Context: an optimization exercise on an open-source flow, tuned for small area, a short achievable clock period and few clock cycles. The choices shown serve that exercise and are no tape-out recipe.
Where RTL was checked, it was by simulation tests only, not by an equivalence proof against the original.
The series may have gaps, and a smaller design here may also do less where the tests do not look.
Only the layout flow was run in runs 5, 6, 11 and 20 to 22; the RTL was not checked for function there.
No activity file was given, so power comes from the tool's default toggle rates.

<file path="design/flow/flow/run.sh">
#!/bin/bash
# The standard layout (standard.sh: unchanged synthesis, floorplan, place,
# CTS, route) with two changes to how it is made:
#  - repair_timing is asked for extra setup slack, so that the achieved period
#    is pushed below the constraint;
#  - the port buffers that buffer_ports inserts are plain buffers (buf_1,
#    which repair may upsize) rather than the delay cells it picks by default.
set -euo pipefail
bash standard.sh SETUP_SLACK_MARGIN=9.5 \
  "BUFFER_PORTS_ARGS=-buffer_cell sky130_fd_sc_hd__buf_1" finish > standard_flow.log 2>&1
</file>
<file path="design/flow/config.mk">
export PLATFORM = sky130hd
export DESIGN_NAME = conv_engine_array
export DESIGN_NICKNAME = conv_engine_array
export VERILOG_FILES = /design/flow/design.v
export SDC_FILE = /design/flow/constraint.sdc
export NUM_CORES = 4
export LEC_CHECK = 0
export CAP_MARGIN = 20
export CORE_MARGIN = 2
export CORE_UTILIZATION = 35
export PLACE_DENSITY = 0.6
export SLEW_MARGIN = 20
</file>
<file path="design/flow/design.v">
`default_nettype none
module booth_enc4 (
    input  wire [31:0] a,
    output wire [15:0] one,
    output wire [15:0] two,
    output wire [15:0] neg
);
    genvar p, k;
    generate
        for (p = 0; p < 4; p++) begin : g_p
            for (k = 0; k < 4; k++) begin : g_k
                wire a2 = a[p*8 + 2*k + 1];
                wire a1 = a[p*8 + 2*k];
                wire a0 = (k == 0) ? 1'b0 : a[p*8 + 2*k - 1];
                assign one[p*4 + k] = a1 ^ a0;
                assign two[p*4 + k] = (a2 & ~a1 & ~a0) | (~a2 & a1 & a0);
                assign neg[p*4 + k] = a2;
            end
        end
    endgenerate
endmodule
module mac_array_32x32 (
    input  wire [31:0] w,
    input  wire [15:0] one,
    input  wire [15:0] two,
    input  wire [15:0] neg,
    output wire [17:0] s,
    output wire [17:0] c
);
    dot4_csa u_csa (.w(w), .one(one), .two(two), .neg(neg), .s(s), .c(c));
endmodule
module dot4_csa (
    input  wire [31:0] w,
    input  wire [15:0] one,
    input  wire [15:0] two,
    input  wire [15:0] neg,
    output wire [17:0] s,
    output wire [17:0] c
);
    wire x0_0 = ((one[0] & w[0]) | (two[0] & 1'b0)) ^ neg[0];
    wire x0_1 = ((one[0] & w[1]) | (two[0] & w[0])) ^ neg[0];
    wire x0_2 = ((one[0] & w[2]) | (two[0] & w[1])) ^ neg[0];
    wire x0_3 = ((one[0] & w[3]) | (two[0] & w[2])) ^ neg[0];
    wire x0_4 = ((one[0] & w[4]) | (two[0] & w[3])) ^ neg[0];
    wire x0_5 = ((one[0] & w[5]) | (two[0] & w[4])) ^ neg[0];
    wire x0_6 = ((one[0] & w[6]) | (two[0] & w[5])) ^ neg[0];
    wire x0_7 = ((one[0] & w[7]) | (two[0] & w[6])) ^ neg[0];
    wire x0_8 = ((one[0] & w[7]) | (two[0] & w[7])) ^ neg[0];
    wire x1_0 = ((one[1] & w[0]) | (two[1] & 1'b0)) ^ neg[1];
    wire x1_1 = ((one[1] & w[1]) | (two[1] & w[0])) ^ neg[1];
    wire x1_2 = ((one[1] & w[2]) | (two[1] & w[1])) ^ neg[1];
    wire x1_3 = ((one[1] & w[3]) | (two[1] & w[2])) ^ neg[1];
    wire x1_4 = ((one[1] & w[4]) | (two[1] & w[3])) ^ neg[1];
    wire x1_5 = ((one[1] & w[5]) | (two[1] & w[4])) ^ neg[1];
    wire x1_6 = ((one[1] & w[6]) | (two[1] & w[5])) ^ neg[1];
    wire x1_7 = ((one[1] & w[7]) | (two[1] & w[6])) ^ neg[1];
    wire x1_8 = ((one[1] & w[7]) | (two[1] & w[7])) ^ neg[1];
    wire x2_0 = ((one[2] & w[0]) | (two[2] & 1'b0)) ^ neg[2];
    wire x2_1 = ((one[2] & w[1]) | (two[2] & w[0])) ^ neg[2];
    wire x2_2 = ((one[2] & w[2]) | (two[2] & w[1])) ^ neg[2];
    wire x2_3 = ((one[2] & w[3]) | (two[2] & w[2])) ^ neg[2];
    wire x2_4 = ((one[2] & w[4]) | (two[2] & w[3])) ^ neg[2];
    wire x2_5 = ((one[2] & w[5]) | (two[2] & w[4])) ^ neg[2];
    wire x2_6 = ((one[2] & w[6]) | (two[2] & w[5])) ^ neg[2];
    wire x2_7 = ((one[2] & w[7]) | (two[2] & w[6])) ^ neg[2];
    wire x2_8 = ((one[2] & w[7]) | (two[2] & w[7])) ^ neg[2];
    wire x3_0 = ((one[3] & w[0]) | (two[3] & 1'b0)) ^ neg[3];
    wire x3_1 = ((one[3] & w[1]) | (two[3] & w[0])) ^ neg[3];
    wire x3_2 = ((one[3] & w[2]) | (two[3] & w[1])) ^ neg[3];
    wire x3_3 = ((one[3] & w[3]) | (two[3] & w[2])) ^ neg[3];
    wire x3_4 = ((one[3] & w[4]) | (two[3] & w[3])) ^ neg[3];
    wire x3_5 = ((one[3] & w[5]) | (two[3] & w[4])) ^ neg[3];
    wire x3_6 = ((one[3] & w[6]) | (two[3] & w[5])) ^ neg[3];
    wire x3_7 = ((one[3] & w[7]) | (two[3] & w[6])) ^ neg[3];
    wire x3_8 = ((one[3] & w[7]) | (two[3] & w[7])) ^ neg[3];
    wire x4_0 = ((one[4] & w[8]) | (two[4] & 1'b0)) ^ neg[4];
    wire x4_1 = ((one[4] & w[9]) | (two[4] & w[8])) ^ neg[4];
    wire x4_2 = ((one[4] & w[10]) | (two[4] & w[9])) ^ neg[4];
    wire x4_3 = ((one[4] & w[11]) | (two[4] & w[10])) ^ neg[4];
    wire x4_4 = ((one[4] & w[12]) | (two[4] & w[11])) ^ neg[4];
    wire x4_5 = ((one[4] & w[13]) | (two[4] & w[12])) ^ neg[4];
    wire x4_6 = ((one[4] & w[14]) | (two[4] & w[13])) ^ neg[4];
    wire x4_7 = ((one[4] & w[15]) | (two[4] & w[14])) ^ neg[4];
    wire x4_8 = ((one[4] & w[15]) | (two[4] & w[15])) ^ neg[4];
    wire x5_0 = ((one[5] & w[8]) | (two[5] & 1'b0)) ^ neg[5];
    wire x5_1 = ((one[5] & w[9]) | (two[5] & w[8])) ^ neg[5];
    wire x5_2 = ((one[5] & w[10]) | (two[5] & w[9])) ^ neg[5];
    wire x5_3 = ((one[5] & w[11]) | (two[5] & w[10])) ^ neg[5];
    wire x5_4 = ((one[5] & w[12]) | (two[5] & w[11])) ^ neg[5];
    wire x5_5 = ((one[5] & w[13]) | (two[5] & w[12])) ^ neg[5];
    wire x5_6 = ((one[5] & w[14]) | (two[5] & w[13])) ^ neg[5];
    wire x5_7 = ((one[5] & w[15]) | (two[5] & w[14])) ^ neg[5];
    wire x5_8 = ((one[5] & w[15]) | (two[5] & w[15])) ^ neg[5];
    wire x6_0 = ((one[6] & w[8]) | (two[6] & 1'b0)) ^ neg[6];
    wire x6_1 = ((one[6] & w[9]) | (two[6] & w[8])) ^ neg[6];
    wire x6_2 = ((one[6] & w[10]) | (two[6] & w[9])) ^ neg[6];
    wire x6_3 = ((one[6] & w[11]) | (two[6] & w[10])) ^ neg[6];
    wire x6_4 = ((one[6] & w[12]) | (two[6] & w[11])) ^ neg[6];
    wire x6_5 = ((one[6] & w[13]) | (two[6] & w[12])) ^ neg[6];
    wire x6_6 = ((one[6] & w[14]) | (two[6] & w[13])) ^ neg[6];
    wire x6_7 = ((one[6] & w[15]) | (two[6] & w[14])) ^ neg[6];
    wire x6_8 = ((one[6] & w[15]) | (two[6] & w[15])) ^ neg[6];
    wire x7_0 = ((one[7] & w[8]) | (two[7] & 1'b0)) ^ neg[7];
    wire x7_1 = ((one[7] & w[9]) | (two[7] & w[8])) ^ neg[7];
    wire x7_2 = ((one[7] & w[10]) | (two[7] & w[9])) ^ neg[7];
    wire x7_3 = ((one[7] & w[11]) | (two[7] & w[10])) ^ neg[7];
    wire x7_4 = ((one[7] & w[12]) | (two[7] & w[11])) ^ neg[7];
    wire x7_5 = ((one[7] & w[13]) | (two[7] & w[12])) ^ neg[7];
    wire x7_6 = ((one[7] & w[14]) | (two[7] & w[13])) ^ neg[7];
    wire x7_7 = ((one[7] & w[15]) | (two[7] & w[14])) ^ neg[7];
    wire x7_8 = ((one[7] & w[15]) | (two[7] & w[15])) ^ neg[7];
    wire x8_0 = ((one[8] & w[16]) | (two[8] & 1'b0)) ^ neg[8];
    wire x8_1 = ((one[8] & w[17]) | (two[8] & w[16])) ^ neg[8];
    wire x8_2 = ((one[8] & w[18]) | (two[8] & w[17])) ^ neg[8];
    wire x8_3 = ((one[8] & w[19]) | (two[8] & w[18])) ^ neg[8];
    wire x8_4 = ((one[8] & w[20]) | (two[8] & w[19])) ^ neg[8];
    wire x8_5 = ((one[8] & w[21]) | (two[8] & w[20])) ^ neg[8];
    wire x8_6 = ((one[8] & w[22]) | (two[8] & w[21])) ^ neg[8];
    wire x8_7 = ((one[8] & w[23]) | (two[8] & w[22])) ^ neg[8];
    wire x8_8 = ((one[8] & w[23]) | (two[8] & w[23])) ^ neg[8];
    wire x9_0 = ((one[9] & w[16]) | (two[9] & 1'b0)) ^ neg[9];
    wire x9_1 = ((one[9] & w[17]) | (two[9] & w[16])) ^ neg[9];
    wire x9_2 = ((one[9] & w[18]) | (two[9] & w[17])) ^ neg[9];
    wire x9_3 = ((one[9] & w[19]) | (two[9] & w[18])) ^ neg[9];
    wire x9_4 = ((one[9] & w[20]) | (two[9] & w[19])) ^ neg[9];
    wire x9_5 = ((one[9] & w[21]) | (two[9] & w[20])) ^ neg[9];
    wire x9_6 = ((one[9] & w[22]) | (two[9] & w[21])) ^ neg[9];
    wire x9_7 = ((one[9] & w[23]) | (two[9] & w[22])) ^ neg[9];
    wire x9_8 = ((one[9] & w[23]) | (two[9] & w[23])) ^ neg[9];
    wire x10_0 = ((one[10] & w[16]) | (two[10] & 1'b0)) ^ neg[10];
    wire x10_1 = ((one[10] & w[17]) | (two[10] & w[16])) ^ neg[10];
    wire x10_2 = ((one[10] & w[18]) | (two[10] & w[17])) ^ neg[10];
    wire x10_3 = ((one[10] & w[19]) | (two[10] & w[18])) ^ neg[10];
    wire x10_4 = ((one[10] & w[20]) | (two[10] & w[19])) ^ neg[10];
    wire x10_5 = ((one[10] & w[21]) | (two[10] & w[20])) ^ neg[10];
    wire x10_6 = ((one[10] & w[22]) | (two[10] & w[21])) ^ neg[10];
    wire x10_7 = ((one[10] & w[23]) | (two[10] & w[22])) ^ neg[10];
    wire x10_8 = ((one[10] & w[23]) | (two[10] & w[23])) ^ neg[10];
    wire x11_0 = ((one[11] & w[16]) | (two[11] & 1'b0)) ^ neg[11];
    wire x11_1 = ((one[11] & w[17]) | (two[11] & w[16])) ^ neg[11];
    wire x11_2 = ((one[11] & w[18]) | (two[11] & w[17])) ^ neg[11];
    wire x11_3 = ((one[11] & w[19]) | (two[11] & w[18])) ^ neg[11];
    wire x11_4 = ((one[11] & w[20]) | (two[11] & w[19])) ^ neg[11];
    wire x11_5 = ((one[11] & w[21]) | (two[11] & w[20])) ^ neg[11];
    wire x11_6 = ((one[11] & w[22]) | (two[11] & w[21])) ^ neg[11];
    wire x11_7 = ((one[11] & w[23]) | (two[11] & w[22])) ^ neg[11];
    wire x11_8 = ((one[11] & w[23]) | (two[11] & w[23])) ^ neg[11];
    wire x12_0 = ((one[12] & w[24]) | (two[12] & 1'b0)) ^ neg[12];
    wire x12_1 = ((one[12] & w[25]) | (two[12] & w[24])) ^ neg[12];
    wire x12_2 = ((one[12] & w[26]) | (two[12] & w[25])) ^ neg[12];
    wire x12_3 = ((one[12] & w[27]) | (two[12] & w[26])) ^ neg[12];
    wire x12_4 = ((one[12] & w[28]) | (two[12] & w[27])) ^ neg[12];
    wire x12_5 = ((one[12] & w[29]) | (two[12] & w[28])) ^ neg[12];
    wire x12_6 = ((one[12] & w[30]) | (two[12] & w[29])) ^ neg[12];
    wire x12_7 = ((one[12] & w[31]) | (two[12] & w[30])) ^ neg[12];
    wire x12_8 = ((one[12] & w[31]) | (two[12] & w[31])) ^ neg[12];
    wire x13_0 = ((one[13] & w[24]) | (two[13] & 1'b0)) ^ neg[13];
    wire x13_1 = ((one[13] & w[25]) | (two[13] & w[24])) ^ neg[13];
    wire x13_2 = ((one[13] & w[26]) | (two[13] & w[25])) ^ neg[13];
    wire x13_3 = ((one[13] & w[27]) | (two[13] & w[26])) ^ neg[13];
    wire x13_4 = ((one[13] & w[28]) | (two[13] & w[27])) ^ neg[13];
    wire x13_5 = ((one[13] & w[29]) | (two[13] & w[28])) ^ neg[13];
    wire x13_6 = ((one[13] & w[30]) | (two[13] & w[29])) ^ neg[13];
    wire x13_7 = ((one[13] & w[31]) | (two[13] & w[30])) ^ neg[13];
    wire x13_8 = ((one[13] & w[31]) | (two[13] & w[31])) ^ neg[13];
    wire x14_0 = ((one[14] & w[24]) | (two[14] & 1'b0)) ^ neg[14];
    wire x14_1 = ((one[14] & w[25]) | (two[14] & w[24])) ^ neg[14];
    wire x14_2 = ((one[14] & w[26]) | (two[14] & w[25])) ^ neg[14];
    wire x14_3 = ((one[14] & w[27]) | (two[14] & w[26])) ^ neg[14];
    wire x14_4 = ((one[14] & w[28]) | (two[14] & w[27])) ^ neg[14];
    wire x14_5 = ((one[14] & w[29]) | (two[14] & w[28])) ^ neg[14];
    wire x14_6 = ((one[14] & w[30]) | (two[14] & w[29])) ^ neg[14];
    wire x14_7 = ((one[14] & w[31]) | (two[14] & w[30])) ^ neg[14];
    wire x14_8 = ((one[14] & w[31]) | (two[14] & w[31])) ^ neg[14];
    wire x15_0 = ((one[15] & w[24]) | (two[15] & 1'b0)) ^ neg[15];
    wire x15_1 = ((one[15] & w[25]) | (two[15] & w[24])) ^ neg[15];
    wire x15_2 = ((one[15] & w[26]) | (two[15] & w[25])) ^ neg[15];
    wire x15_3 = ((one[15] & w[27]) | (two[15] & w[26])) ^ neg[15];
    wire x15_4 = ((one[15] & w[28]) | (two[15] & w[27])) ^ neg[15];
    wire x15_5 = ((one[15] & w[29]) | (two[15] & w[28])) ^ neg[15];
    wire x15_6 = ((one[15] & w[30]) | (two[15] & w[29])) ^ neg[15];
    wire x15_7 = ((one[15] & w[31]) | (two[15] & w[30])) ^ neg[15];
    wire x15_8 = ((one[15] & w[31]) | (two[15] & w[31])) ^ neg[15];
    wire hn_s = neg[3] ^ neg[7];
    wire hn_c = neg[3] & neg[7];
    wire fs0 = x0_4 ^ x1_2 ^ x2_0;
    wire fc0 = (x0_4 & x1_2) | (x0_4 & x2_0) | (x1_2 & x2_0);
    wire hs1 = neg[2] ^ x4_4;
    wire hc1 = neg[2] & x4_4;
    wire hs2 = x0_5 ^ x1_3;
    wire hc2 = x0_5 & x1_3;
    wire fs3 = x0_6 ^ x1_4 ^ x2_2;
    wire fc3 = (x0_6 & x1_4) | (x0_6 & x2_2) | (x1_4 & x2_2);
    wire fs4 = x3_0 ^ x4_6 ^ x5_4;
    wire fc4 = (x3_0 & x4_6) | (x3_0 & x5_4) | (x4_6 & x5_4);
    wire fs5 = x6_2 ^ x7_0 ^ x8_6;
    wire fc5 = (x6_2 & x7_0) | (x6_2 & x8_6) | (x7_0 & x8_6);
    wire hs6 = x9_4 ^ x10_2;
    wire hc6 = x9_4 & x10_2;
    wire fs7 = x0_7 ^ x1_5 ^ x2_3;
    wire fc7 = (x0_7 & x1_5) | (x0_7 & x2_3) | (x1_5 & x2_3);
    wire fs8 = x3_1 ^ x4_7 ^ x5_5;
    wire fc8 = (x3_1 & x4_7) | (x3_1 & x5_5) | (x4_7 & x5_5);
    wire fs9 = x6_3 ^ x7_1 ^ x8_7;
    wire fc9 = (x6_3 & x7_1) | (x6_3 & x8_7) | (x7_1 & x8_7);
    wire fs10 = x9_5 ^ x10_3 ^ x11_1;
    wire fc10 = (x9_5 & x10_3) | (x9_5 & x11_1) | (x10_3 & x11_1);
    wire fs11 = ~x0_8 ^ x1_6 ^ x2_4;
    wire fc11 = (~x0_8 & x1_6) | (~x0_8 & x2_4) | (x1_6 & x2_4);
    wire fs12 = x3_2 ^ ~x4_8 ^ x5_6;
    wire fc12 = (x3_2 & ~x4_8) | (x3_2 & x5_6) | (~x4_8 & x5_6);
    wire fs13 = x6_4 ^ x7_2 ^ ~x8_8;
    wire fc13 = (x6_4 & x7_2) | (x6_4 & ~x8_8) | (x7_2 & ~x8_8);
    wire hs14 = x9_6 ^ x10_4;
    wire hc14 = x9_6 & x10_4;
    wire fs15 = x1_7 ^ x2_5 ^ x3_3;
    wire fc15 = (x1_7 & x2_5) | (x1_7 & x3_3) | (x2_5 & x3_3);
    wire hs16 = x5_7 ^ x6_5;
    wire hc16 = x5_7 & x6_5;
    wire fs17 = ~x1_8 ^ x2_6 ^ x3_4;
    wire fc17 = (~x1_8 & x2_6) | (~x1_8 & x3_4) | (x2_6 & x3_4);
    wire fs18 = x0_2 ^ x1_0 ^ neg[1];
    wire fc18 = (x0_2 & x1_0) | (x0_2 & neg[1]) | (x1_0 & neg[1]);
    wire hs19 = x4_2 ^ x5_0;
    wire hc19 = x4_2 & x5_0;
    wire hs20 = x0_3 ^ x1_1;
    wire hc20 = x0_3 & x1_1;
    wire fs21 = fs0 ^ hs1 ^ x5_2;
    wire fc21 = (fs0 & hs1) | (fs0 & x5_2) | (hs1 & x5_2);
    wire fs22 = x6_0 ^ neg[6] ^ x8_4;
    wire fc22 = (x6_0 & neg[6]) | (x6_0 & x8_4) | (neg[6] & x8_4);
    wire hs23 = x9_2 ^ x10_0;
    wire hc23 = x9_2 & x10_0;
    wire fs24 = fc0 ^ hc1 ^ hs2;
    wire fc24 = (fc0 & hc1) | (fc0 & hs2) | (hc1 & hs2);
    wire fs25 = x2_1 ^ x4_5 ^ x5_3;
    wire fc25 = (x2_1 & x4_5) | (x2_1 & x5_3) | (x4_5 & x5_3);
    wire fs26 = x6_1 ^ x8_5 ^ x9_3;
    wire fc26 = (x6_1 & x8_5) | (x6_1 & x9_3) | (x8_5 & x9_3);
    wire hs27 = x10_1 ^ x12_5;
    wire hc27 = x10_1 & x12_5;
    wire fs28 = hc2 ^ fs3 ^ fs4;
    wire fc28 = (hc2 & fs3) | (hc2 & fs4) | (fs3 & fs4);
    wire fs29 = fs5 ^ hs6 ^ x11_0;
    wire fc29 = (fs5 & hs6) | (fs5 & x11_0) | (hs6 & x11_0);
    wire fs30 = neg[11] ^ x12_6 ^ x13_4;
    wire fc30 = (neg[11] & x12_6) | (neg[11] & x13_4) | (x12_6 & x13_4);
    wire fs31 = x14_2 ^ x15_0 ^ neg[15];
    wire fc31 = (x14_2 & x15_0) | (x14_2 & neg[15]) | (x15_0 & neg[15]);
    wire fs32 = fc3 ^ fc4 ^ fc5;
    wire fc32 = (fc3 & fc4) | (fc3 & fc5) | (fc4 & fc5);
    wire fs33 = hc6 ^ fs7 ^ fs8;
    wire fc33 = (hc6 & fs7) | (hc6 & fs8) | (fs7 & fs8);
    wire fs34 = fs9 ^ fs10 ^ x12_7;
    wire fc34 = (fs9 & fs10) | (fs9 & x12_7) | (fs10 & x12_7);
    wire fs35 = x13_5 ^ x14_3 ^ x15_1;
    wire fc35 = (x13_5 & x14_3) | (x13_5 & x15_1) | (x14_3 & x15_1);
    wire fs36 = fc7 ^ fc8 ^ fc9;
    wire fc36 = (fc7 & fc8) | (fc7 & fc9) | (fc8 & fc9);
    wire fs37 = fc10 ^ fs11 ^ fs12;
    wire fc37 = (fc10 & fs11) | (fc10 & fs12) | (fs11 & fs12);
    wire fs38 = fs13 ^ hs14 ^ x11_2;
    wire fc38 = (fs13 & hs14) | (fs13 & x11_2) | (hs14 & x11_2);
    wire fs39 = ~x12_8 ^ x13_6 ^ x14_4;
    wire fc39 = (~x12_8 & x13_6) | (~x12_8 & x14_4) | (x13_6 & x14_4);
    wire fs40 = fc11 ^ fc12 ^ fc13;
    wire fc40 = (fc11 & fc12) | (fc11 & fc13) | (fc12 & fc13);
    wire fs41 = hc14 ^ fs15 ^ hs16;
    wire fc41 = (hc14 & fs15) | (hc14 & hs16) | (fs15 & hs16);
    wire fs42 = x7_3 ^ x9_7 ^ x10_5;
    wire fc42 = (x7_3 & x9_7) | (x7_3 & x10_5) | (x9_7 & x10_5);
    wire fs43 = x11_3 ^ x13_7 ^ x14_5;
    wire fc43 = (x11_3 & x13_7) | (x11_3 & x14_5) | (x13_7 & x14_5);
    wire fs44 = fc15 ^ hc16 ^ fs17;
    wire fc44 = (fc15 & hc16) | (fc15 & fs17) | (hc16 & fs17);
    wire fs45 = ~x5_8 ^ x6_6 ^ x7_4;
    wire fc45 = (~x5_8 & x6_6) | (~x5_8 & x7_4) | (x6_6 & x7_4);
    wire fs46 = ~x9_8 ^ x10_6 ^ x11_4;
    wire fc46 = (~x9_8 & x10_6) | (~x9_8 & x11_4) | (x10_6 & x11_4);
    wire fs47 = ~x13_8 ^ x14_6 ^ x15_4;
    wire fc47 = (~x13_8 & x14_6) | (~x13_8 & x15_4) | (x14_6 & x15_4);
    wire fs48 = fc17 ^ x2_7 ^ x3_5;
    wire fc48 = (fc17 & x2_7) | (fc17 & x3_5) | (x2_7 & x3_5);
    wire fs49 = x6_7 ^ x7_5 ^ x10_7;
    wire fc49 = (x6_7 & x7_5) | (x6_7 & x10_7) | (x7_5 & x10_7);
    wire hs50 = x11_5 ^ x14_7;
    wire hc50 = x11_5 & x14_7;
    wire fs51 = ~x2_8 ^ x3_6 ^ ~x6_8;
    wire fc51 = (~x2_8 & x3_6) | (~x2_8 & ~x6_8) | (x3_6 & ~x6_8);
    wire fs52 = x0_0 ^ neg[0] ^ x4_0;
    wire fc52 = (x0_0 & neg[0]) | (x0_0 & x4_0) | (neg[0] & x4_0);
    wire fs53 = fs18 ^ hs19 ^ neg[5];
    wire fc53 = (fs18 & hs19) | (fs18 & neg[5]) | (hs19 & neg[5]);
    wire hs54 = x8_2 ^ x9_0;
    wire hc54 = x8_2 & x9_0;
    wire fs55 = fc18 ^ hc19 ^ hs20;
    wire fc55 = (fc18 & hc19) | (fc18 & hs20) | (hc19 & hs20);
    wire fs56 = x4_3 ^ x5_1 ^ x8_3;
    wire fc56 = (x4_3 & x5_1) | (x4_3 & x8_3) | (x5_1 & x8_3);
    wire hs57 = x9_1 ^ x12_3;
    wire hc57 = x9_1 & x12_3;
    wire fs58 = hc20 ^ fs21 ^ fs22;
    wire fc58 = (hc20 & fs21) | (hc20 & fs22) | (fs21 & fs22);
    wire fs59 = hs23 ^ neg[10] ^ x12_4;
    wire fc59 = (hs23 & neg[10]) | (hs23 & x12_4) | (neg[10] & x12_4);
    wire fs60 = x13_2 ^ x14_0 ^ neg[14];
    wire fc60 = (x13_2 & x14_0) | (x13_2 & neg[14]) | (x14_0 & neg[14]);
    wire fs61 = fc21 ^ fc22 ^ hc23;
    wire fc61 = (fc21 & fc22) | (fc21 & hc23) | (fc22 & hc23);
    wire fs62 = fs24 ^ fs25 ^ fs26;
    wire fc62 = (fs24 & fs25) | (fs24 & fs26) | (fs25 & fs26);
    wire fs63 = hs27 ^ x13_3 ^ x14_1;
    wire fc63 = (hs27 & x13_3) | (hs27 & x14_1) | (x13_3 & x14_1);
    wire fs64 = fc24 ^ fc25 ^ fc26;
    wire fc64 = (fc24 & fc25) | (fc24 & fc26) | (fc25 & fc26);
    wire fs65 = hc27 ^ fs28 ^ fs29;
    wire fc65 = (hc27 & fs28) | (hc27 & fs29) | (fs28 & fs29);
    wire fs66 = fs30 ^ fs31 ^ hn_s;
    wire fc66 = (fs30 & fs31) | (fs30 & hn_s) | (fs31 & hn_s);
    wire fs67 = fc28 ^ fc29 ^ fc30;
    wire fc67 = (fc28 & fc29) | (fc28 & fc30) | (fc29 & fc30);
    wire fs68 = fc31 ^ fs32 ^ fs33;
    wire fc68 = (fc31 & fs32) | (fc31 & fs33) | (fs32 & fs33);
    wire fs69 = fs34 ^ fs35 ^ hn_c;
    wire fc69 = (fs34 & fs35) | (fs34 & hn_c) | (fs35 & hn_c);
    wire fs70 = fc32 ^ fc33 ^ fc34;
    wire fc70 = (fc32 & fc33) | (fc32 & fc34) | (fc33 & fc34);
    wire fs71 = fc35 ^ fs36 ^ fs37;
    wire fc71 = (fc35 & fs36) | (fc35 & fs37) | (fs36 & fs37);
    wire fs72 = fs38 ^ fs39 ^ x15_2;
    wire fc72 = (fs38 & fs39) | (fs38 & x15_2) | (fs39 & x15_2);
    wire fs73 = fc36 ^ fc37 ^ fc38;
    wire fc73 = (fc36 & fc37) | (fc36 & fc38) | (fc37 & fc38);
    wire fs74 = fc39 ^ fs40 ^ fs41;
    wire fc74 = (fc39 & fs40) | (fc39 & fs41) | (fs40 & fs41);
    wire fs75 = fs42 ^ fs43 ^ x15_3;
    wire fc75 = (fs42 & fs43) | (fs42 & x15_3) | (fs43 & x15_3);
    wire fs76 = fc40 ^ fc41 ^ fc42;
    wire fc76 = (fc40 & fc41) | (fc40 & fc42) | (fc41 & fc42);
    wire fs77 = fc43 ^ fs44 ^ fs45;
    wire fc77 = (fc43 & fs44) | (fc43 & fs45) | (fs44 & fs45);
    wire fs78 = fs46 ^ fs47 ^ 1'b1;
    wire fc78 = (fs46 & fs47) | (fs46 & 1'b1) | (fs47 & 1'b1);
    wire fs79 = fc44 ^ fc45 ^ fc46;
    wire fc79 = (fc44 & fc45) | (fc44 & fc46) | (fc45 & fc46);
    wire fs80 = fc47 ^ fs48 ^ fs49;
    wire fc80 = (fc47 & fs48) | (fc47 & fs49) | (fs48 & fs49);
    wire fs81 = hs50 ^ x15_5 ^ 1'b1;
    wire fc81 = (hs50 & x15_5) | (hs50 & 1'b1) | (x15_5 & 1'b1);
    wire fs82 = fc48 ^ fc49 ^ hc50;
    wire fc82 = (fc48 & fc49) | (fc48 & hc50) | (fc49 & hc50);
    wire fs83 = fs51 ^ x7_6 ^ ~x10_8;
    wire fc83 = (fs51 & x7_6) | (fs51 & ~x10_8) | (x7_6 & ~x10_8);
    wire fs84 = x11_6 ^ ~x14_8 ^ x15_6;
    wire fc84 = (x11_6 & ~x14_8) | (x11_6 & x15_6) | (~x14_8 & x15_6);
    wire fs85 = fc51 ^ x3_7 ^ x7_7;
    wire fc85 = (fc51 & x3_7) | (fc51 & x7_7) | (x3_7 & x7_7);
    wire hs86 = x11_7 ^ x15_7;
    wire hc86 = x11_7 & x15_7;
    wire fs87 = fs52 ^ neg[4] ^ x8_0;
    wire fc87 = (fs52 & neg[4]) | (fs52 & x8_0) | (neg[4] & x8_0);
    wire fs88 = fc52 ^ x0_1 ^ x4_1;
    wire fc88 = (fc52 & x0_1) | (fc52 & x4_1) | (x0_1 & x4_1);
    wire fs89 = fs53 ^ hs54 ^ neg[9];
    wire fc89 = (fs53 & hs54) | (fs53 & neg[9]) | (hs54 & neg[9]);
    wire hs90 = x12_2 ^ x13_0;
    wire hc90 = x12_2 & x13_0;
    wire fs91 = fc53 ^ hc54 ^ fs55;
    wire fc91 = (fc53 & hc54) | (fc53 & fs55) | (hc54 & fs55);
    wire fs92 = fs56 ^ hs57 ^ x13_1;
    wire fc92 = (fs56 & hs57) | (fs56 & x13_1) | (hs57 & x13_1);
    wire fs93 = fc55 ^ fc56 ^ hc57;
    wire fc93 = (fc55 & fc56) | (fc55 & hc57) | (fc56 & hc57);
    wire fs94 = fs58 ^ fs59 ^ fs60;
    wire fc94 = (fs58 & fs59) | (fs58 & fs60) | (fs59 & fs60);
    wire fs95 = fc58 ^ fc59 ^ fc60;
    wire fc95 = (fc58 & fc59) | (fc58 & fc60) | (fc59 & fc60);
    wire fs96 = fs61 ^ fs62 ^ fs63;
    wire fc96 = (fs61 & fs62) | (fs61 & fs63) | (fs62 & fs63);
    wire fs97 = fc61 ^ fc62 ^ fc63;
    wire fc97 = (fc61 & fc62) | (fc61 & fc63) | (fc62 & fc63);
    wire fs98 = fs64 ^ fs65 ^ fs66;
    wire fc98 = (fs64 & fs65) | (fs64 & fs66) | (fs65 & fs66);
    wire fs99 = fc64 ^ fc65 ^ fc66;
    wire fc99 = (fc64 & fc65) | (fc64 & fc66) | (fc65 & fc66);
    wire fs100 = fs67 ^ fs68 ^ fs69;
    wire fc100 = (fs67 & fs68) | (fs67 & fs69) | (fs68 & fs69);
    wire fs101 = fc67 ^ fc68 ^ fc69;
    wire fc101 = (fc67 & fc68) | (fc67 & fc69) | (fc68 & fc69);
    wire fs102 = fs70 ^ fs71 ^ fs72;
    wire fc102 = (fs70 & fs71) | (fs70 & fs72) | (fs71 & fs72);
    wire fs103 = fc70 ^ fc71 ^ fc72;
    wire fc103 = (fc70 & fc71) | (fc70 & fc72) | (fc71 & fc72);
    wire fs104 = fs73 ^ fs74 ^ fs75;
    wire fc104 = (fs73 & fs74) | (fs73 & fs75) | (fs74 & fs75);
    wire fs105 = fc73 ^ fc74 ^ fc75;
    wire fc105 = (fc73 & fc74) | (fc73 & fc75) | (fc74 & fc75);
    wire fs106 = fs76 ^ fs77 ^ fs78;
    wire fc106 = (fs76 & fs77) | (fs76 & fs78) | (fs77 & fs78);
    wire fs107 = fc76 ^ fc77 ^ fc78;
    wire fc107 = (fc76 & fc77) | (fc76 & fc78) | (fc77 & fc78);
    wire fs108 = fs79 ^ fs80 ^ fs81;
    wire fc108 = (fs79 & fs80) | (fs79 & fs81) | (fs80 & fs81);
    wire fs109 = fc79 ^ fc80 ^ fc81;
    wire fc109 = (fc79 & fc80) | (fc79 & fc81) | (fc80 & fc81);
    wire fs110 = fs82 ^ fs83 ^ fs84;
    wire fc110 = (fs82 & fs83) | (fs82 & fs84) | (fs83 & fs84);
    wire fs111 = fc82 ^ fc83 ^ fc84;
    wire fc111 = (fc82 & fc83) | (fc82 & fc84) | (fc83 & fc84);
    wire fs112 = fs85 ^ hs86 ^ 1'b1;
    wire fc112 = (fs85 & hs86) | (fs85 & 1'b1) | (hs86 & 1'b1);
    wire fs113 = fc85 ^ hc86 ^ ~x3_8;
    wire fc113 = (fc85 & hc86) | (fc85 & ~x3_8) | (hc86 & ~x3_8);
    wire fs114 = ~x7_8 ^ ~x11_8 ^ ~x15_8;
    wire fc114 = (~x7_8 & ~x11_8) | (~x7_8 & ~x15_8) | (~x11_8 & ~x15_8);
    wire hs115 = fs87 ^ neg[8];
    wire hc115 = fs87 & neg[8];
    wire fs116 = fc87 ^ fs88 ^ x8_1;
    wire fc116 = (fc87 & fs88) | (fc87 & x8_1) | (fs88 & x8_1);
    wire fs117 = fc88 ^ fs89 ^ hs90;
    wire fc117 = (fc88 & fs89) | (fc88 & hs90) | (fs89 & hs90);
    wire fs118 = fc89 ^ hc90 ^ fs91;
    wire fc118 = (fc89 & hc90) | (fc89 & fs91) | (hc90 & fs91);
    wire fs119 = fc91 ^ fc92 ^ fs93;
    wire fc119 = (fc91 & fc92) | (fc91 & fs93) | (fc92 & fs93);
    wire fs120 = fc93 ^ fc94 ^ fs95;
    wire fc120 = (fc93 & fc94) | (fc93 & fs95) | (fc94 & fs95);
    wire fs121 = fc95 ^ fc96 ^ fs97;
    wire fc121 = (fc95 & fc96) | (fc95 & fs97) | (fc96 & fs97);
    wire fs122 = fc97 ^ fc98 ^ fs99;
    wire fc122 = (fc97 & fc98) | (fc97 & fs99) | (fc98 & fs99);
    wire fs123 = fc99 ^ fc100 ^ fs101;
    wire fc123 = (fc99 & fc100) | (fc99 & fs101) | (fc100 & fs101);
    wire fs124 = fc101 ^ fc102 ^ fs103;
    wire fc124 = (fc101 & fc102) | (fc101 & fs103) | (fc102 & fs103);
    wire fs125 = fc103 ^ fc104 ^ fs105;
    wire fc125 = (fc103 & fc104) | (fc103 & fs105) | (fc104 & fs105);
    wire fs126 = fc105 ^ fc106 ^ fs107;
    wire fc126 = (fc105 & fc106) | (fc105 & fs107) | (fc106 & fs107);
    wire fs127 = fc107 ^ fc108 ^ fs109;
    wire fc127 = (fc107 & fc108) | (fc107 & fs109) | (fc108 & fs109);
    wire fs128 = fc109 ^ fc110 ^ fs111;
    wire fc128 = (fc109 & fc110) | (fc109 & fs111) | (fc110 & fs111);
    wire fs129 = fc111 ^ fc112 ^ fs113;
    wire fc129 = (fc111 & fc112) | (fc111 & fs113) | (fc112 & fs113);
    wire hs130 = fc113 ^ fc114;
    wire hc130 = fc113 & fc114;
    wire hs131 = hs115 ^ x12_0;
    wire hc131 = hs115 & x12_0;
    wire fs132 = hc115 ^ fs116 ^ x12_1;
    wire fc132 = (hc115 & fs116) | (hc115 & x12_1) | (fs116 & x12_1);
    wire fs133 = fc116 ^ fs117 ^ neg[13];
    wire fc133 = (fc116 & fs117) | (fc116 & neg[13]) | (fs117 & neg[13]);
    wire fs134 = fc117 ^ fs118 ^ fs92;
    wire fc134 = (fc117 & fs118) | (fc117 & fs92) | (fs118 & fs92);
    wire fs135 = fc118 ^ fs119 ^ fs94;
    wire fc135 = (fc118 & fs119) | (fc118 & fs94) | (fs119 & fs94);
    wire fs136 = fc119 ^ fs120 ^ fs96;
    wire fc136 = (fc119 & fs120) | (fc119 & fs96) | (fs120 & fs96);
    wire fs137 = fc120 ^ fs121 ^ fs98;
    wire fc137 = (fc120 & fs121) | (fc120 & fs98) | (fs121 & fs98);
    wire fs138 = fc121 ^ fs122 ^ fs100;
    wire fc138 = (fc121 & fs122) | (fc121 & fs100) | (fs122 & fs100);
    wire fs139 = fc122 ^ fs123 ^ fs102;
    wire fc139 = (fc122 & fs123) | (fc122 & fs102) | (fs123 & fs102);
    wire fs140 = fc123 ^ fs124 ^ fs104;
    wire fc140 = (fc123 & fs124) | (fc123 & fs104) | (fs124 & fs104);
    wire fs141 = fc124 ^ fs125 ^ fs106;
    wire fc141 = (fc124 & fs125) | (fc124 & fs106) | (fs125 & fs106);
    wire fs142 = fc125 ^ fs126 ^ fs108;
    wire fc142 = (fc125 & fs126) | (fc125 & fs108) | (fs126 & fs108);
    wire fs143 = fc126 ^ fs127 ^ fs110;
    wire fc143 = (fc126 & fs127) | (fc126 & fs110) | (fs127 & fs110);
    wire fs144 = fc127 ^ fs128 ^ fs112;
    wire fc144 = (fc127 & fs128) | (fc127 & fs112) | (fs128 & fs112);
    wire fs145 = fc128 ^ fs129 ^ fs114;
    wire fc145 = (fc128 & fs129) | (fc128 & fs114) | (fs129 & fs114);
    wire fs146 = fc129 ^ hs130 ^ 1'b1;
    wire fc146 = (fc129 & hs130) | (fc129 & 1'b1) | (hs130 & 1'b1);
    assign s = {1'b0, fc146, fc145, fc144, fc143, fc142, fc141, fc140, fc139, fc138, fc137, fc136, fc135, fc134, fc133, fc132, hc131, hs131};
    assign c = {1'b0, hc130, fs146, fs145, fs144, fs143, fs142, fs141, fs140, fs139, fs138, fs137, fs136, fs135, fs134, fs133, fs132, neg[12]};
endmodule
`default_nettype wire
`default_nettype none
module post_process_array (
    input  wire               clk,
    input  wire        [3:0]  qs,
    input  wire        [3:0]  dig,
    input  wire signed [31:0] r,
    input  wire        [15:0] scale,
    output wire signed [7:0]  q
);
    logic [23:0] us, uc;
    logic        ui;
    wire [23:0] us_in = qs[0] ? 24'h800000 : us;
    wire [23:0] uc_in = qs[0] ? 24'h000000 : uc;
    wire        ui_in = ~qs[0] & ui;
    wire [27:0] ps, pc;
    qmul_csa u_csa (.r(r[23:0]), .d(dig), .us(us_in), .uc(uc_in), .ui(ui_in), .s(ps), .c(pc));
    wire [4:0] lo = {1'b0, ps[3:0]} + {1'b0, pc[3:0]};
    wire big_pos = ~r[31] & (|r[30:23]);
    wire big_neg =  r[31] & ~(&r[30:23]);
    logic bp, bn;
    always_ff @(posedge clk) begin
        us <= ps[27:4];
        uc <= pc[27:4];
        ui <= lo[4];
        if (qs[3]) begin
            bp <= big_pos;
            bn <= big_neg;
        end
    end
    wire [23:0] u = us + uc + {23'd0, ui};
    wire signed [23:0] m = {~u[23], u[22:0]};      
    wire big     = bp | bn;
    wire snz     = |scale;
    wire hi = ~m[23] & (|m[22:7]);
    wire lo_ = m[23] & ~(&m[22:7]);
    assign q = (snz & bp) | (~big & hi)  ? 8'sd127  :
               (snz & bn) | (~big & lo_) ? -8'sd128 :
               big ? 8'sd0 : m[7:0];
endmodule
module qmul_csa (
    input  wire [23:0] r,
    input  wire [3:0]  d,
    input  wire [23:0] us,
    input  wire [23:0] uc,
    input  wire        ui,
    output wire [27:0] s,
    output wire [27:0] c
);
    wire pq0_0 = d[0] & r[0];
    wire pq0_1 = d[0] & r[1];
    wire pq0_2 = d[0] & r[2];
    wire pq0_3 = d[0] & r[3];
    wire pq0_4 = d[0] & r[4];
    wire pq0_5 = d[0] & r[5];
    wire pq0_6 = d[0] & r[6];
    wire pq0_7 = d[0] & r[7];
    wire pq0_8 = d[0] & r[8];
    wire pq0_9 = d[0] & r[9];
    wire pq0_10 = d[0] & r[10];
    wire pq0_11 = d[0] & r[11];
    wire pq0_12 = d[0] & r[12];
    wire pq0_13 = d[0] & r[13];
    wire pq0_14 = d[0] & r[14];
    wire pq0_15 = d[0] & r[15];
    wire pq0_16 = d[0] & r[16];
    wire pq0_17 = d[0] & r[17];
    wire pq0_18 = d[0] & r[18];
    wire pq0_19 = d[0] & r[19];
    wire pq0_20 = d[0] & r[20];
    wire pq0_21 = d[0] & r[21];
    wire pq0_22 = d[0] & r[22];
    wire pq0_23 = ~(d[0] & r[23]);
    wire pq1_0 = d[1] & r[0];
    wire pq1_1 = d[1] & r[1];
    wire pq1_2 = d[1] & r[2];
    wire pq1_3 = d[1] & r[3];
    wire pq1_4 = d[1] & r[4];
    wire pq1_5 = d[1] & r[5];
    wire pq1_6 = d[1] & r[6];
    wire pq1_7 = d[1] & r[7];
    wire pq1_8 = d[1] & r[8];
    wire pq1_9 = d[1] & r[9];
    wire pq1_10 = d[1] & r[10];
    wire pq1_11 = d[1] & r[11];
    wire pq1_12 = d[1] & r[12];
    wire pq1_13 = d[1] & r[13];
    wire pq1_14 = d[1] & r[14];
    wire pq1_15 = d[1] & r[15];
    wire pq1_16 = d[1] & r[16];
    wire pq1_17 = d[1] & r[17];
    wire pq1_18 = d[1] & r[18];
    wire pq1_19 = d[1] & r[19];
    wire pq1_20 = d[1] & r[20];
    wire pq1_21 = d[1] & r[21];
    wire pq1_22 = d[1] & r[22];
    wire pq1_23 = ~(d[1] & r[23]);
    wire pq2_0 = d[2] & r[0];
    wire pq2_1 = d[2] & r[1];
    wire pq2_2 = d[2] & r[2];
    wire pq2_3 = d[2] & r[3];
    wire pq2_4 = d[2] & r[4];
    wire pq2_5 = d[2] & r[5];
    wire pq2_6 = d[2] & r[6];
    wire pq2_7 = d[2] & r[7];
    wire pq2_8 = d[2] & r[8];
    wire pq2_9 = d[2] & r[9];
    wire pq2_10 = d[2] & r[10];
    wire pq2_11 = d[2] & r[11];
    wire pq2_12 = d[2] & r[12];
    wire pq2_13 = d[2] & r[13];
    wire pq2_14 = d[2] & r[14];
    wire pq2_15 = d[2] & r[15];
    wire pq2_16 = d[2] & r[16];
    wire pq2_17 = d[2] & r[17];
    wire pq2_18 = d[2] & r[18];
    wire pq2_19 = d[2] & r[19];
    wire pq2_20 = d[2] & r[20];
    wire pq2_21 = d[2] & r[21];
    wire pq2_22 = d[2] & r[22];
    wire pq2_23 = ~(d[2] & r[23]);
    wire pq3_0 = d[3] & r[0];
    wire pq3_1 = d[3] & r[1];
    wire pq3_2 = d[3] & r[2];
    wire pq3_3 = d[3] & r[3];
    wire pq3_4 = d[3] & r[4];
    wire pq3_5 = d[3] & r[5];
    wire pq3_6 = d[3] & r[6];
    wire pq3_7 = d[3] & r[7];
    wire pq3_8 = d[3] & r[8];
    wire pq3_9 = d[3] & r[9];
    wire pq3_10 = d[3] & r[10];
    wire pq3_11 = d[3] & r[11];
    wire pq3_12 = d[3] & r[12];
    wire pq3_13 = d[3] & r[13];
    wire pq3_14 = d[3] & r[14];
    wire pq3_15 = d[3] & r[15];
    wire pq3_16 = d[3] & r[16];
    wire pq3_17 = d[3] & r[17];
    wire pq3_18 = d[3] & r[18];
    wire pq3_19 = d[3] & r[19];
    wire pq3_20 = d[3] & r[20];
    wire pq3_21 = d[3] & r[21];
    wire pq3_22 = d[3] & r[22];
    wire pq3_23 = ~(d[3] & r[23]);
    wire hs0 = pq0_2 ^ pq1_1;
    wire hc0 = pq0_2 & pq1_1;
    wire fs1 = pq0_3 ^ pq1_2 ^ pq2_1;
    wire fc1 = (pq0_3 & pq1_2) | (pq0_3 & pq2_1) | (pq1_2 & pq2_1);
    wire hs2 = pq3_0 ^ us[3];
    wire hc2 = pq3_0 & us[3];
    wire fs3 = pq0_4 ^ pq1_3 ^ pq2_2;
    wire fc3 = (pq0_4 & pq1_3) | (pq0_4 & pq2_2) | (pq1_3 & pq2_2);
    wire fs4 = pq3_1 ^ us[4] ^ uc[4];
    wire fc4 = (pq3_1 & us[4]) | (pq3_1 & uc[4]) | (us[4] & uc[4]);
    wire fs5 = pq0_5 ^ pq1_4 ^ pq2_3;
    wire fc5 = (pq0_5 & pq1_4) | (pq0_5 & pq2_3) | (pq1_4 & pq2_3);
    wire fs6 = pq3_2 ^ us[5] ^ uc[5];
    wire fc6 = (pq3_2 & us[5]) | (pq3_2 & uc[5]) | (us[5] & uc[5]);
    wire fs7 = pq0_6 ^ pq1_5 ^ pq2_4;
    wire fc7 = (pq0_6 & pq1_5) | (pq0_6 & pq2_4) | (pq1_5 & pq2_4);
    wire fs8 = pq3_3 ^ us[6] ^ uc[6];
    wire fc8 = (pq3_3 & us[6]) | (pq3_3 & uc[6]) | (us[6] & uc[6]);
    wire fs9 = pq0_7 ^ pq1_6 ^ pq2_5;
    wire fc9 = (pq0_7 & pq1_6) | (pq0_7 & pq2_5) | (pq1_6 & pq2_5);
    wire fs10 = pq3_4 ^ us[7] ^ uc[7];
    wire fc10 = (pq3_4 & us[7]) | (pq3_4 & uc[7]) | (us[7] & uc[7]);
    wire fs11 = pq0_8 ^ pq1_7 ^ pq2_6;
    wire fc11 = (pq0_8 & pq1_7) | (pq0_8 & pq2_6) | (pq1_7 & pq2_6);
    wire fs12 = pq3_5 ^ us[8] ^ uc[8];
    wire fc12 = (pq3_5 & us[8]) | (pq3_5 & uc[8]) | (us[8] & uc[8]);
    wire fs13 = pq0_9 ^ pq1_8 ^ pq2_7;
    wire fc13 = (pq0_9 & pq1_8) | (pq0_9 & pq2_7) | (pq1_8 & pq2_7);
    wire fs14 = pq3_6 ^ us[9] ^ uc[9];
    wire fc14 = (pq3_6 & us[9]) | (pq3_6 & uc[9]) | (us[9] & uc[9]);
    wire fs15 = pq0_10 ^ pq1_9 ^ pq2_8;
    wire fc15 = (pq0_10 & pq1_9) | (pq0_10 & pq2_8) | (pq1_9 & pq2_8);
    wire fs16 = pq3_7 ^ us[10] ^ uc[10];
    wire fc16 = (pq3_7 & us[10]) | (pq3_7 & uc[10]) | (us[10] & uc[10]);
    wire fs17 = pq0_11 ^ pq1_10 ^ pq2_9;
    wire fc17 = (pq0_11 & pq1_10) | (pq0_11 & pq2_9) | (pq1_10 & pq2_9);
    wire fs18 = pq3_8 ^ us[11] ^ uc[11];
    wire fc18 = (pq3_8 & us[11]) | (pq3_8 & uc[11]) | (us[11] & uc[11]);
    wire fs19 = pq0_12 ^ pq1_11 ^ pq2_10;
    wire fc19 = (pq0_12 & pq1_11) | (pq0_12 & pq2_10) | (pq1_11 & pq2_10);
    wire fs20 = pq3_9 ^ us[12] ^ uc[12];
    wire fc20 = (pq3_9 & us[12]) | (pq3_9 & uc[12]) | (us[12] & uc[12]);
    wire fs21 = pq0_13 ^ pq1_12 ^ pq2_11;
    wire fc21 = (pq0_13 & pq1_12) | (pq0_13 & pq2_11) | (pq1_12 & pq2_11);
    wire fs22 = pq3_10 ^ us[13] ^ uc[13];
    wire fc22 = (pq3_10 & us[13]) | (pq3_10 & uc[13]) | (us[13] & uc[13]);
    wire fs23 = pq0_14 ^ pq1_13 ^ pq2_12;
    wire fc23 = (pq0_14 & pq1_13) | (pq0_14 & pq2_12) | (pq1_13 & pq2_12);
    wire fs24 = pq3_11 ^ us[14] ^ uc[14];
    wire fc24 = (pq3_11 & us[14]) | (pq3_11 & uc[14]) | (us[14] & uc[14]);
    wire fs25 = pq0_15 ^ pq1_14 ^ pq2_13;
    wire fc25 = (pq0_15 & pq1_14) | (pq0_15 & pq2_13) | (pq1_14 & pq2_13);
    wire fs26 = pq3_12 ^ us[15] ^ uc[15];
    wire fc26 = (pq3_12 & us[15]) | (pq3_12 & uc[15]) | (us[15] & uc[15]);
    wire fs27 = pq0_16 ^ pq1_15 ^ pq2_14;
    wire fc27 = (pq0_16 & pq1_15) | (pq0_16 & pq2_14) | (pq1_15 & pq2_14);
    wire fs28 = pq3_13 ^ us[16] ^ uc[16];
    wire fc28 = (pq3_13 & us[16]) | (pq3_13 & uc[16]) | (us[16] & uc[16]);
    wire fs29 = pq0_17 ^ pq1_16 ^ pq2_15;
    wire fc29 = (pq0_17 & pq1_16) | (pq0_17 & pq2_15) | (pq1_16 & pq2_15);
    wire fs30 = pq3_14 ^ us[17] ^ uc[17];
    wire fc30 = (pq3_14 & us[17]) | (pq3_14 & uc[17]) | (us[17] & uc[17]);
    wire fs31 = pq0_18 ^ pq1_17 ^ pq2_16;
    wire fc31 = (pq0_18 & pq1_17) | (pq0_18 & pq2_16) | (pq1_17 & pq2_16);
    wire fs32 = pq3_15 ^ us[18] ^ uc[18];
    wire fc32 = (pq3_15 & us[18]) | (pq3_15 & uc[18]) | (us[18] & uc[18]);
    wire fs33 = pq0_19 ^ pq1_18 ^ pq2_17;
    wire fc33 = (pq0_19 & pq1_18) | (pq0_19 & pq2_17) | (pq1_18 & pq2_17);
    wire fs34 = pq3_16 ^ us[19] ^ uc[19];
    wire fc34 = (pq3_16 & us[19]) | (pq3_16 & uc[19]) | (us[19] & uc[19]);
    wire fs35 = pq0_20 ^ pq1_19 ^ pq2_18;
    wire fc35 = (pq0_20 & pq1_19) | (pq0_20 & pq2_18) | (pq1_19 & pq2_18);
    wire fs36 = pq3_17 ^ us[20] ^ uc[20];
    wire fc36 = (pq3_17 & us[20]) | (pq3_17 & uc[20]) | (us[20] & uc[20]);
    wire fs37 = pq0_21 ^ pq1_20 ^ pq2_19;
    wire fc37 = (pq0_21 & pq1_20) | (pq0_21 & pq2_19) | (pq1_20 & pq2_19);
    wire fs38 = pq3_18 ^ us[21] ^ uc[21];
    wire fc38 = (pq3_18 & us[21]) | (pq3_18 & uc[21]) | (us[21] & uc[21]);
    wire fs39 = pq0_22 ^ pq1_21 ^ pq2_20;
    wire fc39 = (pq0_22 & pq1_21) | (pq0_22 & pq2_20) | (pq1_21 & pq2_20);
    wire fs40 = pq3_19 ^ us[22] ^ uc[22];
    wire fc40 = (pq3_19 & us[22]) | (pq3_19 & uc[22]) | (us[22] & uc[22]);
    wire fs41 = pq0_23 ^ pq1_22 ^ pq2_21;
    wire fc41 = (pq0_23 & pq1_22) | (pq0_23 & pq2_21) | (pq1_22 & pq2_21);
    wire fs42 = pq3_20 ^ us[23] ^ uc[23];
    wire fc42 = (pq3_20 & us[23]) | (pq3_20 & uc[23]) | (us[23] & uc[23]);
    wire hs43 = pq1_23 ^ pq2_22;
    wire hc43 = pq1_23 & pq2_22;
    wire hs44 = pq0_0 ^ us[0];
    wire hc44 = pq0_0 & us[0];
    wire fs45 = pq0_1 ^ pq1_0 ^ us[1];
    wire fc45 = (pq0_1 & pq1_0) | (pq0_1 & us[1]) | (pq1_0 & us[1]);
    wire fs46 = hs0 ^ pq2_0 ^ us[2];
    wire fc46 = (hs0 & pq2_0) | (hs0 & us[2]) | (pq2_0 & us[2]);
    wire fs47 = hc0 ^ fs1 ^ hs2;
    wire fc47 = (hc0 & fs1) | (hc0 & hs2) | (fs1 & hs2);
    wire fs48 = fc1 ^ hc2 ^ fs3;
    wire fc48 = (fc1 & hc2) | (fc1 & fs3) | (hc2 & fs3);
    wire fs49 = fc3 ^ fc4 ^ fs5;
    wire fc49 = (fc3 & fc4) | (fc3 & fs5) | (fc4 & fs5);
    wire fs50 = fc5 ^ fc6 ^ fs7;
    wire fc50 = (fc5 & fc6) | (fc5 & fs7) | (fc6 & fs7);
    wire fs51 = fc7 ^ fc8 ^ fs9;
    wire fc51 = (fc7 & fc8) | (fc7 & fs9) | (fc8 & fs9);
    wire fs52 = fc9 ^ fc10 ^ fs11;
    wire fc52 = (fc9 & fc10) | (fc9 & fs11) | (fc10 & fs11);
    wire fs53 = fc11 ^ fc12 ^ fs13;
    wire fc53 = (fc11 & fc12) | (fc11 & fs13) | (fc12 & fs13);
    wire fs54 = fc13 ^ fc14 ^ fs15;
    wire fc54 = (fc13 & fc14) | (fc13 & fs15) | (fc14 & fs15);
    wire fs55 = fc15 ^ fc16 ^ fs17;
    wire fc55 = (fc15 & fc16) | (fc15 & fs17) | (fc16 & fs17);
    wire fs56 = fc17 ^ fc18 ^ fs19;
    wire fc56 = (fc17 & fc18) | (fc17 & fs19) | (fc18 & fs19);
    wire fs57 = fc19 ^ fc20 ^ fs21;
    wire fc57 = (fc19 & fc20) | (fc19 & fs21) | (fc20 & fs21);
    wire fs58 = fc21 ^ fc22 ^ fs23;
    wire fc58 = (fc21 & fc22) | (fc21 & fs23) | (fc22 & fs23);
    wire fs59 = fc23 ^ fc24 ^ fs25;
    wire fc59 = (fc23 & fc24) | (fc23 & fs25) | (fc24 & fs25);
    wire fs60 = fc25 ^ fc26 ^ fs27;
    wire fc60 = (fc25 & fc26) | (fc25 & fs27) | (fc26 & fs27);
    wire fs61 = fc27 ^ fc28 ^ fs29;
    wire fc61 = (fc27 & fc28) | (fc27 & fs29) | (fc28 & fs29);
    wire fs62 = fc29 ^ fc30 ^ fs31;
    wire fc62 = (fc29 & fc30) | (fc29 & fs31) | (fc30 & fs31);
    wire fs63 = fc31 ^ fc32 ^ fs33;
    wire fc63 = (fc31 & fc32) | (fc31 & fs33) | (fc32 & fs33);
    wire fs64 = fc33 ^ fc34 ^ fs35;
    wire fc64 = (fc33 & fc34) | (fc33 & fs35) | (fc34 & fs35);
    wire fs65 = fc35 ^ fc36 ^ fs37;
    wire fc65 = (fc35 & fc36) | (fc35 & fs37) | (fc36 & fs37);
    wire fs66 = fc37 ^ fc38 ^ fs39;
    wire fc66 = (fc37 & fc38) | (fc37 & fs39) | (fc38 & fs39);
    wire fs67 = fc39 ^ fc40 ^ fs41;
    wire fc67 = (fc39 & fc40) | (fc39 & fs41) | (fc40 & fs41);
    wire fs68 = fc41 ^ fc42 ^ hs43;
    wire fc68 = (fc41 & fc42) | (fc41 & hs43) | (fc42 & hs43);
    wire hs69 = hc43 ^ pq2_23;
    wire hc69 = hc43 & pq2_23;
    wire hs70 = hs44 ^ uc[0];
    wire hc70 = hs44 & uc[0];
    wire fs71 = hc44 ^ fs45 ^ uc[1];
    wire fc71 = (hc44 & fs45) | (hc44 & uc[1]) | (fs45 & uc[1]);
    wire fs72 = fc45 ^ fs46 ^ uc[2];
    wire fc72 = (fc45 & fs46) | (fc45 & uc[2]) | (fs46 & uc[2]);
    wire fs73 = fc46 ^ fs47 ^ uc[3];
    wire fc73 = (fc46 & fs47) | (fc46 & uc[3]) | (fs47 & uc[3]);
    wire fs74 = fc47 ^ fs48 ^ fs4;
    wire fc74 = (fc47 & fs48) | (fc47 & fs4) | (fs48 & fs4);
    wire fs75 = fc48 ^ fs49 ^ fs6;
    wire fc75 = (fc48 & fs49) | (fc48 & fs6) | (fs49 & fs6);
    wire fs76 = fc49 ^ fs50 ^ fs8;
    wire fc76 = (fc49 & fs50) | (fc49 & fs8) | (fs50 & fs8);
    wire fs77 = fc50 ^ fs51 ^ fs10;
    wire fc77 = (fc50 & fs51) | (fc50 & fs10) | (fs51 & fs10);
    wire fs78 = fc51 ^ fs52 ^ fs12;
    wire fc78 = (fc51 & fs52) | (fc51 & fs12) | (fs52 & fs12);
    wire fs79 = fc52 ^ fs53 ^ fs14;
    wire fc79 = (fc52 & fs53) | (fc52 & fs14) | (fs53 & fs14);
    wire fs80 = fc53 ^ fs54 ^ fs16;
    wire fc80 = (fc53 & fs54) | (fc53 & fs16) | (fs54 & fs16);
    wire fs81 = fc54 ^ fs55 ^ fs18;
    wire fc81 = (fc54 & fs55) | (fc54 & fs18) | (fs55 & fs18);
    wire fs82 = fc55 ^ fs56 ^ fs20;
    wire fc82 = (fc55 & fs56) | (fc55 & fs20) | (fs56 & fs20);
    wire fs83 = fc56 ^ fs57 ^ fs22;
    wire fc83 = (fc56 & fs57) | (fc56 & fs22) | (fs57 & fs22);
    wire fs84 = fc57 ^ fs58 ^ fs24;
    wire fc84 = (fc57 & fs58) | (fc57 & fs24) | (fs58 & fs24);
    wire fs85 = fc58 ^ fs59 ^ fs26;
    wire fc85 = (fc58 & fs59) | (fc58 & fs26) | (fs59 & fs26);
    wire fs86 = fc59 ^ fs60 ^ fs28;
    wire fc86 = (fc59 & fs60) | (fc59 & fs28) | (fs60 & fs28);
    wire fs87 = fc60 ^ fs61 ^ fs30;
    wire fc87 = (fc60 & fs61) | (fc60 & fs30) | (fs61 & fs30);
    wire fs88 = fc61 ^ fs62 ^ fs32;
    wire fc88 = (fc61 & fs62) | (fc61 & fs32) | (fs62 & fs32);
    wire fs89 = fc62 ^ fs63 ^ fs34;
    wire fc89 = (fc62 & fs63) | (fc62 & fs34) | (fs63 & fs34);
    wire fs90 = fc63 ^ fs64 ^ fs36;
    wire fc90 = (fc63 & fs64) | (fc63 & fs36) | (fs64 & fs36);
    wire fs91 = fc64 ^ fs65 ^ fs38;
    wire fc91 = (fc64 & fs65) | (fc64 & fs38) | (fs65 & fs38);
    wire fs92 = fc65 ^ fs66 ^ fs40;
    wire fc92 = (fc65 & fs66) | (fc65 & fs40) | (fs66 & fs40);
    wire fs93 = fc66 ^ fs67 ^ fs42;
    wire fc93 = (fc66 & fs67) | (fc66 & fs42) | (fs67 & fs42);
    wire fs94 = fc67 ^ fs68 ^ pq3_21;
    wire fc94 = (fc67 & fs68) | (fc67 & pq3_21) | (fs68 & pq3_21);
    wire fs95 = fc68 ^ hs69 ^ pq3_22;
    wire fc95 = (fc68 & hs69) | (fc68 & pq3_22) | (hs69 & pq3_22);
    wire hs96 = hc69 ^ pq3_23;
    wire hc96 = hc69 & pq3_23;
    assign s = {hc96, fc95, fc94, fc93, fc92, fc91, fc90, fc89, fc88, fc87, fc86, fc85, fc84, fc83, fc82, fc81, fc80, fc79, fc78, fc77, fc76, fc75, fc74, fc73, fc72, fc71, hc70, hs70};
    assign c = {1'b0, hs96, fs95, fs94, fs93, fs92, fs91, fs90, fs89, fs88, fs87, fs86, fs85, fs84, fs83, fs82, fs81, fs80, fs79, fs78, fs77, fs76, fs75, fs74, fs73, fs72, fs71, ui};
endmodule
`default_nettype wire
`default_nettype none
module conv_engine_array #(
    parameter int ROWS    = 4,
    parameter int COLS    = 4,
    parameter int SCALE_Q = 16
) (
    input  logic        clk,
    input  logic        rst_n,
    input  logic        start,
    input  logic [10:0] c_in,
    input  logic [10:0] c_out,
    input  logic [3:0]  kernel_size,
    output logic [12:0] patch_rd_addr,
    input  logic [COLS*8-1:0] patch_rd_data_wide,
    output logic [21:0] weight_rd_addr,
    input  logic [COLS*8-1:0] weight_rd_data_wide,
    output logic [8:0]  bias_rd_ch,
    input  logic signed [31:0] bias_rd_data,
    input  logic [15:0] scale,
    input  logic        skip_relu,
    output logic        out_valid,
    output logic [8:0]  out_ch_base,
    output logic [5:0]  out_count,
    output wire  [ROWS*8-1:0] out_data_flat,
    output wire  [ROWS*32-1:0] out_int32_flat,
    output logic        done
);
    logic [8:0]  cin_q;
    logic        k3_q;
    logic [8:0]  coutm1_q;       
    logic [15:0] scale_q;
    logic        skip_q;
    logic [10:0] lastq_q;        
    logic [1:0]  rlast_q;        
    wire  [13:0] nm1 = (k3_q ? ({cin_q, 3'b000} + {5'd0, cin_q}) : {5'd0, cin_q}) - 14'd1;
    always_ff @(posedge clk) begin
        cin_q    <= c_in[8:0];
        k3_q     <= (kernel_size == 4'd3);
        coutm1_q <= c_out[8:0] - 9'd1;
        scale_q  <= scale;
        skip_q   <= skip_relu;
        lastq_q  <= nm1[12:2];
        rlast_q  <= nm1[1:0];
    end
    logic        run;
    logic [10:0] pos;            
    logic [8:0]  och;            
    logic [21:0] waddr;
    logic [1:0]  gcnt;           
    logic        first_cyc;      
    wire f_last   = first_cyc ? (~k3_q & (cin_q <= 9'd4)) : (pos == lastq_q);
    wire f_lastch = (och == coutm1_q);
    wire f_go     = run & (~f_last | (&gcnt));    
    assign weight_rd_addr = waddr;
    assign patch_rd_addr  = {pos, 2'b00};
    always_ff @(posedge clk or negedge rst_n) begin
        if (!rst_n) begin
            run       <= 1'b0;
            first_cyc <= 1'b0;
        end else begin
            first_cyc <= start;
            if (start)
                run <= 1'b1;
            else if (f_go && f_last && f_lastch)
                run <= 1'b0;
        end
    end
    always_ff @(posedge clk) begin
        if (start) begin
            pos   <= 11'd0;
            och   <= 9'd0;
            waddr <= 22'd0;
            gcnt  <= 2'd0;
        end else if (f_go) begin
            if (f_last) begin
                pos   <= 11'd0;
                och   <= och + 9'd1;
                waddr <= waddr + {19'd0, {1'b0, rlast_q} + 3'd1};
                gcnt  <= 2'd0;
            end else begin
                pos   <= pos + 11'd1;
                waddr <= waddr + 22'd4;
                if (~&gcnt) gcnt <= gcnt + 2'd1;
            end
        end else if (~&gcnt) begin
            gcnt <= gcnt + 2'd1;
        end
    end
    logic        d_v, d_first, d_last, d_end;
    logic [31:0] d_w;
    logic [15:0] d_one, d_two, d_neg;    
    wire  [31:0] a_m;
    wire  [15:0] e_one, e_two, e_neg;
    genvar gj;
    generate
        for (gj = 0; gj < 4; gj++) begin : g_am
            assign a_m[gj*8 +: 8] = (f_go && (!f_last || gj <= rlast_q)) ?
                                    patch_rd_data_wide[gj*8 +: 8] : 8'd0;
        end
    endgenerate
    booth_enc4 u_enc (.a(a_m), .one(e_one), .two(e_two), .neg(e_neg));
    always_ff @(posedge clk or negedge rst_n) begin
        if (!rst_n) d_v <= 1'b0;
        else        d_v <= f_go;
    end
    always_ff @(posedge clk) begin
        d_first <= f_go & (pos == 11'd0);
        d_last  <= f_last;
        d_end   <= f_last & f_lastch;
        d_w     <= weight_rd_data_wide;
        d_one   <= e_one;
        d_two   <= e_two;
        d_neg   <= e_neg;
    end
    logic        s_v, s_first, s_last, s_end;
    logic [17:0] s_s, s_c;
    logic [31:0] bias_d, bias_q;
    wire  [17:0] dot_s, dot_c;
    mac_array_32x32 u_dot (.w(d_w), .one(d_one), .two(d_two), .neg(d_neg), .s(dot_s), .c(dot_c));
    assign bias_rd_ch = och;
    always_ff @(posedge clk or negedge rst_n) begin
        if (!rst_n) s_v <= 1'b0;
        else        s_v <= d_v;
    end
    always_ff @(posedge clk) begin
        s_first <= d_first;
        s_last  <= d_last;
        s_end   <= d_end;
        s_s     <= dot_s;
        s_c     <= dot_c;
        bias_d  <= bias_rd_data;
        bias_q  <= bias_d + {4'hf, ~lastq_q, 17'd0};
    end
    logic        a_v, a_end;
    logic [1:0]  alane, a_lane;
    logic signed [31:0] acc;
    always_ff @(posedge clk or negedge rst_n) begin
        if (!rst_n) a_v <= 1'b0;
        else        a_v <= s_v & s_last;
    end
    always_ff @(posedge clk) begin
        if (start)
            alane <= 2'd0;
        else if (s_v && s_last)
            alane <= alane + 2'd1;
        a_end  <= s_end;
        a_lane <= alane;
        acc <= (s_first ? bias_q : acc) + {14'd0, s_s & {18{s_v}}} + {14'd0, s_c & {18{s_v}}};
    end
    logic        r_end;
    logic [1:0]  r_lane;
    logic signed [31:0] r;
    logic [4:0]  qs;             
    always_ff @(posedge clk or negedge rst_n) begin
        if (!rst_n) qs <= 4'd0;
        else        qs <= {qs[3:0], a_v};
    end
    always_ff @(posedge clk) begin
        if (a_v) begin
            r_end  <= a_end;
            r_lane <= a_lane;
            r      <= (skip_q || !acc[31]) ? acc : ((acc >>> 3) - (acc >>> 5));
        end
    end
    wire signed [7:0] q;
    logic [3:0]  dig;            
    always_ff @(posedge clk)
        dig <= a_v   ? scale_q[3:0]   :
               qs[0] ? scale_q[7:4]   :
               qs[1] ? scale_q[11:8]  : scale_q[15:12];
    post_process_array u_q (.clk(clk), .qs(qs[3:0]), .dig(dig), .r(r), .scale(scale_q), .q(q));
    logic [7:0]  o8  [0:ROWS-1];
    logic [31:0] o32 [0:ROWS-1];
    logic [6:0]  tile;
    logic        q_end;
    logic [1:0]  q_lane;
    always_ff @(posedge clk or negedge rst_n) begin
        if (!rst_n) begin
            out_valid <= 1'b0;
            done      <= 1'b0;
        end else begin
            out_valid <= qs[4] & (q_end | (q_lane == 2'd3));
            done      <= qs[4] & q_end;
        end
    end
    always_ff @(posedge clk) begin
        if (start)
            tile <= 7'd0;
        else if (out_valid)
            tile <= tile + 7'd1;
        if (qs[3]) begin
            q_end  <= r_end;
            q_lane <= r_lane;
        end
        out_count <= q_end ? {3'd0, {1'b0, coutm1_q[1:0]} + 3'd1} : 6'd4;
        for (int l = 0; l < ROWS; l++) begin
            if (qs[3] && r_lane == l[1:0]) o32[l] <= r;
            if (qs[4] && q_lane == l[1:0]) o8[l]  <= q;
        end
    end
    assign out_ch_base = {tile, 2'b00};
    genvar gl;
    generate
        for (gl = 0; gl < ROWS; gl++) begin : g_out
            assign out_data_flat[gl*8 +: 8]   = o8[gl];
            assign out_int32_flat[gl*32 +: 32] = o32[gl];
        end
    endgenerate
endmodule
`default_nettype wire
</file>
<file path="design/flow/standard.sh">
#!/bin/bash
# synth_recipe.tcl (not shown) runs the flow's synth.tcl, then flattens the netlist and writes it again
# the make line also repeats each setting of config.mk as NAME=value (left out here)
make -C /OpenROAD-flow-scripts/flow DESIGN_CONFIG=/design/flow/config.mk WORK_HOME=/design/flow/orfs CLKGATE_MAP_FILE= SYNTH_SCRIPT=/design/flow/synth_recipe.tcl "${@:-finish}"
</file>
<file path="design/flow/constraint.sdc">
create_clock -name core_clock -period 13.5 [get_ports {clk}]
set_input_delay 2.7000 -clock core_clock [delete_from_list [all_inputs] [get_ports {clk}]]
set_output_delay 2.7000 -clock core_clock [all_outputs]
set_load 0.01 [all_outputs]
</file>
Figure 1. Register map, names as in the netlist (run 1).
(2 px per um)
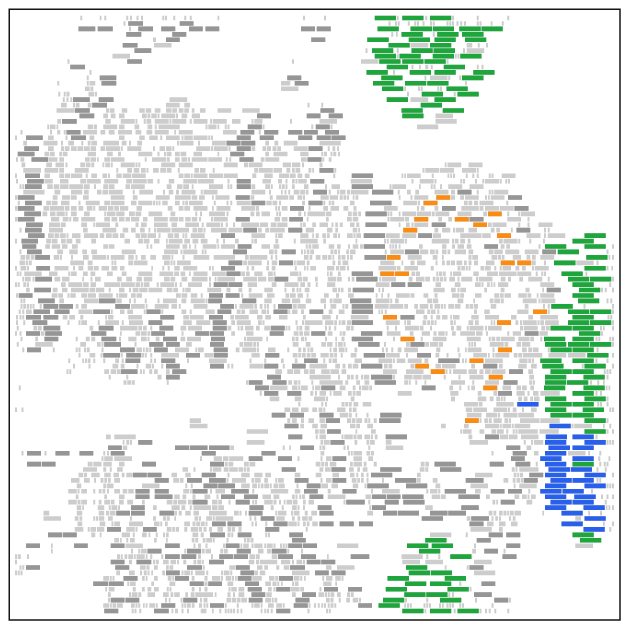
orange -> `u_q.us`  # placed flops 24, where right middle
blue -> `o8`  # placed flops 32, where bottom right
green -> `o32`  # placed flops 128
not colored = 404

Figure 2. Pin map (run 1).
(1.5 px per um) Pins as bars across the die edge, other pins in gray.
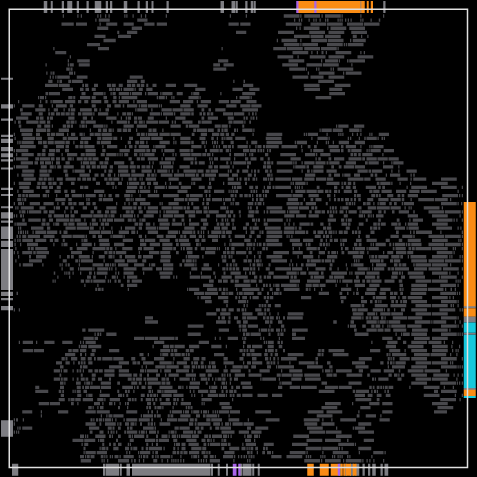
cyan -> `out_data_flat`  # pins 32, direction output, edge right
purple -> `out_count`  # pins 6, direction output, edge 4 bottom, 2 top
orange -> `out_int32_flat`  # pins 128, direction output, edge 58 right, 48 top, 22 bottom

==> qor.yml, run 1 <==
grt:
  grt_max_degree: 72
  grt_use_met1_pct: 20.2
  grt_pass1_vias: 21900
  use_met3_pct: 3.31
  grt.busiest_layer: "met2"
  grt_overflow_total: 0
  grt_pass1_wl_um: 124000
  grt_use_total_pct: 17.0
synth:
  ys_seq_area_share_pct: 43.7
  netlist_area_sq_um: 31600
  synth.area.mux_share_pct: 1.01
  yosys.area.top_type: "dfxtp_1"
  synth_flop_cell: "dfxtp_1"
  synth_area_leaders: "dfxtp_1 (24%), edfxtp_1 (19%), fa_1 (15%), ha_1 (5.1%), xnor2_1 (4.8%)"
  synth_top_family_by_area: "adder cells"
critical_path:
  critPathRequiredTime_ps: 10800
  cp_num_buf_inv: 1
  worstSetupEndpointType: "output pin"
  path_class: "reg2out"
  arrival_ps: 1250
  crit_family: "flip-flops"
  critical-path-slowest-cell: "dfxtp_1"
clock_network:
  clk_path_buf_depth: 3
  cts_tree: "yes"
  clk_latency_ps: 650
power_and_ir_drop:
  seqPwrFrac_pct: 27.0
  pwr-share-comb_pct: 49.3
  switching_power_mw: 3.38
  leakage_nw: 14.9
  clkPwrFrac_pct: 23.7
  power_density_nw_per_um2: 231
  p_int_mw: 5.25
  powerComb_mw: 4.25
  powerClk_mw: 2.04
sta:
  fmax_ghz: 0.253
  holdWs_ps: 317
  fin_worst_skew_ps: 37.5
  slew_headroom_pct: 29.2
cells_and_area:
  nNetsFinal: 3750
  area_growth_pct: 18.1
  final_area_sq_um: 37300
routing:
  first_pass_iters: 5
  vias: 21400
  finalWirelength_um: 78900
  wl_per_cell_um: 17.6
floorplan:
  std_cell_rows: 110
  die_width_um: 305
  core_area_sq_um: 89700
run_status:
  outcome: "complete, no violations"
placed_design:
  postPlaceCellArea_sq_um: 34000
  pre_cts_ws_ps: 8600
  numPortBuffers: 351
Testbench counts for the RTL of run 1, summed over its fixed seeds: cycles 14,425.
Figure 3. CTS result over the die (run 1).
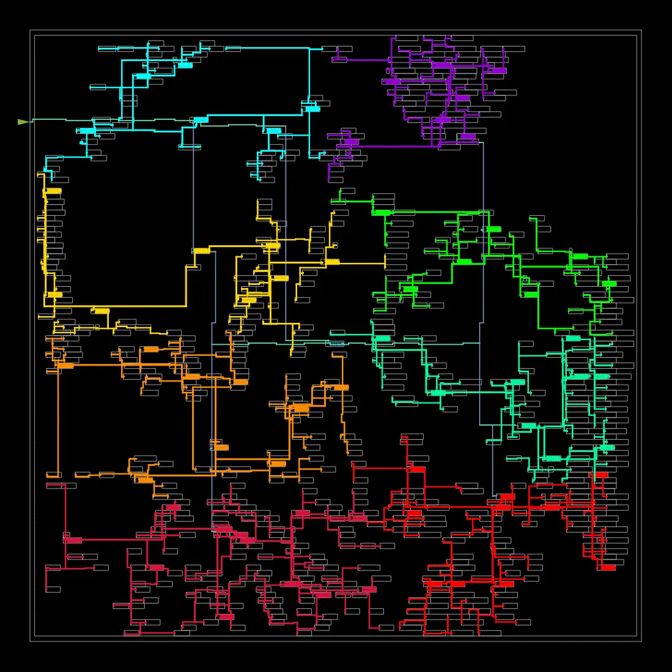
Root Buffer: clkbuf_16
Num CTS Buffers: 69
H-tree levels: 3
Sink Count: 588

[run 1: Yosys cell counts (15+ instances only)]
library cell	n
nand2b_1	15
o21ai_0	86
nand3_1	56
nand2_1	199
clkbuf_1	122
inv_1	302
a21o_1	26
o21a_1	16
and3_1	19
o21ai_1	15
nor2_1	162
nand4_1	22
ha_1	128
mux2i_1	24
nor3_1	27
xnor2_1	173
dfxtp_1	376
and2_1	87
fa_1	234
edfxtp_1	200
a21oi_1	92
a22oi_1	114
xor2_1	142
nor4_1	22
nor2b_1	62
[run 1: repair_timing]
action / CTS / global route
setup buffers: 5 / 7
cloned: 1 / 1
endpoints found under the setup margin: 86 / 64
resized for setup: 123 / 81
hold endpoints to repair: 0 / 0
pin swaps: 7 / 33
[run 1: state kept, by name, summed over array words and instances, names as in the netlist, 22 cells and up]
signal,count
o32,128
acc,32
bias_d,32
bias_q,32
d_w,32
o8,32
r,32
u_q.us,24
u_q.uc,23
waddr,22
[run 1: area by class of cell]
type | instances | area (sq um)
clock buffers | 81 | 1850
inverters | 305 | 1150
fillers | 8702 | 52400
multi-input cells | 1904 | 16500
clock inverters | 45 | 687
diodes | 3 | 7.51
flip-flops and latches | 588 | 14000
well taps | 1176 | 1470
repair buffers | 378 | 1610
[run 1: kinds of logic after synthesis]
logic type,count (synthesis)
other cells,1
buf+inv,443
mux,31
xor+xnor,315
compound gates,453
flops,588
fa+ha+maj,362
simple gates,736
[run 1: path summary, 6_finish.rpt]
path                                  from            end  slack (ps)  cells after the start
worst max register to register    d_one[1]        s_c[12]        9610                     11
worst min register to register  bias_d[14]     bias_q[14]         320                      0
worst max-delay path                och[1]  bias_rd_ch[1]        9550                      1
min in group asynchronous            rst_n            run        2000                      1
worst min-delay path            bias_d[14]     bias_q[14]         320                      0
max in group asynchronous            rst_n            s_v       11140                      1
[run 1: per-layer routing]
metal	wire (um)	up-vias	part of all wire, %
met1	32700	10400	41
li1	-	10400	-
met4	2390	10	3.0
met2	39700	512	50
met5	68	-	0.086
met3	4030	140	5.1
[run 1: worst register-to-register path: cells and delay by family (launching register included)]
family                     cells  cell delay (ps)
AOI/OAI and AO/OA              1               80
xor gates and xnor gates       1              140
DFF                            1              410
adders and majority gates      6             2910
buffers and inverters          3              180
Figure 4. Close-up of the layout (run 1).
Window x 140 to 165, y 140 to 165 um. Cells in gray, sequential cells in the stronger gray; small squares are vias.
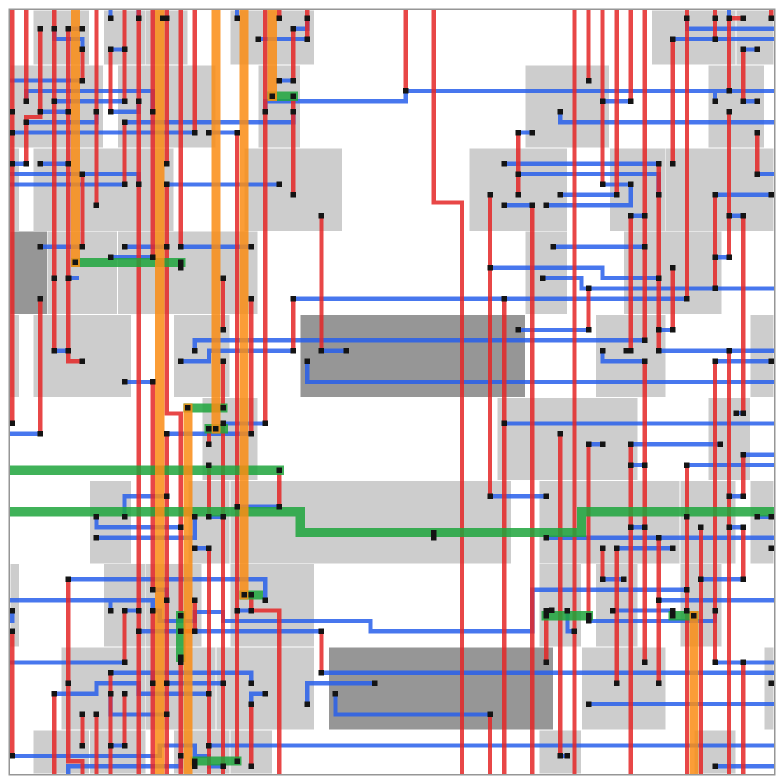

## Run 2: what changed since run 1
==> design/flow/flow/run.sh (replaced) <==
#!/bin/bash
# The standard layout (standard.sh: unchanged synthesis, floorplan, place,
# CTS, route) with these changes to how it is made:
#  - repair_timing is asked for extra setup slack, so that the achieved period
#    is pushed below the constraint;
#  - the port buffers that buffer_ports inserts are plain buffers (buf_1,
#    which repair may upsize) rather than the delay cells it picks by default;
#  - CTS inserts no dummy load cells.
set -euo pipefail
bash standard.sh SETUP_SLACK_MARGIN=9.5 \
  "BUFFER_PORTS_ARGS=-buffer_cell sky130_fd_sc_hd__buf_1" \
  "CTS_ARGS=-sink_clustering_enable -repair_clock_nets -dont_use_dummy_load" \
  finish > standard_flow.log 2>&1
Figure 5. Close-up of the layout (run 2).
Window x 140 to 165, y 140 to 165 um. Cells in gray, sequential cells in the stronger gray; small squares are vias.
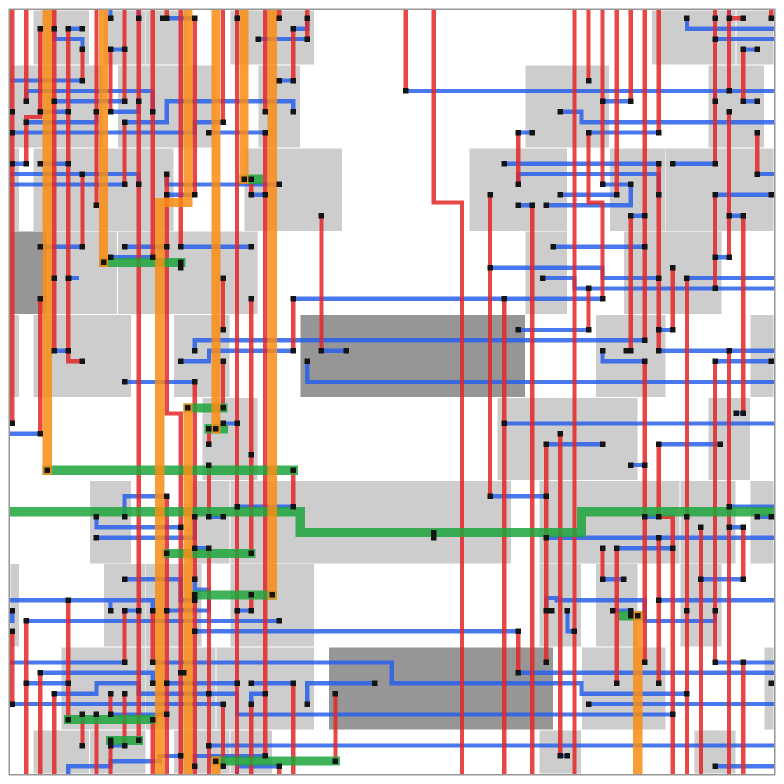
blue -> M1
orange -> M4
red -> M2
green -> M3
most frequent = nand2_1 (7), o21ai_0 (7), inv_1 (6)
sequential cells in the window = 2
cells with their middle in the window = 50
netlist names of flops here include = `acc` (2)

==> qor.yml, run 2 <==
synth:
  synth_area_leaders: "dfxtp_1 (24%), edfxtp_1 (19%), fa_1 (15%), ha_1 (5.1%), xnor2_1 (4.8%)"
  synth_flop_cell: "dfxtp_1"
  netlist_area_sq_um: 31600
  yosys.area.top_type: "dfxtp_1"
  synth.most_common_cell: "dfxtp_1"
clock_network:
  cts_buffers: 69
  clk_path_buf_depth: 3
  cts_tree: "yes"
  h-tree-depth: 3
  cts_sinks: 588
grt:
  grt_pass1_vias: 21800
  grt_pass1_wl_um: 123000
  grt_overflow_total: 0
  grt_use_total_pct: 16.9
cells_and_area:
  area_growth_pct: 15.5
  largest_reg_flops: 128
  final.fill_count: 8767
  largest-register: "o32"
power_and_ir_drop:
  p_int_mw: 4.89
  clkPwrFrac_pct: 19.1
  leakage_nw: 14.5
  power_density_nw_per_um2: 223
  pwr-share-comb_pct: 52.2
critical_path:
  path_depth: 1
  arrival_ps: 1260
  critical-path-slowest-cell: "dfxtp_1"
  cp_num_buf_inv: 1
  path_class: "reg2out"
  reg2reg_depth: 11
sta:
  fin_worst_skew_ps: 86.8
floorplan:
  std_cell_rows: 110
  core_area_sq_um: 89700
routing:
  wl_met3_um: 3830
  finalWirelength_um: 78300
  vias: 21300
  wl_per_cell_um: 17.7
  m1WireLength_um: 32600
min_path:
  min_path_cells: 0
placed_design:
  numPortBuffers: 351
run_status:
  outcome: "complete, no violations"
Figure 6. Signal wires on met2 (run 2).
(2 px per um)
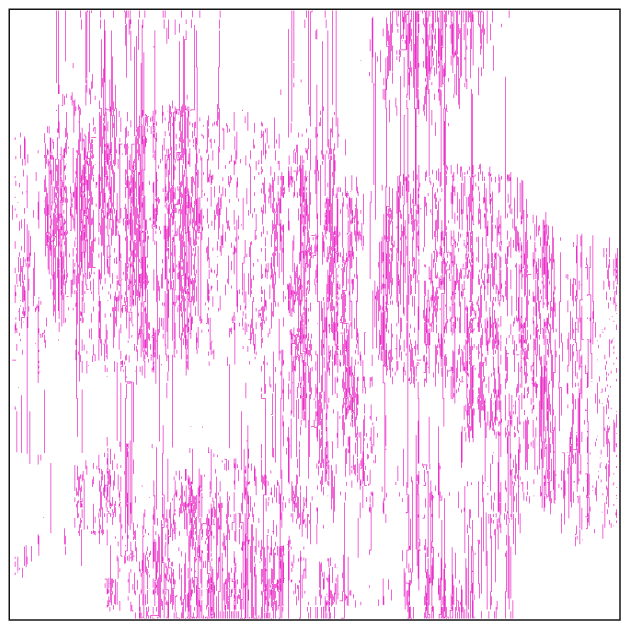
share of all routed wire = 51%
wire length on this layer = 39.6 mm
main direction = vertical

[run 2: cell counts after synthesis]
Identical to the previous run, type by type.
[run 2: power by group through the flow]
stage / clock network [mW] / registers [mW] / logic [mW]
finish: 1.55 / 2.33 / 4.25
global route: 1.68 / 2.36 / 4.91
CTS: 1.61 / 2.33 / 4.21
detailed placement: 0 / 2.37 / 4.08
global placement: 0 / 2.37 / 3.99
floorplan: 0 / 2.26 / 3.17
[run 2: stage by stage]
| stage | util [%] | total power, mW | instance area, sq um |
|---|---|---|---|
| after floorplan | - | 5.43 | 31700 |
| after global placement | 37.9 | 6.35 | 34000 |
| after detailed placement | 37.9 | 6.45 | 34000 |
| after CTS | 40.3 | 8.15 | 36100 |
| after global routing | 40.7 | 8.95 | 36500 |
| final | 40.7 | 8.13 | 36500 |
[run 2: what timing repair did]
item	4_1_cts	5_1_grt
cloned	1	1
hold buffers	0	0
hold endpoints to repair	0	0
pin swaps	8	25
setup endpoints to repair	84	64
resized for setup	115	80
buffers inserted	5	7
[run 2: layout make-up]
cell class / count / area [sq um] / area share [%]
tap: 1176 / 1470 / 4.03
timing repair buffer: 378 / 1600 / 4.39
clock buffer: 69 / 1730 / 4.73
multi-input combinational: 1904 / 16500 / 45.3
antenna: 3 / 7.51 / 0.0206
inverter: 305 / 1150 / 3.15
sequential: 588 / 14000 / 38.4
[run 2: routing by layer]
layer  vias to the layer above  GRT usage, %
met3                       133          3.28
met1                     10300          20.0
met5                         -             0
li1                      10300             -
met4                        10          6.11
met2                       502          30.2
[run 2: cells by family (layout without fill, tap and decap cells)]
kind of cell,after synthesis,after routing,synth area share [%]
AOI/OAI and AO/OA,453,453,9.55
xor gates and xnor gates,315,315,8.73
other,1,10,0.0119
muxes,31,31,1.01
and+or+nand+nor,736,736,11.7
adders and majority gates,362,362,19.9
buffers and inverters,443,752,5.35
DFF,588,588,43.7
[run 2: worst paths after layout]
check	end	slack, ps	from
max in group asynchronous	s_v	11110	rst_n
worst min-delay path	bias_q[12]	320	bias_d[12]
min in group asynchronous	run	2010	rst_n
worst max register to register	s_c[12]	9600	d_w[3]
worst min register to register	bias_q[12]	320	bias_d[12]
worst max-delay path	patch_rd_addr[11]	9540	pos[9]
Figure 7. CTS result over the die (run 2).
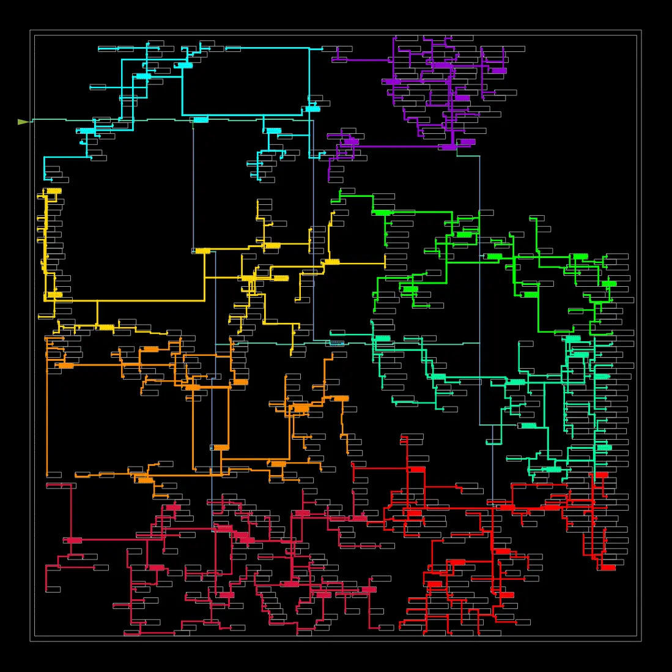

## Run 3: what changed since run 2
--- a/design/flow/flow/run.sh
+++ b/design/flow/flow/run.sh
@@ -5,9 +5,9 @@
 #    is pushed below the constraint;
 #  - the port buffers that buffer_ports inserts are plain buffers (buf_1,
 #    which repair may upsize) rather than the delay cells it picks by default;
-#  - CTS inserts no dummy load cells.
+#  - CTS inserts no dummy load cells and clusters up to 30 sinks per leaf buffer.
 set -euo pipefail
 bash standard.sh SETUP_SLACK_MARGIN=9.5 \
   "BUFFER_PORTS_ARGS=-buffer_cell sky130_fd_sc_hd__buf_1" \
-  "CTS_ARGS=-sink_clustering_enable -repair_clock_nets -dont_use_dummy_load" \
+  "CTS_ARGS=-sink_clustering_enable -repair_clock_nets -dont_use_dummy_load -sink_clustering_size 30 -sink_clustering_max_diameter 80 -buf_list {sky130_fd_sc_hd__clkbuf_8 sky130_fd_sc_hd__clkbuf_16}" \
   finish > standard_flow.log 2>&1
Figure 8. CTS result over the die (run 3).
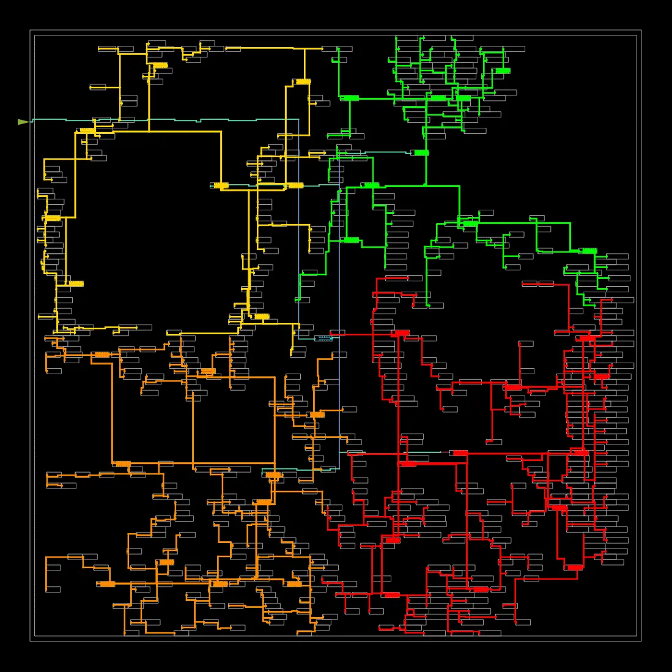
seq_cells: 588
Num CTS Buffers: 40
H-tree levels: 2

Figure 9. Signal wires on met2 (run 3).
(2 px per um)
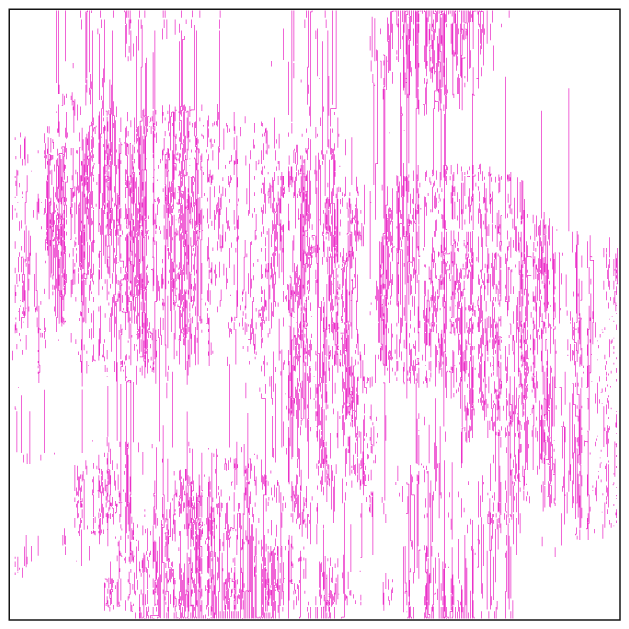
wire length on this layer = 39.9 mm
main direction = vertical
nets with wire on the layer = 3020
share of all routed wire = 51%
longest straight run = 182 um

==> qor.yml, run 3 <==
routing:
  m1WireLength_um: 32700
  wl_per_cell_um: 17.7
  vias: 21100
  wl_met3_um: 3280
clock_network:
  clk_latency_ps: 640
  cts-root-buf: "clkbuf_16"
  cts_sinks: 588
  cts_tree: "yes"
  clk_path_buf_depth: 3
sta:
  slew_headroom_pct: 34.5
  holdWs_ps: 304
  finalCritPeriodShare_pct: 29.2
  fmax_ghz: 0.254
  fin_worst_skew_ps: 117
synth:
  synth.area.mux_share_pct: 1.01
  synth_area_leaders: "dfxtp_1 (24%), edfxtp_1 (19%), fa_1 (15%), ha_1 (5.1%), xnor2_1 (4.8%)"
  synth_edf_count: 200
  ys_seq_area_share_pct: 43.7
  synth_fa_ha_area_share_pct: 19.9
  synth_xor_area_share_pct: 8.73
  synth.most_common_cell: "dfxtp_1"
  netlist_area_sq_um: 31600
  yosys.area.top_type: "dfxtp_1"
  synth_commonest_cells: "dfxtp_1 (376), inv_1 (302), fa_1 (234), edfxtp_1 (200), nand2_1 (199)"
  synth_compound_area_share_pct: 9.55
  synth_flop_cell: "dfxtp_1"
cells_and_area:
  largest-register: "o32"
  final.fill_count: 8831
  nNetsFinal: 3719
  area_growth_pct: 13.1
  largest_reg_flops: 128
  final_cell_mix: "buf_1 (346), inv_1 (299), dfxtp_1 (298)"
power_and_ir_drop:
  seqPwrFrac_pct: 30.3
  power_density_nw_per_um2: 215
  pwr-share-comb_pct: 55.3
  clkPwrFrac_pct: 14.4
  leakage_nw: 14.1
  p_int_mw: 4.53
  switching_power_mw: 3.17
floorplan:
  die_width_um: 305
  std_cell_rows: 110
  core_area_sq_um: 89700
critical_path:
  reg2reg_depth: 11
  cp_num_buf_inv: 1
  path_depth: 1
  arrival_ps: 1240
  critPathRequiredTime_ps: 10800
  path_class: "reg2out"
  crit_family: "flip-flops"
  critical-path-slowest-cell: "dfxtp_1"
grt:
  grt_max_degree: 72
  grt_use_total_pct: 16.6
  grt_pass1_wl_um: 122000
  grt_pass1_vias: 21500
min_path:
  min_path_cells: 0
run_status:
  outcome: "complete, no violations"
placed_design:
  numPortBuffers: 351
## run 3: cells by family (layout without fill, tap and decap cells)
family | count (synthesis) | count (layout)
flip-flops | 588 | 588
AO/OA/AOI/OAI | 453 | 453
AND/OR/NAND/NOR | 736 | 736
multiplexers | 31 | 31
other | 1 | 10
adder cells (fa/ha/maj) | 362 | 362
buffers and inverters | 443 | 721
XOR/XNOR | 315 | 315
## run 3: layer usage
layer,global-route usage (%),vias to the layer above
met5,0,-
met4,4.21,8
met3,2.62,104
met2,30.6,454
met1,20.1,10200
li1,-,10300
## run 3: power groups by stage
| stage | logic (mW) | registers [mW] | clock network, mW |
|---|---|---|---|
| 6_report | 4.26 | 2.33 | 1.11 |
| 5_1_grt | 4.92 | 2.36 | 1.22 |
| 4_1_cts | 4.21 | 2.33 | 1.16 |
| 3_5_place_dp | 4.08 | 2.37 | 0 |
| 3_3_place_gp | 3.99 | 2.37 | 0 |
| 2_1_floorplan | 3.17 | 2.26 | 0 |
## run 3: repair_timing
item,CTS,global route
pin swaps,8,26
buffers inserted,5,5
gates cloned,1,1
hold buffers,0,0
endpoints found under the setup margin,73,66
gates resized for setup,98,89
## run 3: per-stage QoR
step                setup WS (ps)  instance area, sq um  utilization (%)  instances  total power, mW
finish                       9560                 35800             39.8       4392             7.69
global route                 9490                 35700             39.8       4390             8.50
CTS                          9500                 35400             39.4       4383             7.70
detailed placement           8600                 34000             37.9       4337             6.45
global placement             8580                 34000             37.9       4337             6.35
floorplan                    9500                 31700                -       2935             5.43
## run 3: area by class of cell
| cell class | instances | area, sq um | share of cell area [%] |
|---|---|---|---|
| Antenna cell | 3 | 7.51 | 0.0210 |
| Timing Repair Buffer | 376 | 1580 | 4.42 |
| Clock buffer | 40 | 1000 | 2.80 |
| Sequential cell | 588 | 14000 | 39.2 |
| Tap cell | 1176 | 1470 | 4.12 |
| Multi-Input combinational cell | 1904 | 16500 | 46.3 |
| Inverter | 305 | 1150 | 3.21 |
## run 3: path summary, 6_finish.rpt
kind,slack [ps],from,to
worst max-delay path,9560,pos[8],patch_rd_addr[10]
worst min-delay path,300,d_last,s_last
worst max register to register,9630,d_w[18],s_c[8]
worst min register to register,300,d_last,s_last
max in group asynchronous,11100,rst_n,s_v
min in group asynchronous,2000,rst_n,qs[2]
## Run 4: what changed since run 3
--- a/design/flow/flow/run.sh
+++ b/design/flow/flow/run.sh
@@ -9,5 +9,5 @@
 set -euo pipefail
 bash standard.sh SETUP_SLACK_MARGIN=9.5 \
   "BUFFER_PORTS_ARGS=-buffer_cell sky130_fd_sc_hd__buf_1" \
-  "CTS_ARGS=-sink_clustering_enable -repair_clock_nets -dont_use_dummy_load -sink_clustering_size 30 -sink_clustering_max_diameter 80 -buf_list {sky130_fd_sc_hd__clkbuf_8 sky130_fd_sc_hd__clkbuf_16}" \
+  "CTS_ARGS=-sink_clustering_enable -repair_clock_nets -dont_use_dummy_load -sink_clustering_size 30 -sink_clustering_max_diameter 80" \
   finish > standard_flow.log 2>&1
Figure 10. Close-up of the layout (run 4).
Window x 140 to 165, y 140 to 165 um. Cells in gray, sequential cells in the stronger gray; small squares are vias.
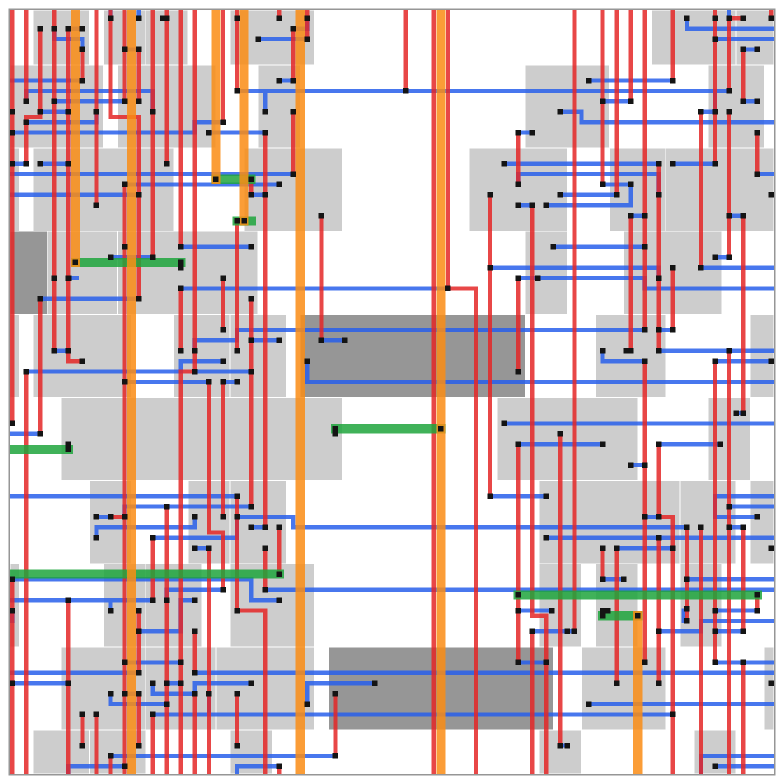
blue -> M1
orange -> M4
red -> M2
green -> M3
sequential cells in the window = 2
cells with their middle in the window = 50
netlist names of flops here include = `acc` (2)
most frequent = nand2_1 (7), o21ai_0 (7), inv_1 (6)

==> qor.yml, run 4 <==
routing:
  wl_per_cell_um: 17.7
  first_pass_iters: 5
  vias: 21100
  finalWirelength_um: 77700
synth:
  synth_area_leaders: "dfxtp_1 (24%), edfxtp_1 (19%), fa_1 (15%), ha_1 (5.1%), xnor2_1 (4.8%)"
  netlist_area_sq_um: 31600
  synth_flop_cell: "dfxtp_1"
  yosys.area.top_type: "dfxtp_1"
  synth.most_common_cell: "dfxtp_1"
  ys_seq_area_share_pct: 43.7
min_path:
  min_path_cells: 0
  worstHoldStart: "d_last"
  min_to: "s_last"
grt:
  grt_max_degree: 72
  grt_pass1_wl_um: 122000
  grt_use_total_pct: 16.6
  grt_overflow_total: 0
placed_design:
  postPlaceCellArea_sq_um: 34000
  numPortBuffers: 351
  dp_cells: 4337
  pre_cts_ws_ps: 8600
critical_path:
  reg2reg_depth: 11
  critPathRequiredTime_ps: 10800
  critical-path-slowest-cell: "dfxtp_1"
  worst-r2r-setup-slack_ps: 9630
  arrival_ps: 1240
  path_class: "reg2out"
  r2r-end: "s_c[8]"
  path_max_fanout: 6
  crit_family: "flip-flops"
  cp_num_buf_inv: 1
  worstSetupEndpointType: "output pin"
power_and_ir_drop:
  leakage_nw: 14.1
  power_density_nw_per_um2: 215
floorplan:
  start_util_pct: 35.2
  die_width_um: 305
  core_area_sq_um: 89700
  std_cell_rows: 110
clock_network:
  clk_path_buf_depth: 3
  hold_buffers: 0
  clk_pin_slew_ps: 90
  cts_buffers: 40
  clk_latency_ps: 640
  cts_tree: "yes"
  cts-root-buf: "clkbuf_16"
  h-tree-depth: 2
  cts_sinks: 588
cells_and_area:
  largest_reg_flops: 128
  nNetsFinal: 3719
  final_area_sq_um: 35800
  area_growth_pct: 13.1
  largest-register: "o32"
  fin_cells: 4392
  final_cell_mix: "buf_1 (346), inv_1 (299), dfxtp_1 (298)"
  utilization_pct: 39.8
sta:
  finalCritPeriodShare_pct: 29.2
  fmax_ghz: 0.254
  worst_slack_ps: 9560
  fin_worst_skew_ps: 117
run_status:
  outcome: "complete, no violations"
Figure 11. Register map, names as in the netlist (run 4).
(2 px per um)
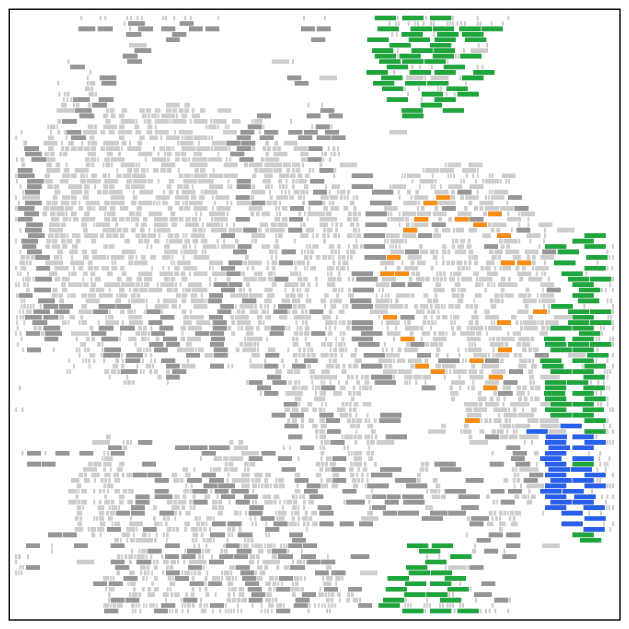
orange -> `u_q.us`  # placed flops 24, where right middle
green -> `o32`  # placed flops 128
blue -> `o8`  # placed flops 32, where bottom right

[run 4: cell counts after synthesis]
No cell type changed its count.
[run 4: worst max path at each step]
stage | endpoint | cells past startpoint | slack (ps) | from
after CTS | bias_rd_ch[0] | 1 | 9500 | och[0]
after floorplan | acc[29] | 18 | 9500 | s_first
after global routing | s_c[9] | 11 | 9490 | d_neg[0]
after global placement | acc[26] | 13 | 8580 | s_first
after detailed placement | acc[26] | 13 | 8600 | s_first
final | patch_rd_addr[10] | 1 | 9560 | pos[8]
[run 4: per-stage QoR]
step | total power [mW] | hold slack [ps]
after floorplan | 5.43 | 310
after global placement | 6.35 | 313
after detailed placement | 6.45 | 312
after CTS | 7.70 | 308
after global routing | 8.50 | 311
final | 7.69 | 304
[run 4: final cells by class]
class,count,area (sq um)
antenna,3,7.51
clock buffer,40,1000
fill,8831,54000
inverter,305,1150
multi-input combinational,1904,16500
sequential,588,14000
tap,1176,1470
timing repair buffer,376,1580
[run 4: logic make-up after synthesis]
kind of cell / synth area share, %
mux: 1.01
compound gates: 9.55
buf+inv: 5.35
fa+ha+maj: 19.9
simple gates: 11.7
flops: 43.7
other cells: 0.0119
xor+xnor: 8.73
[run 4: what timing repair did]
item,in CTS,in global routing
pin swaps,8,26
setup buffers,5,5
setup endpoints to repair,73,66
resized for setup,98,89
gates cloned,1,1
[run 4: power by group]
group	switching, mW	internal (mW)	leakage (nW)
sequential	0.185	2.15	5.11
clock	0.581	0.524	0.493
combinational	2.40	1.86	8.46
total	3.17	4.53	14.1
[run 4: layer usage]
metal	GRT usage [%]	share of wire (%)
met5	0	0.073
met4	4.21	2.3
met3	2.62	4.2
met2	30.6	51
met1	20.1	42
Figure 12. Pin map (run 4).
(1.5 px per um) Pins as bars across the die edge, other pins in gray.
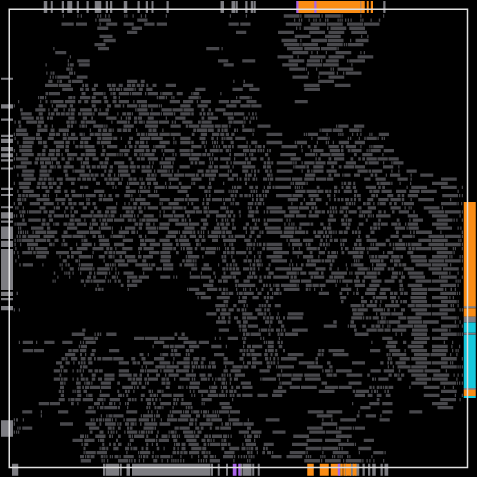

## Run 5: what changed since run 4
--- a/design/flow/design.v
+++ b/design/flow/design.v
@@ -853,8 +853,6 @@
     logic [8:0]  cin_q;
     logic        k3_q;
     logic [8:0]  coutm1_q;       
-    logic [15:0] scale_q;
-    logic        skip_q;
     logic [10:0] lastq_q;        
     logic [1:0]  rlast_q;        
     wire  [13:0] nm1 = (k3_q ? ({cin_q, 3'b000} + {5'd0, cin_q}) : {5'd0, cin_q}) - 14'd1;
@@ -862,8 +860,6 @@
         cin_q    <= c_in[8:0];
         k3_q     <= (kernel_size == 4'd3);
         coutm1_q <= c_out[8:0] - 9'd1;
-        scale_q  <= scale;
-        skip_q   <= skip_relu;
         lastq_q  <= nm1[12:2];
         rlast_q  <= nm1[1:0];
     end
@@ -871,11 +867,12 @@
     logic [10:0] pos;            
     logic [8:0]  och;            
     logic [21:0] waddr;
-    logic [1:0]  gcnt;           
+    logic [2:0]  gcnt;           
     logic        first_cyc;      
     wire f_last   = first_cyc ? (~k3_q & (cin_q <= 9'd4)) : (pos == lastq_q);
     wire f_lastch = (och == coutm1_q);
-    wire f_go     = run & (~f_last | (&gcnt));    
+    wire f_space  = (och[1:0] == 2'd0 && och != 9'd0) ? (gcnt == 3'd5) : (gcnt >= 3'd3);
+    wire f_go     = run & (~f_last | f_space);    
     assign weight_rd_addr = waddr;
     assign patch_rd_addr  = {pos, 2'b00};
     always_ff @(posedge clk or negedge rst_n) begin
@@ -895,20 +892,20 @@
             pos   <= 11'd0;
             och   <= 9'd0;
             waddr <= 22'd0;
-            gcnt  <= 2'd0;
+            gcnt  <= 3'd0;
         end else if (f_go) begin
             if (f_last) begin
                 pos   <= 11'd0;
                 och   <= och + 9'd1;
                 waddr <= waddr + {19'd0, {1'b0, rlast_q} + 3'd1};
-                gcnt  <= 2'd0;
+                gcnt  <= 3'd0;
             end else begin
                 pos   <= pos + 11'd1;
                 waddr <= waddr + 22'd4;
-                if (~&gcnt) gcnt <= gcnt + 2'd1;
+                if (gcnt != 3'd5) gcnt <= gcnt + 3'd1;
             end
-        end else if (~&gcnt) begin
-            gcnt <= gcnt + 2'd1;
+        end else if (gcnt != 3'd5) begin
+            gcnt <= gcnt + 3'd1;
         end
     end
     logic        d_v, d_first, d_last, d_end;
@@ -984,18 +981,18 @@
         if (a_v) begin
             r_end  <= a_end;
             r_lane <= a_lane;
-            r      <= (skip_q || !acc[31]) ? acc : ((acc >>> 3) - (acc >>> 5));
+            r      <= (skip_relu || !acc[31]) ? acc : ((acc >>> 3) - (acc >>> 5));
         end
     end
     wire signed [7:0] q;
     logic [3:0]  dig;            
     always_ff @(posedge clk)
-        dig <= a_v   ? scale_q[3:0]   :
-               qs[0] ? scale_q[7:4]   :
-               qs[1] ? scale_q[11:8]  : scale_q[15:12];
-    post_process_array u_q (.clk(clk), .qs(qs[3:0]), .dig(dig), .r(r), .scale(scale_q), .q(q));
+        dig <= a_v   ? scale[3:0]   :
+               qs[0] ? scale[7:4]   :
+               qs[1] ? scale[11:8]  : scale[15:12];
+    post_process_array u_q (.clk(clk), .qs(qs[3:0]), .dig(dig), .r(r), .scale(scale), .q(q));
     logic [7:0]  o8  [0:ROWS-1];
-    logic [31:0] o32 [0:ROWS-1];
+    logic [31:0] o32 [0:ROWS-2];     
     logic [6:0]  tile;
     logic        q_end;
     logic [1:0]  q_lane;
@@ -1019,16 +1016,21 @@
         end
         out_count <= q_end ? {3'd0, {1'b0, coutm1_q[1:0]} + 3'd1} : 6'd4;
         for (int l = 0; l < ROWS; l++) begin
-            if (qs[3] && r_lane == l[1:0]) o32[l] <= r;
-            if (qs[4] && q_lane == l[1:0]) o8[l]  <= q;
+            if (l < ROWS-1 && qs[3] && r_lane == l[1:0]) o32[l] <= r;
+            if (l < ROWS-1 && qs[4] && q_lane == l[1:0]) o8[l]  <= q;
         end
+        o8[ROWS-1] <= q;         
     end
     assign out_ch_base = {tile, 2'b00};
     genvar gl;
     generate
         for (gl = 0; gl < ROWS; gl++) begin : g_out
             assign out_data_flat[gl*8 +: 8]   = o8[gl];
-            assign out_int32_flat[gl*32 +: 32] = o32[gl];
+            if (gl < ROWS-1) begin : g_o32
+                assign out_int32_flat[gl*32 +: 32] = o32[gl];
+            end else begin : g_r
+                assign out_int32_flat[gl*32 +: 32] = r;
+            end
         end
     endgenerate
 endmodule
Figure 13. Pin map (run 5).
(1.5 px per um) Pins as bars across the die edge, other pins in gray.
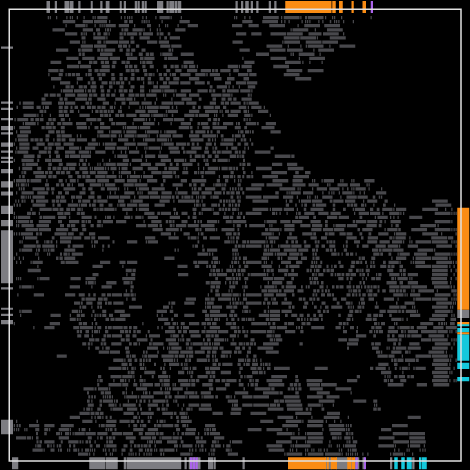
orange -> `out_int32_flat`  # pins 128, direction output, edge 52 right, 40 top, 36 bottom
cyan -> `out_data_flat`  # pins 32, direction output, edge 21 right, 11 bottom
purple -> `out_count`  # pins 6, direction output, edge 5 bottom, 1 top
all pins by edge = 143 bottom, 79 top, 77 right, 64 left

Figure 14. Register map, names as in the netlist (run 5).
(2 px per um)
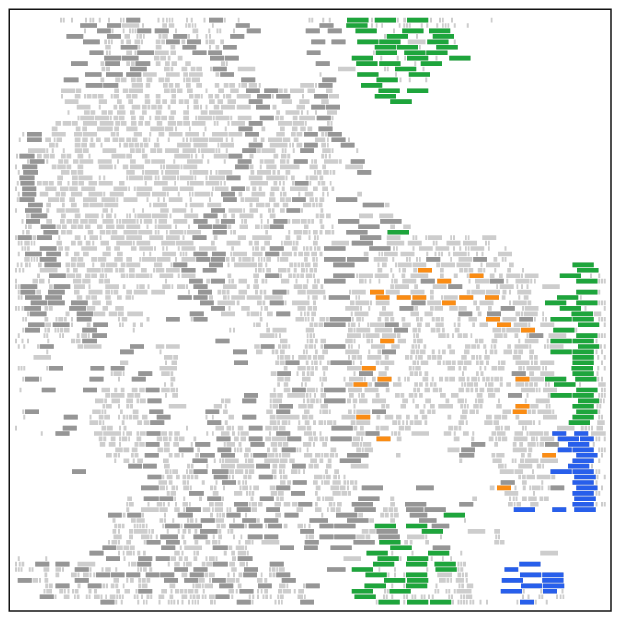
orange -> `u_q.us`  # placed flops 24, where right middle
blue -> `o8`  # placed flops 32, where bottom right
green -> `o32`  # placed flops 96
not colored = 388

==> qor.yml, run 5 <==
run_status:
  outcome: "complete, no violations"
synth:
  synth_area_leaders: "dfxtp_1 (24%), edfxtp_1 (16%), fa_1 (15%), ha_1 (5.4%), xnor2_1 (4.9%)"
  synth.most_common_cell: "dfxtp_1"
  ys_seq_area_share_pct: 40.6
  yosys.area.top_type: "dfxtp_1"
  synth_flop_cell: "dfxtp_1"
  synth_commonest_cells: "dfxtp_1 (368), inv_1 (307), fa_1 (234), nand2_1 (205), xnor2_1 (173)"
grt:
  use_met3_pct: 2.14
  grt_overflow_total: 0
  grt_use_met1_pct: 21.6
  grt_pass1_vias: 21200
critical_path:
  worstReg2RegStart: "s_first"
  crit_family: "simple AND/OR/NAND/NOR gates"
  path_class: "in2reg"
clock_network:
  cts_tree: "yes"
  cts_sinks: 540
power_and_ir_drop:
  finalPower_mw: 7.70
  leakage_nw: 14.1
  power_density_nw_per_um2: 217
cells_and_area:
  largest_reg_flops: 96
  utilization_pct: 40.7
sta:
  slew_headroom_pct: 32.3
  finalCritPeriodShare_pct: 37.4
routing:
  first_pass_iters: 5
placed_design:
  pre_cts_ws_ps: 7070
run 5: cell types whose count changed after synthesis, sizes merged, moves of 8 or more:
| cell | before | now |
|---|---|---|
| a21oi | 93 | 112 |
| dfxtp | 376 | 368 |
| and2 | 88 | 102 |
| a21o | 27 | 38 |
| xor2 | 142 | 130 |
| nand3 | 56 | 32 |
| or3 | 10 | 23 |
| edfxtp | 200 | 160 |
| o21ai | 101 | 115 |
run 5: worst reg2reg max path: stages (launching register included):
cell and delay [ps]:
dfxtp_4 380, buf_12 150, buf_6 120, mux2_4 300, fa_1 520, ha_4 220, o21a_1 190, o21ai_1 130
nand2b_1 90, a311o_1 410, a2111oi_4 470, o31ai_4 150, o31ai_4 270, buf_12 170, nor2_1 60, a21oi_1 140
o22ai_1 100
run 5: area by class of cell:
cell class / instances / area (sq um) / area share [%]
inverters: 309 / 1160 / 3.28
diodes: 3 / 7.51 / 0.0212
repair buffers: 435 / 2150 / 6.07
flip-flops and latches: 540 / 12700 / 35.7
well taps: 1155 / 1450 / 4.08
clock buffers: 37 / 926 / 2.62
multi-input cells: 1959 / 17100 / 48.2
run 5: worst min path at each step:
stage | startpoint | to | slack [ps] | cells past startpoint
after floorplan | d_first | s_first | 310 | 0
after global placement | d_first | s_first | 310 | 0
after detailed placement | bias_d[8] | bias_q[8] | 310 | 0
after CTS | s_end | a_end | 320 | 0
after global routing | s_end | a_end | 330 | 0
final | s_end | a_end | 320 | 0
run 5: power breakdown:
part	leakage (nW)	internal [mW]	total, mW	switching, mW
clock network	0.456	0.486	1.03	0.541
registers	4.68	1.98	2.16	0.174
logic	9.01	2.01	4.51	2.51
total	14.1	4.48	7.70	3.22
run 5: cell families (layout without fill, tap and decap cells):
group	after synthesis	after routing	share of synthesized area (%)
adder cells (fa/ha/maj)	366	366	20.6
buffers and inverters	451	781	5.67
AND/OR/NAND/NOR	745	745	12.3
multiplexers	29	29	0.974
other	1	10	0.0122
XOR/XNOR	303	303	8.65
flip-flops	540	540	40.6
AO/OA/AOI/OAI	509	509	11.1
run 5: what timing repair did:
item	in CTS	in global routing
buffers inserted	41	24
endpoints found under the hold margin	0	0
endpoints found under the setup margin	105	72
pin swaps	11	71
gates cloned	2	1
gates resized for setup	84	154
Figure 15. Signal wires on met2 (run 5).
(2 px per um)
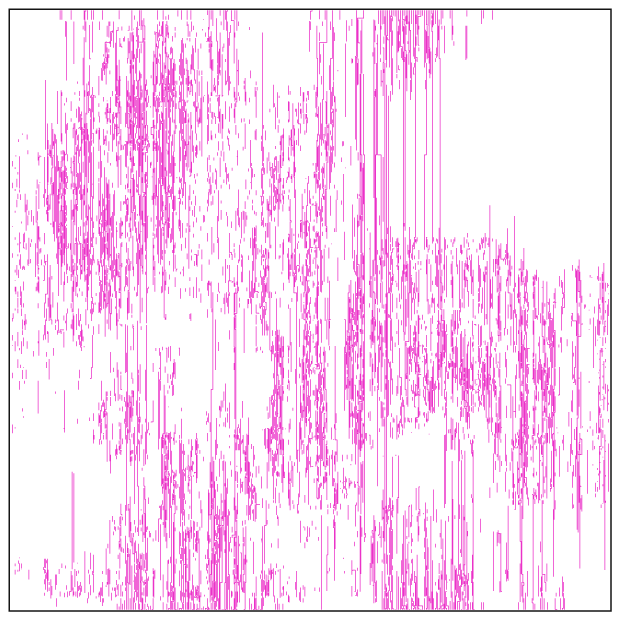

## Run 6: what changed since run 5
--- a/design/flow/design.v
+++ b/design/flow/design.v
@@ -487,7 +487,7 @@
     input  wire        [3:0]  qs,
     input  wire        [3:0]  dig,
     input  wire signed [31:0] r,
-    input  wire        [15:0] scale,
+    input  wire               snz,       
     output wire signed [7:0]  q
 );
     logic [23:0] us, uc;
@@ -500,24 +500,24 @@
     wire [4:0] lo = {1'b0, ps[3:0]} + {1'b0, pc[3:0]};
     wire big_pos = ~r[31] & (|r[30:23]);
     wire big_neg =  r[31] & ~(&r[30:23]);
-    logic bp, bn;
+    logic bp, bn, bz;                
     always_ff @(posedge clk) begin
         us <= ps[27:4];
         uc <= pc[27:4];
         ui <= lo[4];
         if (qs[3]) begin
-            bp <= big_pos;
-            bn <= big_neg;
+            bp <= big_pos & snz;
+            bn <= big_neg & snz;
+            bz <= (big_pos | big_neg) & ~snz;
         end
     end
     wire [23:0] u = us + uc + {23'd0, ui};
     wire signed [23:0] m = {~u[23], u[22:0]};      
-    wire big     = bp | bn;
-    wire snz     = |scale;
+    wire big     = bp | bn | bz;
     wire hi = ~m[23] & (|m[22:7]);
     wire lo_ = m[23] & ~(&m[22:7]);
-    assign q = (snz & bp) | (~big & hi)  ? 8'sd127  :
-               (snz & bn) | (~big & lo_) ? -8'sd128 :
+    assign q = bp | (~big & hi)  ? 8'sd127  :
+               bn | (~big & lo_) ? -8'sd128 :
                big ? 8'sd0 : m[7:0];
 endmodule
 module qmul_csa (
@@ -990,7 +990,7 @@
         dig <= a_v   ? scale[3:0]   :
                qs[0] ? scale[7:4]   :
                qs[1] ? scale[11:8]  : scale[15:12];
-    post_process_array u_q (.clk(clk), .qs(qs[3:0]), .dig(dig), .r(r), .scale(scale), .q(q));
+    post_process_array u_q (.clk(clk), .qs(qs[3:0]), .dig(dig), .r(r), .snz(|scale), .q(q));
     logic [7:0]  o8  [0:ROWS-1];
     logic [31:0] o32 [0:ROWS-2];     
     logic [6:0]  tile;
Figure 16. Signal wires on met2 (run 6).
(2 px per um)
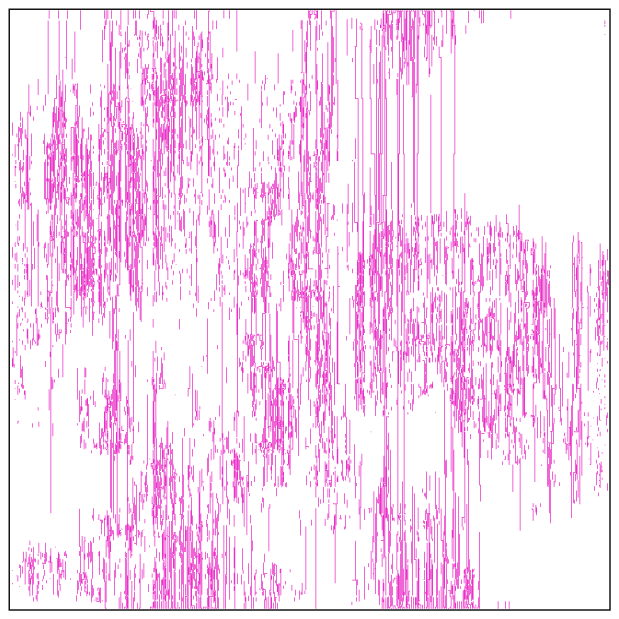
share of all routed wire = 50%
nets with wire on the layer = 3113

==> qor.yml, run 6 <==
clock_network:
  clk_pin_slew_ps: 70
  cts_sinks: 541
  cts_buffers: 39
  clk_path_buf_depth: 3
  h-tree-depth: 2
  cts-root-buf: "clkbuf_16"
  hold_buffers: 0
  cts_tree: "yes"
power_and_ir_drop:
  leakage_nw: 13.9
  seqPwrFrac_pct: 29.1
  finalPower_mw: 7.45
  switching_power_mw: 3.15
  p_sw_share_pct: 42.3
  pwr-share-comb_pct: 56.8
  p_int_mw: 4.30
  clkPwrFrac_pct: 14.1
sta:
  fin_worst_skew_ps: 87.5
  slew_headroom_pct: 32.6
  finalCritPeriodShare_pct: 29.8
  worst_slack_ps: 9470
  fmax_ghz: 0.248
synth:
  synth_commonest_cells: "dfxtp_1 (368), inv_1 (297), nand2_1 (237), fa_1 (234), xnor2_1 (169)"
  yosys.area.top_type: "dfxtp_1"
  synth_edf_count: 161
  synth_area_leaders: "dfxtp_1 (24%), edfxtp_1 (16%), fa_1 (15%), ha_1 (5.4%), xnor2_1 (4.8%)"
  netlist_area_sq_um: 30600
  ys_seq_area_share_pct: 40.9
  synth_flop_cell: "dfxtp_1"
cells_and_area:
  largest_reg_flops: 96
  final_cell_mix: "buf_1 (337), inv_1 (294), dfxtp_1 (291)"
  utilization_pct: 40.1
  nNetsFinal: 3771
  area_growth_pct: 13.7
  largest-register: "o32"
critical_path:
  reg2reg_depth: 12
  arrival_ps: 1330
  path_class: "reg2out"
  crit_family: "flip-flops"
  worstSetupEndpointType: "output pin"
  cp_num_buf_inv: 1
  path_max_fanout: 4
  path_depth: 1
  critPathRequiredTime_ps: 10800
placed_design:
  dp_cells: 4339
  pre_cts_ws_ps: 9080
min_path:
  min_path_cells: 0
routing:
  first_pass_iters: 5
  finalWirelength_um: 77100
  vias: 21400
floorplan:
  std_cell_rows: 108
  start_util_pct: 35.3
run_status:
  outcome: "complete, no violations"
Figure 17. Close-up of the layout (run 6).
Window x 137 to 162, y 137 to 162 um. Cells in gray, sequential cells in the stronger gray; small squares are vias.
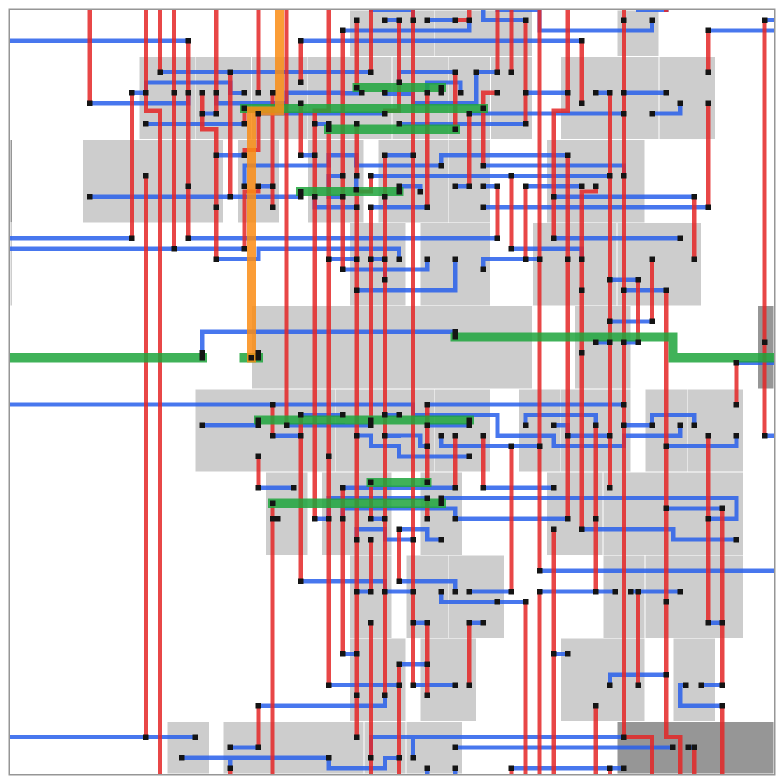
red -> M2
green -> M3
orange -> M4
blue -> M1
sequential cells in the window = 0
cells with their middle in the window = 49
most frequent = nand2_1 (9), a21oi_1 (8), o21ai_0 (6)

run 6: kinds of logic (layout without fill, tap and decap cells):
kind of cell / count (synthesis) / after routing / share of synthesized area (%)
multiplexers: 28 / 28 / 0.941
XOR/XNOR: 307 / 307 / 8.79
other: 1 / 11 / 0.0123
adder cells (fa/ha/maj): 366 / 366 / 20.7
AO/OA/AOI/OAI: 520 / 520 / 11.1
AND/OR/NAND/NOR: 750 / 750 / 12.1
buffers and inverters: 436 / 742 / 5.46
flip-flops: 541 / 541 / 40.9
run 6: worst paths after layout:
check	start	end	slack, ps
setup reg to reg	u_q.us[0]	o8[1][2]	9520
hold / removal	bias_d[15]	bias_q[15]	300
min in group asynchronous	rst_n	qs[2]	2190
max in group asynchronous	rst_n	a_v	10680
setup / recovery	r[22]	out_int32_flat[118]	9470
hold reg to reg	bias_d[15]	bias_q[15]	300
run 6: power groups by stage:
stage	Clock, mW	Combinational, mW	Sequential [mW]
after global routing	1.16	4.89	2.19
after CTS	1.10	4.21	2.16
after detailed placement	0	4.16	2.20
after global placement	0	4.05	2.20
final	1.05	4.23	2.16
after floorplan	0	3.24	2.09
run 6: cell type report:
type | instances | area [sq um]
inverters | 301 | 1130
well taps | 1155 | 1450
diodes | 4 | 10.0
clock buffers | 39 | 976
flip-flops and latches | 541 | 12600
multi-input cells | 1978 | 16700
fillers | 8592 | 52000
repair buffers | 402 | 1870
run 6: what timing repair did:
| action | CTS | global route |
|---|---|---|
| pin swaps | 2 | 22 |
| gates resized for setup | 86 | 99 |
| setup buffers | 29 | 7 |
| gates cloned | 1 | 1 |
| endpoints found under the setup margin | 72 | 72 |
run 6: per-layer routing:
layer	vias up	GRT usage (%)	share of wire (%)
li1	10400	-	-
met1	10400	21.4	43
met2	512	29.9	50
met3	97	2.20	4.4
met4	2	5.17	2.6
met5	-	0	0.014
Figure 18. CTS result over the die (run 6).
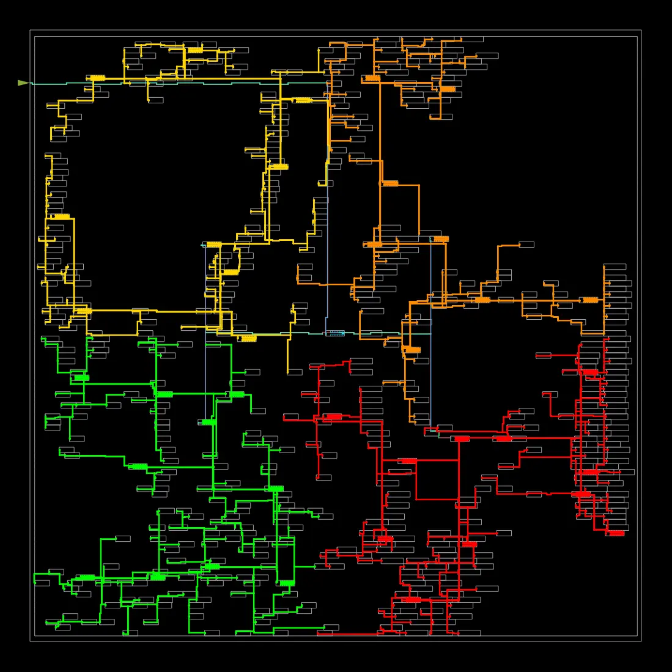

## Run 7: what changed since run 6
--- a/design/flow/design.v
+++ b/design/flow/design.v
@@ -511,7 +511,8 @@
             bz <= (big_pos | big_neg) & ~snz;
         end
     end
-    wire [23:0] u = us + uc + {23'd0, ui};
+    wire [24:0] u2 = {us, ui} + {uc, ui};
+    wire [23:0] u  = u2[24:1];
     wire signed [23:0] m = {~u[23], u[22:0]};      
     wire big     = bp | bn | bz;
     wire hi = ~m[23] & (|m[22:7]);
--- a/design/flow/config.mk
+++ b/design/flow/config.mk
@@ -7,6 +7,6 @@
 export LEC_CHECK = 0
 export CAP_MARGIN = 20
 export CORE_MARGIN = 2
-export CORE_UTILIZATION = 35
+export CORE_UTILIZATION = 42
 export PLACE_DENSITY = 0.6
 export SLEW_MARGIN = 20
Figure 19. CTS result over the die (run 7).
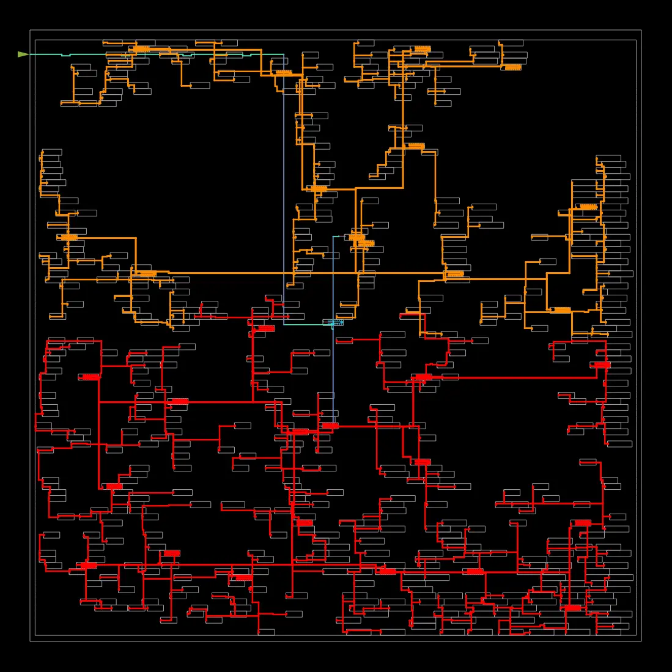
H-tree levels: 1
seq_cells: 541
Sink Count: 541

==> qor.yml, run 7 <==
grt:
  grt_use_total_pct: 20.2
  grt_max_degree: 63
  grt_pass1_wl_um: 117000
critical_path:
  path_class: "reg2out"
  critical-path-slowest-cell: "edfxtp_1"
placed_design:
  dp_cells: 4098
  pre_cts_ws_ps: 9050
  numPortBuffers: 351
synth:
  synth_area_leaders: "dfxtp_1 (24%), edfxtp_1 (16%), fa_1 (15%), ha_1 (5.4%), xnor2_1 (5.2%)"
  synth_compound_area_share_pct: 10.6
  synth_fa_ha_area_share_pct: 20.7
  synth.most_common_cell: "dfxtp_1"
  synth_edf_count: 161
sta:
  slew_headroom_pct: 25.8
  fin_worst_skew_ps: 103
  finalCritPeriodShare_pct: 30.0
routing:
  first_pass_iters: 5
  highest_layer: "met5"
  wl_per_cell_um: 18.5
  wl_met3_um: 4400
  finalWirelength_um: 77900
  vias: 21200
  wl_met2_um: 37500
  m1WireLength_um: 33800
cells_and_area:
  final_area_sq_um: 34800
  largest-register: "o32"
  nNetsFinal: 3773
  final.fill_count: 6728
  final_cell_mix: "buf_1 (319), inv_1 (297), dfxtp_1 (281)"
  largest_reg_flops: 96
clock_network:
  clk_pin_slew_ps: 110
  cts_tree: "yes"
  clk_path_buf_depth: 3
  cts-root-buf: "clkbuf_16"
  clk_latency_ps: 650
floorplan:
  core_area_sq_um: 71700
run_status:
  outcome: "complete, no violations"
Testbench counts for the RTL of run 7, summed over its fixed seeds: cycles 14,476.
Figure 20. Close-up of the layout (run 7).
Window x 124 to 149, y 124 to 149 um. Cells in gray, sequential cells in the stronger gray; small squares are vias.
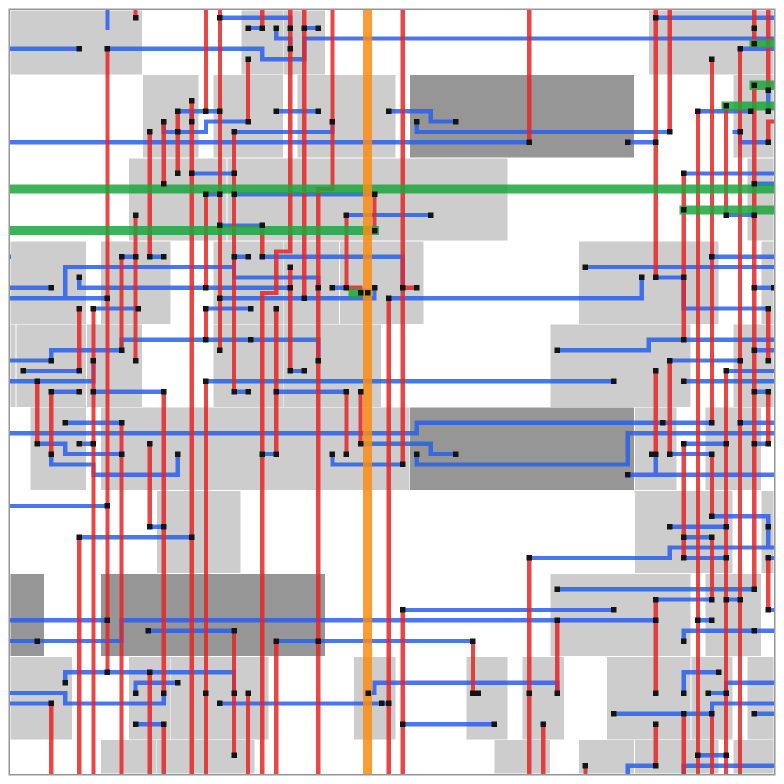
green -> M3
red -> M2
blue -> M1
orange -> M4
most frequent = ha_1 (5), inv_1 (4)
cells with their middle in the window = 41
sequential cells in the window = 3
netlist names of flops here include = `acc` (3)

[run 7: where the power goes]
| group | switching [mW] | leakage (nW) | internal [mW] |
|---|---|---|---|
| registers | 0.189 | 4.70 | 1.98 |
| clock network | 0.511 | 0.382 | 0.404 |
| logic | 2.45 | 9.17 | 1.94 |
[run 7: layer usage]
metal	GRT usage, %	vias up
met1	26.2	10300
met4	5.55	4
li1	-	10300
met2	34.4	536
met3	3.65	97
met5	0	-
[run 7: worst paths after layout]
kind | from | to | slack [ps] | depth (start not counted)
max | r[0] | out_int32_flat[96] | 9450 | 1
min | bias_d[1] | bias_q[1] | 330 | 0
max reg2reg | d_two[7] | s_c[9] | 9570 | 9
min reg2reg | bias_d[1] | bias_q[1] | 330 | 0
max in group asynchronous | rst_n | s_v | 11150 | 1
min in group asynchronous | rst_n | done | 1970 | 1
[run 7: kinds of logic after synthesis]
kind of cell | Yosys count
AOI/OAI and AO/OA | 488
xor gates and xnor gates | 317
adders and majority gates | 366
buffers and inverters | 443
DFF | 541
muxes | 40
other | 1
and+or+nand+nor | 718
[run 7: repair_timing]
action,4_1_cts,5_1_grt
cloned,1,1
setup endpoints to repair,85,69
pin swaps,13,52
setup buffers,45,37
gates resized for setup,140,108
[run 7: area by class of cell]
| cell class | count | area [sq um] | share of cell area [%] |
|---|---|---|---|
| well taps | 950 | 1190 | 3.42 |
| clock buffers | 31 | 776 | 2.23 |
| inverters | 309 | 1160 | 3.35 |
| flip-flops and latches | 541 | 12700 | 36.6 |
| diodes | 1 | 2.50 | 0.00720 |
| repair buffers | 446 | 2230 | 6.41 |
| multi-input cells | 1936 | 16700 | 48.0 |
Figure 21. Register map, names as in the netlist (run 7).
(2 px per um)
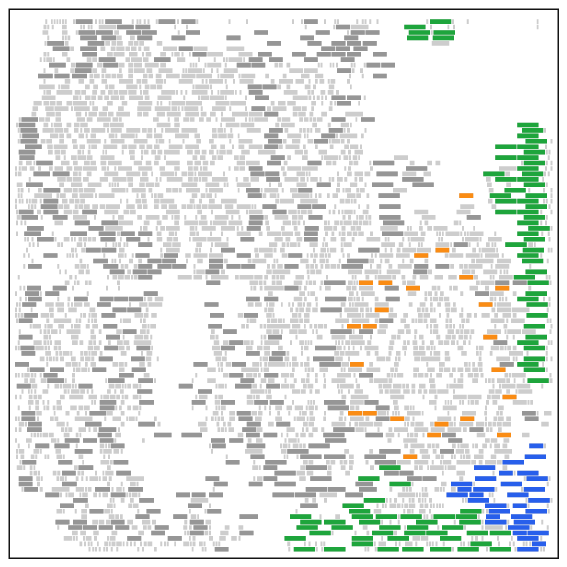

## Run 8: what changed since run 7
--- a/design/flow/config.mk
+++ b/design/flow/config.mk
@@ -7,6 +7,6 @@
 export LEC_CHECK = 0
 export CAP_MARGIN = 20
 export CORE_MARGIN = 2
-export CORE_UTILIZATION = 42
+export CORE_UTILIZATION = 30
 export PLACE_DENSITY = 0.6
 export SLEW_MARGIN = 20
Figure 22. Register map, names as in the netlist (run 8).
(2 px per um)
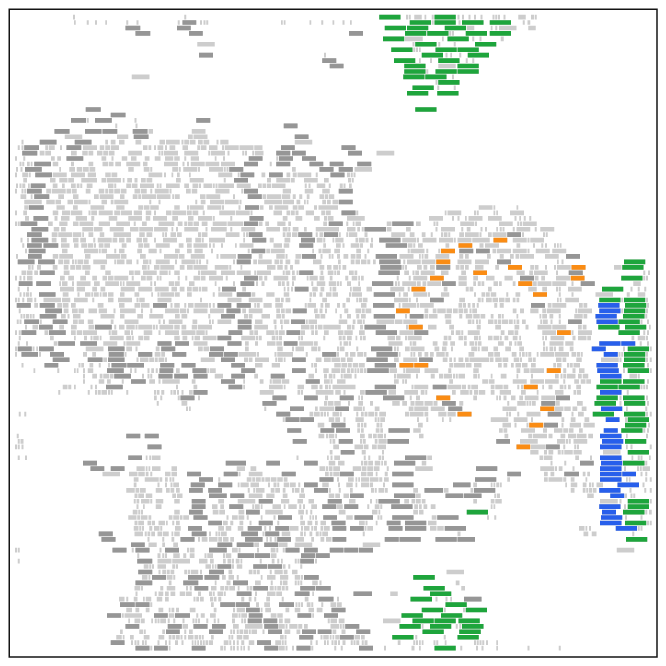
green -> `o32`  # placed flops 96
orange -> `u_q.us`  # placed flops 24, where right middle
blue -> `o8`  # placed flops 32
not colored = 389

Figure 23. Signal wires on met2 (run 8).
(2 px per um)
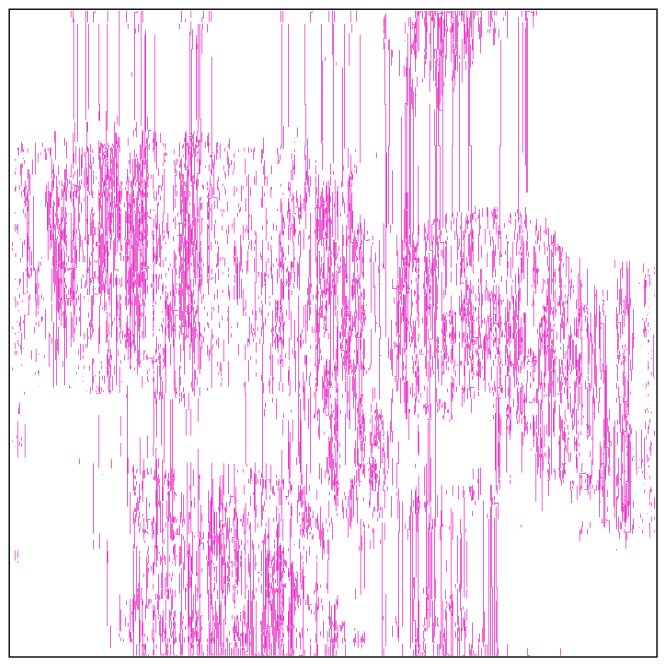
nets with wire on the layer = 3093
main direction = vertical
wire length on this layer = 40.8 mm
share of all routed wire = 50%
longest straight run = 191 um

==> qor.yml, run 8 <==
cells_and_area:
  area_growth_pct: 15.3
  regArea_sq_um: 12700
  largest-register: "o32"
  final_cell_mix: "buf_1 (318), inv_1 (299), dfxtp_1 (283)"
sta:
  fin_worst_skew_ps: 96.3
  holdWs_ps: 300
  slew_headroom_pct: 25.3
power_and_ir_drop:
  power_density_nw_per_um2: 214
  clkPwrFrac_pct: 14.1
  p_sw_share_pct: 41.7
  p_int_mw: 4.40
synth:
  synth_edf_count: 161
  ys_seq_area_share_pct: 40.9
  yosys.area.top_type: "dfxtp_1"
  synth_commonest_cells: "dfxtp_1 (368), inv_1 (306), fa_1 (233), nand2_1 (216), xnor2_1 (180)"
  netlist_area_sq_um: 30600
clock_network:
  cts_sinks: 541
  cts_buffers: 39
  cts-root-buf: "clkbuf_16"
  cts_tree: "yes"
  clk_latency_ps: 620
critical_path:
  critical-path-slowest-cell: "edfxtp_1"
  critPathRequiredTime_ps: 10800
grt:
  grt_overflow_total: 0
  grt_use_total_pct: 15.4
  grt_max_degree: 63
floorplan:
  core_area_sq_um: 101000
min_path:
  worstHoldStart: "bias_d[13]"
run_status:
  outcome: "complete, no violations"
routing:
  vias: 21300
## run 8: cell counts after synthesis
Identical to the previous run, type by type.
## run 8: metal layers
| metal | GRT usage [%] | up-vias | wire, um |
|---|---|---|---|
| li1 | - | 10300 | - |
| met2 | 27.6 | 501 | 40800 |
| met5 | 0 | - | 70 |
| met4 | 4.95 | 10 | 2500 |
| met1 | 18.7 | 10300 | 33800 |
| met3 | 2.58 | 124 | 3990 |
## run 8: per-stage QoR
stage / std cells / instance area [sq um] / power [mW] / utilization [%] / setup WS (ps)
finish: 4617 / 35200 / 7.54 / 34.7 / 9450
global route: 4616 / 35200 / 8.34 / 34.7 / 9360
CTS: 4603 / 34900 / 7.58 / 34.4 / 9360
detailed placement: 4521 / 33200 / 6.40 / 32.8 / 8990
global placement: 4521 / 33200 / 6.29 / 32.8 / 9020
floorplan: 2920 / 30600 / 5.39 / - / 9520
## run 8: cells by family after synthesis
group           after synthesis  share of synthesized area [%]
simple gates                718                           11.7
flops                       541                           40.9
compound gates              488                           10.6
buf+inv                     443                           5.61
fa+ha+maj                   366                           20.7
xor+xnor                    317                           9.09
mux                          40                           1.34
other cells                   1                         0.0123
## run 8: repair_timing
| action | in CTS | in global routing |
|---|---|---|
| cloned | 2 | 0 |
| gates resized for setup | 129 | 101 |
| hold buffers | 0 | 0 |
| setup buffers | 41 | 9 |
| pin swaps | 5 | 28 |
| setup endpoints to repair | 85 | 69 |
## run 8: worst paths after layout
check,to,depth (start not counted)
worst max-delay path,out_int32_flat[96],1
worst min-delay path,bias_q[13],0
worst max register to register,s_c[9],9
worst min register to register,bias_q[13],0
max in group asynchronous,a_v,2
min in group asynchronous,done,1
## run 8: cell type report
cell class,count,share of cell area (%)
Sequential cell,541,36.0
Antenna cell,4,0.0284
Tap cell,1368,4.86
Timing Repair Buffer,420,5.85
Multi-Input combinational cell,1936,47.1
Inverter,309,3.31
Clock buffer,39,2.77
## run 8: power groups by stage
stage,sequential (mW),combinational (mW),clock [mW]
floorplan,2.10,3.29,0
global placement,2.21,4.09,0
detailed placement,2.21,4.19,0
CTS,2.17,4.29,1.12
global route,2.20,4.98,1.17
finish,2.17,4.31,1.06
Figure 24. CTS result over the die (run 8).
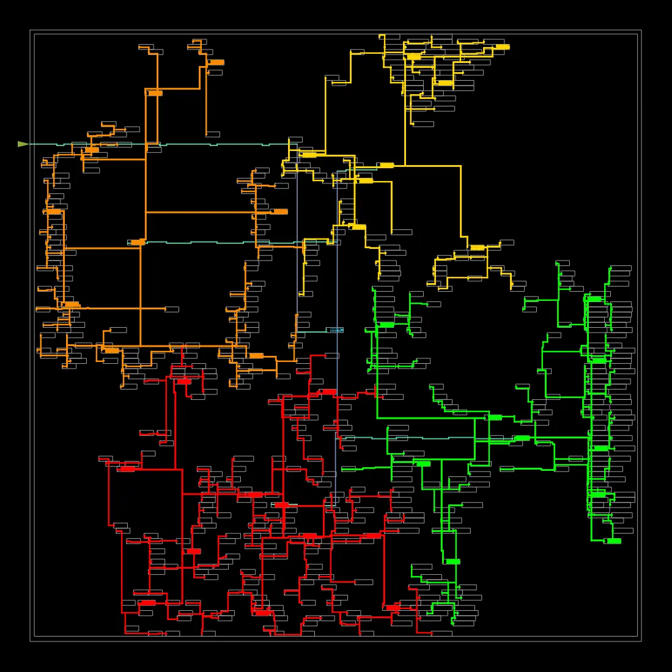

## Run 9: what changed since run 8
--- a/design/flow/config.mk
+++ b/design/flow/config.mk
@@ -7,6 +7,6 @@
 export LEC_CHECK = 0
 export CAP_MARGIN = 20
 export CORE_MARGIN = 2
-export CORE_UTILIZATION = 30
+export CORE_UTILIZATION = 35
 export PLACE_DENSITY = 0.6
 export SLEW_MARGIN = 20
Figure 25. CTS result over the die (run 9).
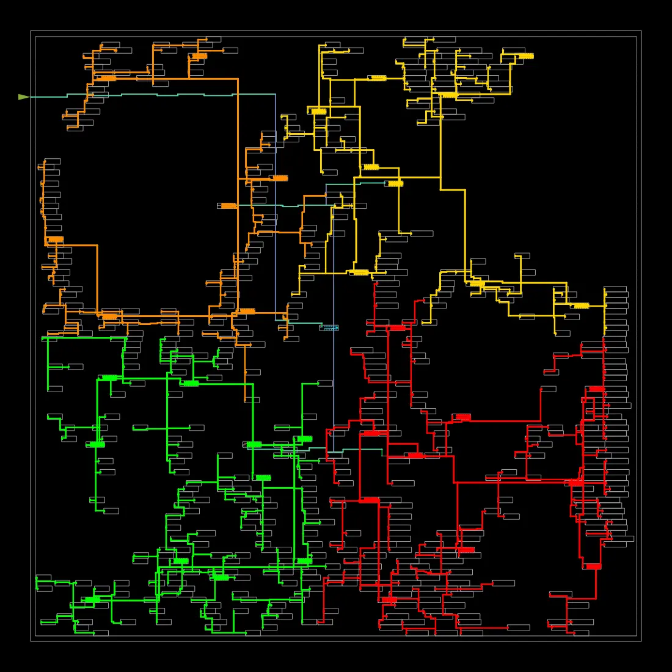
H-tree levels: 2
Num CTS Buffers: 37

==> qor.yml, run 9 <==
clock_network:
  clk_pin_slew_ps: 80
  cts_sinks: 541
  cts_tree: "yes"
  clk_path_buf_depth: 3
  cts-root-buf: "clkbuf_16"
  clk_latency_ps: 600
sta:
  holdWs_ps: 316
  fin_worst_skew_ps: 79.2
  slew_headroom_pct: 27.8
synth:
  synth_area_leaders: "dfxtp_1 (24%), edfxtp_1 (16%), fa_1 (15%), ha_1 (5.4%), xnor2_1 (5.2%)"
  yosys.area.top_type: "dfxtp_1"
  ys_seq_area_share_pct: 40.9
  synth.most_common_cell: "dfxtp_1"
  synth_commonest_cells: "dfxtp_1 (368), inv_1 (306), fa_1 (233), nand2_1 (216), xnor2_1 (180)"
  synth_edf_count: 161
  synth_flop_cell: "dfxtp_1"
  netlist_area_sq_um: 30600
critical_path:
  crit_family: "flip-flops"
  path_max_fanout: 2
  cp_num_buf_inv: 1
  worst-r2r-setup-slack_ps: 9550
  critPathRequiredTime_ps: 10800
  path_depth: 1
  critical-path-slowest-cell: "edfxtp_1"
  worstSetupEndpointType: "output pin"
  arrival_ps: 1300
  r2r-end: "s_c[9]"
  path_class: "reg2out"
  setup.worst_path.end: "out_int32_flat[98]"
grt:
  grt_overflow_total: 0
  grt_pass1_wl_um: 119000
  grt_use_total_pct: 16.9
  grt_pass1_vias: 21100
  grt_max_degree: 63
routing:
  wl_per_cell_um: 17.6
  vias: 20900
  finalWirelength_um: 77300
cells_and_area:
  largest-register: "o32"
  largest_reg_flops: 96
  area_growth_pct: 13.5
  nNetsFinal: 3739
  final_cell_mix: "buf_1 (337), inv_1 (305), dfxtp_1 (290)"
  final_area_sq_um: 34700
floorplan:
  std_cell_rows: 108
  start_util_pct: 35.3
  core_area_sq_um: 86600
placed_design:
  numPortBuffers: 351
  dp_cells: 4305
  postPlaceCellArea_sq_um: 32900
power_and_ir_drop:
  leakage_nw: 14.1
  finalPower_mw: 7.48
run_status:
  outcome: "complete, no violations"
Figure 26. Pin map (run 9).
(1.5 px per um) Pins as bars across the die edge, other pins in gray.
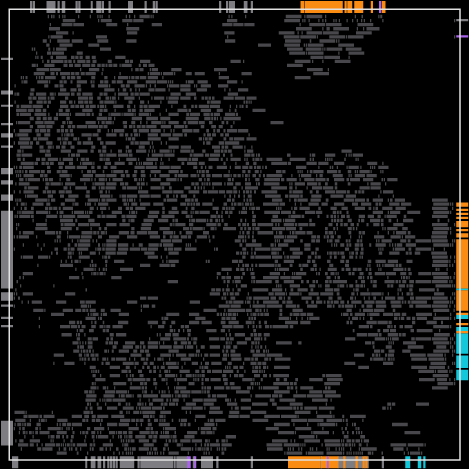
cyan -> `out_data_flat`  # pins 32, direction output, edge 26 right, 6 bottom
purple -> `out_count`  # pins 6, direction output, edge 4 bottom, 1 top, 1 right
orange -> `out_int32_flat`  # pins 128, direction output, edge 48 right, 42 top, 38 bottom
all pins by edge = 137 bottom, 77 top, 76 right, 73 left

[run 9: cell counts after synthesis]
No cell type changed its count.
[run 9: final cells by class]
type | count | area (sq um)
Clock buffer | 37 | 926
Tap cell | 1155 | 1450
Sequential cell | 541 | 12700
Fill cell | 8534 | 52000
Antenna cell | 2 | 5.00
Multi-Input combinational cell | 1936 | 16600
Timing Repair Buffer | 406 | 1860
Inverter | 309 | 1160
[run 9: stage by stage]
step	setup slack (ps)	utilization [%]
finish	9500	40.0
CTS	9450	39.6
global placement	8990	38.0
floorplan	9520	-
global route	9450	40.0
detailed placement	8970	38.0
[run 9: worst reg2reg max path: cells and delay by family, from the launching register on]
family | cells | cell delay, ps
XOR/XNOR | 1 | 110
adder cells (fa/ha/maj) | 6 | 2900
flip-flops | 1 | 390
AO/OA/AOI/OAI | 1 | 210
buffers and inverters | 4 | 230
[run 9: cell families (layout without fill, tap and decap cells)]
kind of cell             after synthesis  in the layout  share of synthesized area, %
AO/OA/AOI/OAI                        488            488                          10.6
XOR/XNOR                             317            317                          9.09
adder cells (fa/ha/maj)              366            366                          20.7
buffers and inverters                443            752                          5.61
flip-flops                           541            541                          40.9
multiplexers                          40             40                          1.34
other                                  1              9                        0.0123
AND/OR/NAND/NOR                      718            718                          11.7
[run 9: repair_timing]
item / in CTS / in global routing
endpoints found under the setup margin: 66 / 52
gates resized for setup: 97 / 78
buffers inserted: 31 / 9
pin swaps: 4 / 13
gates cloned: 2 / 0
[run 9: worst min path at each step]
| stage | startpoint | end | slack [ps] | cells past startpoint |
|---|---|---|---|---|
| finish | bias_d[12] | bias_q[12] | 320 | 0 |
| CTS | bias_d[12] | bias_q[12] | 320 | 0 |
| floorplan | s_end | a_end | 310 | 0 |
| global route | bias_d[12] | bias_q[12] | 330 | 0 |
| detailed placement | s_end | a_end | 310 | 0 |
| global placement | d_first | s_first | 310 | 0 |
[run 9: per-layer routing]
layer	wire (um)	global-route usage, %	share of wire, %
met1	32600	20.5	42
met2	39400	30.9	51
met3	3180	2.43	4.1
met4	2140	5.00	2.8
met5	24	0	0.031
[run 9: power by group]
part / internal [mW] / total (mW) / switching [mW]
Combinational: 1.91 / 4.29 / 2.38
Sequential: 1.98 / 2.17 / 0.187
Clock: 0.486 / 1.02 / 0.537
Total: 4.37 / 7.48 / 3.10
Figure 27. Close-up of the layout (run 9).
Window x 137 to 162, y 137 to 162 um. Cells in gray, sequential cells in the stronger gray; small squares are vias.
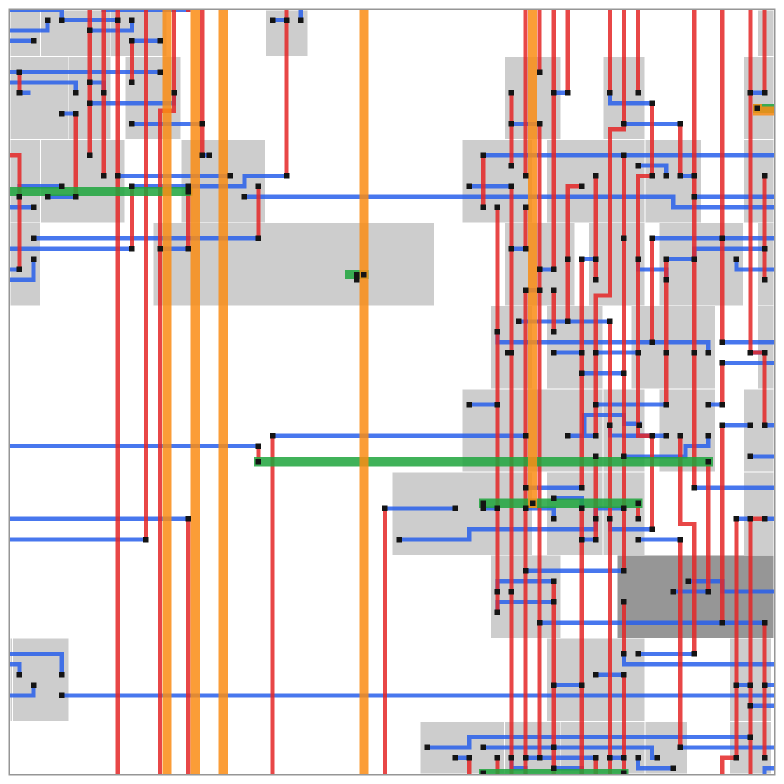

## Run 10: what changed since run 9
--- a/design/flow/flow/run.sh
+++ b/design/flow/flow/run.sh
@@ -7,7 +7,7 @@
 #    which repair may upsize) rather than the delay cells it picks by default;
 #  - CTS inserts no dummy load cells and clusters up to 30 sinks per leaf buffer.
 set -euo pipefail
-bash standard.sh SETUP_SLACK_MARGIN=9.5 \
+bash standard.sh SETUP_SLACK_MARGIN=9.6 \
   "BUFFER_PORTS_ARGS=-buffer_cell sky130_fd_sc_hd__buf_1" \
   "CTS_ARGS=-sink_clustering_enable -repair_clock_nets -dont_use_dummy_load -sink_clustering_size 30 -sink_clustering_max_diameter 80" \
   finish > standard_flow.log 2>&1
Figure 28. Close-up of the layout (run 10).
Window x 137 to 162, y 137 to 162 um. Cells in gray, sequential cells in the stronger gray; small squares are vias.
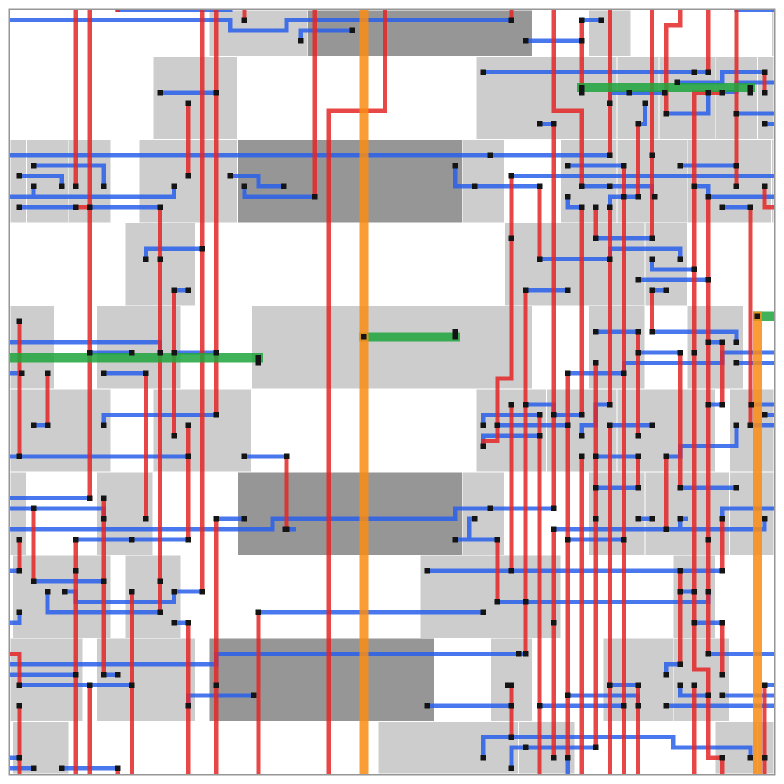
orange -> M4
red -> M2
blue -> M1
green -> M3
sequential cells in the window = 4
netlist names of flops here include = `acc` (4)
most frequent = a21oi_1 (7), inv_1 (5)
cells with their middle in the window = 49

==> qor.yml, run 10 <==
floorplan:
  die_width_um: 299
  core_area_sq_um: 86600
routing:
  wl_per_cell_um: 18.3
  vias: 21200
sta:
  finalCritPeriodShare_pct: 29.9
  slew_headroom_pct: 29.3
  fmax_ghz: 0.247
critical_path:
  worstSetupEndpointType: "flip-flop"
  path_depth: 13
  worstReg2RegStart: "d_one[1]"
  cp_num_buf_inv: 5
  reg2reg_depth: 13
  r2r-end: "s_c[9]"
synth:
  synth_flop_cell: "dfxtp_1"
  ys_seq_area_share_pct: 40.9
run_status:
  outcome: "complete, no violations"
cells_and_area:
  largest-register: "o32"
  area_growth_pct: 15.8
grt:
  grt_max_degree: 63
  grt_overflow_total: 0
placed_design:
  dp_cells: 4308
min_path:
  worstHoldStart: "bias_d[11]"
clock_network:
  cts-root-buf: "clkbuf_16"
  hold_buffers: 0
  h-tree-depth: 2
Figure 29. Register map, names as in the netlist (run 10).
(2 px per um)
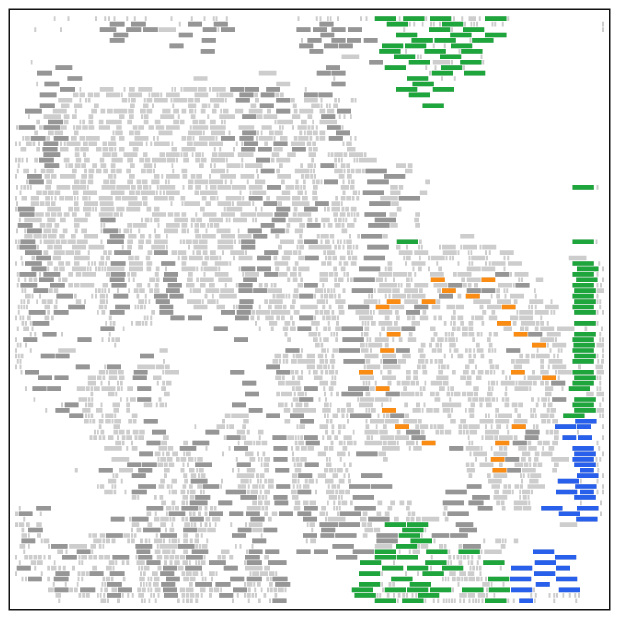
green -> `o32`  # placed flops 96
orange -> `u_q.us`  # placed flops 24, where right middle
blue -> `o8`  # placed flops 32, where bottom right

## run 10: layout make-up
class / instances / area (sq um)
fill: 8509 / 51200
multi-input combinational: 1936 / 16700
sequential: 541 / 12700
timing repair buffer: 449 / 2380
tap: 1155 / 1450
inverter: 309 / 1160
clock buffer: 38 / 951
antenna: 1 / 2.50
## run 10: what timing repair did
item / CTS / global route
setup endpoints to repair: 110 / 89
pin swaps: 39 / 30
gates resized for setup: 249 / 83
buffers inserted: 53 / 27
gates cloned: 2 / 0
## run 10: cell families (layout without fill, tap and decap cells)
logic type,after synthesis,after routing,share of synthesized area [%]
buffers and inverters,443,796,5.61
flip-flops,541,541,40.9
XOR/XNOR,317,317,9.09
AO/OA/AOI/OAI,488,488,10.6
adder cells (fa/ha/maj),366,366,20.7
multiplexers,40,40,1.34
other,1,8,0.0123
AND/OR/NAND/NOR,718,718,11.7
## run 10: worst register-to-register path, stage by stage, from the launching register on
cell and delay, ps:
dfxtp_4 380, buf_6 120, a22oi_2 210, xnor2_2 110, fa_1 570, inv_2 50, fa_1 510, inv_2 50
fa_2 540, inv_2 40, fa_2 380, fa_1 480, inv_1 50, fa_1 430
## run 10: routing by layer
layer,track usage [%],share of wire (%)
met1,22.5,43
met2,30.9,50
met3,2.76,4.8
met4,4.04,2.2
met5,0,0.062
## run 10: worst max path at each step
stage	from	end	slack, ps
floorplan	d_w[5]	s_c[10]	9600
global placement	s_first	acc[25]	9100
detailed placement	s_first	acc[31]	9040
CTS	d_one[1]	s_c[9]	9480
global route	d_one[1]	s_c[9]	9360
finish	d_one[1]	s_c[9]	9460
## run 10: power by group
group          switching (mW)  internal, mW
Clock                   0.549         0.499
Sequential              0.181          1.98
Combinational            2.44          1.96
Total                    3.17          4.43
## run 10: per-stage QoR
step	worst slack [ps]	hold WS, ps	total power, mW	area, sq um	utilization [%]
global placement	9100	313	6.33	33000	38.0
detailed placement	9040	312	6.43	33000	38.0
floorplan	9600	310	5.39	30700	-
CTS	9480	303	7.59	35000	40.4
global route	9360	307	8.40	35400	40.8
finish	9460	301	7.60	35400	40.8
Figure 30. CTS result over the die (run 10).
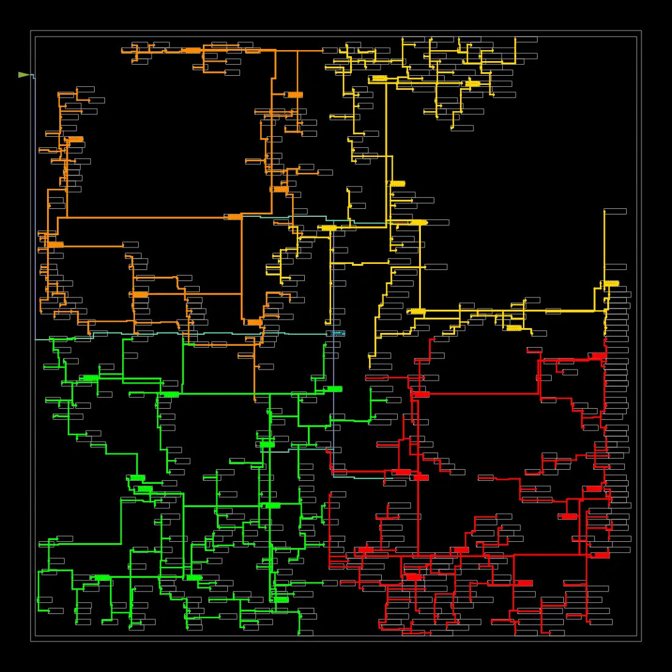

## Run 11: what changed since run 10
--- a/design/flow/design.v
+++ b/design/flow/design.v
@@ -955,23 +955,16 @@
         bias_q  <= bias_d + {4'hf, ~lastq_q, 17'd0};
     end
     logic        a_v, a_end;
-    logic [1:0]  alane, a_lane;
     logic signed [31:0] acc;
     always_ff @(posedge clk or negedge rst_n) begin
         if (!rst_n) a_v <= 1'b0;
         else        a_v <= s_v & s_last;
     end
     always_ff @(posedge clk) begin
-        if (start)
-            alane <= 2'd0;
-        else if (s_v && s_last)
-            alane <= alane + 2'd1;
         a_end  <= s_end;
-        a_lane <= alane;
         acc <= (s_first ? bias_q : acc) + {14'd0, s_s & {18{s_v}}} + {14'd0, s_c & {18{s_v}}};
     end
     logic        r_end;
-    logic [1:0]  r_lane;
     logic signed [31:0] r;
     logic [4:0]  qs;             
     always_ff @(posedge clk or negedge rst_n) begin
@@ -981,7 +974,6 @@
     always_ff @(posedge clk) begin
         if (a_v) begin
             r_end  <= a_end;
-            r_lane <= a_lane;
             r      <= (skip_relu || !acc[31]) ? acc : ((acc >>> 3) - (acc >>> 5));
         end
     end
@@ -996,29 +988,32 @@
     logic [31:0] o32 [0:ROWS-2];     
     logic [6:0]  tile;
     logic        q_end;
-    logic [1:0]  q_lane;
+    logic [1:0]  qlane;          
     always_ff @(posedge clk or negedge rst_n) begin
         if (!rst_n) begin
             out_valid <= 1'b0;
             done      <= 1'b0;
         end else begin
-            out_valid <= qs[4] & (q_end | (q_lane == 2'd3));
+            out_valid <= qs[4] & (q_end | (qlane == 2'd3));
             done      <= qs[4] & q_end;
         end
     end
     always_ff @(posedge clk) begin
         if (start)
+            qlane <= 2'd0;
+        else if (qs[4])
+            qlane <= qlane + 2'd1;
+        if (start)
             tile <= 7'd0;
         else if (out_valid)
             tile <= tile + 7'd1;
         if (qs[3]) begin
             q_end  <= r_end;
-            q_lane <= r_lane;
         end
         out_count <= q_end ? {3'd0, {1'b0, coutm1_q[1:0]} + 3'd1} : 6'd4;
         for (int l = 0; l < ROWS; l++) begin
-            if (l < ROWS-1 && qs[3] && r_lane == l[1:0]) o32[l] <= r;
-            if (l < ROWS-1 && qs[4] && q_lane == l[1:0]) o8[l]  <= q;
+            if (l < ROWS-1 && qs[3] && qlane == l[1:0]) o32[l] <= r;
+            if (l < ROWS-1 && qs[4] && qlane == l[1:0]) o8[l]  <= q;
         end
         o8[ROWS-1] <= q;         
     end
--- a/design/flow/flow/run.sh
+++ b/design/flow/flow/run.sh
@@ -7,7 +7,7 @@
 #    which repair may upsize) rather than the delay cells it picks by default;
 #  - CTS inserts no dummy load cells and clusters up to 30 sinks per leaf buffer.
 set -euo pipefail
-bash standard.sh SETUP_SLACK_MARGIN=9.6 \
+bash standard.sh SETUP_SLACK_MARGIN=9.5 \
   "BUFFER_PORTS_ARGS=-buffer_cell sky130_fd_sc_hd__buf_1" \
   "CTS_ARGS=-sink_clustering_enable -repair_clock_nets -dont_use_dummy_load -sink_clustering_size 30 -sink_clustering_max_diameter 80" \
   finish > standard_flow.log 2>&1
Figure 31. CTS result over the die (run 11).
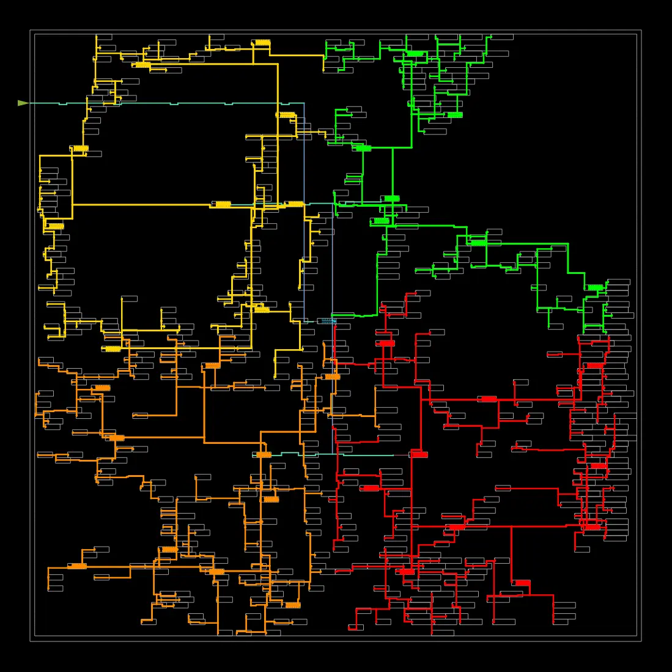
Sink Count: 535
seq_cells: 535

==> qor.yml, run 11 <==
run_status:
  outcome: "complete, no violations"
power_and_ir_drop:
  power_density_nw_per_um2: 215
  leakage_nw: 14.0
critical_path:
  r2r-end: "o8[2][6]"
  worstSetupEndpointType: "flip-flop"
  critical-path-slowest-cell: "a2111oi_1"
  cp-startpoint: "u_q.ui"
  worstReg2RegStart: "u_q.ui"
  reg2reg_depth: 11
cells_and_area:
  largest_reg_flops: 96
  area_growth_pct: 13.7
  final.fill_count: 8510
  largest-register: "o32"
clock_network:
  h-tree-depth: 2
  cts-root-buf: "clkbuf_16"
  clk_path_buf_depth: 3
  hold_buffers: 0
  clk_latency_ps: 600
  cts_buffers: 37
floorplan:
  start_util_pct: 35.2
  std_cell_rows: 108
synth:
  synth_fa_ha_area_share_pct: 21.0
  synth_xor_area_share_pct: 9.09
  synth_commonest_cells: "dfxtp_1 (366), inv_1 (303), fa_1 (233), nand2_1 (202), xnor2_1 (168)"
  yosys.area.top_type: "dfxtp_1"
  netlist_area_sq_um: 30400
  synth_compound_area_share_pct: 10.3
  synth.area.mux_share_pct: 1.30
  synth.most_common_cell: "dfxtp_1"
min_path:
  worstHoldStart: "bias_d[15]"
  min_to: "bias_q[15]"
routing:
  first_pass_iters: 8
  wl_per_cell_um: 17.6
  vias: 21000
placed_design:
  numPortBuffers: 351
  pre_cts_ws_ps: 8970
  postPlaceCellArea_sq_um: 32700
grt:
  grt_max_degree: 62
sta:
  fmax_ghz: 0.249
Figure 32. Close-up of the layout (run 11).
Window x 137 to 162, y 137 to 162 um. Cells in gray, sequential cells in the stronger gray; small squares are vias.
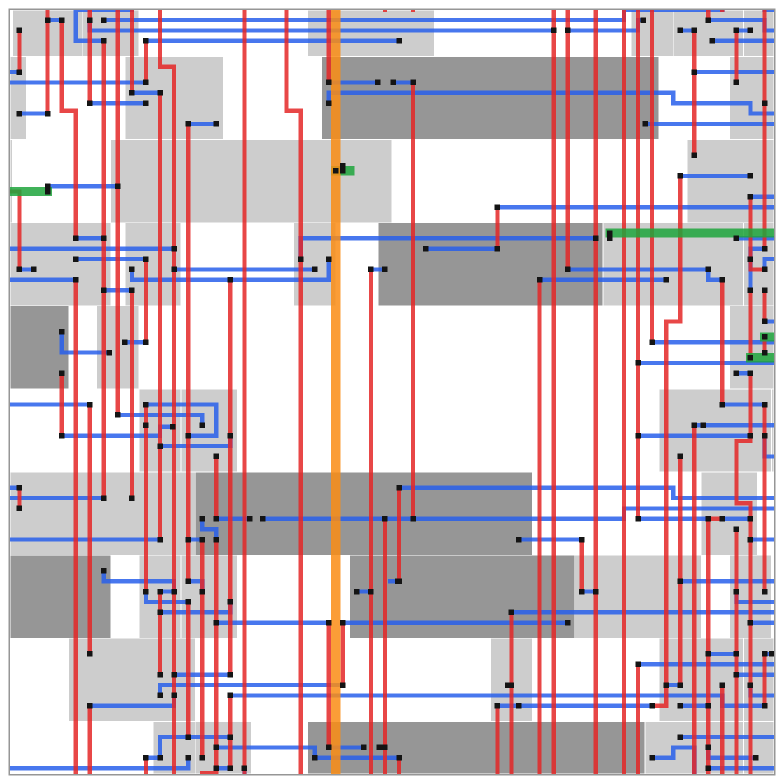
blue -> M1
green -> M3
orange -> M4
red -> M2
cells with their middle in the window = 37
netlist names of flops here include = `r` (3), `bias_q` (2)
most frequent = nand2_1 (6), o21ai_0 (5), inv_1 (4)
sequential cells in the window = 5

run 11: cell count changes after synthesis, moves of 6 or more:
cell     delta
nand2_1    -14
o21ai_0    -12
xnor2_1    -12
or3_1      +10
xor2_1     +10
nand3_1     +7
and3_1      -6
run 11: how the worst max path moves through the flow:
stage                     endpoint  slack, ps  cells after the start
6_report                  o8[2][6]       9480                     11
5_1_grt                   o8[2][6]       9350                     11
4_1_cts        out_int32_flat[116]       9430                      1
3_5_place_dp               acc[30]       8970                     13
3_3_place_gp               acc[30]       8980                     13
2_1_floorplan              acc[21]       9510                     17
run 11: cell type report:
type	count	area (sq um)	share of cell area (%)
clock buffer	37	926	2.68
timing repair buffer	413	1920	5.58
tap	1155	1450	4.19
sequential	535	12500	36.3
inverter	305	1150	3.33
multi-input combinational	1926	16500	47.9
antenna	1	2.50	0.00725
run 11: cells by family (layout without fill, tap and decap cells):
logic type      after synthesis  in the layout
fa+ha+maj                   370            370
xor+xnor                    315            315
other cells                   1              8
compound gates              471            471
simple gates                725            725
mux                          38             38
buf+inv                     442            755
flops                       535            535
run 11: layer usage:
metal  global-route usage, %  part of all wire [%]
met1                    20.8                    42
met2                    30.4                    50
met3                    2.79                   5.0
met4                    4.12                   2.6
met5                       0                  0.12
run 11: what timing repair did:
action	in CTS	in global routing
setup endpoints to repair	82	78
setup buffers	35	13
resized for setup	91	100
pin swaps	4	27
gates cloned	0	1
run 11: where the power goes:
group          internal (mW)  total, mW  switching [mW]
registers               1.97       2.15           0.181
logic                   1.85       4.25            2.40
clock network          0.486       1.02           0.535
run 11: worst max-delay path: cells and delay by family, from the launching register on:
kind | cells | cell delay (ps)
compound gates | 6 | 2290
fa+ha+maj | 1 | 450
simple gates | 2 | 420
flops | 1 | 360
mux | 1 | 120
buf+inv | 1 | 90
run 11: stage by stage:
| stage | utilization, % | std cells | power [mW] | hold WS [ps] |
|---|---|---|---|---|
| after detailed placement | 37.9 | 4285 | 6.38 | 312 |
| after global placement | 37.9 | 4285 | 6.28 | 311 |
| after global routing | 40.0 | 4371 | 8.18 | 334 |
| final | 40.0 | 4372 | 7.43 | 327 |
| after CTS | 39.5 | 4357 | 7.48 | 329 |
| after floorplan | - | 2903 | 5.33 | 310 |
Figure 33. Register map, names as in the netlist (run 11).
(2 px per um)
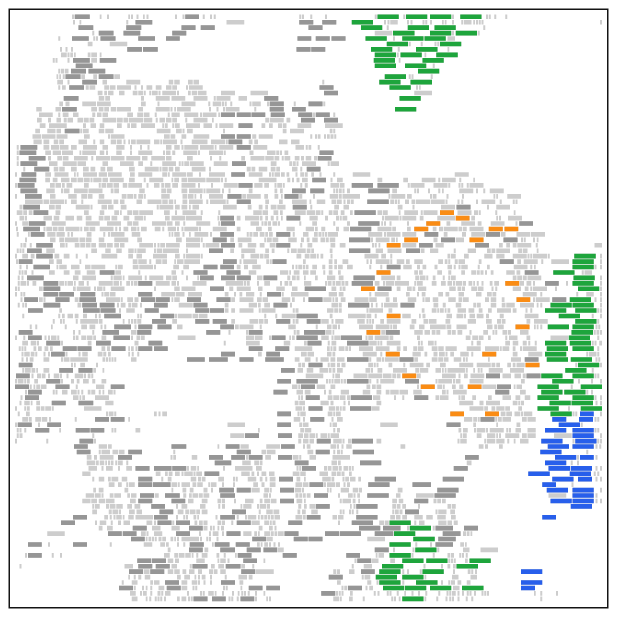

## Run 12: what changed since run 11
--- a/design/flow/design.v
+++ b/design/flow/design.v
@@ -937,32 +937,34 @@
     end
     logic        s_v, s_first, s_last, s_end;
     logic [17:0] s_s, s_c;
-    logic [31:0] bias_d, bias_q;
+    logic [8:0]  dch;            
+    logic [31:0] bias_q;
     wire  [17:0] dot_s, dot_c;
     mac_array_32x32 u_dot (.w(d_w), .one(d_one), .two(d_two), .neg(d_neg), .s(dot_s), .c(dot_c));
-    assign bias_rd_ch = och;
+    assign bias_rd_ch = dch;
     always_ff @(posedge clk or negedge rst_n) begin
         if (!rst_n) s_v <= 1'b0;
         else        s_v <= d_v;
     end
     always_ff @(posedge clk) begin
+        dch     <= och;
         s_first <= d_first;
         s_last  <= d_last;
         s_end   <= d_end;
         s_s     <= dot_s;
         s_c     <= dot_c;
-        bias_d  <= bias_rd_data;
-        bias_q  <= bias_d + {4'hf, ~lastq_q, 17'd0};
+        bias_q  <= bias_rd_data;
     end
     logic        a_v, a_end;
     logic signed [31:0] acc;
+    wire  [14:0] corr = s_first ? {4'hf, ~lastq_q} : 15'd0;
     always_ff @(posedge clk or negedge rst_n) begin
         if (!rst_n) a_v <= 1'b0;
         else        a_v <= s_v & s_last;
     end
     always_ff @(posedge clk) begin
         a_end  <= s_end;
-        acc <= (s_first ? bias_q : acc) + {14'd0, s_s & {18{s_v}}} + {14'd0, s_c & {18{s_v}}};
+        acc <= (s_first ? bias_q : acc) + {corr, s_s[16:0] & {17{s_v}}} + {14'd0, s_c & {18{s_v}}};
     end
     logic        r_end;
     logic signed [31:0] r;
--- a/design/flow/flow/run.sh
+++ b/design/flow/flow/run.sh
@@ -7,7 +7,7 @@
 #    which repair may upsize) rather than the delay cells it picks by default;
 #  - CTS inserts no dummy load cells and clusters up to 30 sinks per leaf buffer.
 set -euo pipefail
-bash standard.sh SETUP_SLACK_MARGIN=9.5 \
+bash standard.sh SETUP_SLACK_MARGIN=9.6 \
   "BUFFER_PORTS_ARGS=-buffer_cell sky130_fd_sc_hd__buf_1" \
   "CTS_ARGS=-sink_clustering_enable -repair_clock_nets -dont_use_dummy_load -sink_clustering_size 30 -sink_clustering_max_diameter 80" \
   finish > standard_flow.log 2>&1
Figure 34. Register map, names as in the netlist (run 12).
(2 px per um)
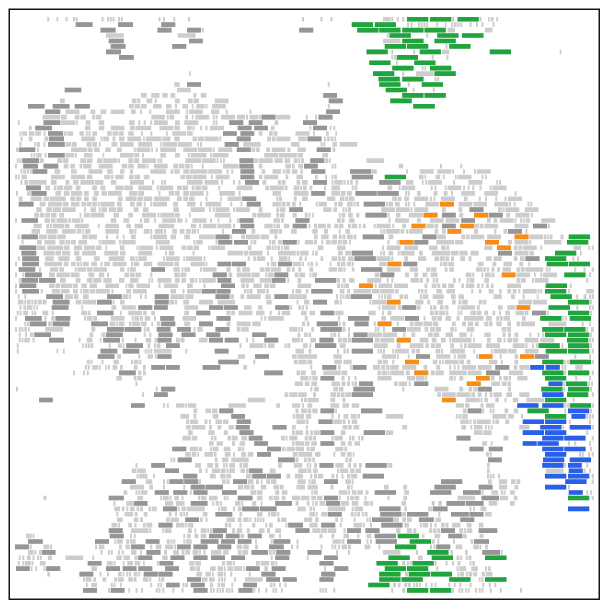
orange -> `u_q.us`  # placed flops 24, where right middle
blue -> `o8`  # placed flops 32, where bottom right
green -> `o32`  # placed flops 96

Figure 35. Close-up of the layout (run 12).
Window x 135 to 160, y 135 to 160 um. Cells in gray, sequential cells in the stronger gray; small squares are vias.
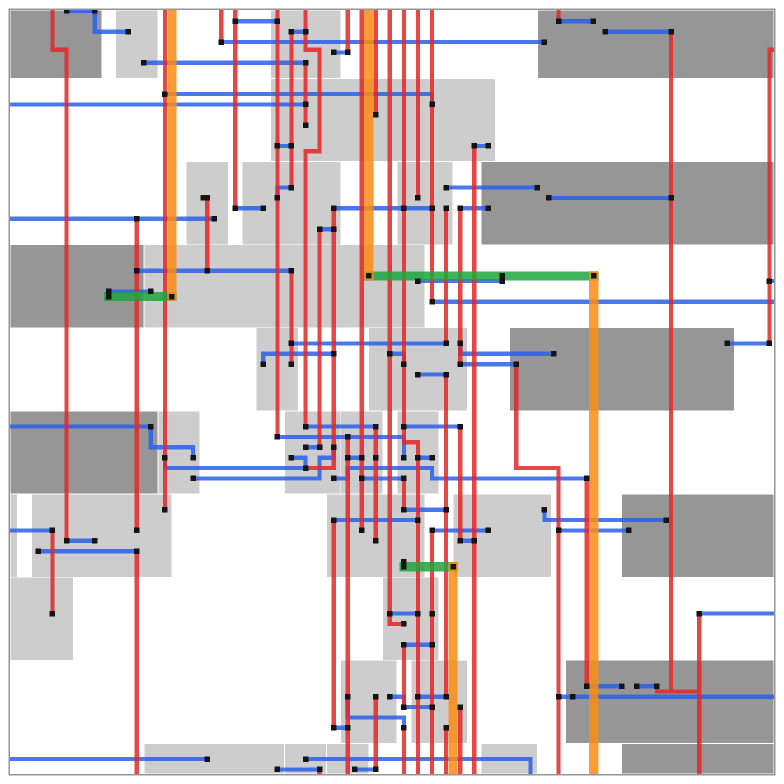
red -> M2
orange -> M4
blue -> M1
green -> M3
most frequent = o21ai_0 (4), dfxtp_1 (4), edfxtp_1 (3)
cells with their middle in the window = 26
netlist names of flops here include = `acc` (4), `r` (3)
sequential cells in the window = 7

==> qor.yml, run 12 <==
run_status:
  outcome: "complete, no violations"
synth:
  yosys.area_share.simple_pct: 11.7
  synth_compound_area_share_pct: 10.3
  synth_edf_count: 157
  synth.most_common_cell: "dfxtp_1"
  synth_xor_area_share_pct: 9.24
  netlist_area_sq_um: 29500
  synth_commonest_cells: "dfxtp_1 (343), inv_1 (280), fa_1 (232), nand2_1 (215), xnor2_1 (171)"
  yosys.area.top_type: "dfxtp_1"
  ys_seq_area_share_pct: 40.3
  synth_flop_cell: "dfxtp_1"
  synth.area.mux_share_pct: 0.878
placed_design:
  numPortBuffers: 351
  postPlaceCellArea_sq_um: 31800
critical_path:
  path_max_fanout: 2
  worstSetupEndpointType: "output pin"
  cp_num_buf_inv: 1
cells_and_area:
  final_area_sq_um: 34000
  final.fill_count: 8192
  nNetsFinal: 3674
  area_growth_pct: 15.4
clock_network:
  cts_sinks: 512
  clk_latency_ps: 600
  h-tree-depth: 2
  clk_path_buf_depth: 3
  cts-root-buf: "clkbuf_16"
  hold_buffers: 0
  clk_pin_slew_ps: 110
routing:
  first_pass_iters: 5
  vias: 20300
  wl_per_cell_um: 18.1
grt:
  grt_overflow_total: 0
  grt_pass1_wl_um: 117000
  grt_use_total_pct: 17.4
  grt_max_degree: 61
  grt_pass1_vias: 20400
floorplan:
  std_cell_rows: 106
  die_width_um: 294
sta:
  fin_worst_skew_ps: 70.8
  slew_headroom_pct: 23.8
power_and_ir_drop:
  leakage_nw: 14.0
Testbench counts for the RTL of run 12, summed over its fixed seeds: cycles 14,476.
## run 12: cell count changes in the layout (fill, tap and decap cells not counted), sizes merged, moves of 15 or more
| cell | change |
|---|---|
| dfxtp | -23 |
| ha | +16 |
| inv | -23 |
| nor2 | -15 |
| o21ai | +19 |
## run 12: report_power, final
part | internal [mW] | switching, mW
Sequential | 1.90 | 0.172
Combinational | 1.96 | 2.46
Clock | 0.473 | 0.513
Total | 4.33 | 3.14
## run 12: final timing paths
check / startpoint / end / slack, ps / cells after the start
min in group asynchronous: rst_n / d_v / 2030 / 1
worst max-delay path: r[1] / out_int32_flat[97] / 9480 / 1
max in group asynchronous: rst_n / out_valid / 10990 / 2
worst max register to register: d_one[8] / s_c[9] / 9600 / 9
worst min-delay path: s_end / a_end / 290 / 0
worst min register to register: s_end / a_end / 290 / 0
## run 12: per-stage QoR
stage | setup WS, ps | hold slack [ps] | power, mW | util, % | cells
floorplan | 9600 | 310 | 5.26 | - | 2811
global placement | 8940 | 313 | 6.22 | 38.0 | 4124
detailed placement | 8970 | 312 | 6.31 | 38.0 | 4124
CTS | 9470 | 295 | 7.38 | 40.1 | 4210
global route | 9450 | 301 | 8.28 | 40.7 | 4225
finish | 9480 | 294 | 7.47 | 40.7 | 4226
## run 12: per-layer routing
layer  GRT usage, %  share of wire, %  up-vias  wire (um)
met2           31.9                51      386      39300
met1           21.4                42     9879      32500
met5              0              0.11        -         86
li1               -                 -     9943          -
met3           2.79               4.2       97       3240
met4           3.61               1.9       14       1480
## run 12: kinds of logic (layout without fill, tap and decap cells)
group,Yosys count,count (layout)
AND/OR/NAND/NOR,694,694
adder cells (fa/ha/maj),385,385
XOR/XNOR,311,311
flip-flops,512,512
AO/OA/AOI/OAI,462,462
buffers and inverters,415,749
multiplexers,25,25
other,1,8
## run 12: area by class of cell
class / instances / area, sq um / share of cell area [%]
multi-input combinational: 1884 / 16500 / 48.6
sequential: 512 / 12100 / 35.5
inverter: 284 / 1070 / 3.16
timing repair buffer: 429 / 2070 / 6.07
clock buffer: 36 / 901 / 2.65
antenna: 1 / 2.50 / 0.00735
tap: 1080 / 1350 / 3.97
## run 12: timing repair
action,in CTS,in global routing
setup buffers,50,14
pin swaps,26,67
setup endpoints to repair,110,106
endpoints found under the hold margin,0,0
gates resized for setup,182,128
Figure 36. Signal wires on met2 (run 12).
(2 px per um)
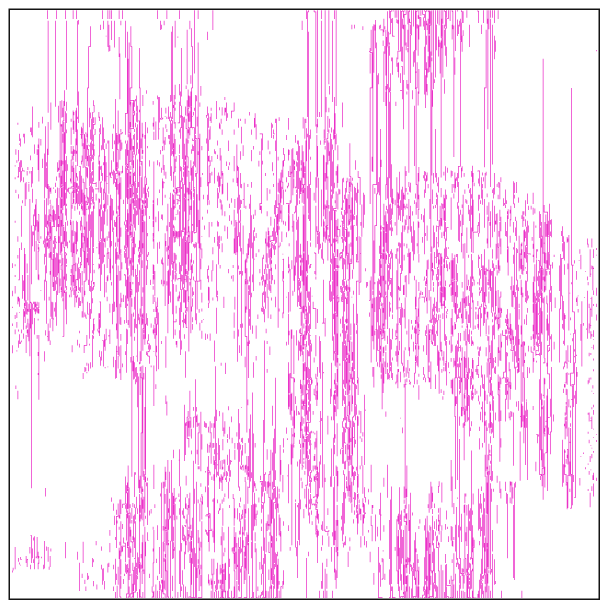

## Run 13: what changed since run 12
--- a/design/flow/flow/run.sh
+++ b/design/flow/flow/run.sh
@@ -7,7 +7,7 @@
 #    which repair may upsize) rather than the delay cells it picks by default;
 #  - CTS inserts no dummy load cells and clusters up to 30 sinks per leaf buffer.
 set -euo pipefail
-bash standard.sh SETUP_SLACK_MARGIN=9.6 \
+bash standard.sh SETUP_SLACK_MARGIN=9.4 \
   "BUFFER_PORTS_ARGS=-buffer_cell sky130_fd_sc_hd__buf_1" \
   "CTS_ARGS=-sink_clustering_enable -repair_clock_nets -dont_use_dummy_load -sink_clustering_size 30 -sink_clustering_max_diameter 80" \
   finish > standard_flow.log 2>&1
Figure 37. Signal wires on met2 (run 13).
(2 px per um)
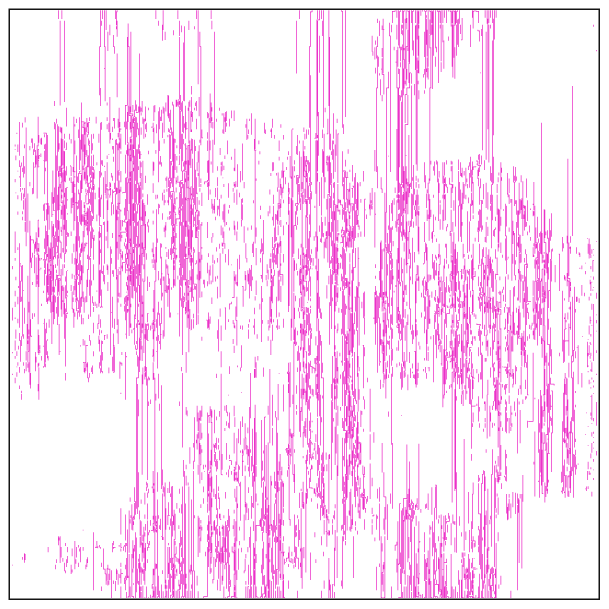
share of all routed wire = 51%
wire length on this layer = 38.1 mm
longest straight run = 98.9 um
main direction = vertical
nets with wire on the layer = 2940

Figure 38. Pin map (run 13).
(1.5 px per um) Pins as bars across the die edge, other pins in gray.
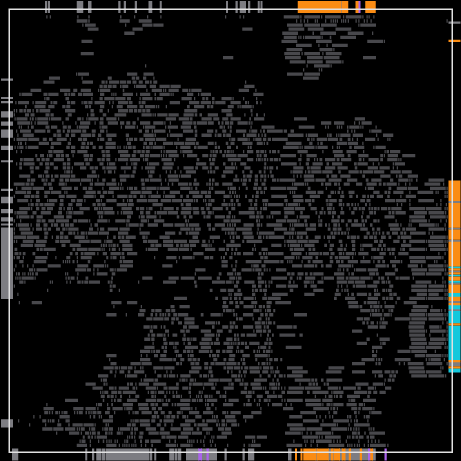
purple -> `out_count`  # pins 6, direction output, edge 5 bottom, 1 top
cyan -> `out_data_flat`  # pins 32, direction output, edge right
orange -> `out_int32_flat`  # pins 128, direction output, edge 54 right, 44 top, 30 bottom
all pins by edge = 135 bottom, 96 right, 69 top, 63 left

==> qor.yml, run 13 <==
power_and_ir_drop:
  switching_power_mw: 3.07
  pwr-share-comb_pct: 58.3
  leakage_nw: 13.6
  seqPwrFrac_pct: 28.4
  clkPwrFrac_pct: 13.3
  power_density_nw_per_um2: 220
  p_int_mw: 4.23
clock_network:
  hold_buffers: 0
  cts_tree: "yes"
  clk_pin_slew_ps: 110
  clk_path_buf_depth: 3
  cts_buffers: 35
run_status:
  outcome: "complete, no violations"
cells_and_area:
  utilization_pct: 39.7
  final.fill_count: 8225
  regArea_sq_um: 12000
  final_cell_mix: "buf_1 (350), dfxtp_1 (285), inv_1 (280)"
  multi_input_area_sq_um: 16200
  largest-register: "o32"
sta:
  fmax_ghz: 0.248
  finalCritPeriodShare_pct: 29.8
  slew_headroom_pct: 30.0
routing:
  vias: 20100
  wl_per_cell_um: 17.9
grt:
  grt.busiest_layer: "met2"
  grt_max_degree: 61
  grt_pass1_wl_um: 115000
  grt_use_total_pct: 17.1
  use_met3_pct: 3.13
synth:
  synth_commonest_cells: "dfxtp_1 (343), inv_1 (280), fa_1 (232), nand2_1 (215), xnor2_1 (171)"
  netlist_area_sq_um: 29500
  synth_edf_count: 157
  synth.most_common_cell: "dfxtp_1"
  synth_flop_cell: "dfxtp_1"
critical_path:
  worstSetupEndpointType: "flip-flop"
  critPathRequiredTime_ps: 13930
  arrival_ps: 4460
  path_max_fanout: 8
placed_design:
  numPortBuffers: 351
floorplan:
  std_cell_rows: 106
==> run 13: area by class of cell <==
cell class / instances / share of cell area [%]
sequential: 512 / 36.1
multi-input combinational: 1884 / 48.8
tap: 1080 / 4.08
clock buffer: 35 / 2.64
inverter: 284 / 3.22
timing repair buffer: 394 / 5.06
antenna: 2 / 0.0151
==> run 13: worst paths after layout <==
kind	endpoint	slack, ps	cells past startpoint
worst max-delay path	s_c[8]	9480	11
worst min-delay path	s_end	310	0
worst max register to register	s_c[8]	9480	11
worst min register to register	s_end	310	0
max in group asynchronous	a_v	10560	1
min in group asynchronous	qs[1]	2230	1
==> run 13: cell families (layout without fill, tap and decap cells) <==
| group | count (synthesis) | after routing | share of synthesized area, % |
|---|---|---|---|
| other cells | 1 | 9 | 0.0127 |
| simple gates | 694 | 694 | 11.7 |
| fa+ha+maj | 385 | 385 | 22.2 |
| flops | 512 | 512 | 40.3 |
| xor+xnor | 311 | 311 | 9.24 |
| mux | 25 | 25 | 0.878 |
| buf+inv | 415 | 713 | 5.38 |
| compound gates | 462 | 462 | 10.3 |
==> run 13: power by group through the flow <==
stage                     clock, mW  sequential [mW]  combinational (mW)
after floorplan                   0             2.02                3.24
after global placement            0             2.11                4.11
after detailed placement          0             2.11                4.22
after CTS                      1.01             2.07                4.25
after global routing           1.06             2.10                4.92
final                         0.971             2.07                4.25
==> run 13: through the flow <==
| stage | cell area [sq um] | instances | hold slack (ps) |
|---|---|---|---|
| global route | 33200 | 4190 | 314 |
| CTS | 32900 | 4181 | 318 |
| global placement | 31800 | 4123 | 312 |
| finish | 33200 | 4191 | 310 |
| detailed placement | 31800 | 4123 | 312 |
| floorplan | 29500 | 2811 | 310 |
==> run 13: layer usage <==
layer / routed length, um / up-vias
met2: 38100 / 413
met5: 112 / -
met3: 3680 / 84
li1: - / 9854
met1: 31800 / 9703
met4: 1250 / 18
==> run 13: repair_timing <==
item,4_1_cts,5_1_grt
setup buffers,23,6
endpoints found under the setup margin,41,61
gates resized for setup,33,70
pin swaps,1,7
cloned,0,1
==> run 13: critical path: stages, from the launching register on <==
cell,delay (ps)
dfxtp_2,430
a22oi_1,120
xor2_1,170
fa_1,590
inv_1,70
fa_1,560
inv_1,70
fa_1,490
fa_1,410
fa_1,510
inv_1,50
fa_1,430
Figure 39. CTS result over the die (run 13).
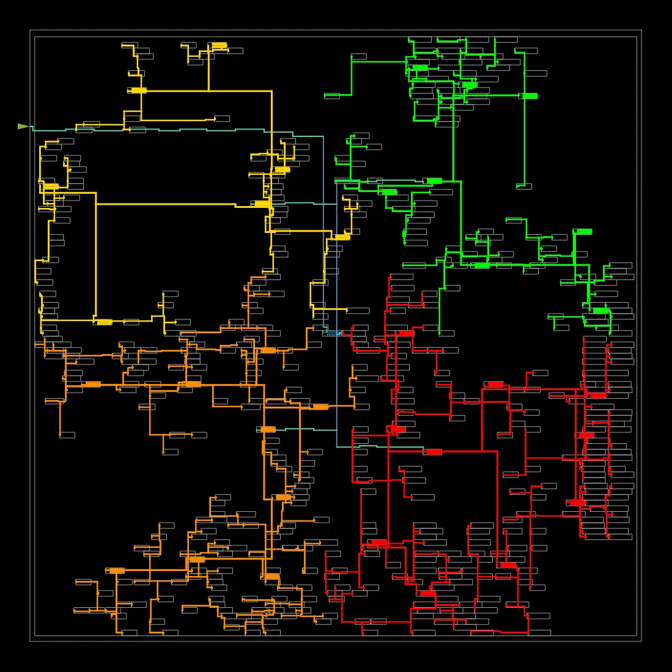

## Run 14: what changed since run 13
--- a/design/flow/flow/run.sh
+++ b/design/flow/flow/run.sh
@@ -7,7 +7,7 @@
 #    which repair may upsize) rather than the delay cells it picks by default;
 #  - CTS inserts no dummy load cells and clusters up to 30 sinks per leaf buffer.
 set -euo pipefail
-bash standard.sh SETUP_SLACK_MARGIN=9.4 \
+bash standard.sh SETUP_SLACK_MARGIN=9.5 \
   "BUFFER_PORTS_ARGS=-buffer_cell sky130_fd_sc_hd__buf_1" \
   "CTS_ARGS=-sink_clustering_enable -repair_clock_nets -dont_use_dummy_load -sink_clustering_size 30 -sink_clustering_max_diameter 80" \
   finish > standard_flow.log 2>&1
Figure 40. CTS result over the die (run 14).
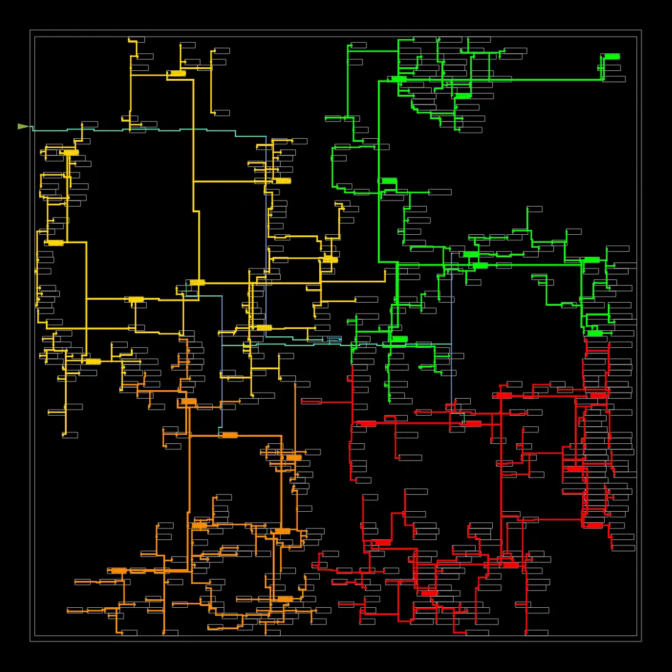
seq_cells: 512
Num CTS Buffers: 35
Sink Count: 512

Figure 41. Register map, names as in the netlist (run 14).
(2 px per um)
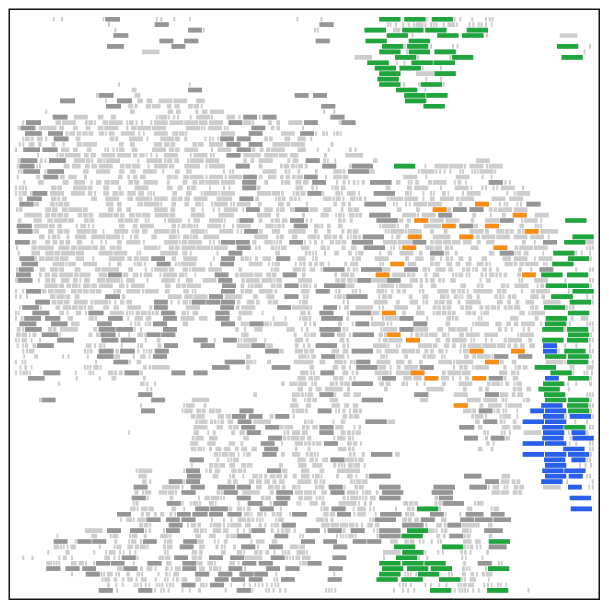
orange -> `u_q.us`  # placed flops 24, where right middle
blue -> `o8`  # placed flops 32, where bottom right
green -> `o32`  # placed flops 96
not colored = 360

==> qor.yml, run 14 <==
run_status:
  outcome: "complete, no violations"
placed_design:
  postPlaceCellArea_sq_um: 31800
critical_path:
  path_max_fanout: 2
  cp_cell_sequence: "buf_1"
  cp-startpoint: "r[1]"
  crit_family: "flip-flops"
  critPathRequiredTime_ps: 10800
  reg2reg_depth: 14
  worstReg2RegStart: "s_v"
  r2r-end: "acc[31]"
sta:
  fin_worst_skew_ps: 81.0
power_and_ir_drop:
  p_int_mw: 4.26
  clkPwrFrac_pct: 13.3
  power_density_nw_per_um2: 218
  switching_power_mw: 3.08
routing:
  first_pass_iters: 5
  wl_per_cell_um: 18.1
clock_network:
  hold_buffers: 0
  clk_path_buf_depth: 3
  cts-root-buf: "clkbuf_16"
  clk_latency_ps: 590
  clk_pin_slew_ps: 100
synth:
  netlist_area_sq_um: 29500
floorplan:
  std_cell_rows: 106
  start_util_pct: 35.3
  core_area_sq_um: 83600
grt:
  grt_use_total_pct: 17.3
  grt_overflow_total: 0
  grt_pass1_vias: 20500
  grt_pass1_wl_um: 116000
cells_and_area:
  nNetsFinal: 3665
  largest_reg_flops: 96
  final.fill_count: 8255
  largest-register: "o32"
-- run 14: layout make-up --
type	instances	area (sq um)	area share [%]
inverter	284	1070	3.18
clock buffer	35	876	2.60
sequential	512	12000	35.8
multi-input combinational	1884	16300	48.5
timing repair buffer	421	1980	5.90
antenna	4	10.0	0.0298
tap	1080	1350	4.02
-- run 14: cell families (layout without fill, tap and decap cells) --
family	Yosys count	in the layout	share of synthesized area, %
adders and majority gates	385	385	22.2
buffers and inverters	415	740	5.38
AOI/OAI and AO/OA	462	462	10.3
other	1	11	0.0127
muxes	25	25	0.878
xor gates and xnor gates	311	311	9.24
and+or+nand+nor	694	694	11.7
DFF	512	512	40.3
-- run 14: stage by stage --
stage	cells	setup slack (ps)
floorplan	2811	9520
global placement	4126	8680
detailed placement	4126	8660
CTS	4196	9340
global route	4219	9380
finish	4220	9510
-- run 14: how the worst min path moves through the flow --
stage               cells after the start      end  startpoint
CTS                                     0      s_v         d_v
finish                                  0      s_v         d_v
global route                            0      s_v         d_v
floorplan                               0    a_end       s_end
global placement                        0  s_first     d_first
detailed placement                      0    a_end       s_end
-- run 14: routing by layer --
| metal | wire length (um) | global-route usage (%) |
|---|---|---|
| met1 | 31600 | 20.8 |
| met2 | 39000 | 31.5 |
| met3 | 3830 | 3.11 |
| met4 | 1840 | 4.62 |
| met5 | 112 | 0 |
-- run 14: power by group through the flow --
stage               Clock, mW  Combinational, mW  Sequential, mW
floorplan                   0               3.24            2.02
CTS                      1.02               4.24            2.08
global route             1.06               4.95            2.10
global placement            0               4.11            2.11
detailed placement          0               4.18            2.11
finish                  0.973               4.28            2.08
-- run 14: repair_timing --
item,4_1_cts,5_1_grt
setup buffers,34,19
resized for setup,103,82
endpoints found under the setup margin,79,75
pin swaps,6,29
cloned,1,0
Figure 42. Pin map (run 14).
(1.5 px per um) Pins as bars across the die edge, other pins in gray.
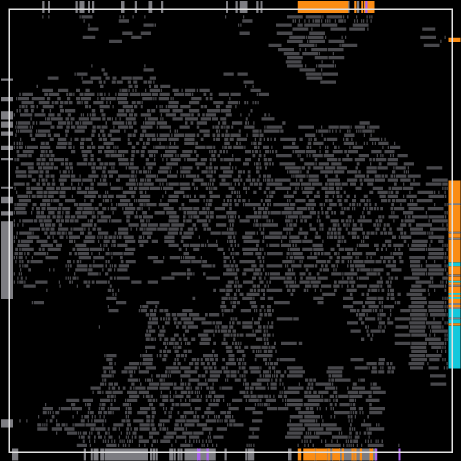

## Run 15: what changed since run 14
--- a/design/flow/config.mk
+++ b/design/flow/config.mk
@@ -8,5 +8,5 @@
 export CAP_MARGIN = 20
 export CORE_MARGIN = 2
 export CORE_UTILIZATION = 35
-export PLACE_DENSITY = 0.6
+export PLACE_DENSITY = 0.5
 export SLEW_MARGIN = 20
Figure 43. Pin map (run 15).
(1.5 px per um) Pins as bars across the die edge, other pins in gray.
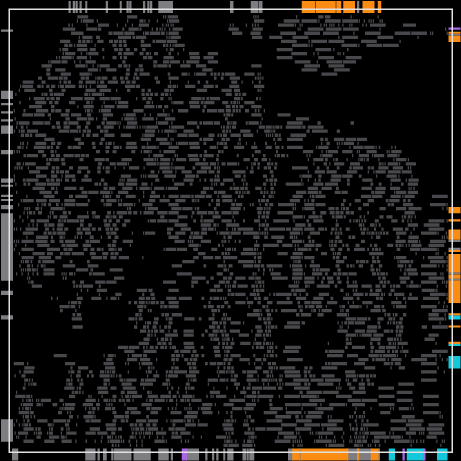
orange -> `out_int32_flat`  # pins 128, direction output, edge 45 bottom, 44 top, 39 right
purple -> `out_count`  # pins 6, direction output, edge 5 bottom, 1 right
cyan -> `out_data_flat`  # pins 32, direction output, edge 23 bottom, 9 right
all pins by edge = 164 bottom, 76 top, 69 left, 54 right

Figure 44. Close-up of the layout (run 15).
Window x 135 to 160, y 135 to 160 um. Cells in gray, sequential cells in the stronger gray; small squares are vias.
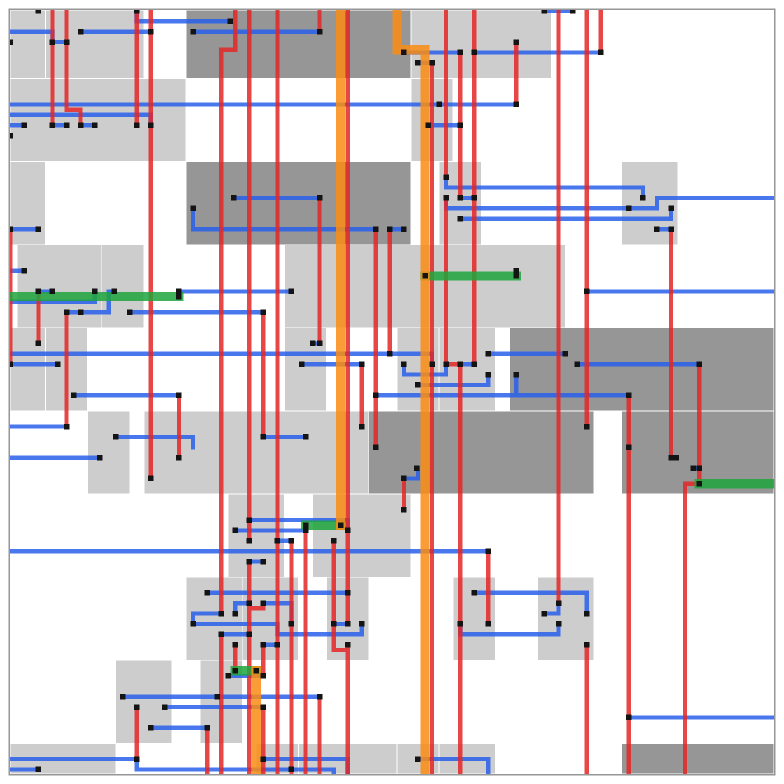
orange -> M4
green -> M3
blue -> M1
red -> M2
cells with their middle in the window = 28
netlist names of flops here include = `acc` (3), `r` (1)
most frequent = inv_1 (6), o21ai_0 (5)
sequential cells in the window = 4

==> qor.yml, run 15 <==
routing:
  wl_per_cell_um: 19.2
  vias: 20500
grt:
  grt_max_degree: 61
  grt_overflow_total: 0
clock_network:
  cts_buffers: 36
  cts_tree: "yes"
cells_and_area:
  final_area_sq_um: 33500
  area_growth_pct: 13.6
  multi_input_area_sq_um: 16300
  nNetsFinal: 3647
  regArea_sq_um: 12000
critical_path:
  cp_cell_sequence: "clkbuf_2"
  worstReg2RegStart: "d_two[3]"
  arrival_ps: 1320
  reg2reg_depth: 9
  path_max_fanout: 2
  critical-path-slowest-cell: "edfxtp_1"
  cp_num_buf_inv: 1
  path_class: "reg2out"
placed_design:
  dp_cells: 4118
sta:
  fin_worst_skew_ps: 107
  fmax_ghz: 0.249
run_status:
  outcome: "complete, no violations"
floorplan:
  start_util_pct: 35.3
  core_area_sq_um: 83600
  die_width_um: 294
power_and_ir_drop:
  power_density_nw_per_um2: 223
  leakage_nw: 13.7
min_path:
  worstHoldStart: "s_end"
synth:
  yosys.area.top_type: "dfxtp_1"
  synth_commonest_cells: "dfxtp_1 (343), inv_1 (280), fa_1 (232), nand2_1 (215), xnor2_1 (171)"
run 15: power by group:
group	total, mW	internal [mW]	switching, mW
sequential	2.08	1.91	0.179
clock	0.988	0.473	0.515
combinational	4.41	1.91	2.50
run 15: stage by stage:
stage	util, %	power [mW]
floorplan	-	5.26
global placement	38.0	6.41
detailed placement	38.0	6.46
CTS	39.6	7.51
global route	40.1	8.26
finish	40.1	7.48
run 15: kinds of logic (layout without fill, tap and decap cells):
logic type | after synthesis | count (layout) | share of synthesized area [%]
buf+inv | 415 | 722 | 5.38
flops | 512 | 512 | 40.3
other cells | 1 | 10 | 0.0127
xor+xnor | 311 | 311 | 9.24
fa+ha+maj | 385 | 385 | 22.2
compound gates | 462 | 462 | 10.3
simple gates | 694 | 694 | 11.7
mux | 25 | 25 | 0.878
run 15: worst max path at each step:
stage	from	endpoint	slack [ps]	cells after the start
finish	r[3]	out_int32_flat[99]	9480	1
global route	s_first	acc[31]	9400	15
CTS	r[2]	out_int32_flat[98]	9430	1
detailed placement	s_first	acc[31]	8980	17
global placement	s_first	acc[31]	8960	17
floorplan	d_neg[2]	s_c[10]	9520	12
run 15: routing by layer:
layer  wire length, um  global-route usage [%]
met1             33000                    21.8
met2             42600                    34.6
met3              3060                    2.43
met4              1940                    4.64
met5                40                       0
run 15: layout make-up:
class	count	area share [%]
diodes	3	0.0224
clock buffers	36	2.69
inverters	284	3.19
multi-input cells	1884	48.8
flip-flops and latches	512	36.0
well taps	1080	4.03
repair buffers	402	5.33
run 15: what timing repair did:
action,in CTS,in global routing
gates cloned,0,0
pin swaps,2,26
buffers inserted,33,10
resized for setup,86,94
endpoints found under the setup margin,71,75
Figure 45. Register map, names as in the netlist (run 15).
(2 px per um)
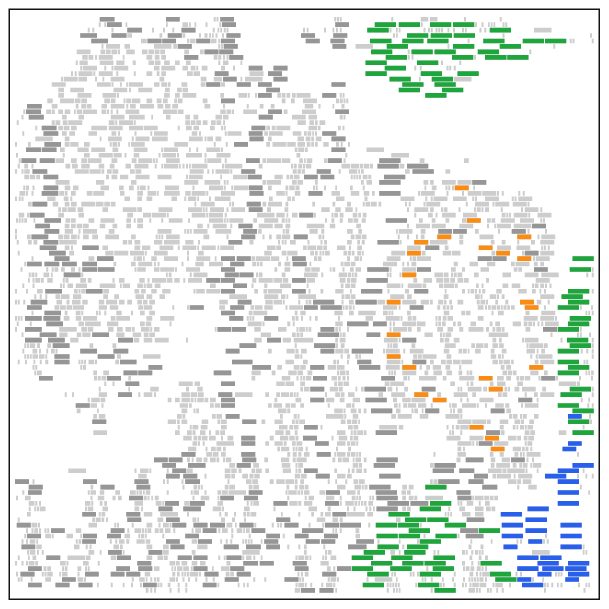

## Run 16: what changed since run 15
--- a/design/flow/config.mk
+++ b/design/flow/config.mk
@@ -8,5 +8,5 @@
 export CAP_MARGIN = 20
 export CORE_MARGIN = 2
 export CORE_UTILIZATION = 35
-export PLACE_DENSITY = 0.5
+export PLACE_DENSITY = 0.7
 export SLEW_MARGIN = 20
Figure 46. Register map, names as in the netlist (run 16).
(2 px per um)
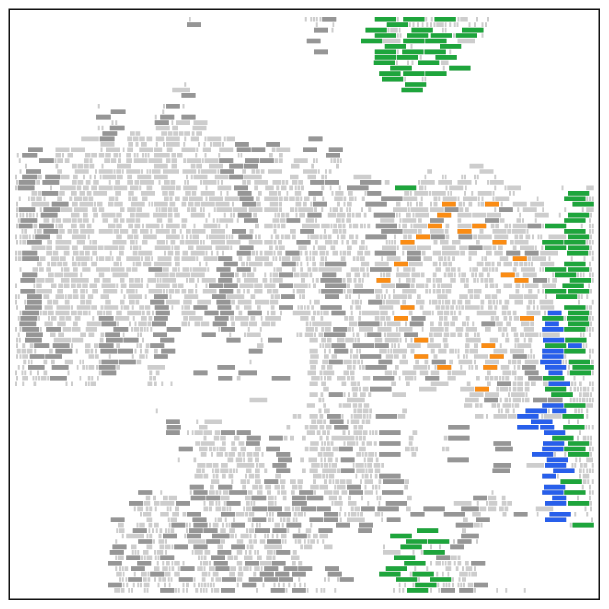
blue -> `o8`  # placed flops 32
orange -> `u_q.us`  # placed flops 24, where right middle
green -> `o32`  # placed flops 96
not colored = 360

==> qor.yml, run 16 <==
run_status:
  outcome: "complete, no violations"
grt:
  grt_use_total_pct: 17.1
  grt_pass1_wl_um: 115000
  grt_pass1_vias: 20500
  grt_overflow_total: 0
sta:
  fin_worst_skew_ps: 90.2
  fmax_ghz: 0.249
  slew_headroom_pct: 26.9
floorplan:
  die_width_um: 294
  std_cell_rows: 106
  core_area_sq_um: 83600
clock_network:
  postCtsSetupBuffers: 36
  cts_resized: 94
  cts-root-buf: "clkbuf_16"
  cts_buffers: 35
  h-tree-depth: 2
  hold_buffers: 0
  clk_path_buf_depth: 3
  cts_sinks: 512
  clk_pin_slew_ps: 110
  clk_latency_ps: 590
power_and_ir_drop:
  pwr-share-comb_pct: 58.6
  p_sw_share_pct: 42.0
  leakage_nw: 13.8
  clkPwrFrac_pct: 13.2
  switching_power_mw: 3.09
synth:
  synth.most_common_cell: "dfxtp_1"
  yosys.area.top_type: "dfxtp_1"
  synth_area_leaders: "dfxtp_1 (23%), edfxtp_1 (16%), fa_1 (16%), ha_1 (6.5%), xnor2_1 (5.1%)"
  netlist_area_sq_um: 29500
  synth_commonest_cells: "dfxtp_1 (343), inv_1 (280), fa_1 (232), nand2_1 (215), xnor2_1 (171)"
  ys_seq_area_share_pct: 40.3
critical_path:
  crit_family: "flip-flops"
  cp_cell_sequence: "buf_1"
  path_max_fanout: 2
  critPathMaxStageDelay_ps: 530
  path_class: "reg2out"
  worstSetupEndpointType: "output pin"
  critical-path-slowest-cell: "edfxtp_1"
cells_and_area:
  multi_input_area_sq_um: 16300
  regArea_sq_um: 12000
  utilization_pct: 40.2
  area_growth_pct: 14.0
  largest-register: "o32"
  largest_reg_flops: 96
routing:
  finalWirelength_um: 75100
  first_pass_iters: 5
  wl_per_cell_um: 17.8
  vias: 20600
placed_design:
  numPortBuffers: 351
Figure 47. Close-up of the layout (run 16).
Window x 135 to 160, y 135 to 160 um. Cells in gray, sequential cells in the stronger gray; small squares are vias.
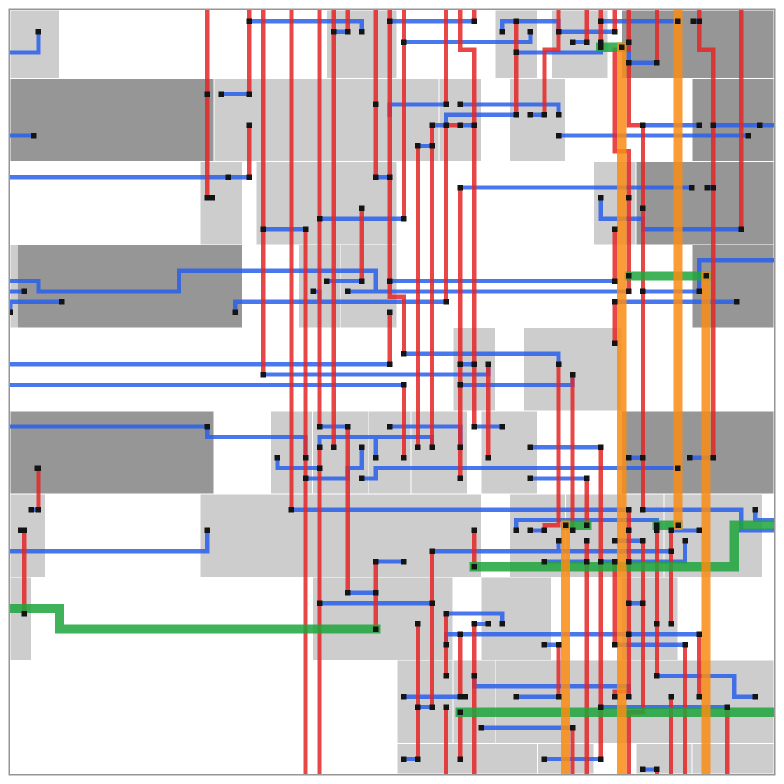
green -> M3
red -> M2
blue -> M1
orange -> M4
netlist names of flops here include = `acc` (3)
cells with their middle in the window = 33
sequential cells in the window = 3
most frequent = o21ai_0 (8), nand2_1 (5), inv_1 (4)

==> run 16: cell types whose count changed in the layout (fill, tap and decap cells not counted), moves of 3 or more <==
cell / change
buf_6: +6
xor2_1: +3
xor2_2: -3
a22oi_2: -3
a22oi_1: +3
buf_4: +12
==> run 16: kinds of logic (layout without fill, tap and decap cells) <==
family | after synthesis | after routing | share of synthesized area [%]
compound gates | 462 | 462 | 10.3
other cells | 1 | 9 | 0.0127
fa+ha+maj | 385 | 385 | 22.2
buf+inv | 415 | 734 | 5.38
simple gates | 694 | 694 | 11.7
xor+xnor | 311 | 311 | 9.24
mux | 25 | 25 | 0.878
flops | 512 | 512 | 40.3
==> run 16: power groups by stage <==
stage                     Clock [mW]  Sequential (mW)  Combinational, mW
final                          0.972             2.08               4.31
after global routing            1.06             2.10               4.99
after CTS                       1.01             2.08               4.25
after detailed placement           0             2.11               4.17
after global placement             0             2.11               4.06
after floorplan                    0             2.02               3.24
==> run 16: cell type report <==
type | instances | share of cell area (%)
timing repair buffer | 415 | 5.77
clock buffer | 35 | 2.61
sequential | 512 | 35.8
tap | 1080 | 4.02
antenna | 2 | 0.0149
multi-input combinational | 1884 | 48.6
inverter | 284 | 3.18
==> run 16: through the flow <==
step | power (mW) | setup slack, ps | cell area, sq um | std cells | hold WS (ps)
2_1_floorplan | 5.26 | 9520 | 29500 | 2811 | 310
3_3_place_gp | 6.16 | 8890 | 31800 | 4124 | 311
3_5_place_dp | 6.28 | 8870 | 31800 | 4124 | 312
4_1_cts | 7.33 | 9370 | 33200 | 4197 | 306
5_1_grt | 8.15 | 9430 | 33600 | 4212 | 317
6_report | 7.36 | 9490 | 33600 | 4212 | 319
==> run 16: worst paths after layout <==
kind / startpoint / endpoint / slack, ps / cells after the start
setup / recovery: r[5] / out_int32_flat[101] / 9490 / 1
hold / removal: d_first / s_first / 320 / 0
setup reg to reg: d_one[1] / s_c[10] / 9540 / 12
hold reg to reg: d_first / s_first / 320 / 0
max in group asynchronous: rst_n / a_v / 10480 / 1
min in group asynchronous: rst_n / qs[0] / 2250 / 1
==> run 16: routing by layer <==
metal  track usage (%)  up-vias  wire length [um]
met5                 0        -                81
met4              5.34       12              2220
met3              3.39      124              4910
li1                  -     9906                 -
met2              29.9      596             36800
met1              21.2     9941             31200
Figure 48. Signal wires on met2 (run 16).
(2 px per um)
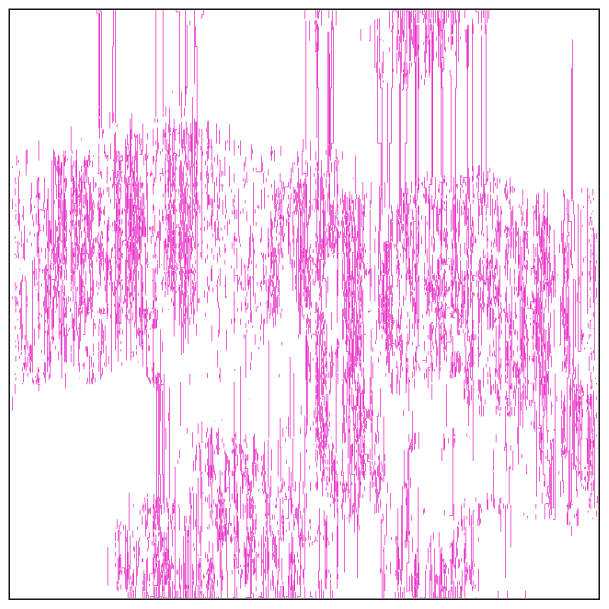

## Run 17: what changed since run 16
==> design/flow/config.mk (replaced) <==
export PLATFORM = sky130hd
export DESIGN_NAME = conv_engine_array
export DESIGN_NICKNAME = conv_engine_array
export VERILOG_FILES = /design/flow/design.v
export SDC_FILE = /design/flow/constraint.sdc
export NUM_CORES = 4
export LEC_CHECK = 0
export CAP_MARGIN = 5
export CORE_MARGIN = 2
export CORE_UTILIZATION = 35
export PLACE_DENSITY = 0.6
export SLEW_MARGIN = 5
Figure 49. Signal wires on met2 (run 17).
(2 px per um)
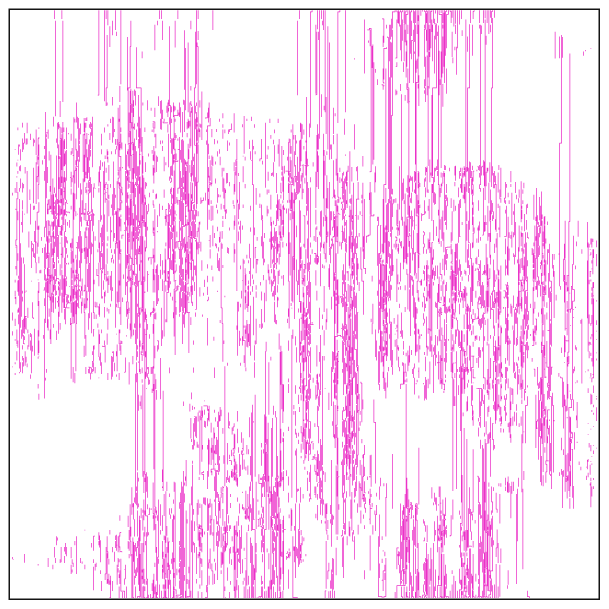
wire length on this layer = 39.1 mm
share of all routed wire = 51%
nets with wire on the layer = 2985
main direction = vertical
longest straight run = 121 um

==> qor.yml, run 17 <==
run_status:
  outcome: "complete, no violations"
critical_path:
  crit_family: "flip-flops"
  path_max_fanout: 2
  critPathRequiredTime_ps: 10800
  arrival_ps: 1290
  worstSetupEndpointType: "output pin"
  critical-path-slowest-cell: "edfxtp_1"
  cp_cell_sequence: "clkbuf_2"
clock_network:
  cts_sinks: 512
  clk_latency_ps: 590
  cts_tree: "yes"
  h-tree-depth: 2
  cts_buffers: 35
routing:
  wl_per_cell_um: 18.1
  first_pass_iters: 5
placed_design:
  postPlaceCellArea_sq_um: 31800
  dp_cells: 4126
synth:
  synth_commonest_cells: "dfxtp_1 (343), inv_1 (280), fa_1 (232), nand2_1 (215), xnor2_1 (171)"
  synth.most_common_cell: "dfxtp_1"
  synth_flop_cell: "dfxtp_1"
  synth_area_leaders: "dfxtp_1 (23%), edfxtp_1 (16%), fa_1 (16%), ha_1 (6.5%), xnor2_1 (5.1%)"
  yosys.area.top_type: "dfxtp_1"
  netlist_area_sq_um: 29500
grt:
  grt_pass1_wl_um: 116000
  grt_max_degree: 61
cells_and_area:
  final_cell_mix: "buf_1 (339), dfxtp_1 (280), inv_1 (272)"
  largest-register: "o32"
  final.fill_count: 8255
sta:
  fmax_ghz: 0.251
  fin_worst_skew_ps: 81.6
  slew_headroom_pct: 24.1
  finalCritPeriodShare_pct: 29.5
floorplan:
  core_area_sq_um: 83600
power_and_ir_drop:
  leakage_nw: 13.8
Figure 50. CTS result over the die (run 17).
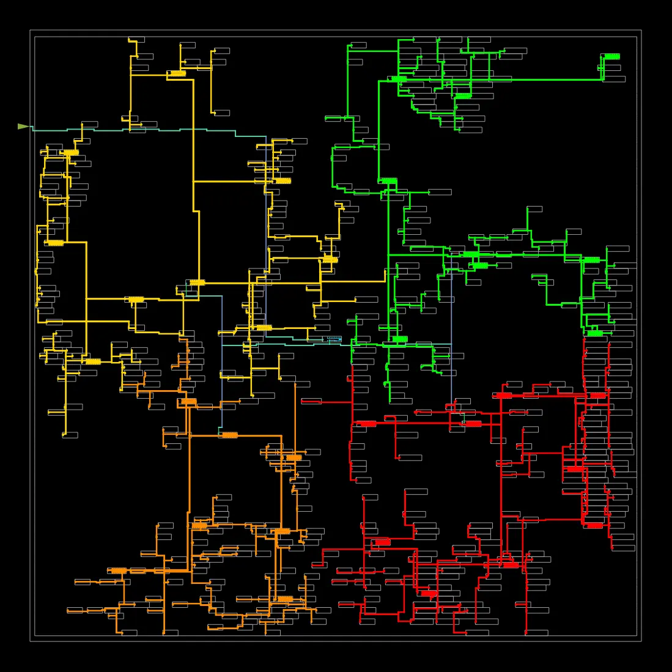

-- run 17: cell counts after synthesis --
No cell type changed its count.
-- run 17: timing repair --
action	4_1_cts	5_1_grt
hold buffers	0	0
cloned	1	0
pin swaps	6	29
buffers inserted	34	19
resized for setup	103	82
setup endpoints to repair	79	75
-- run 17: per-layer routing --
layer	vias up	wire length, um	share of wire [%]	global-route usage, %
met2	444	39100	51	31.5
met1	9749	31500	41	20.8
met5	-	112	0.15	0
met4	18	1820	2.4	4.62
li1	9915	-	-	-
met3	108	3830	5.0	3.11
-- run 17: cell type report --
| class | instances | area [sq um] | area share [%] |
|---|---|---|---|
| multi-input cells | 1884 | 16300 | 48.5 |
| flip-flops and latches | 512 | 12000 | 35.8 |
| repair buffers | 420 | 1970 | 5.87 |
| well taps | 1080 | 1350 | 4.02 |
| inverters | 284 | 1070 | 3.18 |
| clock buffers | 35 | 876 | 2.60 |
| diodes | 3 | 7.51 | 0.0223 |
-- run 17: kinds of logic (layout without fill, tap and decap cells) --
group | Yosys count | after routing | share of synthesized area (%)
simple gates | 694 | 694 | 11.7
flops | 512 | 512 | 40.3
compound gates | 462 | 462 | 10.3
buf+inv | 415 | 739 | 5.38
fa+ha+maj | 385 | 385 | 22.2
xor+xnor | 311 | 311 | 9.24
mux | 25 | 25 | 0.878
other cells | 1 | 10 | 0.0127
-- run 17: worst paths after layout --
check                      slack [ps]  cells past startpoint                 end  start
setup / recovery                 9510                      1  out_int32_flat[99]   r[3]
hold / removal                    290                      0                 s_v    d_v
setup reg to reg                 9550                     14             acc[31]    s_v
hold reg to reg                   290                      0                 s_v    d_v
max in group asynchronous       10530                      1                 s_v  rst_n
min in group asynchronous        2260                      1                 s_v  rst_n
-- run 17: metrics by stage --
stage,hold WS [ps],total power [mW]
after global routing,319,8.11
after CTS,297,7.33
after detailed placement,312,6.30
after floorplan,310,5.26
final,295,7.34
after global placement,312,6.22
-- run 17: power by group --
group / internal (mW) / switching, mW / total [mW]
sequential: 1.91 / 0.172 / 2.08
clock: 0.460 / 0.512 / 0.973
combinational: 1.89 / 2.39 / 4.29
total: 4.26 / 3.08 / 7.34
Figure 51. Close-up of the layout (run 17).
Window x 135 to 160, y 135 to 160 um. Cells in gray, sequential cells in the stronger gray; small squares are vias.
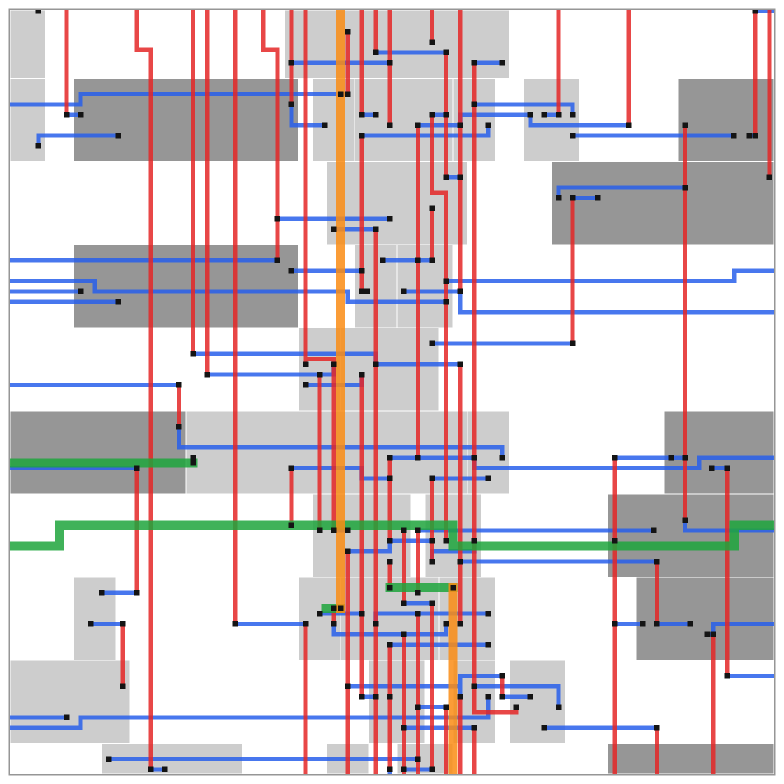

## Run 18: what changed since run 17
--- a/design/flow/flow/run.sh
+++ b/design/flow/flow/run.sh
@@ -9,5 +9,5 @@
 set -euo pipefail
 bash standard.sh SETUP_SLACK_MARGIN=9.5 \
   "BUFFER_PORTS_ARGS=-buffer_cell sky130_fd_sc_hd__buf_1" \
-  "CTS_ARGS=-sink_clustering_enable -repair_clock_nets -dont_use_dummy_load -sink_clustering_size 30 -sink_clustering_max_diameter 80" \
+  "CTS_ARGS=-sink_clustering_enable -repair_clock_nets -dont_use_dummy_load -sink_clustering_size 30 -sink_clustering_max_diameter 80 -distance_between_buffers 400 -branching_point_buffers_distance 400" \
   finish > standard_flow.log 2>&1
--- a/design/flow/config.mk
+++ b/design/flow/config.mk
@@ -5,8 +5,8 @@
 export SDC_FILE = /design/flow/constraint.sdc
 export NUM_CORES = 4
 export LEC_CHECK = 0
-export CAP_MARGIN = 5
+export CAP_MARGIN = 20
 export CORE_MARGIN = 2
 export CORE_UTILIZATION = 35
 export PLACE_DENSITY = 0.6
-export SLEW_MARGIN = 5
+export SLEW_MARGIN = 20
Figure 52. Close-up of the layout (run 18).
Window x 135 to 160, y 135 to 160 um. Cells in gray, sequential cells in the stronger gray; small squares are vias.
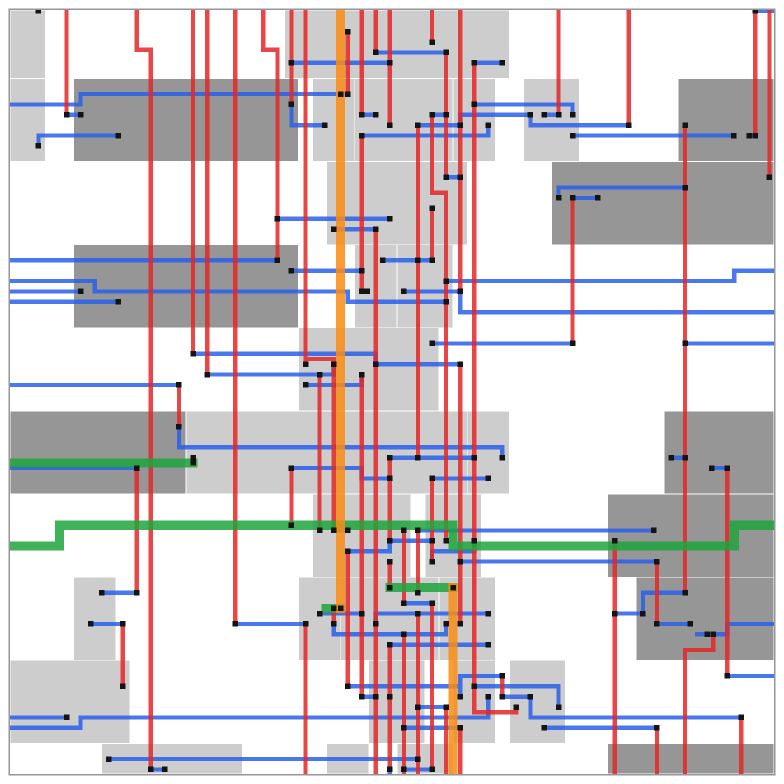
blue -> M1
red -> M2
orange -> M4
green -> M3
netlist names of flops here include = `acc` (5)
cells with their middle in the window = 27
sequential cells in the window = 5
most frequent = o21ai_0 (5), dfxtp_1 (5)

Figure 53. Signal wires on met2 (run 18).
(2 px per um)
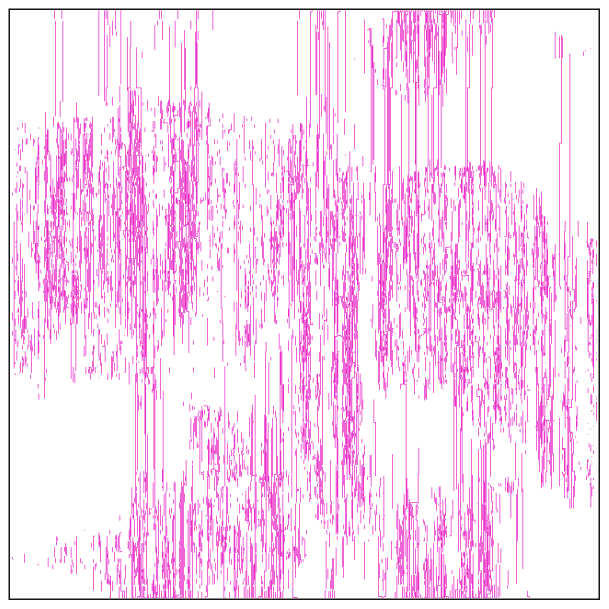
longest straight run = 121 um
nets with wire on the layer = 2990
main direction = vertical

==> qor.yml, run 18 <==
run_status:
  outcome: "complete, no violations"
cells_and_area:
  final_cell_mix: "buf_1 (339), dfxtp_1 (279), inv_1 (272)"
  largest-register: "o32"
  area_growth_pct: 14.1
  nNetsFinal: 3665
  largest_reg_flops: 96
routing:
  vias: 20300
  finalWirelength_um: 76400
placed_design:
  postPlaceCellArea_sq_um: 31800
  numPortBuffers: 351
synth:
  synth_edf_count: 157
  synth_commonest_cells: "dfxtp_1 (343), inv_1 (280), fa_1 (232), nand2_1 (215), xnor2_1 (171)"
  ys_seq_area_share_pct: 40.3
  synth_flop_cell: "dfxtp_1"
  synth.most_common_cell: "dfxtp_1"
sta:
  holdWs_ps: 295
  fmax_ghz: 0.250
  slew_headroom_pct: 35.6
  fin_worst_skew_ps: 81.0
grt:
  grt_overflow_total: 0
  grt_max_degree: 61
  grt.busiest_layer: "met2"
  grtUsageMet2_pct: 31.5
  grt_use_met1_pct: 20.8
  use_met3_pct: 3.11
  grt_pass1_vias: 20500
floorplan:
  die_width_um: 294
  core_area_sq_um: 83600
  std_cell_rows: 106
critical_path:
  path_max_fanout: 2
  worstSetupEndpointType: "output pin"
  critPathMaxStageDelay_ps: 530
  cp_cell_sequence: "buf_1"
  critPathRequiredTime_ps: 10800
  arrival_ps: 1290
  crit_family: "flip-flops"
  path_class: "reg2out"
  worst-r2r-setup-slack_ps: 9550
  cp_num_buf_inv: 1
clock_network:
  cts_tree: "yes"
  cts-root-buf: "clkbuf_16"
  h-tree-depth: 2
  clk_latency_ps: 590
  cts_buffers: 35
  cts_sinks: 512
  clk_path_buf_depth: 3
power_and_ir_drop:
  power_density_nw_per_um2: 218
## run 18: cell counts after synthesis
No cell type changed its count.
## run 18: per-layer routing
layer | vias up | part of all wire, %
li1 | 9912 | -
met1 | 9800 | 41
met2 | 433 | 51
met3 | 114 | 5.0
met4 | 18 | 2.4
met5 | - | 0.15
## run 18: path summary, 6_finish.rpt
| kind | start | endpoint | cells after the start |
|---|---|---|---|
| max | r[1] | out_int32_flat[97] | 1 |
| min in group asynchronous | rst_n | done | 1 |
| min | d_v | s_v | 0 |
| max reg2reg | s_v | acc[31] | 14 |
| max in group asynchronous | rst_n | first_cyc | 2 |
| min reg2reg | d_v | s_v | 0 |
## run 18: what timing repair did
item                       in CTS  in global routing
pin swaps                       6                 29
gates resized for setup       103                 82
gates cloned                    1                  0
setup endpoints to repair      79                 75
buffers inserted               34                 19
hold endpoints to repair        0                  0
## run 18: layout make-up
class                           instances  share of cell area, %
Timing Repair Buffer                  421                   5.90
Tap cell                             1080                   4.02
Antenna cell                            4                 0.0298
Inverter                              284                   3.18
Sequential cell                       512                   35.8
Multi-Input combinational cell       1884                   48.5
Clock buffer                           35                   2.60
## run 18: cells by family (layout without fill, tap and decap cells)
kind of cell | Yosys count | in the layout | share of synthesized area [%]
compound gates | 462 | 462 | 10.3
xor+xnor | 311 | 311 | 9.24
fa+ha+maj | 385 | 385 | 22.2
buf+inv | 415 | 740 | 5.38
flops | 512 | 512 | 40.3
mux | 25 | 25 | 0.878
other cells | 1 | 11 | 0.0127
simple gates | 694 | 694 | 11.7
## run 18: report_power, final
| part | internal [mW] | switching, mW |
|---|---|---|
| logic | 1.89 | 2.39 |
| clock network | 0.460 | 0.513 |
| registers | 1.91 | 0.172 |
| total | 4.26 | 3.08 |
## run 18: stage by stage
step	instances	setup slack, ps	total power [mW]	utilization, %
6_report	4220	9510	7.33	40.3
5_1_grt	4219	9380	8.11	40.3
4_1_cts	4196	9340	7.33	39.7
3_5_place_dp	4126	8660	6.30	38.1
3_3_place_gp	4126	8680	6.22	38.1
2_1_floorplan	2811	9520	5.26	-
## run 18: worst register-to-register path: cells and delay by family (launching register included)
kind / cells / cell delay (ps)
flops: 1 / 520
buf+inv: 1 / 150
xor+xnor: 1 / 130
simple gates: 1 / 140
compound gates: 9 / 2080
fa+ha+maj: 2 / 840
## Run 19: what changed since run 18
==> design/flow/flow/run.sh (replaced) <==
#!/bin/bash
# The standard layout (standard.sh: unchanged synthesis, floorplan, place,
# CTS, route) with these changes to how it is made:
#  - repair_timing is asked for extra setup slack, so that the achieved period
#    is pushed below the constraint;
#  - the port buffers that buffer_ports inserts are plain buffers (buf_1,
#    which repair may upsize) rather than the delay cells it picks by default;
#  - CTS inserts no dummy load cells and clusters up to 36 sinks per leaf buffer.
set -euo pipefail
bash standard.sh SETUP_SLACK_MARGIN=9.5 \
  "BUFFER_PORTS_ARGS=-buffer_cell sky130_fd_sc_hd__buf_1" \
  "CTS_ARGS=-sink_clustering_enable -repair_clock_nets -dont_use_dummy_load -sink_clustering_size 36 -sink_clustering_max_diameter 90" \
  finish > standard_flow.log 2>&1
Figure 54. Signal wires on met2 (run 19).
(2 px per um)
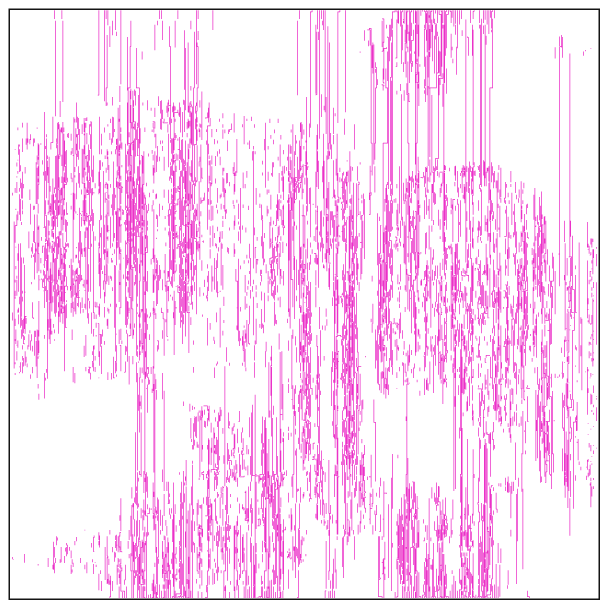
main direction = vertical
longest straight run = 121 um
wire length on this layer = 39.4 mm

Figure 55. Pin map (run 19).
(1.5 px per um) Pins as bars across the die edge, other pins in gray.
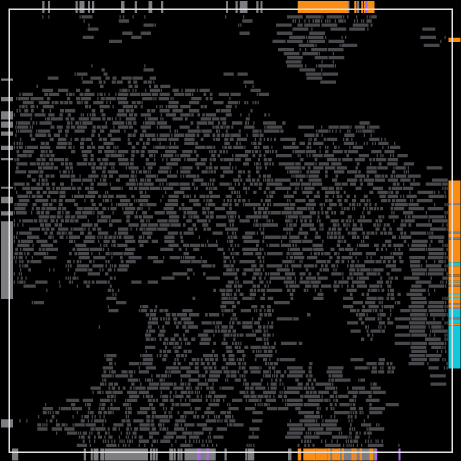
cyan -> `out_data_flat`  # pins 32, direction output, edge right
purple -> `out_count`  # pins 6, direction output, edge 5 bottom, 1 top
orange -> `out_int32_flat`  # pins 128, direction output, edge 54 right, 44 top, 30 bottom
all pins by edge = 136 bottom, 94 right, 70 top, 63 left

==> qor.yml, run 19 <==
synth:
  synth.most_common_cell: "dfxtp_1"
  yosys.area.top_type: "dfxtp_1"
  netlist_area_sq_um: 29500
  ys_seq_area_share_pct: 40.3
  synth_edf_count: 157
  synth_flop_cell: "dfxtp_1"
  synth_area_leaders: "dfxtp_1 (23%), edfxtp_1 (16%), fa_1 (16%), ha_1 (6.5%), xnor2_1 (5.1%)"
  synth_commonest_cells: "dfxtp_1 (343), inv_1 (280), fa_1 (232), nand2_1 (215), xnor2_1 (171)"
routing:
  first_pass_iters: 5
  wl_per_cell_um: 18.1
  drc: 0
  vias: 20400
  finalWirelength_um: 76400
grt:
  grt_pass1_vias: 20500
  grt_max_degree: 61
  grt_use_total_pct: 17.3
  grt_overflow_total: 0
  grt_pass1_wl_um: 117000
clock_network:
  h-tree-depth: 1
  clk_latency_ps: 660
  cts_tree: "yes"
  cts_buffers: 30
  clk_pin_slew_ps: 90
  cts-root-buf: "clkbuf_16"
  clk_path_buf_depth: 3
run_status:
  outcome: "complete, no violations"
critical_path:
  worstSetupEndpointType: "output pin"
  critPathMaxStageDelay_ps: 520
  arrival_ps: 1350
  path_max_fanout: 2
  critical-path-slowest-cell: "edfxtp_1"
  reg2reg_depth: 9
  path_class: "reg2out"
  critPathRequiredTime_ps: 10800
  path_depth: 1
sta:
  fin_worst_skew_ps: 88.9
  slew_headroom_pct: 35.5
  fmax_ghz: 0.247
  worst_slack_ps: 9450
floorplan:
  die_width_um: 294
  std_cell_rows: 106
  start_util_pct: 35.3
  core_area_sq_um: 83600
cells_and_area:
  largest_reg_flops: 96
  largest-register: "o32"
  area_growth_pct: 13.6
  nNetsFinal: 3662
power_and_ir_drop:
  leakage_nw: 13.8
  power_density_nw_per_um2: 216
placed_design:
  pre_cts_ws_ps: 8660
min_path:
  min_path_cells: 0
## run 19: cell count changes in the layout (fill, tap and decap cells not counted), moves of 5 or more
cell	before	now
inv_1	272	278
dfxtp_2	40	49
buf_1	339	321
buf_6	15	21
dfxtp_1	279	271
clkbuf_16	35	30
inv_2	11	5
clkbuf_2	3	13
## run 19: per-layer routing
metal / GRT usage [%] / share of wire (%) / up-vias
met5: 0 / 0.15 / -
met4: 4.36 / 2.4 / 18
met3: 2.99 / 4.8 / 101
met2: 31.8 / 52 / 451
met1: 20.9 / 41 / 9907
li1: - / - / 9902
## run 19: path summary, 6_finish.rpt
path,start,to,slack [ps]
min,d_first,s_first,330
min in group asynchronous,rst_n,qs[1],1980
max reg2reg,d_w[1],s_c[5],9520
min reg2reg,d_first,s_first,330
max,r[3],out_int32_flat[99],9450
max in group asynchronous,rst_n,first_cyc,10960
## run 19: stage by stage
stage | util, % | power (mW) | hold slack (ps) | cell area, sq um | std cells
floorplan | - | 5.26 | 310 | 29500 | 2811
global placement | 38.1 | 6.22 | 312 | 31800 | 4126
detailed placement | 38.1 | 6.30 | 312 | 31800 | 4126
CTS | 39.7 | 7.26 | 338 | 33200 | 4202
global route | 40.1 | 8.00 | 349 | 33500 | 4216
finish | 40.1 | 7.22 | 333 | 33500 | 4217
## run 19: power by group
part / leakage [nW] / total [mW] / switching [mW] / internal, mW
Combinational: 8.97 / 4.26 / 2.38 / 1.87
Clock: 0.370 / 0.890 / 0.499 / 0.391
Sequential: 4.44 / 2.07 / 0.170 / 1.90
## run 19: what timing repair did
item	CTS	global route
pin swaps	5	12
hold buffers	0	0
cloned	1	0
gates resized for setup	123	79
buffers inserted	45	10
setup endpoints to repair	97	100
endpoints found under the hold margin	0	0
## run 19: kinds of logic (layout without fill, tap and decap cells)
family	Yosys count	in the layout	share of synthesized area (%)
simple gates	694	694	11.7
flops	512	512	40.3
compound gates	462	462	10.3
buf+inv	415	737	5.38
fa+ha+maj	385	385	22.2
xor+xnor	311	311	9.24
mux	25	25	0.878
other cells	1	11	0.0127
## run 19: final cells by class
class                   count  area [sq um]
diodes                      4          10.0
clock buffers              30           751
fillers                  8293         50100
inverters                 284          1070
multi-input cells        1884         16200
flip-flops and latches    512         12000
well taps                1080          1350
repair buffers            423          2040
Figure 56. Register map, names as in the netlist (run 19).
(2 px per um)
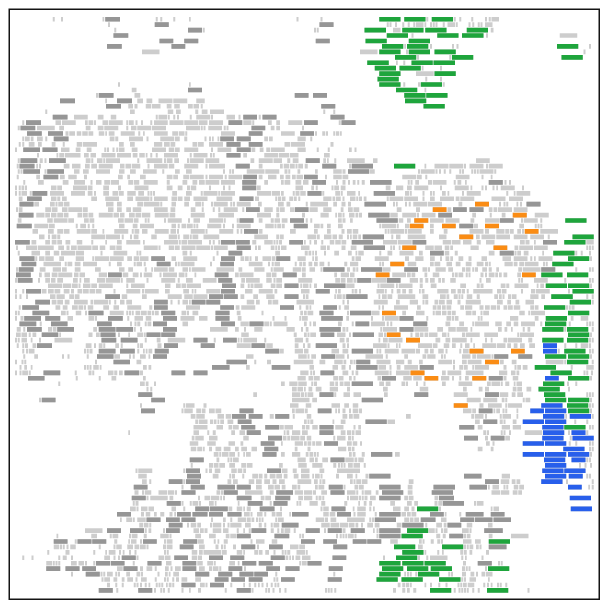

## Run 20: what changed since run 19
--- a/design/flow/design.v
+++ b/design/flow/design.v
@@ -855,14 +855,13 @@
     logic        k3_q;
     logic [8:0]  coutm1_q;       
     logic [10:0] lastq_q;        
-    logic [1:0]  rlast_q;        
+    wire  [1:0]  rlast = cin_q[1:0] - 2'd1;
     wire  [13:0] nm1 = (k3_q ? ({cin_q, 3'b000} + {5'd0, cin_q}) : {5'd0, cin_q}) - 14'd1;
     always_ff @(posedge clk) begin
         cin_q    <= c_in[8:0];
         k3_q     <= (kernel_size == 4'd3);
         coutm1_q <= c_out[8:0] - 9'd1;
         lastq_q  <= nm1[12:2];
-        rlast_q  <= nm1[1:0];
     end
     logic        run;
     logic [10:0] pos;            
@@ -898,7 +897,7 @@
             if (f_last) begin
                 pos   <= 11'd0;
                 och   <= och + 9'd1;
-                waddr <= waddr + {19'd0, {1'b0, rlast_q} + 3'd1};
+                waddr <= waddr + {19'd0, {1'b0, rlast} + 3'd1};
                 gcnt  <= 3'd0;
             end else begin
                 pos   <= pos + 11'd1;
@@ -909,7 +908,7 @@
             gcnt <= gcnt + 3'd1;
         end
     end
-    logic        d_v, d_first, d_last, d_end;
+    logic        d_v, d_first, d_last;
     logic [31:0] d_w;
     logic [15:0] d_one, d_two, d_neg;    
     wire  [31:0] a_m;
@@ -917,7 +916,7 @@
     genvar gj;
     generate
         for (gj = 0; gj < 4; gj++) begin : g_am
-            assign a_m[gj*8 +: 8] = (f_go && (!f_last || gj <= rlast_q)) ?
+            assign a_m[gj*8 +: 8] = (f_go && (!f_last || gj <= rlast)) ?
                                     patch_rd_data_wide[gj*8 +: 8] : 8'd0;
         end
     endgenerate
@@ -929,13 +928,12 @@
     always_ff @(posedge clk) begin
         d_first <= f_go & (pos == 11'd0);
         d_last  <= f_last;
-        d_end   <= f_last & f_lastch;
         d_w     <= weight_rd_data_wide;
         d_one   <= e_one;
         d_two   <= e_two;
         d_neg   <= e_neg;
     end
-    logic        s_v, s_first, s_last, s_end;
+    logic        s_v, s_first, s_last;
     logic [17:0] s_s, s_c;
     logic [8:0]  dch;            
     logic [31:0] bias_q;
@@ -950,12 +948,11 @@
         dch     <= och;
         s_first <= d_first;
         s_last  <= d_last;
-        s_end   <= d_end;
         s_s     <= dot_s;
         s_c     <= dot_c;
         bias_q  <= bias_rd_data;
     end
-    logic        a_v, a_end;
+    logic        a_v;
     logic signed [31:0] acc;
     wire  [14:0] corr = s_first ? {4'hf, ~lastq_q} : 15'd0;
     always_ff @(posedge clk or negedge rst_n) begin
@@ -963,7 +960,6 @@
         else        a_v <= s_v & s_last;
     end
     always_ff @(posedge clk) begin
-        a_end  <= s_end;
         acc <= (s_first ? bias_q : acc) + {corr, s_s[16:0] & {17{s_v}}} + {14'd0, s_c & {18{s_v}}};
     end
     logic        r_end;
@@ -975,7 +971,7 @@
     end
     always_ff @(posedge clk) begin
         if (a_v) begin
-            r_end  <= a_end;
+            r_end  <= ~run;
             r      <= (skip_relu || !acc[31]) ? acc : ((acc >>> 3) - (acc >>> 5));
         end
     end
==> design/flow/flow/run.sh (replaced) <==
#!/bin/bash
# The standard layout (standard.sh: unchanged synthesis, floorplan, place,
# CTS, route) with these changes to how it is made:
#  - repair_timing is asked for extra setup slack, so that the achieved period
#    is pushed below the constraint;
#  - the port buffers that buffer_ports inserts are plain buffers (buf_1,
#    which repair may upsize) rather than the delay cells it picks by default;
#  - CTS inserts no dummy load cells and clusters up to 30 sinks per leaf buffer.
set -euo pipefail
bash standard.sh SETUP_SLACK_MARGIN=9.5 \
  "BUFFER_PORTS_ARGS=-buffer_cell sky130_fd_sc_hd__buf_1" \
  "CTS_ARGS=-sink_clustering_enable -repair_clock_nets -dont_use_dummy_load -sink_clustering_size 30 -sink_clustering_max_diameter 80" \
  finish > standard_flow.log 2>&1
Figure 57. Register map, names as in the netlist (run 20).
(2 px per um)
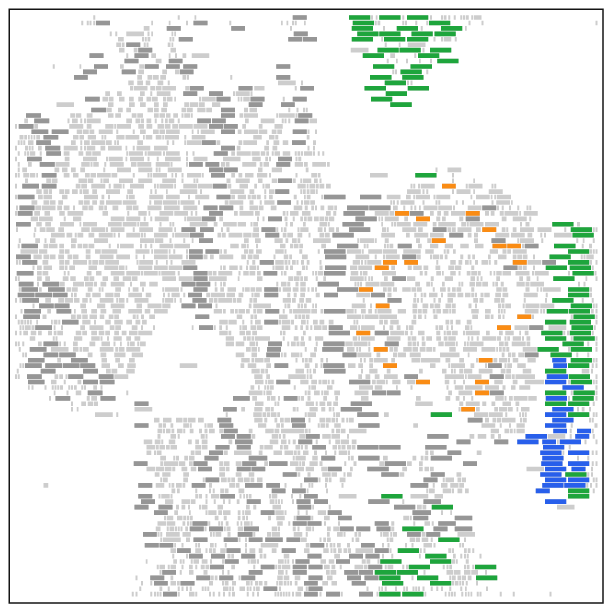
orange -> `u_q.us`  # placed flops 24, where right middle
green -> `o32`  # placed flops 96
blue -> `o8`  # placed flops 32, where bottom right
not colored = 355

==> qor.yml, run 20 <==
critical_path:
  critical-path-slowest-cell: "edfxtp_1"
  reg2reg_depth: 9
  worstSetupEndpointType: "output pin"
  crit_family: "flip-flops"
  critPathMaxStageDelay_ps: 560
  cp_num_buf_inv: 1
  worstReg2RegStart: "d_w[4]"
  r2r-end: "s_c[5]"
  cp_cell_sequence: "buf_1"
synth:
  yosys.area.top_type: "dfxtp_1"
  synth_fa_ha_area_share_pct: 22.0
  synth_area_leaders: "dfxtp_1 (23%), edfxtp_1 (16%), fa_1 (16%), ha_1 (6.4%), xnor2_1 (4.8%)"
  synth_flop_cell: "dfxtp_1"
  synth.most_common_cell: "dfxtp_1"
  synth_commonest_cells: "dfxtp_1 (338), inv_1 (285), nand2_1 (237), fa_1 (232), xnor2_1 (163)"
  netlist_area_sq_um: 29900
run_status:
  outcome: "complete, no violations"
cells_and_area:
  final.fill_count: 8418
  utilization_pct: 40.2
  final_area_sq_um: 34100
  nNetsFinal: 3732
clock_network:
  clk_path_buf_depth: 3
  cts-root-buf: "clkbuf_16"
  clk_latency_ps: 620
grt:
  grt_overflow_total: 0
  use_met3_pct: 2.86
  grt_max_degree: 62
sta:
  holdWs_ps: 333
  slew_headroom_pct: 30.4
  finalCritPeriodShare_pct: 29.8
power_and_ir_drop:
  leakage_nw: 13.8
  power_density_nw_per_um2: 219
floorplan:
  die_width_um: 296
min_path:
  min_path_cells: 0
placed_design:
  postPlaceCellArea_sq_um: 32200
Figure 58. Close-up of the layout (run 20).
Window x 136 to 161, y 136 to 161 um. Cells in gray, sequential cells in the stronger gray; small squares are vias.
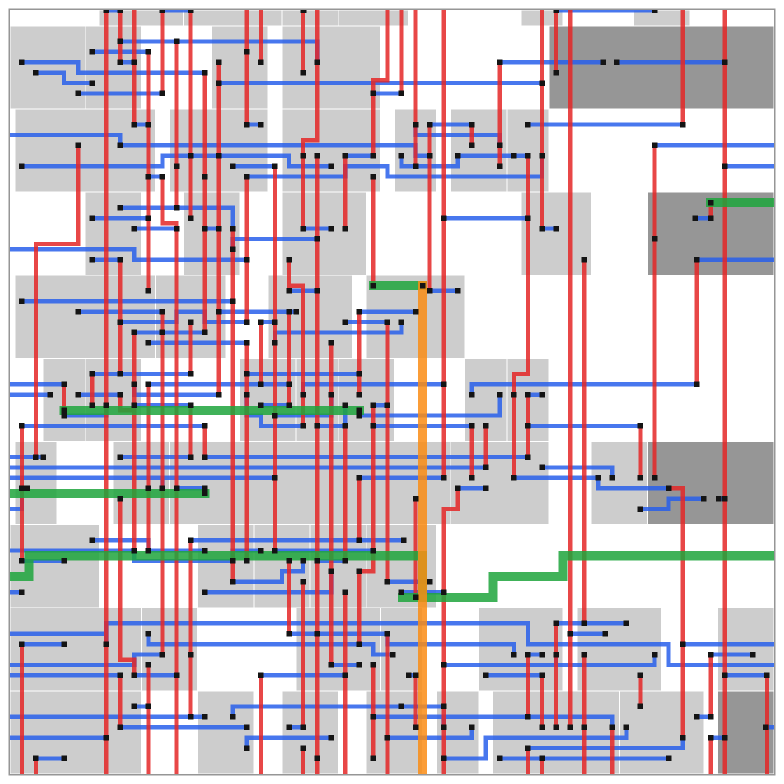
green -> M3
blue -> M1
orange -> M4
red -> M2
sequential cells in the window = 2
most frequent = a21oi_1 (7), nand2_1 (6)
cells with their middle in the window = 51
netlist names of flops here include = `bias_q` (1), `r` (1)

## run 20: cell types whose count changed after synthesis, sizes merged, moves of 11 or more
cell,delta
a211oi,+12
a21oi,+12
and2,-17
clkbuf,+12
nand2,+23
nor2b,+16
nor3,+13
o31ai,+11
xor2,-12
## run 20: metal layers
layer / vias to the layer above / routed length, um / share of wire, %
met2: 468 / 38100 / 49
li1: 10200 / - / -
met1: 10200 / 32700 / 42
met3: 117 / 3770 / 4.9
met5: - / 25 / 0.032
met4: 4 / 2530 / 3.3
## run 20: metrics by stage
step / std cells / setup slack [ps]
6_report: 4347 / 9480
5_1_grt: 4346 / 9380
4_1_cts: 4327 / 9440
3_5_place_dp: 4259 / 8640
3_3_place_gp: 4259 / 8660
2_1_floorplan: 2893 / 9520
## run 20: worst max-delay path by stage
stage                     startpoint                 end  slack, ps
after floorplan             d_neg[2]             s_c[10]       9520
after global placement       s_first             acc[31]       8660
after detailed placement     s_first             acc[31]       8640
after CTS                       r[1]  out_int32_flat[97]       9440
after global routing             s_v             acc[30]       9380
final                           r[1]  out_int32_flat[97]       9480
## run 20: cell families after synthesis
group / Yosys count
flops: 507
compound gates: 513
fa+ha+maj: 386
mux: 22
other cells: 1
buf+inv: 433
simple gates: 734
xor+xnor: 291
## run 20: area by class of cell
class                           count  area, sq um  area share [%]
Antenna cell                        1         2.50         0.00733
Clock buffer                       38          951            2.79
Timing Repair Buffer              417         1960            5.74
Tap cell                         1144         1430            4.19
Multi-Input combinational cell   1953        16800            49.1
Sequential cell                   507        11900            35.0
Inverter                          287         1080            3.17
## run 20: report_power, final
part / total (mW) / internal, mW / switching (mW)
Sequential: 2.04 / 1.88 / 0.165
Clock: 1.01 / 0.496 / 0.511
Combinational: 4.43 / 1.92 / 2.51
Total: 7.48 / 4.30 / 3.19
## run 20: what timing repair did
| action | 4_1_cts | 5_1_grt |
|---|---|---|
| gates resized for setup | 75 | 114 |
| pin swaps | 3 | 15 |
| hold buffers | 0 | 0 |
| buffers inserted | 29 | 18 |
| setup endpoints to repair | 65 | 66 |
| cloned | 1 | 1 |
Figure 59. Pin map (run 20).
(1.5 px per um) Pins as bars across the die edge, other pins in gray.
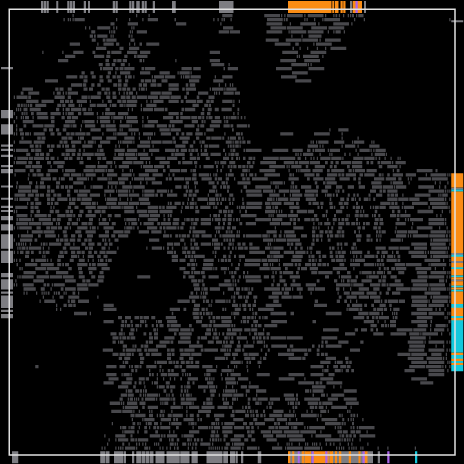

## Run 21: what changed since run 20
--- a/design/flow/design.v
+++ b/design/flow/design.v
@@ -855,13 +855,14 @@
     logic        k3_q;
     logic [8:0]  coutm1_q;       
     logic [10:0] lastq_q;        
-    wire  [1:0]  rlast = cin_q[1:0] - 2'd1;
+    logic [1:0]  rlast_q;        
     wire  [13:0] nm1 = (k3_q ? ({cin_q, 3'b000} + {5'd0, cin_q}) : {5'd0, cin_q}) - 14'd1;
     always_ff @(posedge clk) begin
         cin_q    <= c_in[8:0];
         k3_q     <= (kernel_size == 4'd3);
         coutm1_q <= c_out[8:0] - 9'd1;
         lastq_q  <= nm1[12:2];
+        rlast_q  <= nm1[1:0];
     end
     logic        run;
     logic [10:0] pos;            
@@ -897,7 +898,7 @@
             if (f_last) begin
                 pos   <= 11'd0;
                 och   <= och + 9'd1;
-                waddr <= waddr + {19'd0, {1'b0, rlast} + 3'd1};
+                waddr <= waddr + {19'd0, {1'b0, rlast_q} + 3'd1};
                 gcnt  <= 3'd0;
             end else begin
                 pos   <= pos + 11'd1;
@@ -916,7 +917,7 @@
     genvar gj;
     generate
         for (gj = 0; gj < 4; gj++) begin : g_am
-            assign a_m[gj*8 +: 8] = (f_go && (!f_last || gj <= rlast)) ?
+            assign a_m[gj*8 +: 8] = (f_go && (!f_last || gj <= rlast_q)) ?
                                     patch_rd_data_wide[gj*8 +: 8] : 8'd0;
         end
     endgenerate
@@ -964,10 +965,10 @@
     end
     logic        r_end;
     logic signed [31:0] r;
-    logic [4:0]  qs;             
+    logic [5:0]  qs;             
     always_ff @(posedge clk or negedge rst_n) begin
-        if (!rst_n) qs <= 4'd0;
-        else        qs <= {qs[3:0], a_v};
+        if (!rst_n) qs <= 6'd0;
+        else        qs <= {qs[4:0], a_v};
     end
     always_ff @(posedge clk) begin
         if (a_v) begin
@@ -992,14 +993,14 @@
             out_valid <= 1'b0;
             done      <= 1'b0;
         end else begin
-            out_valid <= qs[4] & (q_end | (qlane == 2'd3));
-            done      <= qs[4] & q_end;
+            out_valid <= (qs[4] & (qlane == 2'd3)) | (qs[5] & q_end & (qlane != 2'd3));
+            done      <= q_end & ((qs[4] & (qlane == 2'd3)) | (qs[5] & (qlane != 2'd3)));
         end
     end
     always_ff @(posedge clk) begin
         if (start)
             qlane <= 2'd0;
-        else if (qs[4])
+        else if (qs[5])
             qlane <= qlane + 2'd1;
         if (start)
             tile <= 7'd0;
@@ -1011,7 +1012,7 @@
         out_count <= q_end ? {3'd0, {1'b0, coutm1_q[1:0]} + 3'd1} : 6'd4;
         for (int l = 0; l < ROWS; l++) begin
             if (l < ROWS-1 && qs[3] && qlane == l[1:0]) o32[l] <= r;
-            if (l < ROWS-1 && qs[4] && qlane == l[1:0]) o8[l]  <= q;
+            if (l < ROWS-1 && qs[5] && qlane == l[1:0]) o8[l]  <= o8[ROWS-1];
         end
         o8[ROWS-1] <= q;         
     end
Figure 60. Pin map (run 21).
(1.5 px per um) Pins as bars across the die edge, other pins in gray.
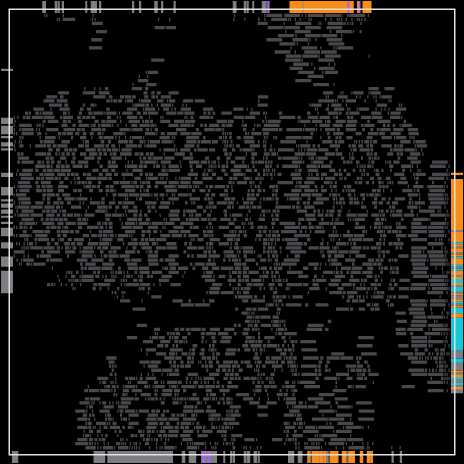
cyan -> `out_data_flat`  # pins 32, direction output, edge right
orange -> `out_int32_flat`  # pins 128, direction output, edge 51 top, 50 right, 27 bottom
purple -> `out_count`  # pins 6, direction output, edge 3 bottom, 3 top
all pins by edge = 129 bottom, 106 right, 80 top, 48 left

Figure 61. Signal wires on met2 (run 21).
(2 px per um)
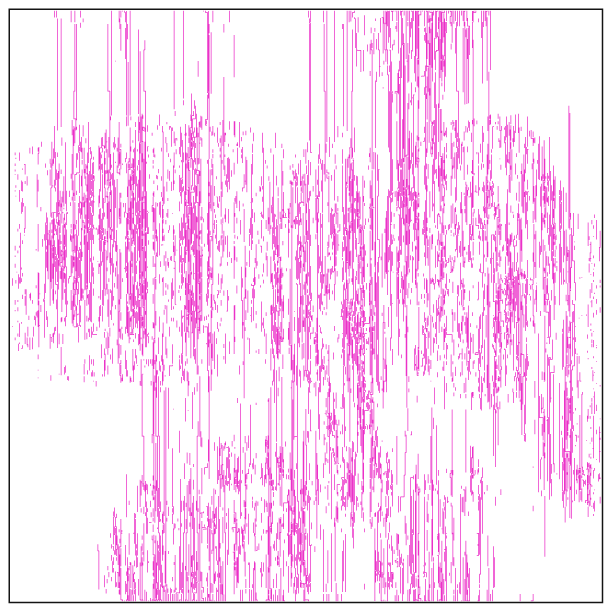
wire length on this layer = 39.9 mm
share of all routed wire = 51%
nets with wire on the layer = 3005
longest straight run = 109 um
main direction = vertical

==> qor.yml, run 21 <==
critical_path:
  arrival_ps: 1300
  crit_family: "flip-flops"
  critPathMaxStageDelay_ps: 530
  critPathRequiredTime_ps: 10800
  path_class: "reg2out"
  critical-path-slowest-cell: "edfxtp_1"
  worstReg2RegStart: "d_one[1]"
run_status:
  outcome: "complete, no violations"
cells_and_area:
  fin_cells: 4359
  final_cell_mix: "buf_1 (347), inv_1 (285), dfxtp_1 (272)"
  largest-register: "o32"
  area_growth_pct: 13.8
sta:
  fmax_ghz: 0.250
floorplan:
  std_cell_rows: 107
  start_util_pct: 35.2
synth:
  ys_seq_area_share_pct: 39.7
  synth.most_common_cell: "dfxtp_1"
  synth_commonest_cells: "dfxtp_1 (340), inv_1 (292), nand2_1 (240), fa_1 (232), xnor2_1 (161)"
power_and_ir_drop:
  power_density_nw_per_um2: 219
placed_design:
  dp_cells: 4265
clock_network:
  clk_latency_ps: 590
  clk_path_buf_depth: 3
  h-tree-depth: 2
min_path:
  min_path_cells: 0
  worstHoldStart: "d_v"
grt:
  grt_pass1_vias: 20800
  grt_max_degree: 66
[run 21: cell types whose count changed after synthesis, sizes merged, moves of 7 or more]
cell / change
or3: -9
nor2b: -15
and2: +17
o31ai: -7
a21oi: -8
nor2: +22
inv: +7
o211ai: +9
[run 21: cell families (layout without fill, tap and decap cells)]
kind of cell | Yosys count | count (layout) | synth area share (%)
compound gates | 494 | 494 | 10.9
simple gates | 752 | 752 | 12.4
mux | 24 | 24 | 0.826
other cells | 1 | 13 | 0.0126
fa+ha+maj | 385 | 385 | 22.0
flops | 510 | 510 | 39.7
buf+inv | 434 | 745 | 5.56
xor+xnor | 292 | 292 | 8.57
[run 21: worst max-delay path by stage]
stage / to / slack (ps) / cells after the start / start
final: out_int32_flat[114] / 9500 / 1 / r[18]
after global routing: s_c[9] / 9440 / 12 / d_w[4]
after CTS: acc[29] / 9370 / 15 / s_first
after detailed placement: acc[29] / 8630 / 17 / s_first
after global placement: acc[29] / 8660 / 17 / s_first
after floorplan: acc[29] / 9460 / 17 / s_first
[run 21: stage by stage]
step | instance area, sq um | power (mW) | utilization (%)
global route | 33900 | 8.25 | 40.1
global placement | 32200 | 6.32 | 37.9
finish | 33900 | 7.44 | 40.1
detailed placement | 32200 | 6.41 | 37.9
CTS | 33500 | 7.45 | 39.5
floorplan | 29900 | 5.34 | -
[run 21: routing by layer]
layer	GRT usage (%)	routed length (um)	up-vias
li1	-	-	10200
met3	2.47	3790	98
met4	5.46	1980	8
met2	31.8	39900	462
met1	21.0	32100	10000
met5	0	58	-
[run 21: timing repair]
action	4_1_cts	5_1_grt
pin swaps	2	49
resized for setup	86	101
endpoints found under the setup margin	61	31
hold buffers	0	0
setup buffers	36	17
[run 21: layout make-up]
class | count | area (sq um) | area share, %
Antenna cell | 6 | 15.0 | 0.0442
Multi-Input combinational cell | 1954 | 16700 | 49.1
Inverter | 294 | 1110 | 3.27
Sequential cell | 510 | 12000 | 35.4
Tap cell | 1144 | 1430 | 4.22
Clock buffer | 35 | 876 | 2.58
Timing Repair Buffer | 416 | 1850 | 5.44
[run 21: power breakdown]
part / leakage (nW) / internal [mW] / switching (mW)
Clock: 0.431 / 0.460 / 0.513
Sequential: 4.43 / 1.90 / 0.174
Combinational: 8.86 / 1.90 / 2.50
Total: 13.7 / 4.25 / 3.19
Figure 62. Close-up of the layout (run 21).
Window x 135 to 160, y 135 to 160 um. Cells in gray, sequential cells in the stronger gray; small squares are vias.
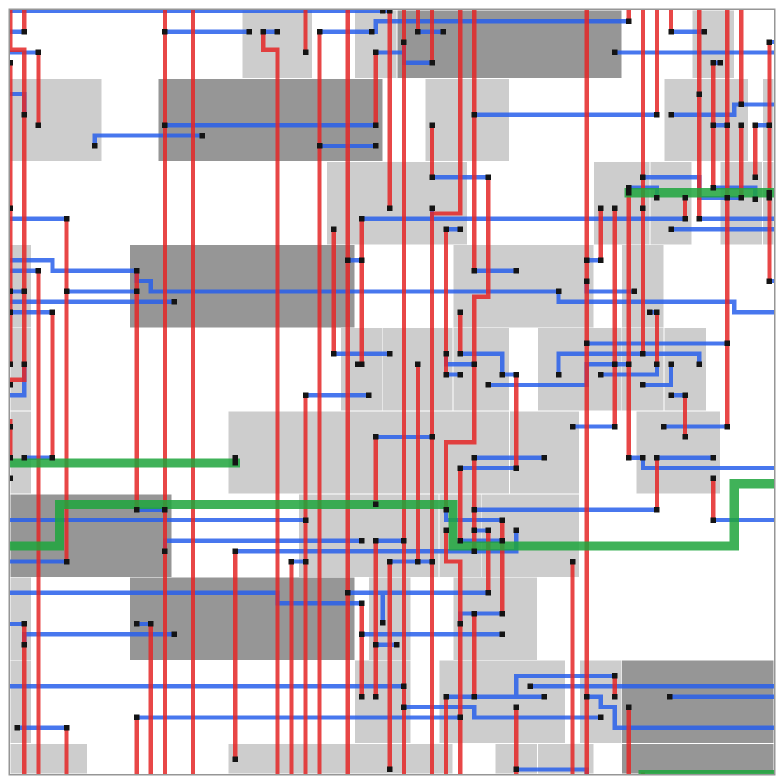

==> run 22: too many edits to list; what changed since run 21 <==
design/flow/design.v: 1032 -> 1038 lines; modules unchanged: 3
  dot4_csa: edited, 451 -> 451 lines
  qmul_csa: edited, 302 -> 302 lines
  conv_engine_array: edited, 204 -> 210 lines
Figure 63. Close-up of the layout (run 22).
Window x 138 to 163, y 138 to 163 um. Cells in gray, sequential cells in the stronger gray; small squares are vias.
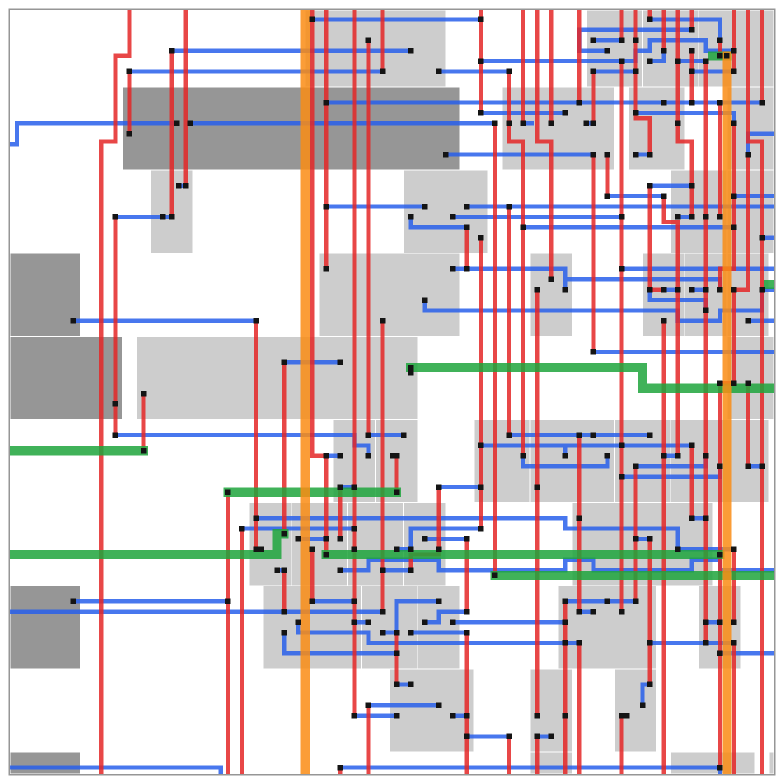
green -> M3
orange -> M4
blue -> M1
red -> M2
sequential cells in the window = 2
cells with their middle in the window = 39
netlist names of flops here include = `acc` (1), `r` (1)
most frequent = nand2_1 (8), a21oi_1 (5)

Figure 64. CTS result over the die (run 22).
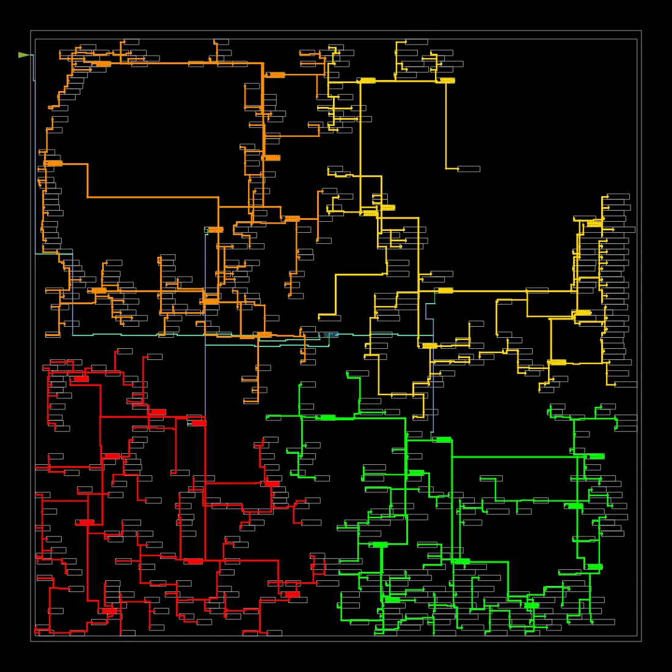
seq_cells: 541
Sink Count: 541
Num CTS Buffers: 38

==> qor.yml, run 22 <==
sta:
  slew_headroom_pct: 29.9
  finalCritPeriodShare_pct: 29.6
  fmax_ghz: 0.250
run_status:
  outcome: "complete, no violations"
critical_path:
  cp-startpoint: "r[17]"
  worstReg2RegStart: "d_w[10]"
  worst-r2r-setup-slack_ps: 9580
  crit_family: "flip-flops"
  setup.worst_path.end: "out_int32_flat[113]"
  path_max_fanout: 2
  critical-path-slowest-cell: "edfxtp_1"
  path_depth: 1
  critPathMaxStageDelay_ps: 530
  arrival_ps: 1300
clock_network:
  h-tree-depth: 2
  cts-root-buf: "clkbuf_16"
  clk_pin_slew_ps: 100
  clk_path_buf_depth: 3
  cts_tree: "yes"
min_path:
  worstHoldStart: "bias_d[13]"
grt:
  grt_max_degree: 64
  grt_use_total_pct: 17.2
  grt_overflow_total: 0
floorplan:
  die_width_um: 301
  core_area_sq_um: 87000
synth:
  netlist_area_sq_um: 30800
  synth_commonest_cells: "dfxtp_1 (368), inv_1 (308), fa_1 (233), xor2_1 (165), edfxtp_1 (161)"
  synth_edf_count: 161
routing:
  wl_per_cell_um: 17.8
  drc: 0
cells_and_area:
  final_cell_mix: "buf_1 (339), inv_1 (308), dfxtp_1 (295)"
  area_growth_pct: 13.0
  largest_reg_flops: 96
  largest-register: "o32"
placed_design:
  pre_cts_ws_ps: 8860
  postPlaceCellArea_sq_um: 33100
  numPortBuffers: 351
power_and_ir_drop:
  finalPower_mw: 7.66
run 22: changes by cell type after synthesis, sizes merged, moves of 16 or more:
cell   change
ha        -20
xor2      +34
nor2b     -16
inv       +17
dfxtp     +28
nand2     -84
and2      +56
run 22: area by class of cell:
cell class / count / area share [%]
diodes: 4 / 0.0287
multi-input cells: 1959 / 48.3
flip-flops and latches: 541 / 36.2
inverters: 311 / 3.35
well taps: 1155 / 4.15
clock buffers: 38 / 2.73
repair buffers: 403 / 5.20
run 22: layer usage:
metal / global-route usage, % / part of all wire [%]
met4: 4.62 / 2.3
met3: 2.55 / 4.5
met2: 30.0 / 49
met5: 0 / 0.051
met1: 22.1 / 44
run 22: logic make-up (layout without fill, tap and decap cells):
| logic type | count (synthesis) | after routing | share of synthesized area, % |
|---|---|---|---|
| muxes | 35 | 35 | 1.15 |
| AOI/OAI and AO/OA | 491 | 491 | 10.6 |
| other | 1 | 11 | 0.0122 |
| xor gates and xnor gates | 312 | 312 | 8.87 |
| DFF | 541 | 541 | 40.6 |
| adders and majority gates | 366 | 366 | 20.5 |
| buffers and inverters | 449 | 752 | 5.60 |
| and+or+nand+nor | 748 | 748 | 12.7 |
run 22: per-stage QoR:
step	std cells	utilization, %
final	4411	40.0
after global routing	4407	40.0
after CTS	4403	39.7
after detailed placement	4327	38.1
after global placement	4327	38.1
after floorplan	2949	-
run 22: power by group:
group,switching (mW),internal (mW)
Clock,0.550,0.499
Sequential,0.187,1.99
Combinational,2.47,1.96
run 22: repair_timing:
action | CTS | global route
endpoints found under the setup margin | 70 | 43
gates resized for setup | 65 | 74
gates cloned | 2 | 0
buffers inserted | 36 | 4
hold endpoints to repair | 0 | 0
pin swaps | 4 | 12

[afterwards: timing with drivers on the ports]
In the flow no input, the clock included, has a driving cell. The finished layouts below were timed again as built, in two steps. Step 1 (the two cells are an assumption about what drives the block):
set clk [get_ports {clk}]
set_driving_cell -lib_cell sky130_fd_sc_hd__clkbuf_16 $clk
set_driving_cell -lib_cell sky130_fd_sc_hd__buf_2 [delete_from_list [all_inputs] $clk]
Step 2 times the ports against the registers' clock, not the clock port: input delays grow and output delays shrink by t, the midpoint of the rising clock arrivals with the driver on. a / b / c = ideal ports / drivers / drivers and shift; a / b = the first two.
run	shift t [ns]	setup WS [ns]	worst hold slack (ns)	slew at the worst register clock pin (ns)
run 1	0.688	9.549 / 9.486 / 9.408	0.317 / 0.317 / 0.317	0.06 / 0.06
run 2	0.661	9.544 / 9.482 / 9.398	0.317 / 0.317 / 0.317	0.06 / 0.06
run 3	0.640	9.564 / 9.502 / 9.395	0.304 / 0.304 / 0.304	0.11 / 0.11
run 4	0.640	9.564 / 9.502 / 9.395	0.304 / 0.304 / 0.304	0.11 / 0.11
run 5	0.627	8.456 / 8.488 / 7.860	0.322 / 0.322 / 0.322	0.11 / 0.11
run 6	0.628	9.474 / 9.406 / 9.129	0.298 / 0.298 / 0.298	0.11 / 0.11
run 7	0.672	9.448 / 9.383 / 9.364	0.331 / 0.331 / 0.331	0.11 / 0.11
run 8	0.644	9.448 / 9.385 / 9.397	0.300 / 0.300 / 0.300	0.11 / 0.11
run 9	0.623	9.500 / 9.437 / 9.361	0.316 / 0.316 / 0.316	0.10 / 0.10
run 10	0.627	9.459 / 9.459 / 9.447	0.301 / 0.301 / 0.301	0.11 / 0.11
run 11	0.613	9.481 / 9.440 / 9.423	0.327 / 0.327 / 0.327	0.10 / 0.10
run 12	0.632	9.483 / 9.419 / 9.266	0.294 / 0.294 / 0.294	0.11 / 0.11
run 13	0.621	9.476 / 9.414 / 9.301	0.310 / 0.310 / 0.310	0.11 / 0.11
run 14	0.609	9.506 / 9.444 / 9.348	0.295 / 0.295 / 0.295	0.10 / 0.10
run 15	0.621	9.478 / 9.414 / 9.246	0.313 / 0.313 / 0.313	0.11 / 0.11
run 16	0.607	9.491 / 9.432 / 9.216	0.319 / 0.319 / 0.319	0.11 / 0.11
run 17	0.608	9.514 / 9.452 / 9.338	0.295 / 0.295 / 0.295	0.10 / 0.10
run 18	0.609	9.506 / 9.444 / 9.348	0.295 / 0.295 / 0.295	0.10 / 0.10
run 19	0.678	9.449 / 9.387 / 9.359	0.333 / 0.333 / 0.333	0.12 / 0.12
run 20	0.613	9.475 / 9.415 / 9.288	0.333 / 0.333 / 0.333	0.11 / 0.11
run 21	0.616	9.504 / 9.441 / 9.233	0.315 / 0.315 / 0.315	0.11 / 0.11
run 22	0.629	9.499 / 9.432 / 9.228	0.326 / 0.326 / 0.326	0.10 / 0.10
After both steps setup and hold are still met in every run listed. The setup slack of run 5, which loses most, moves by +0.032 ns with the drivers and by -0.596 ns with both steps.
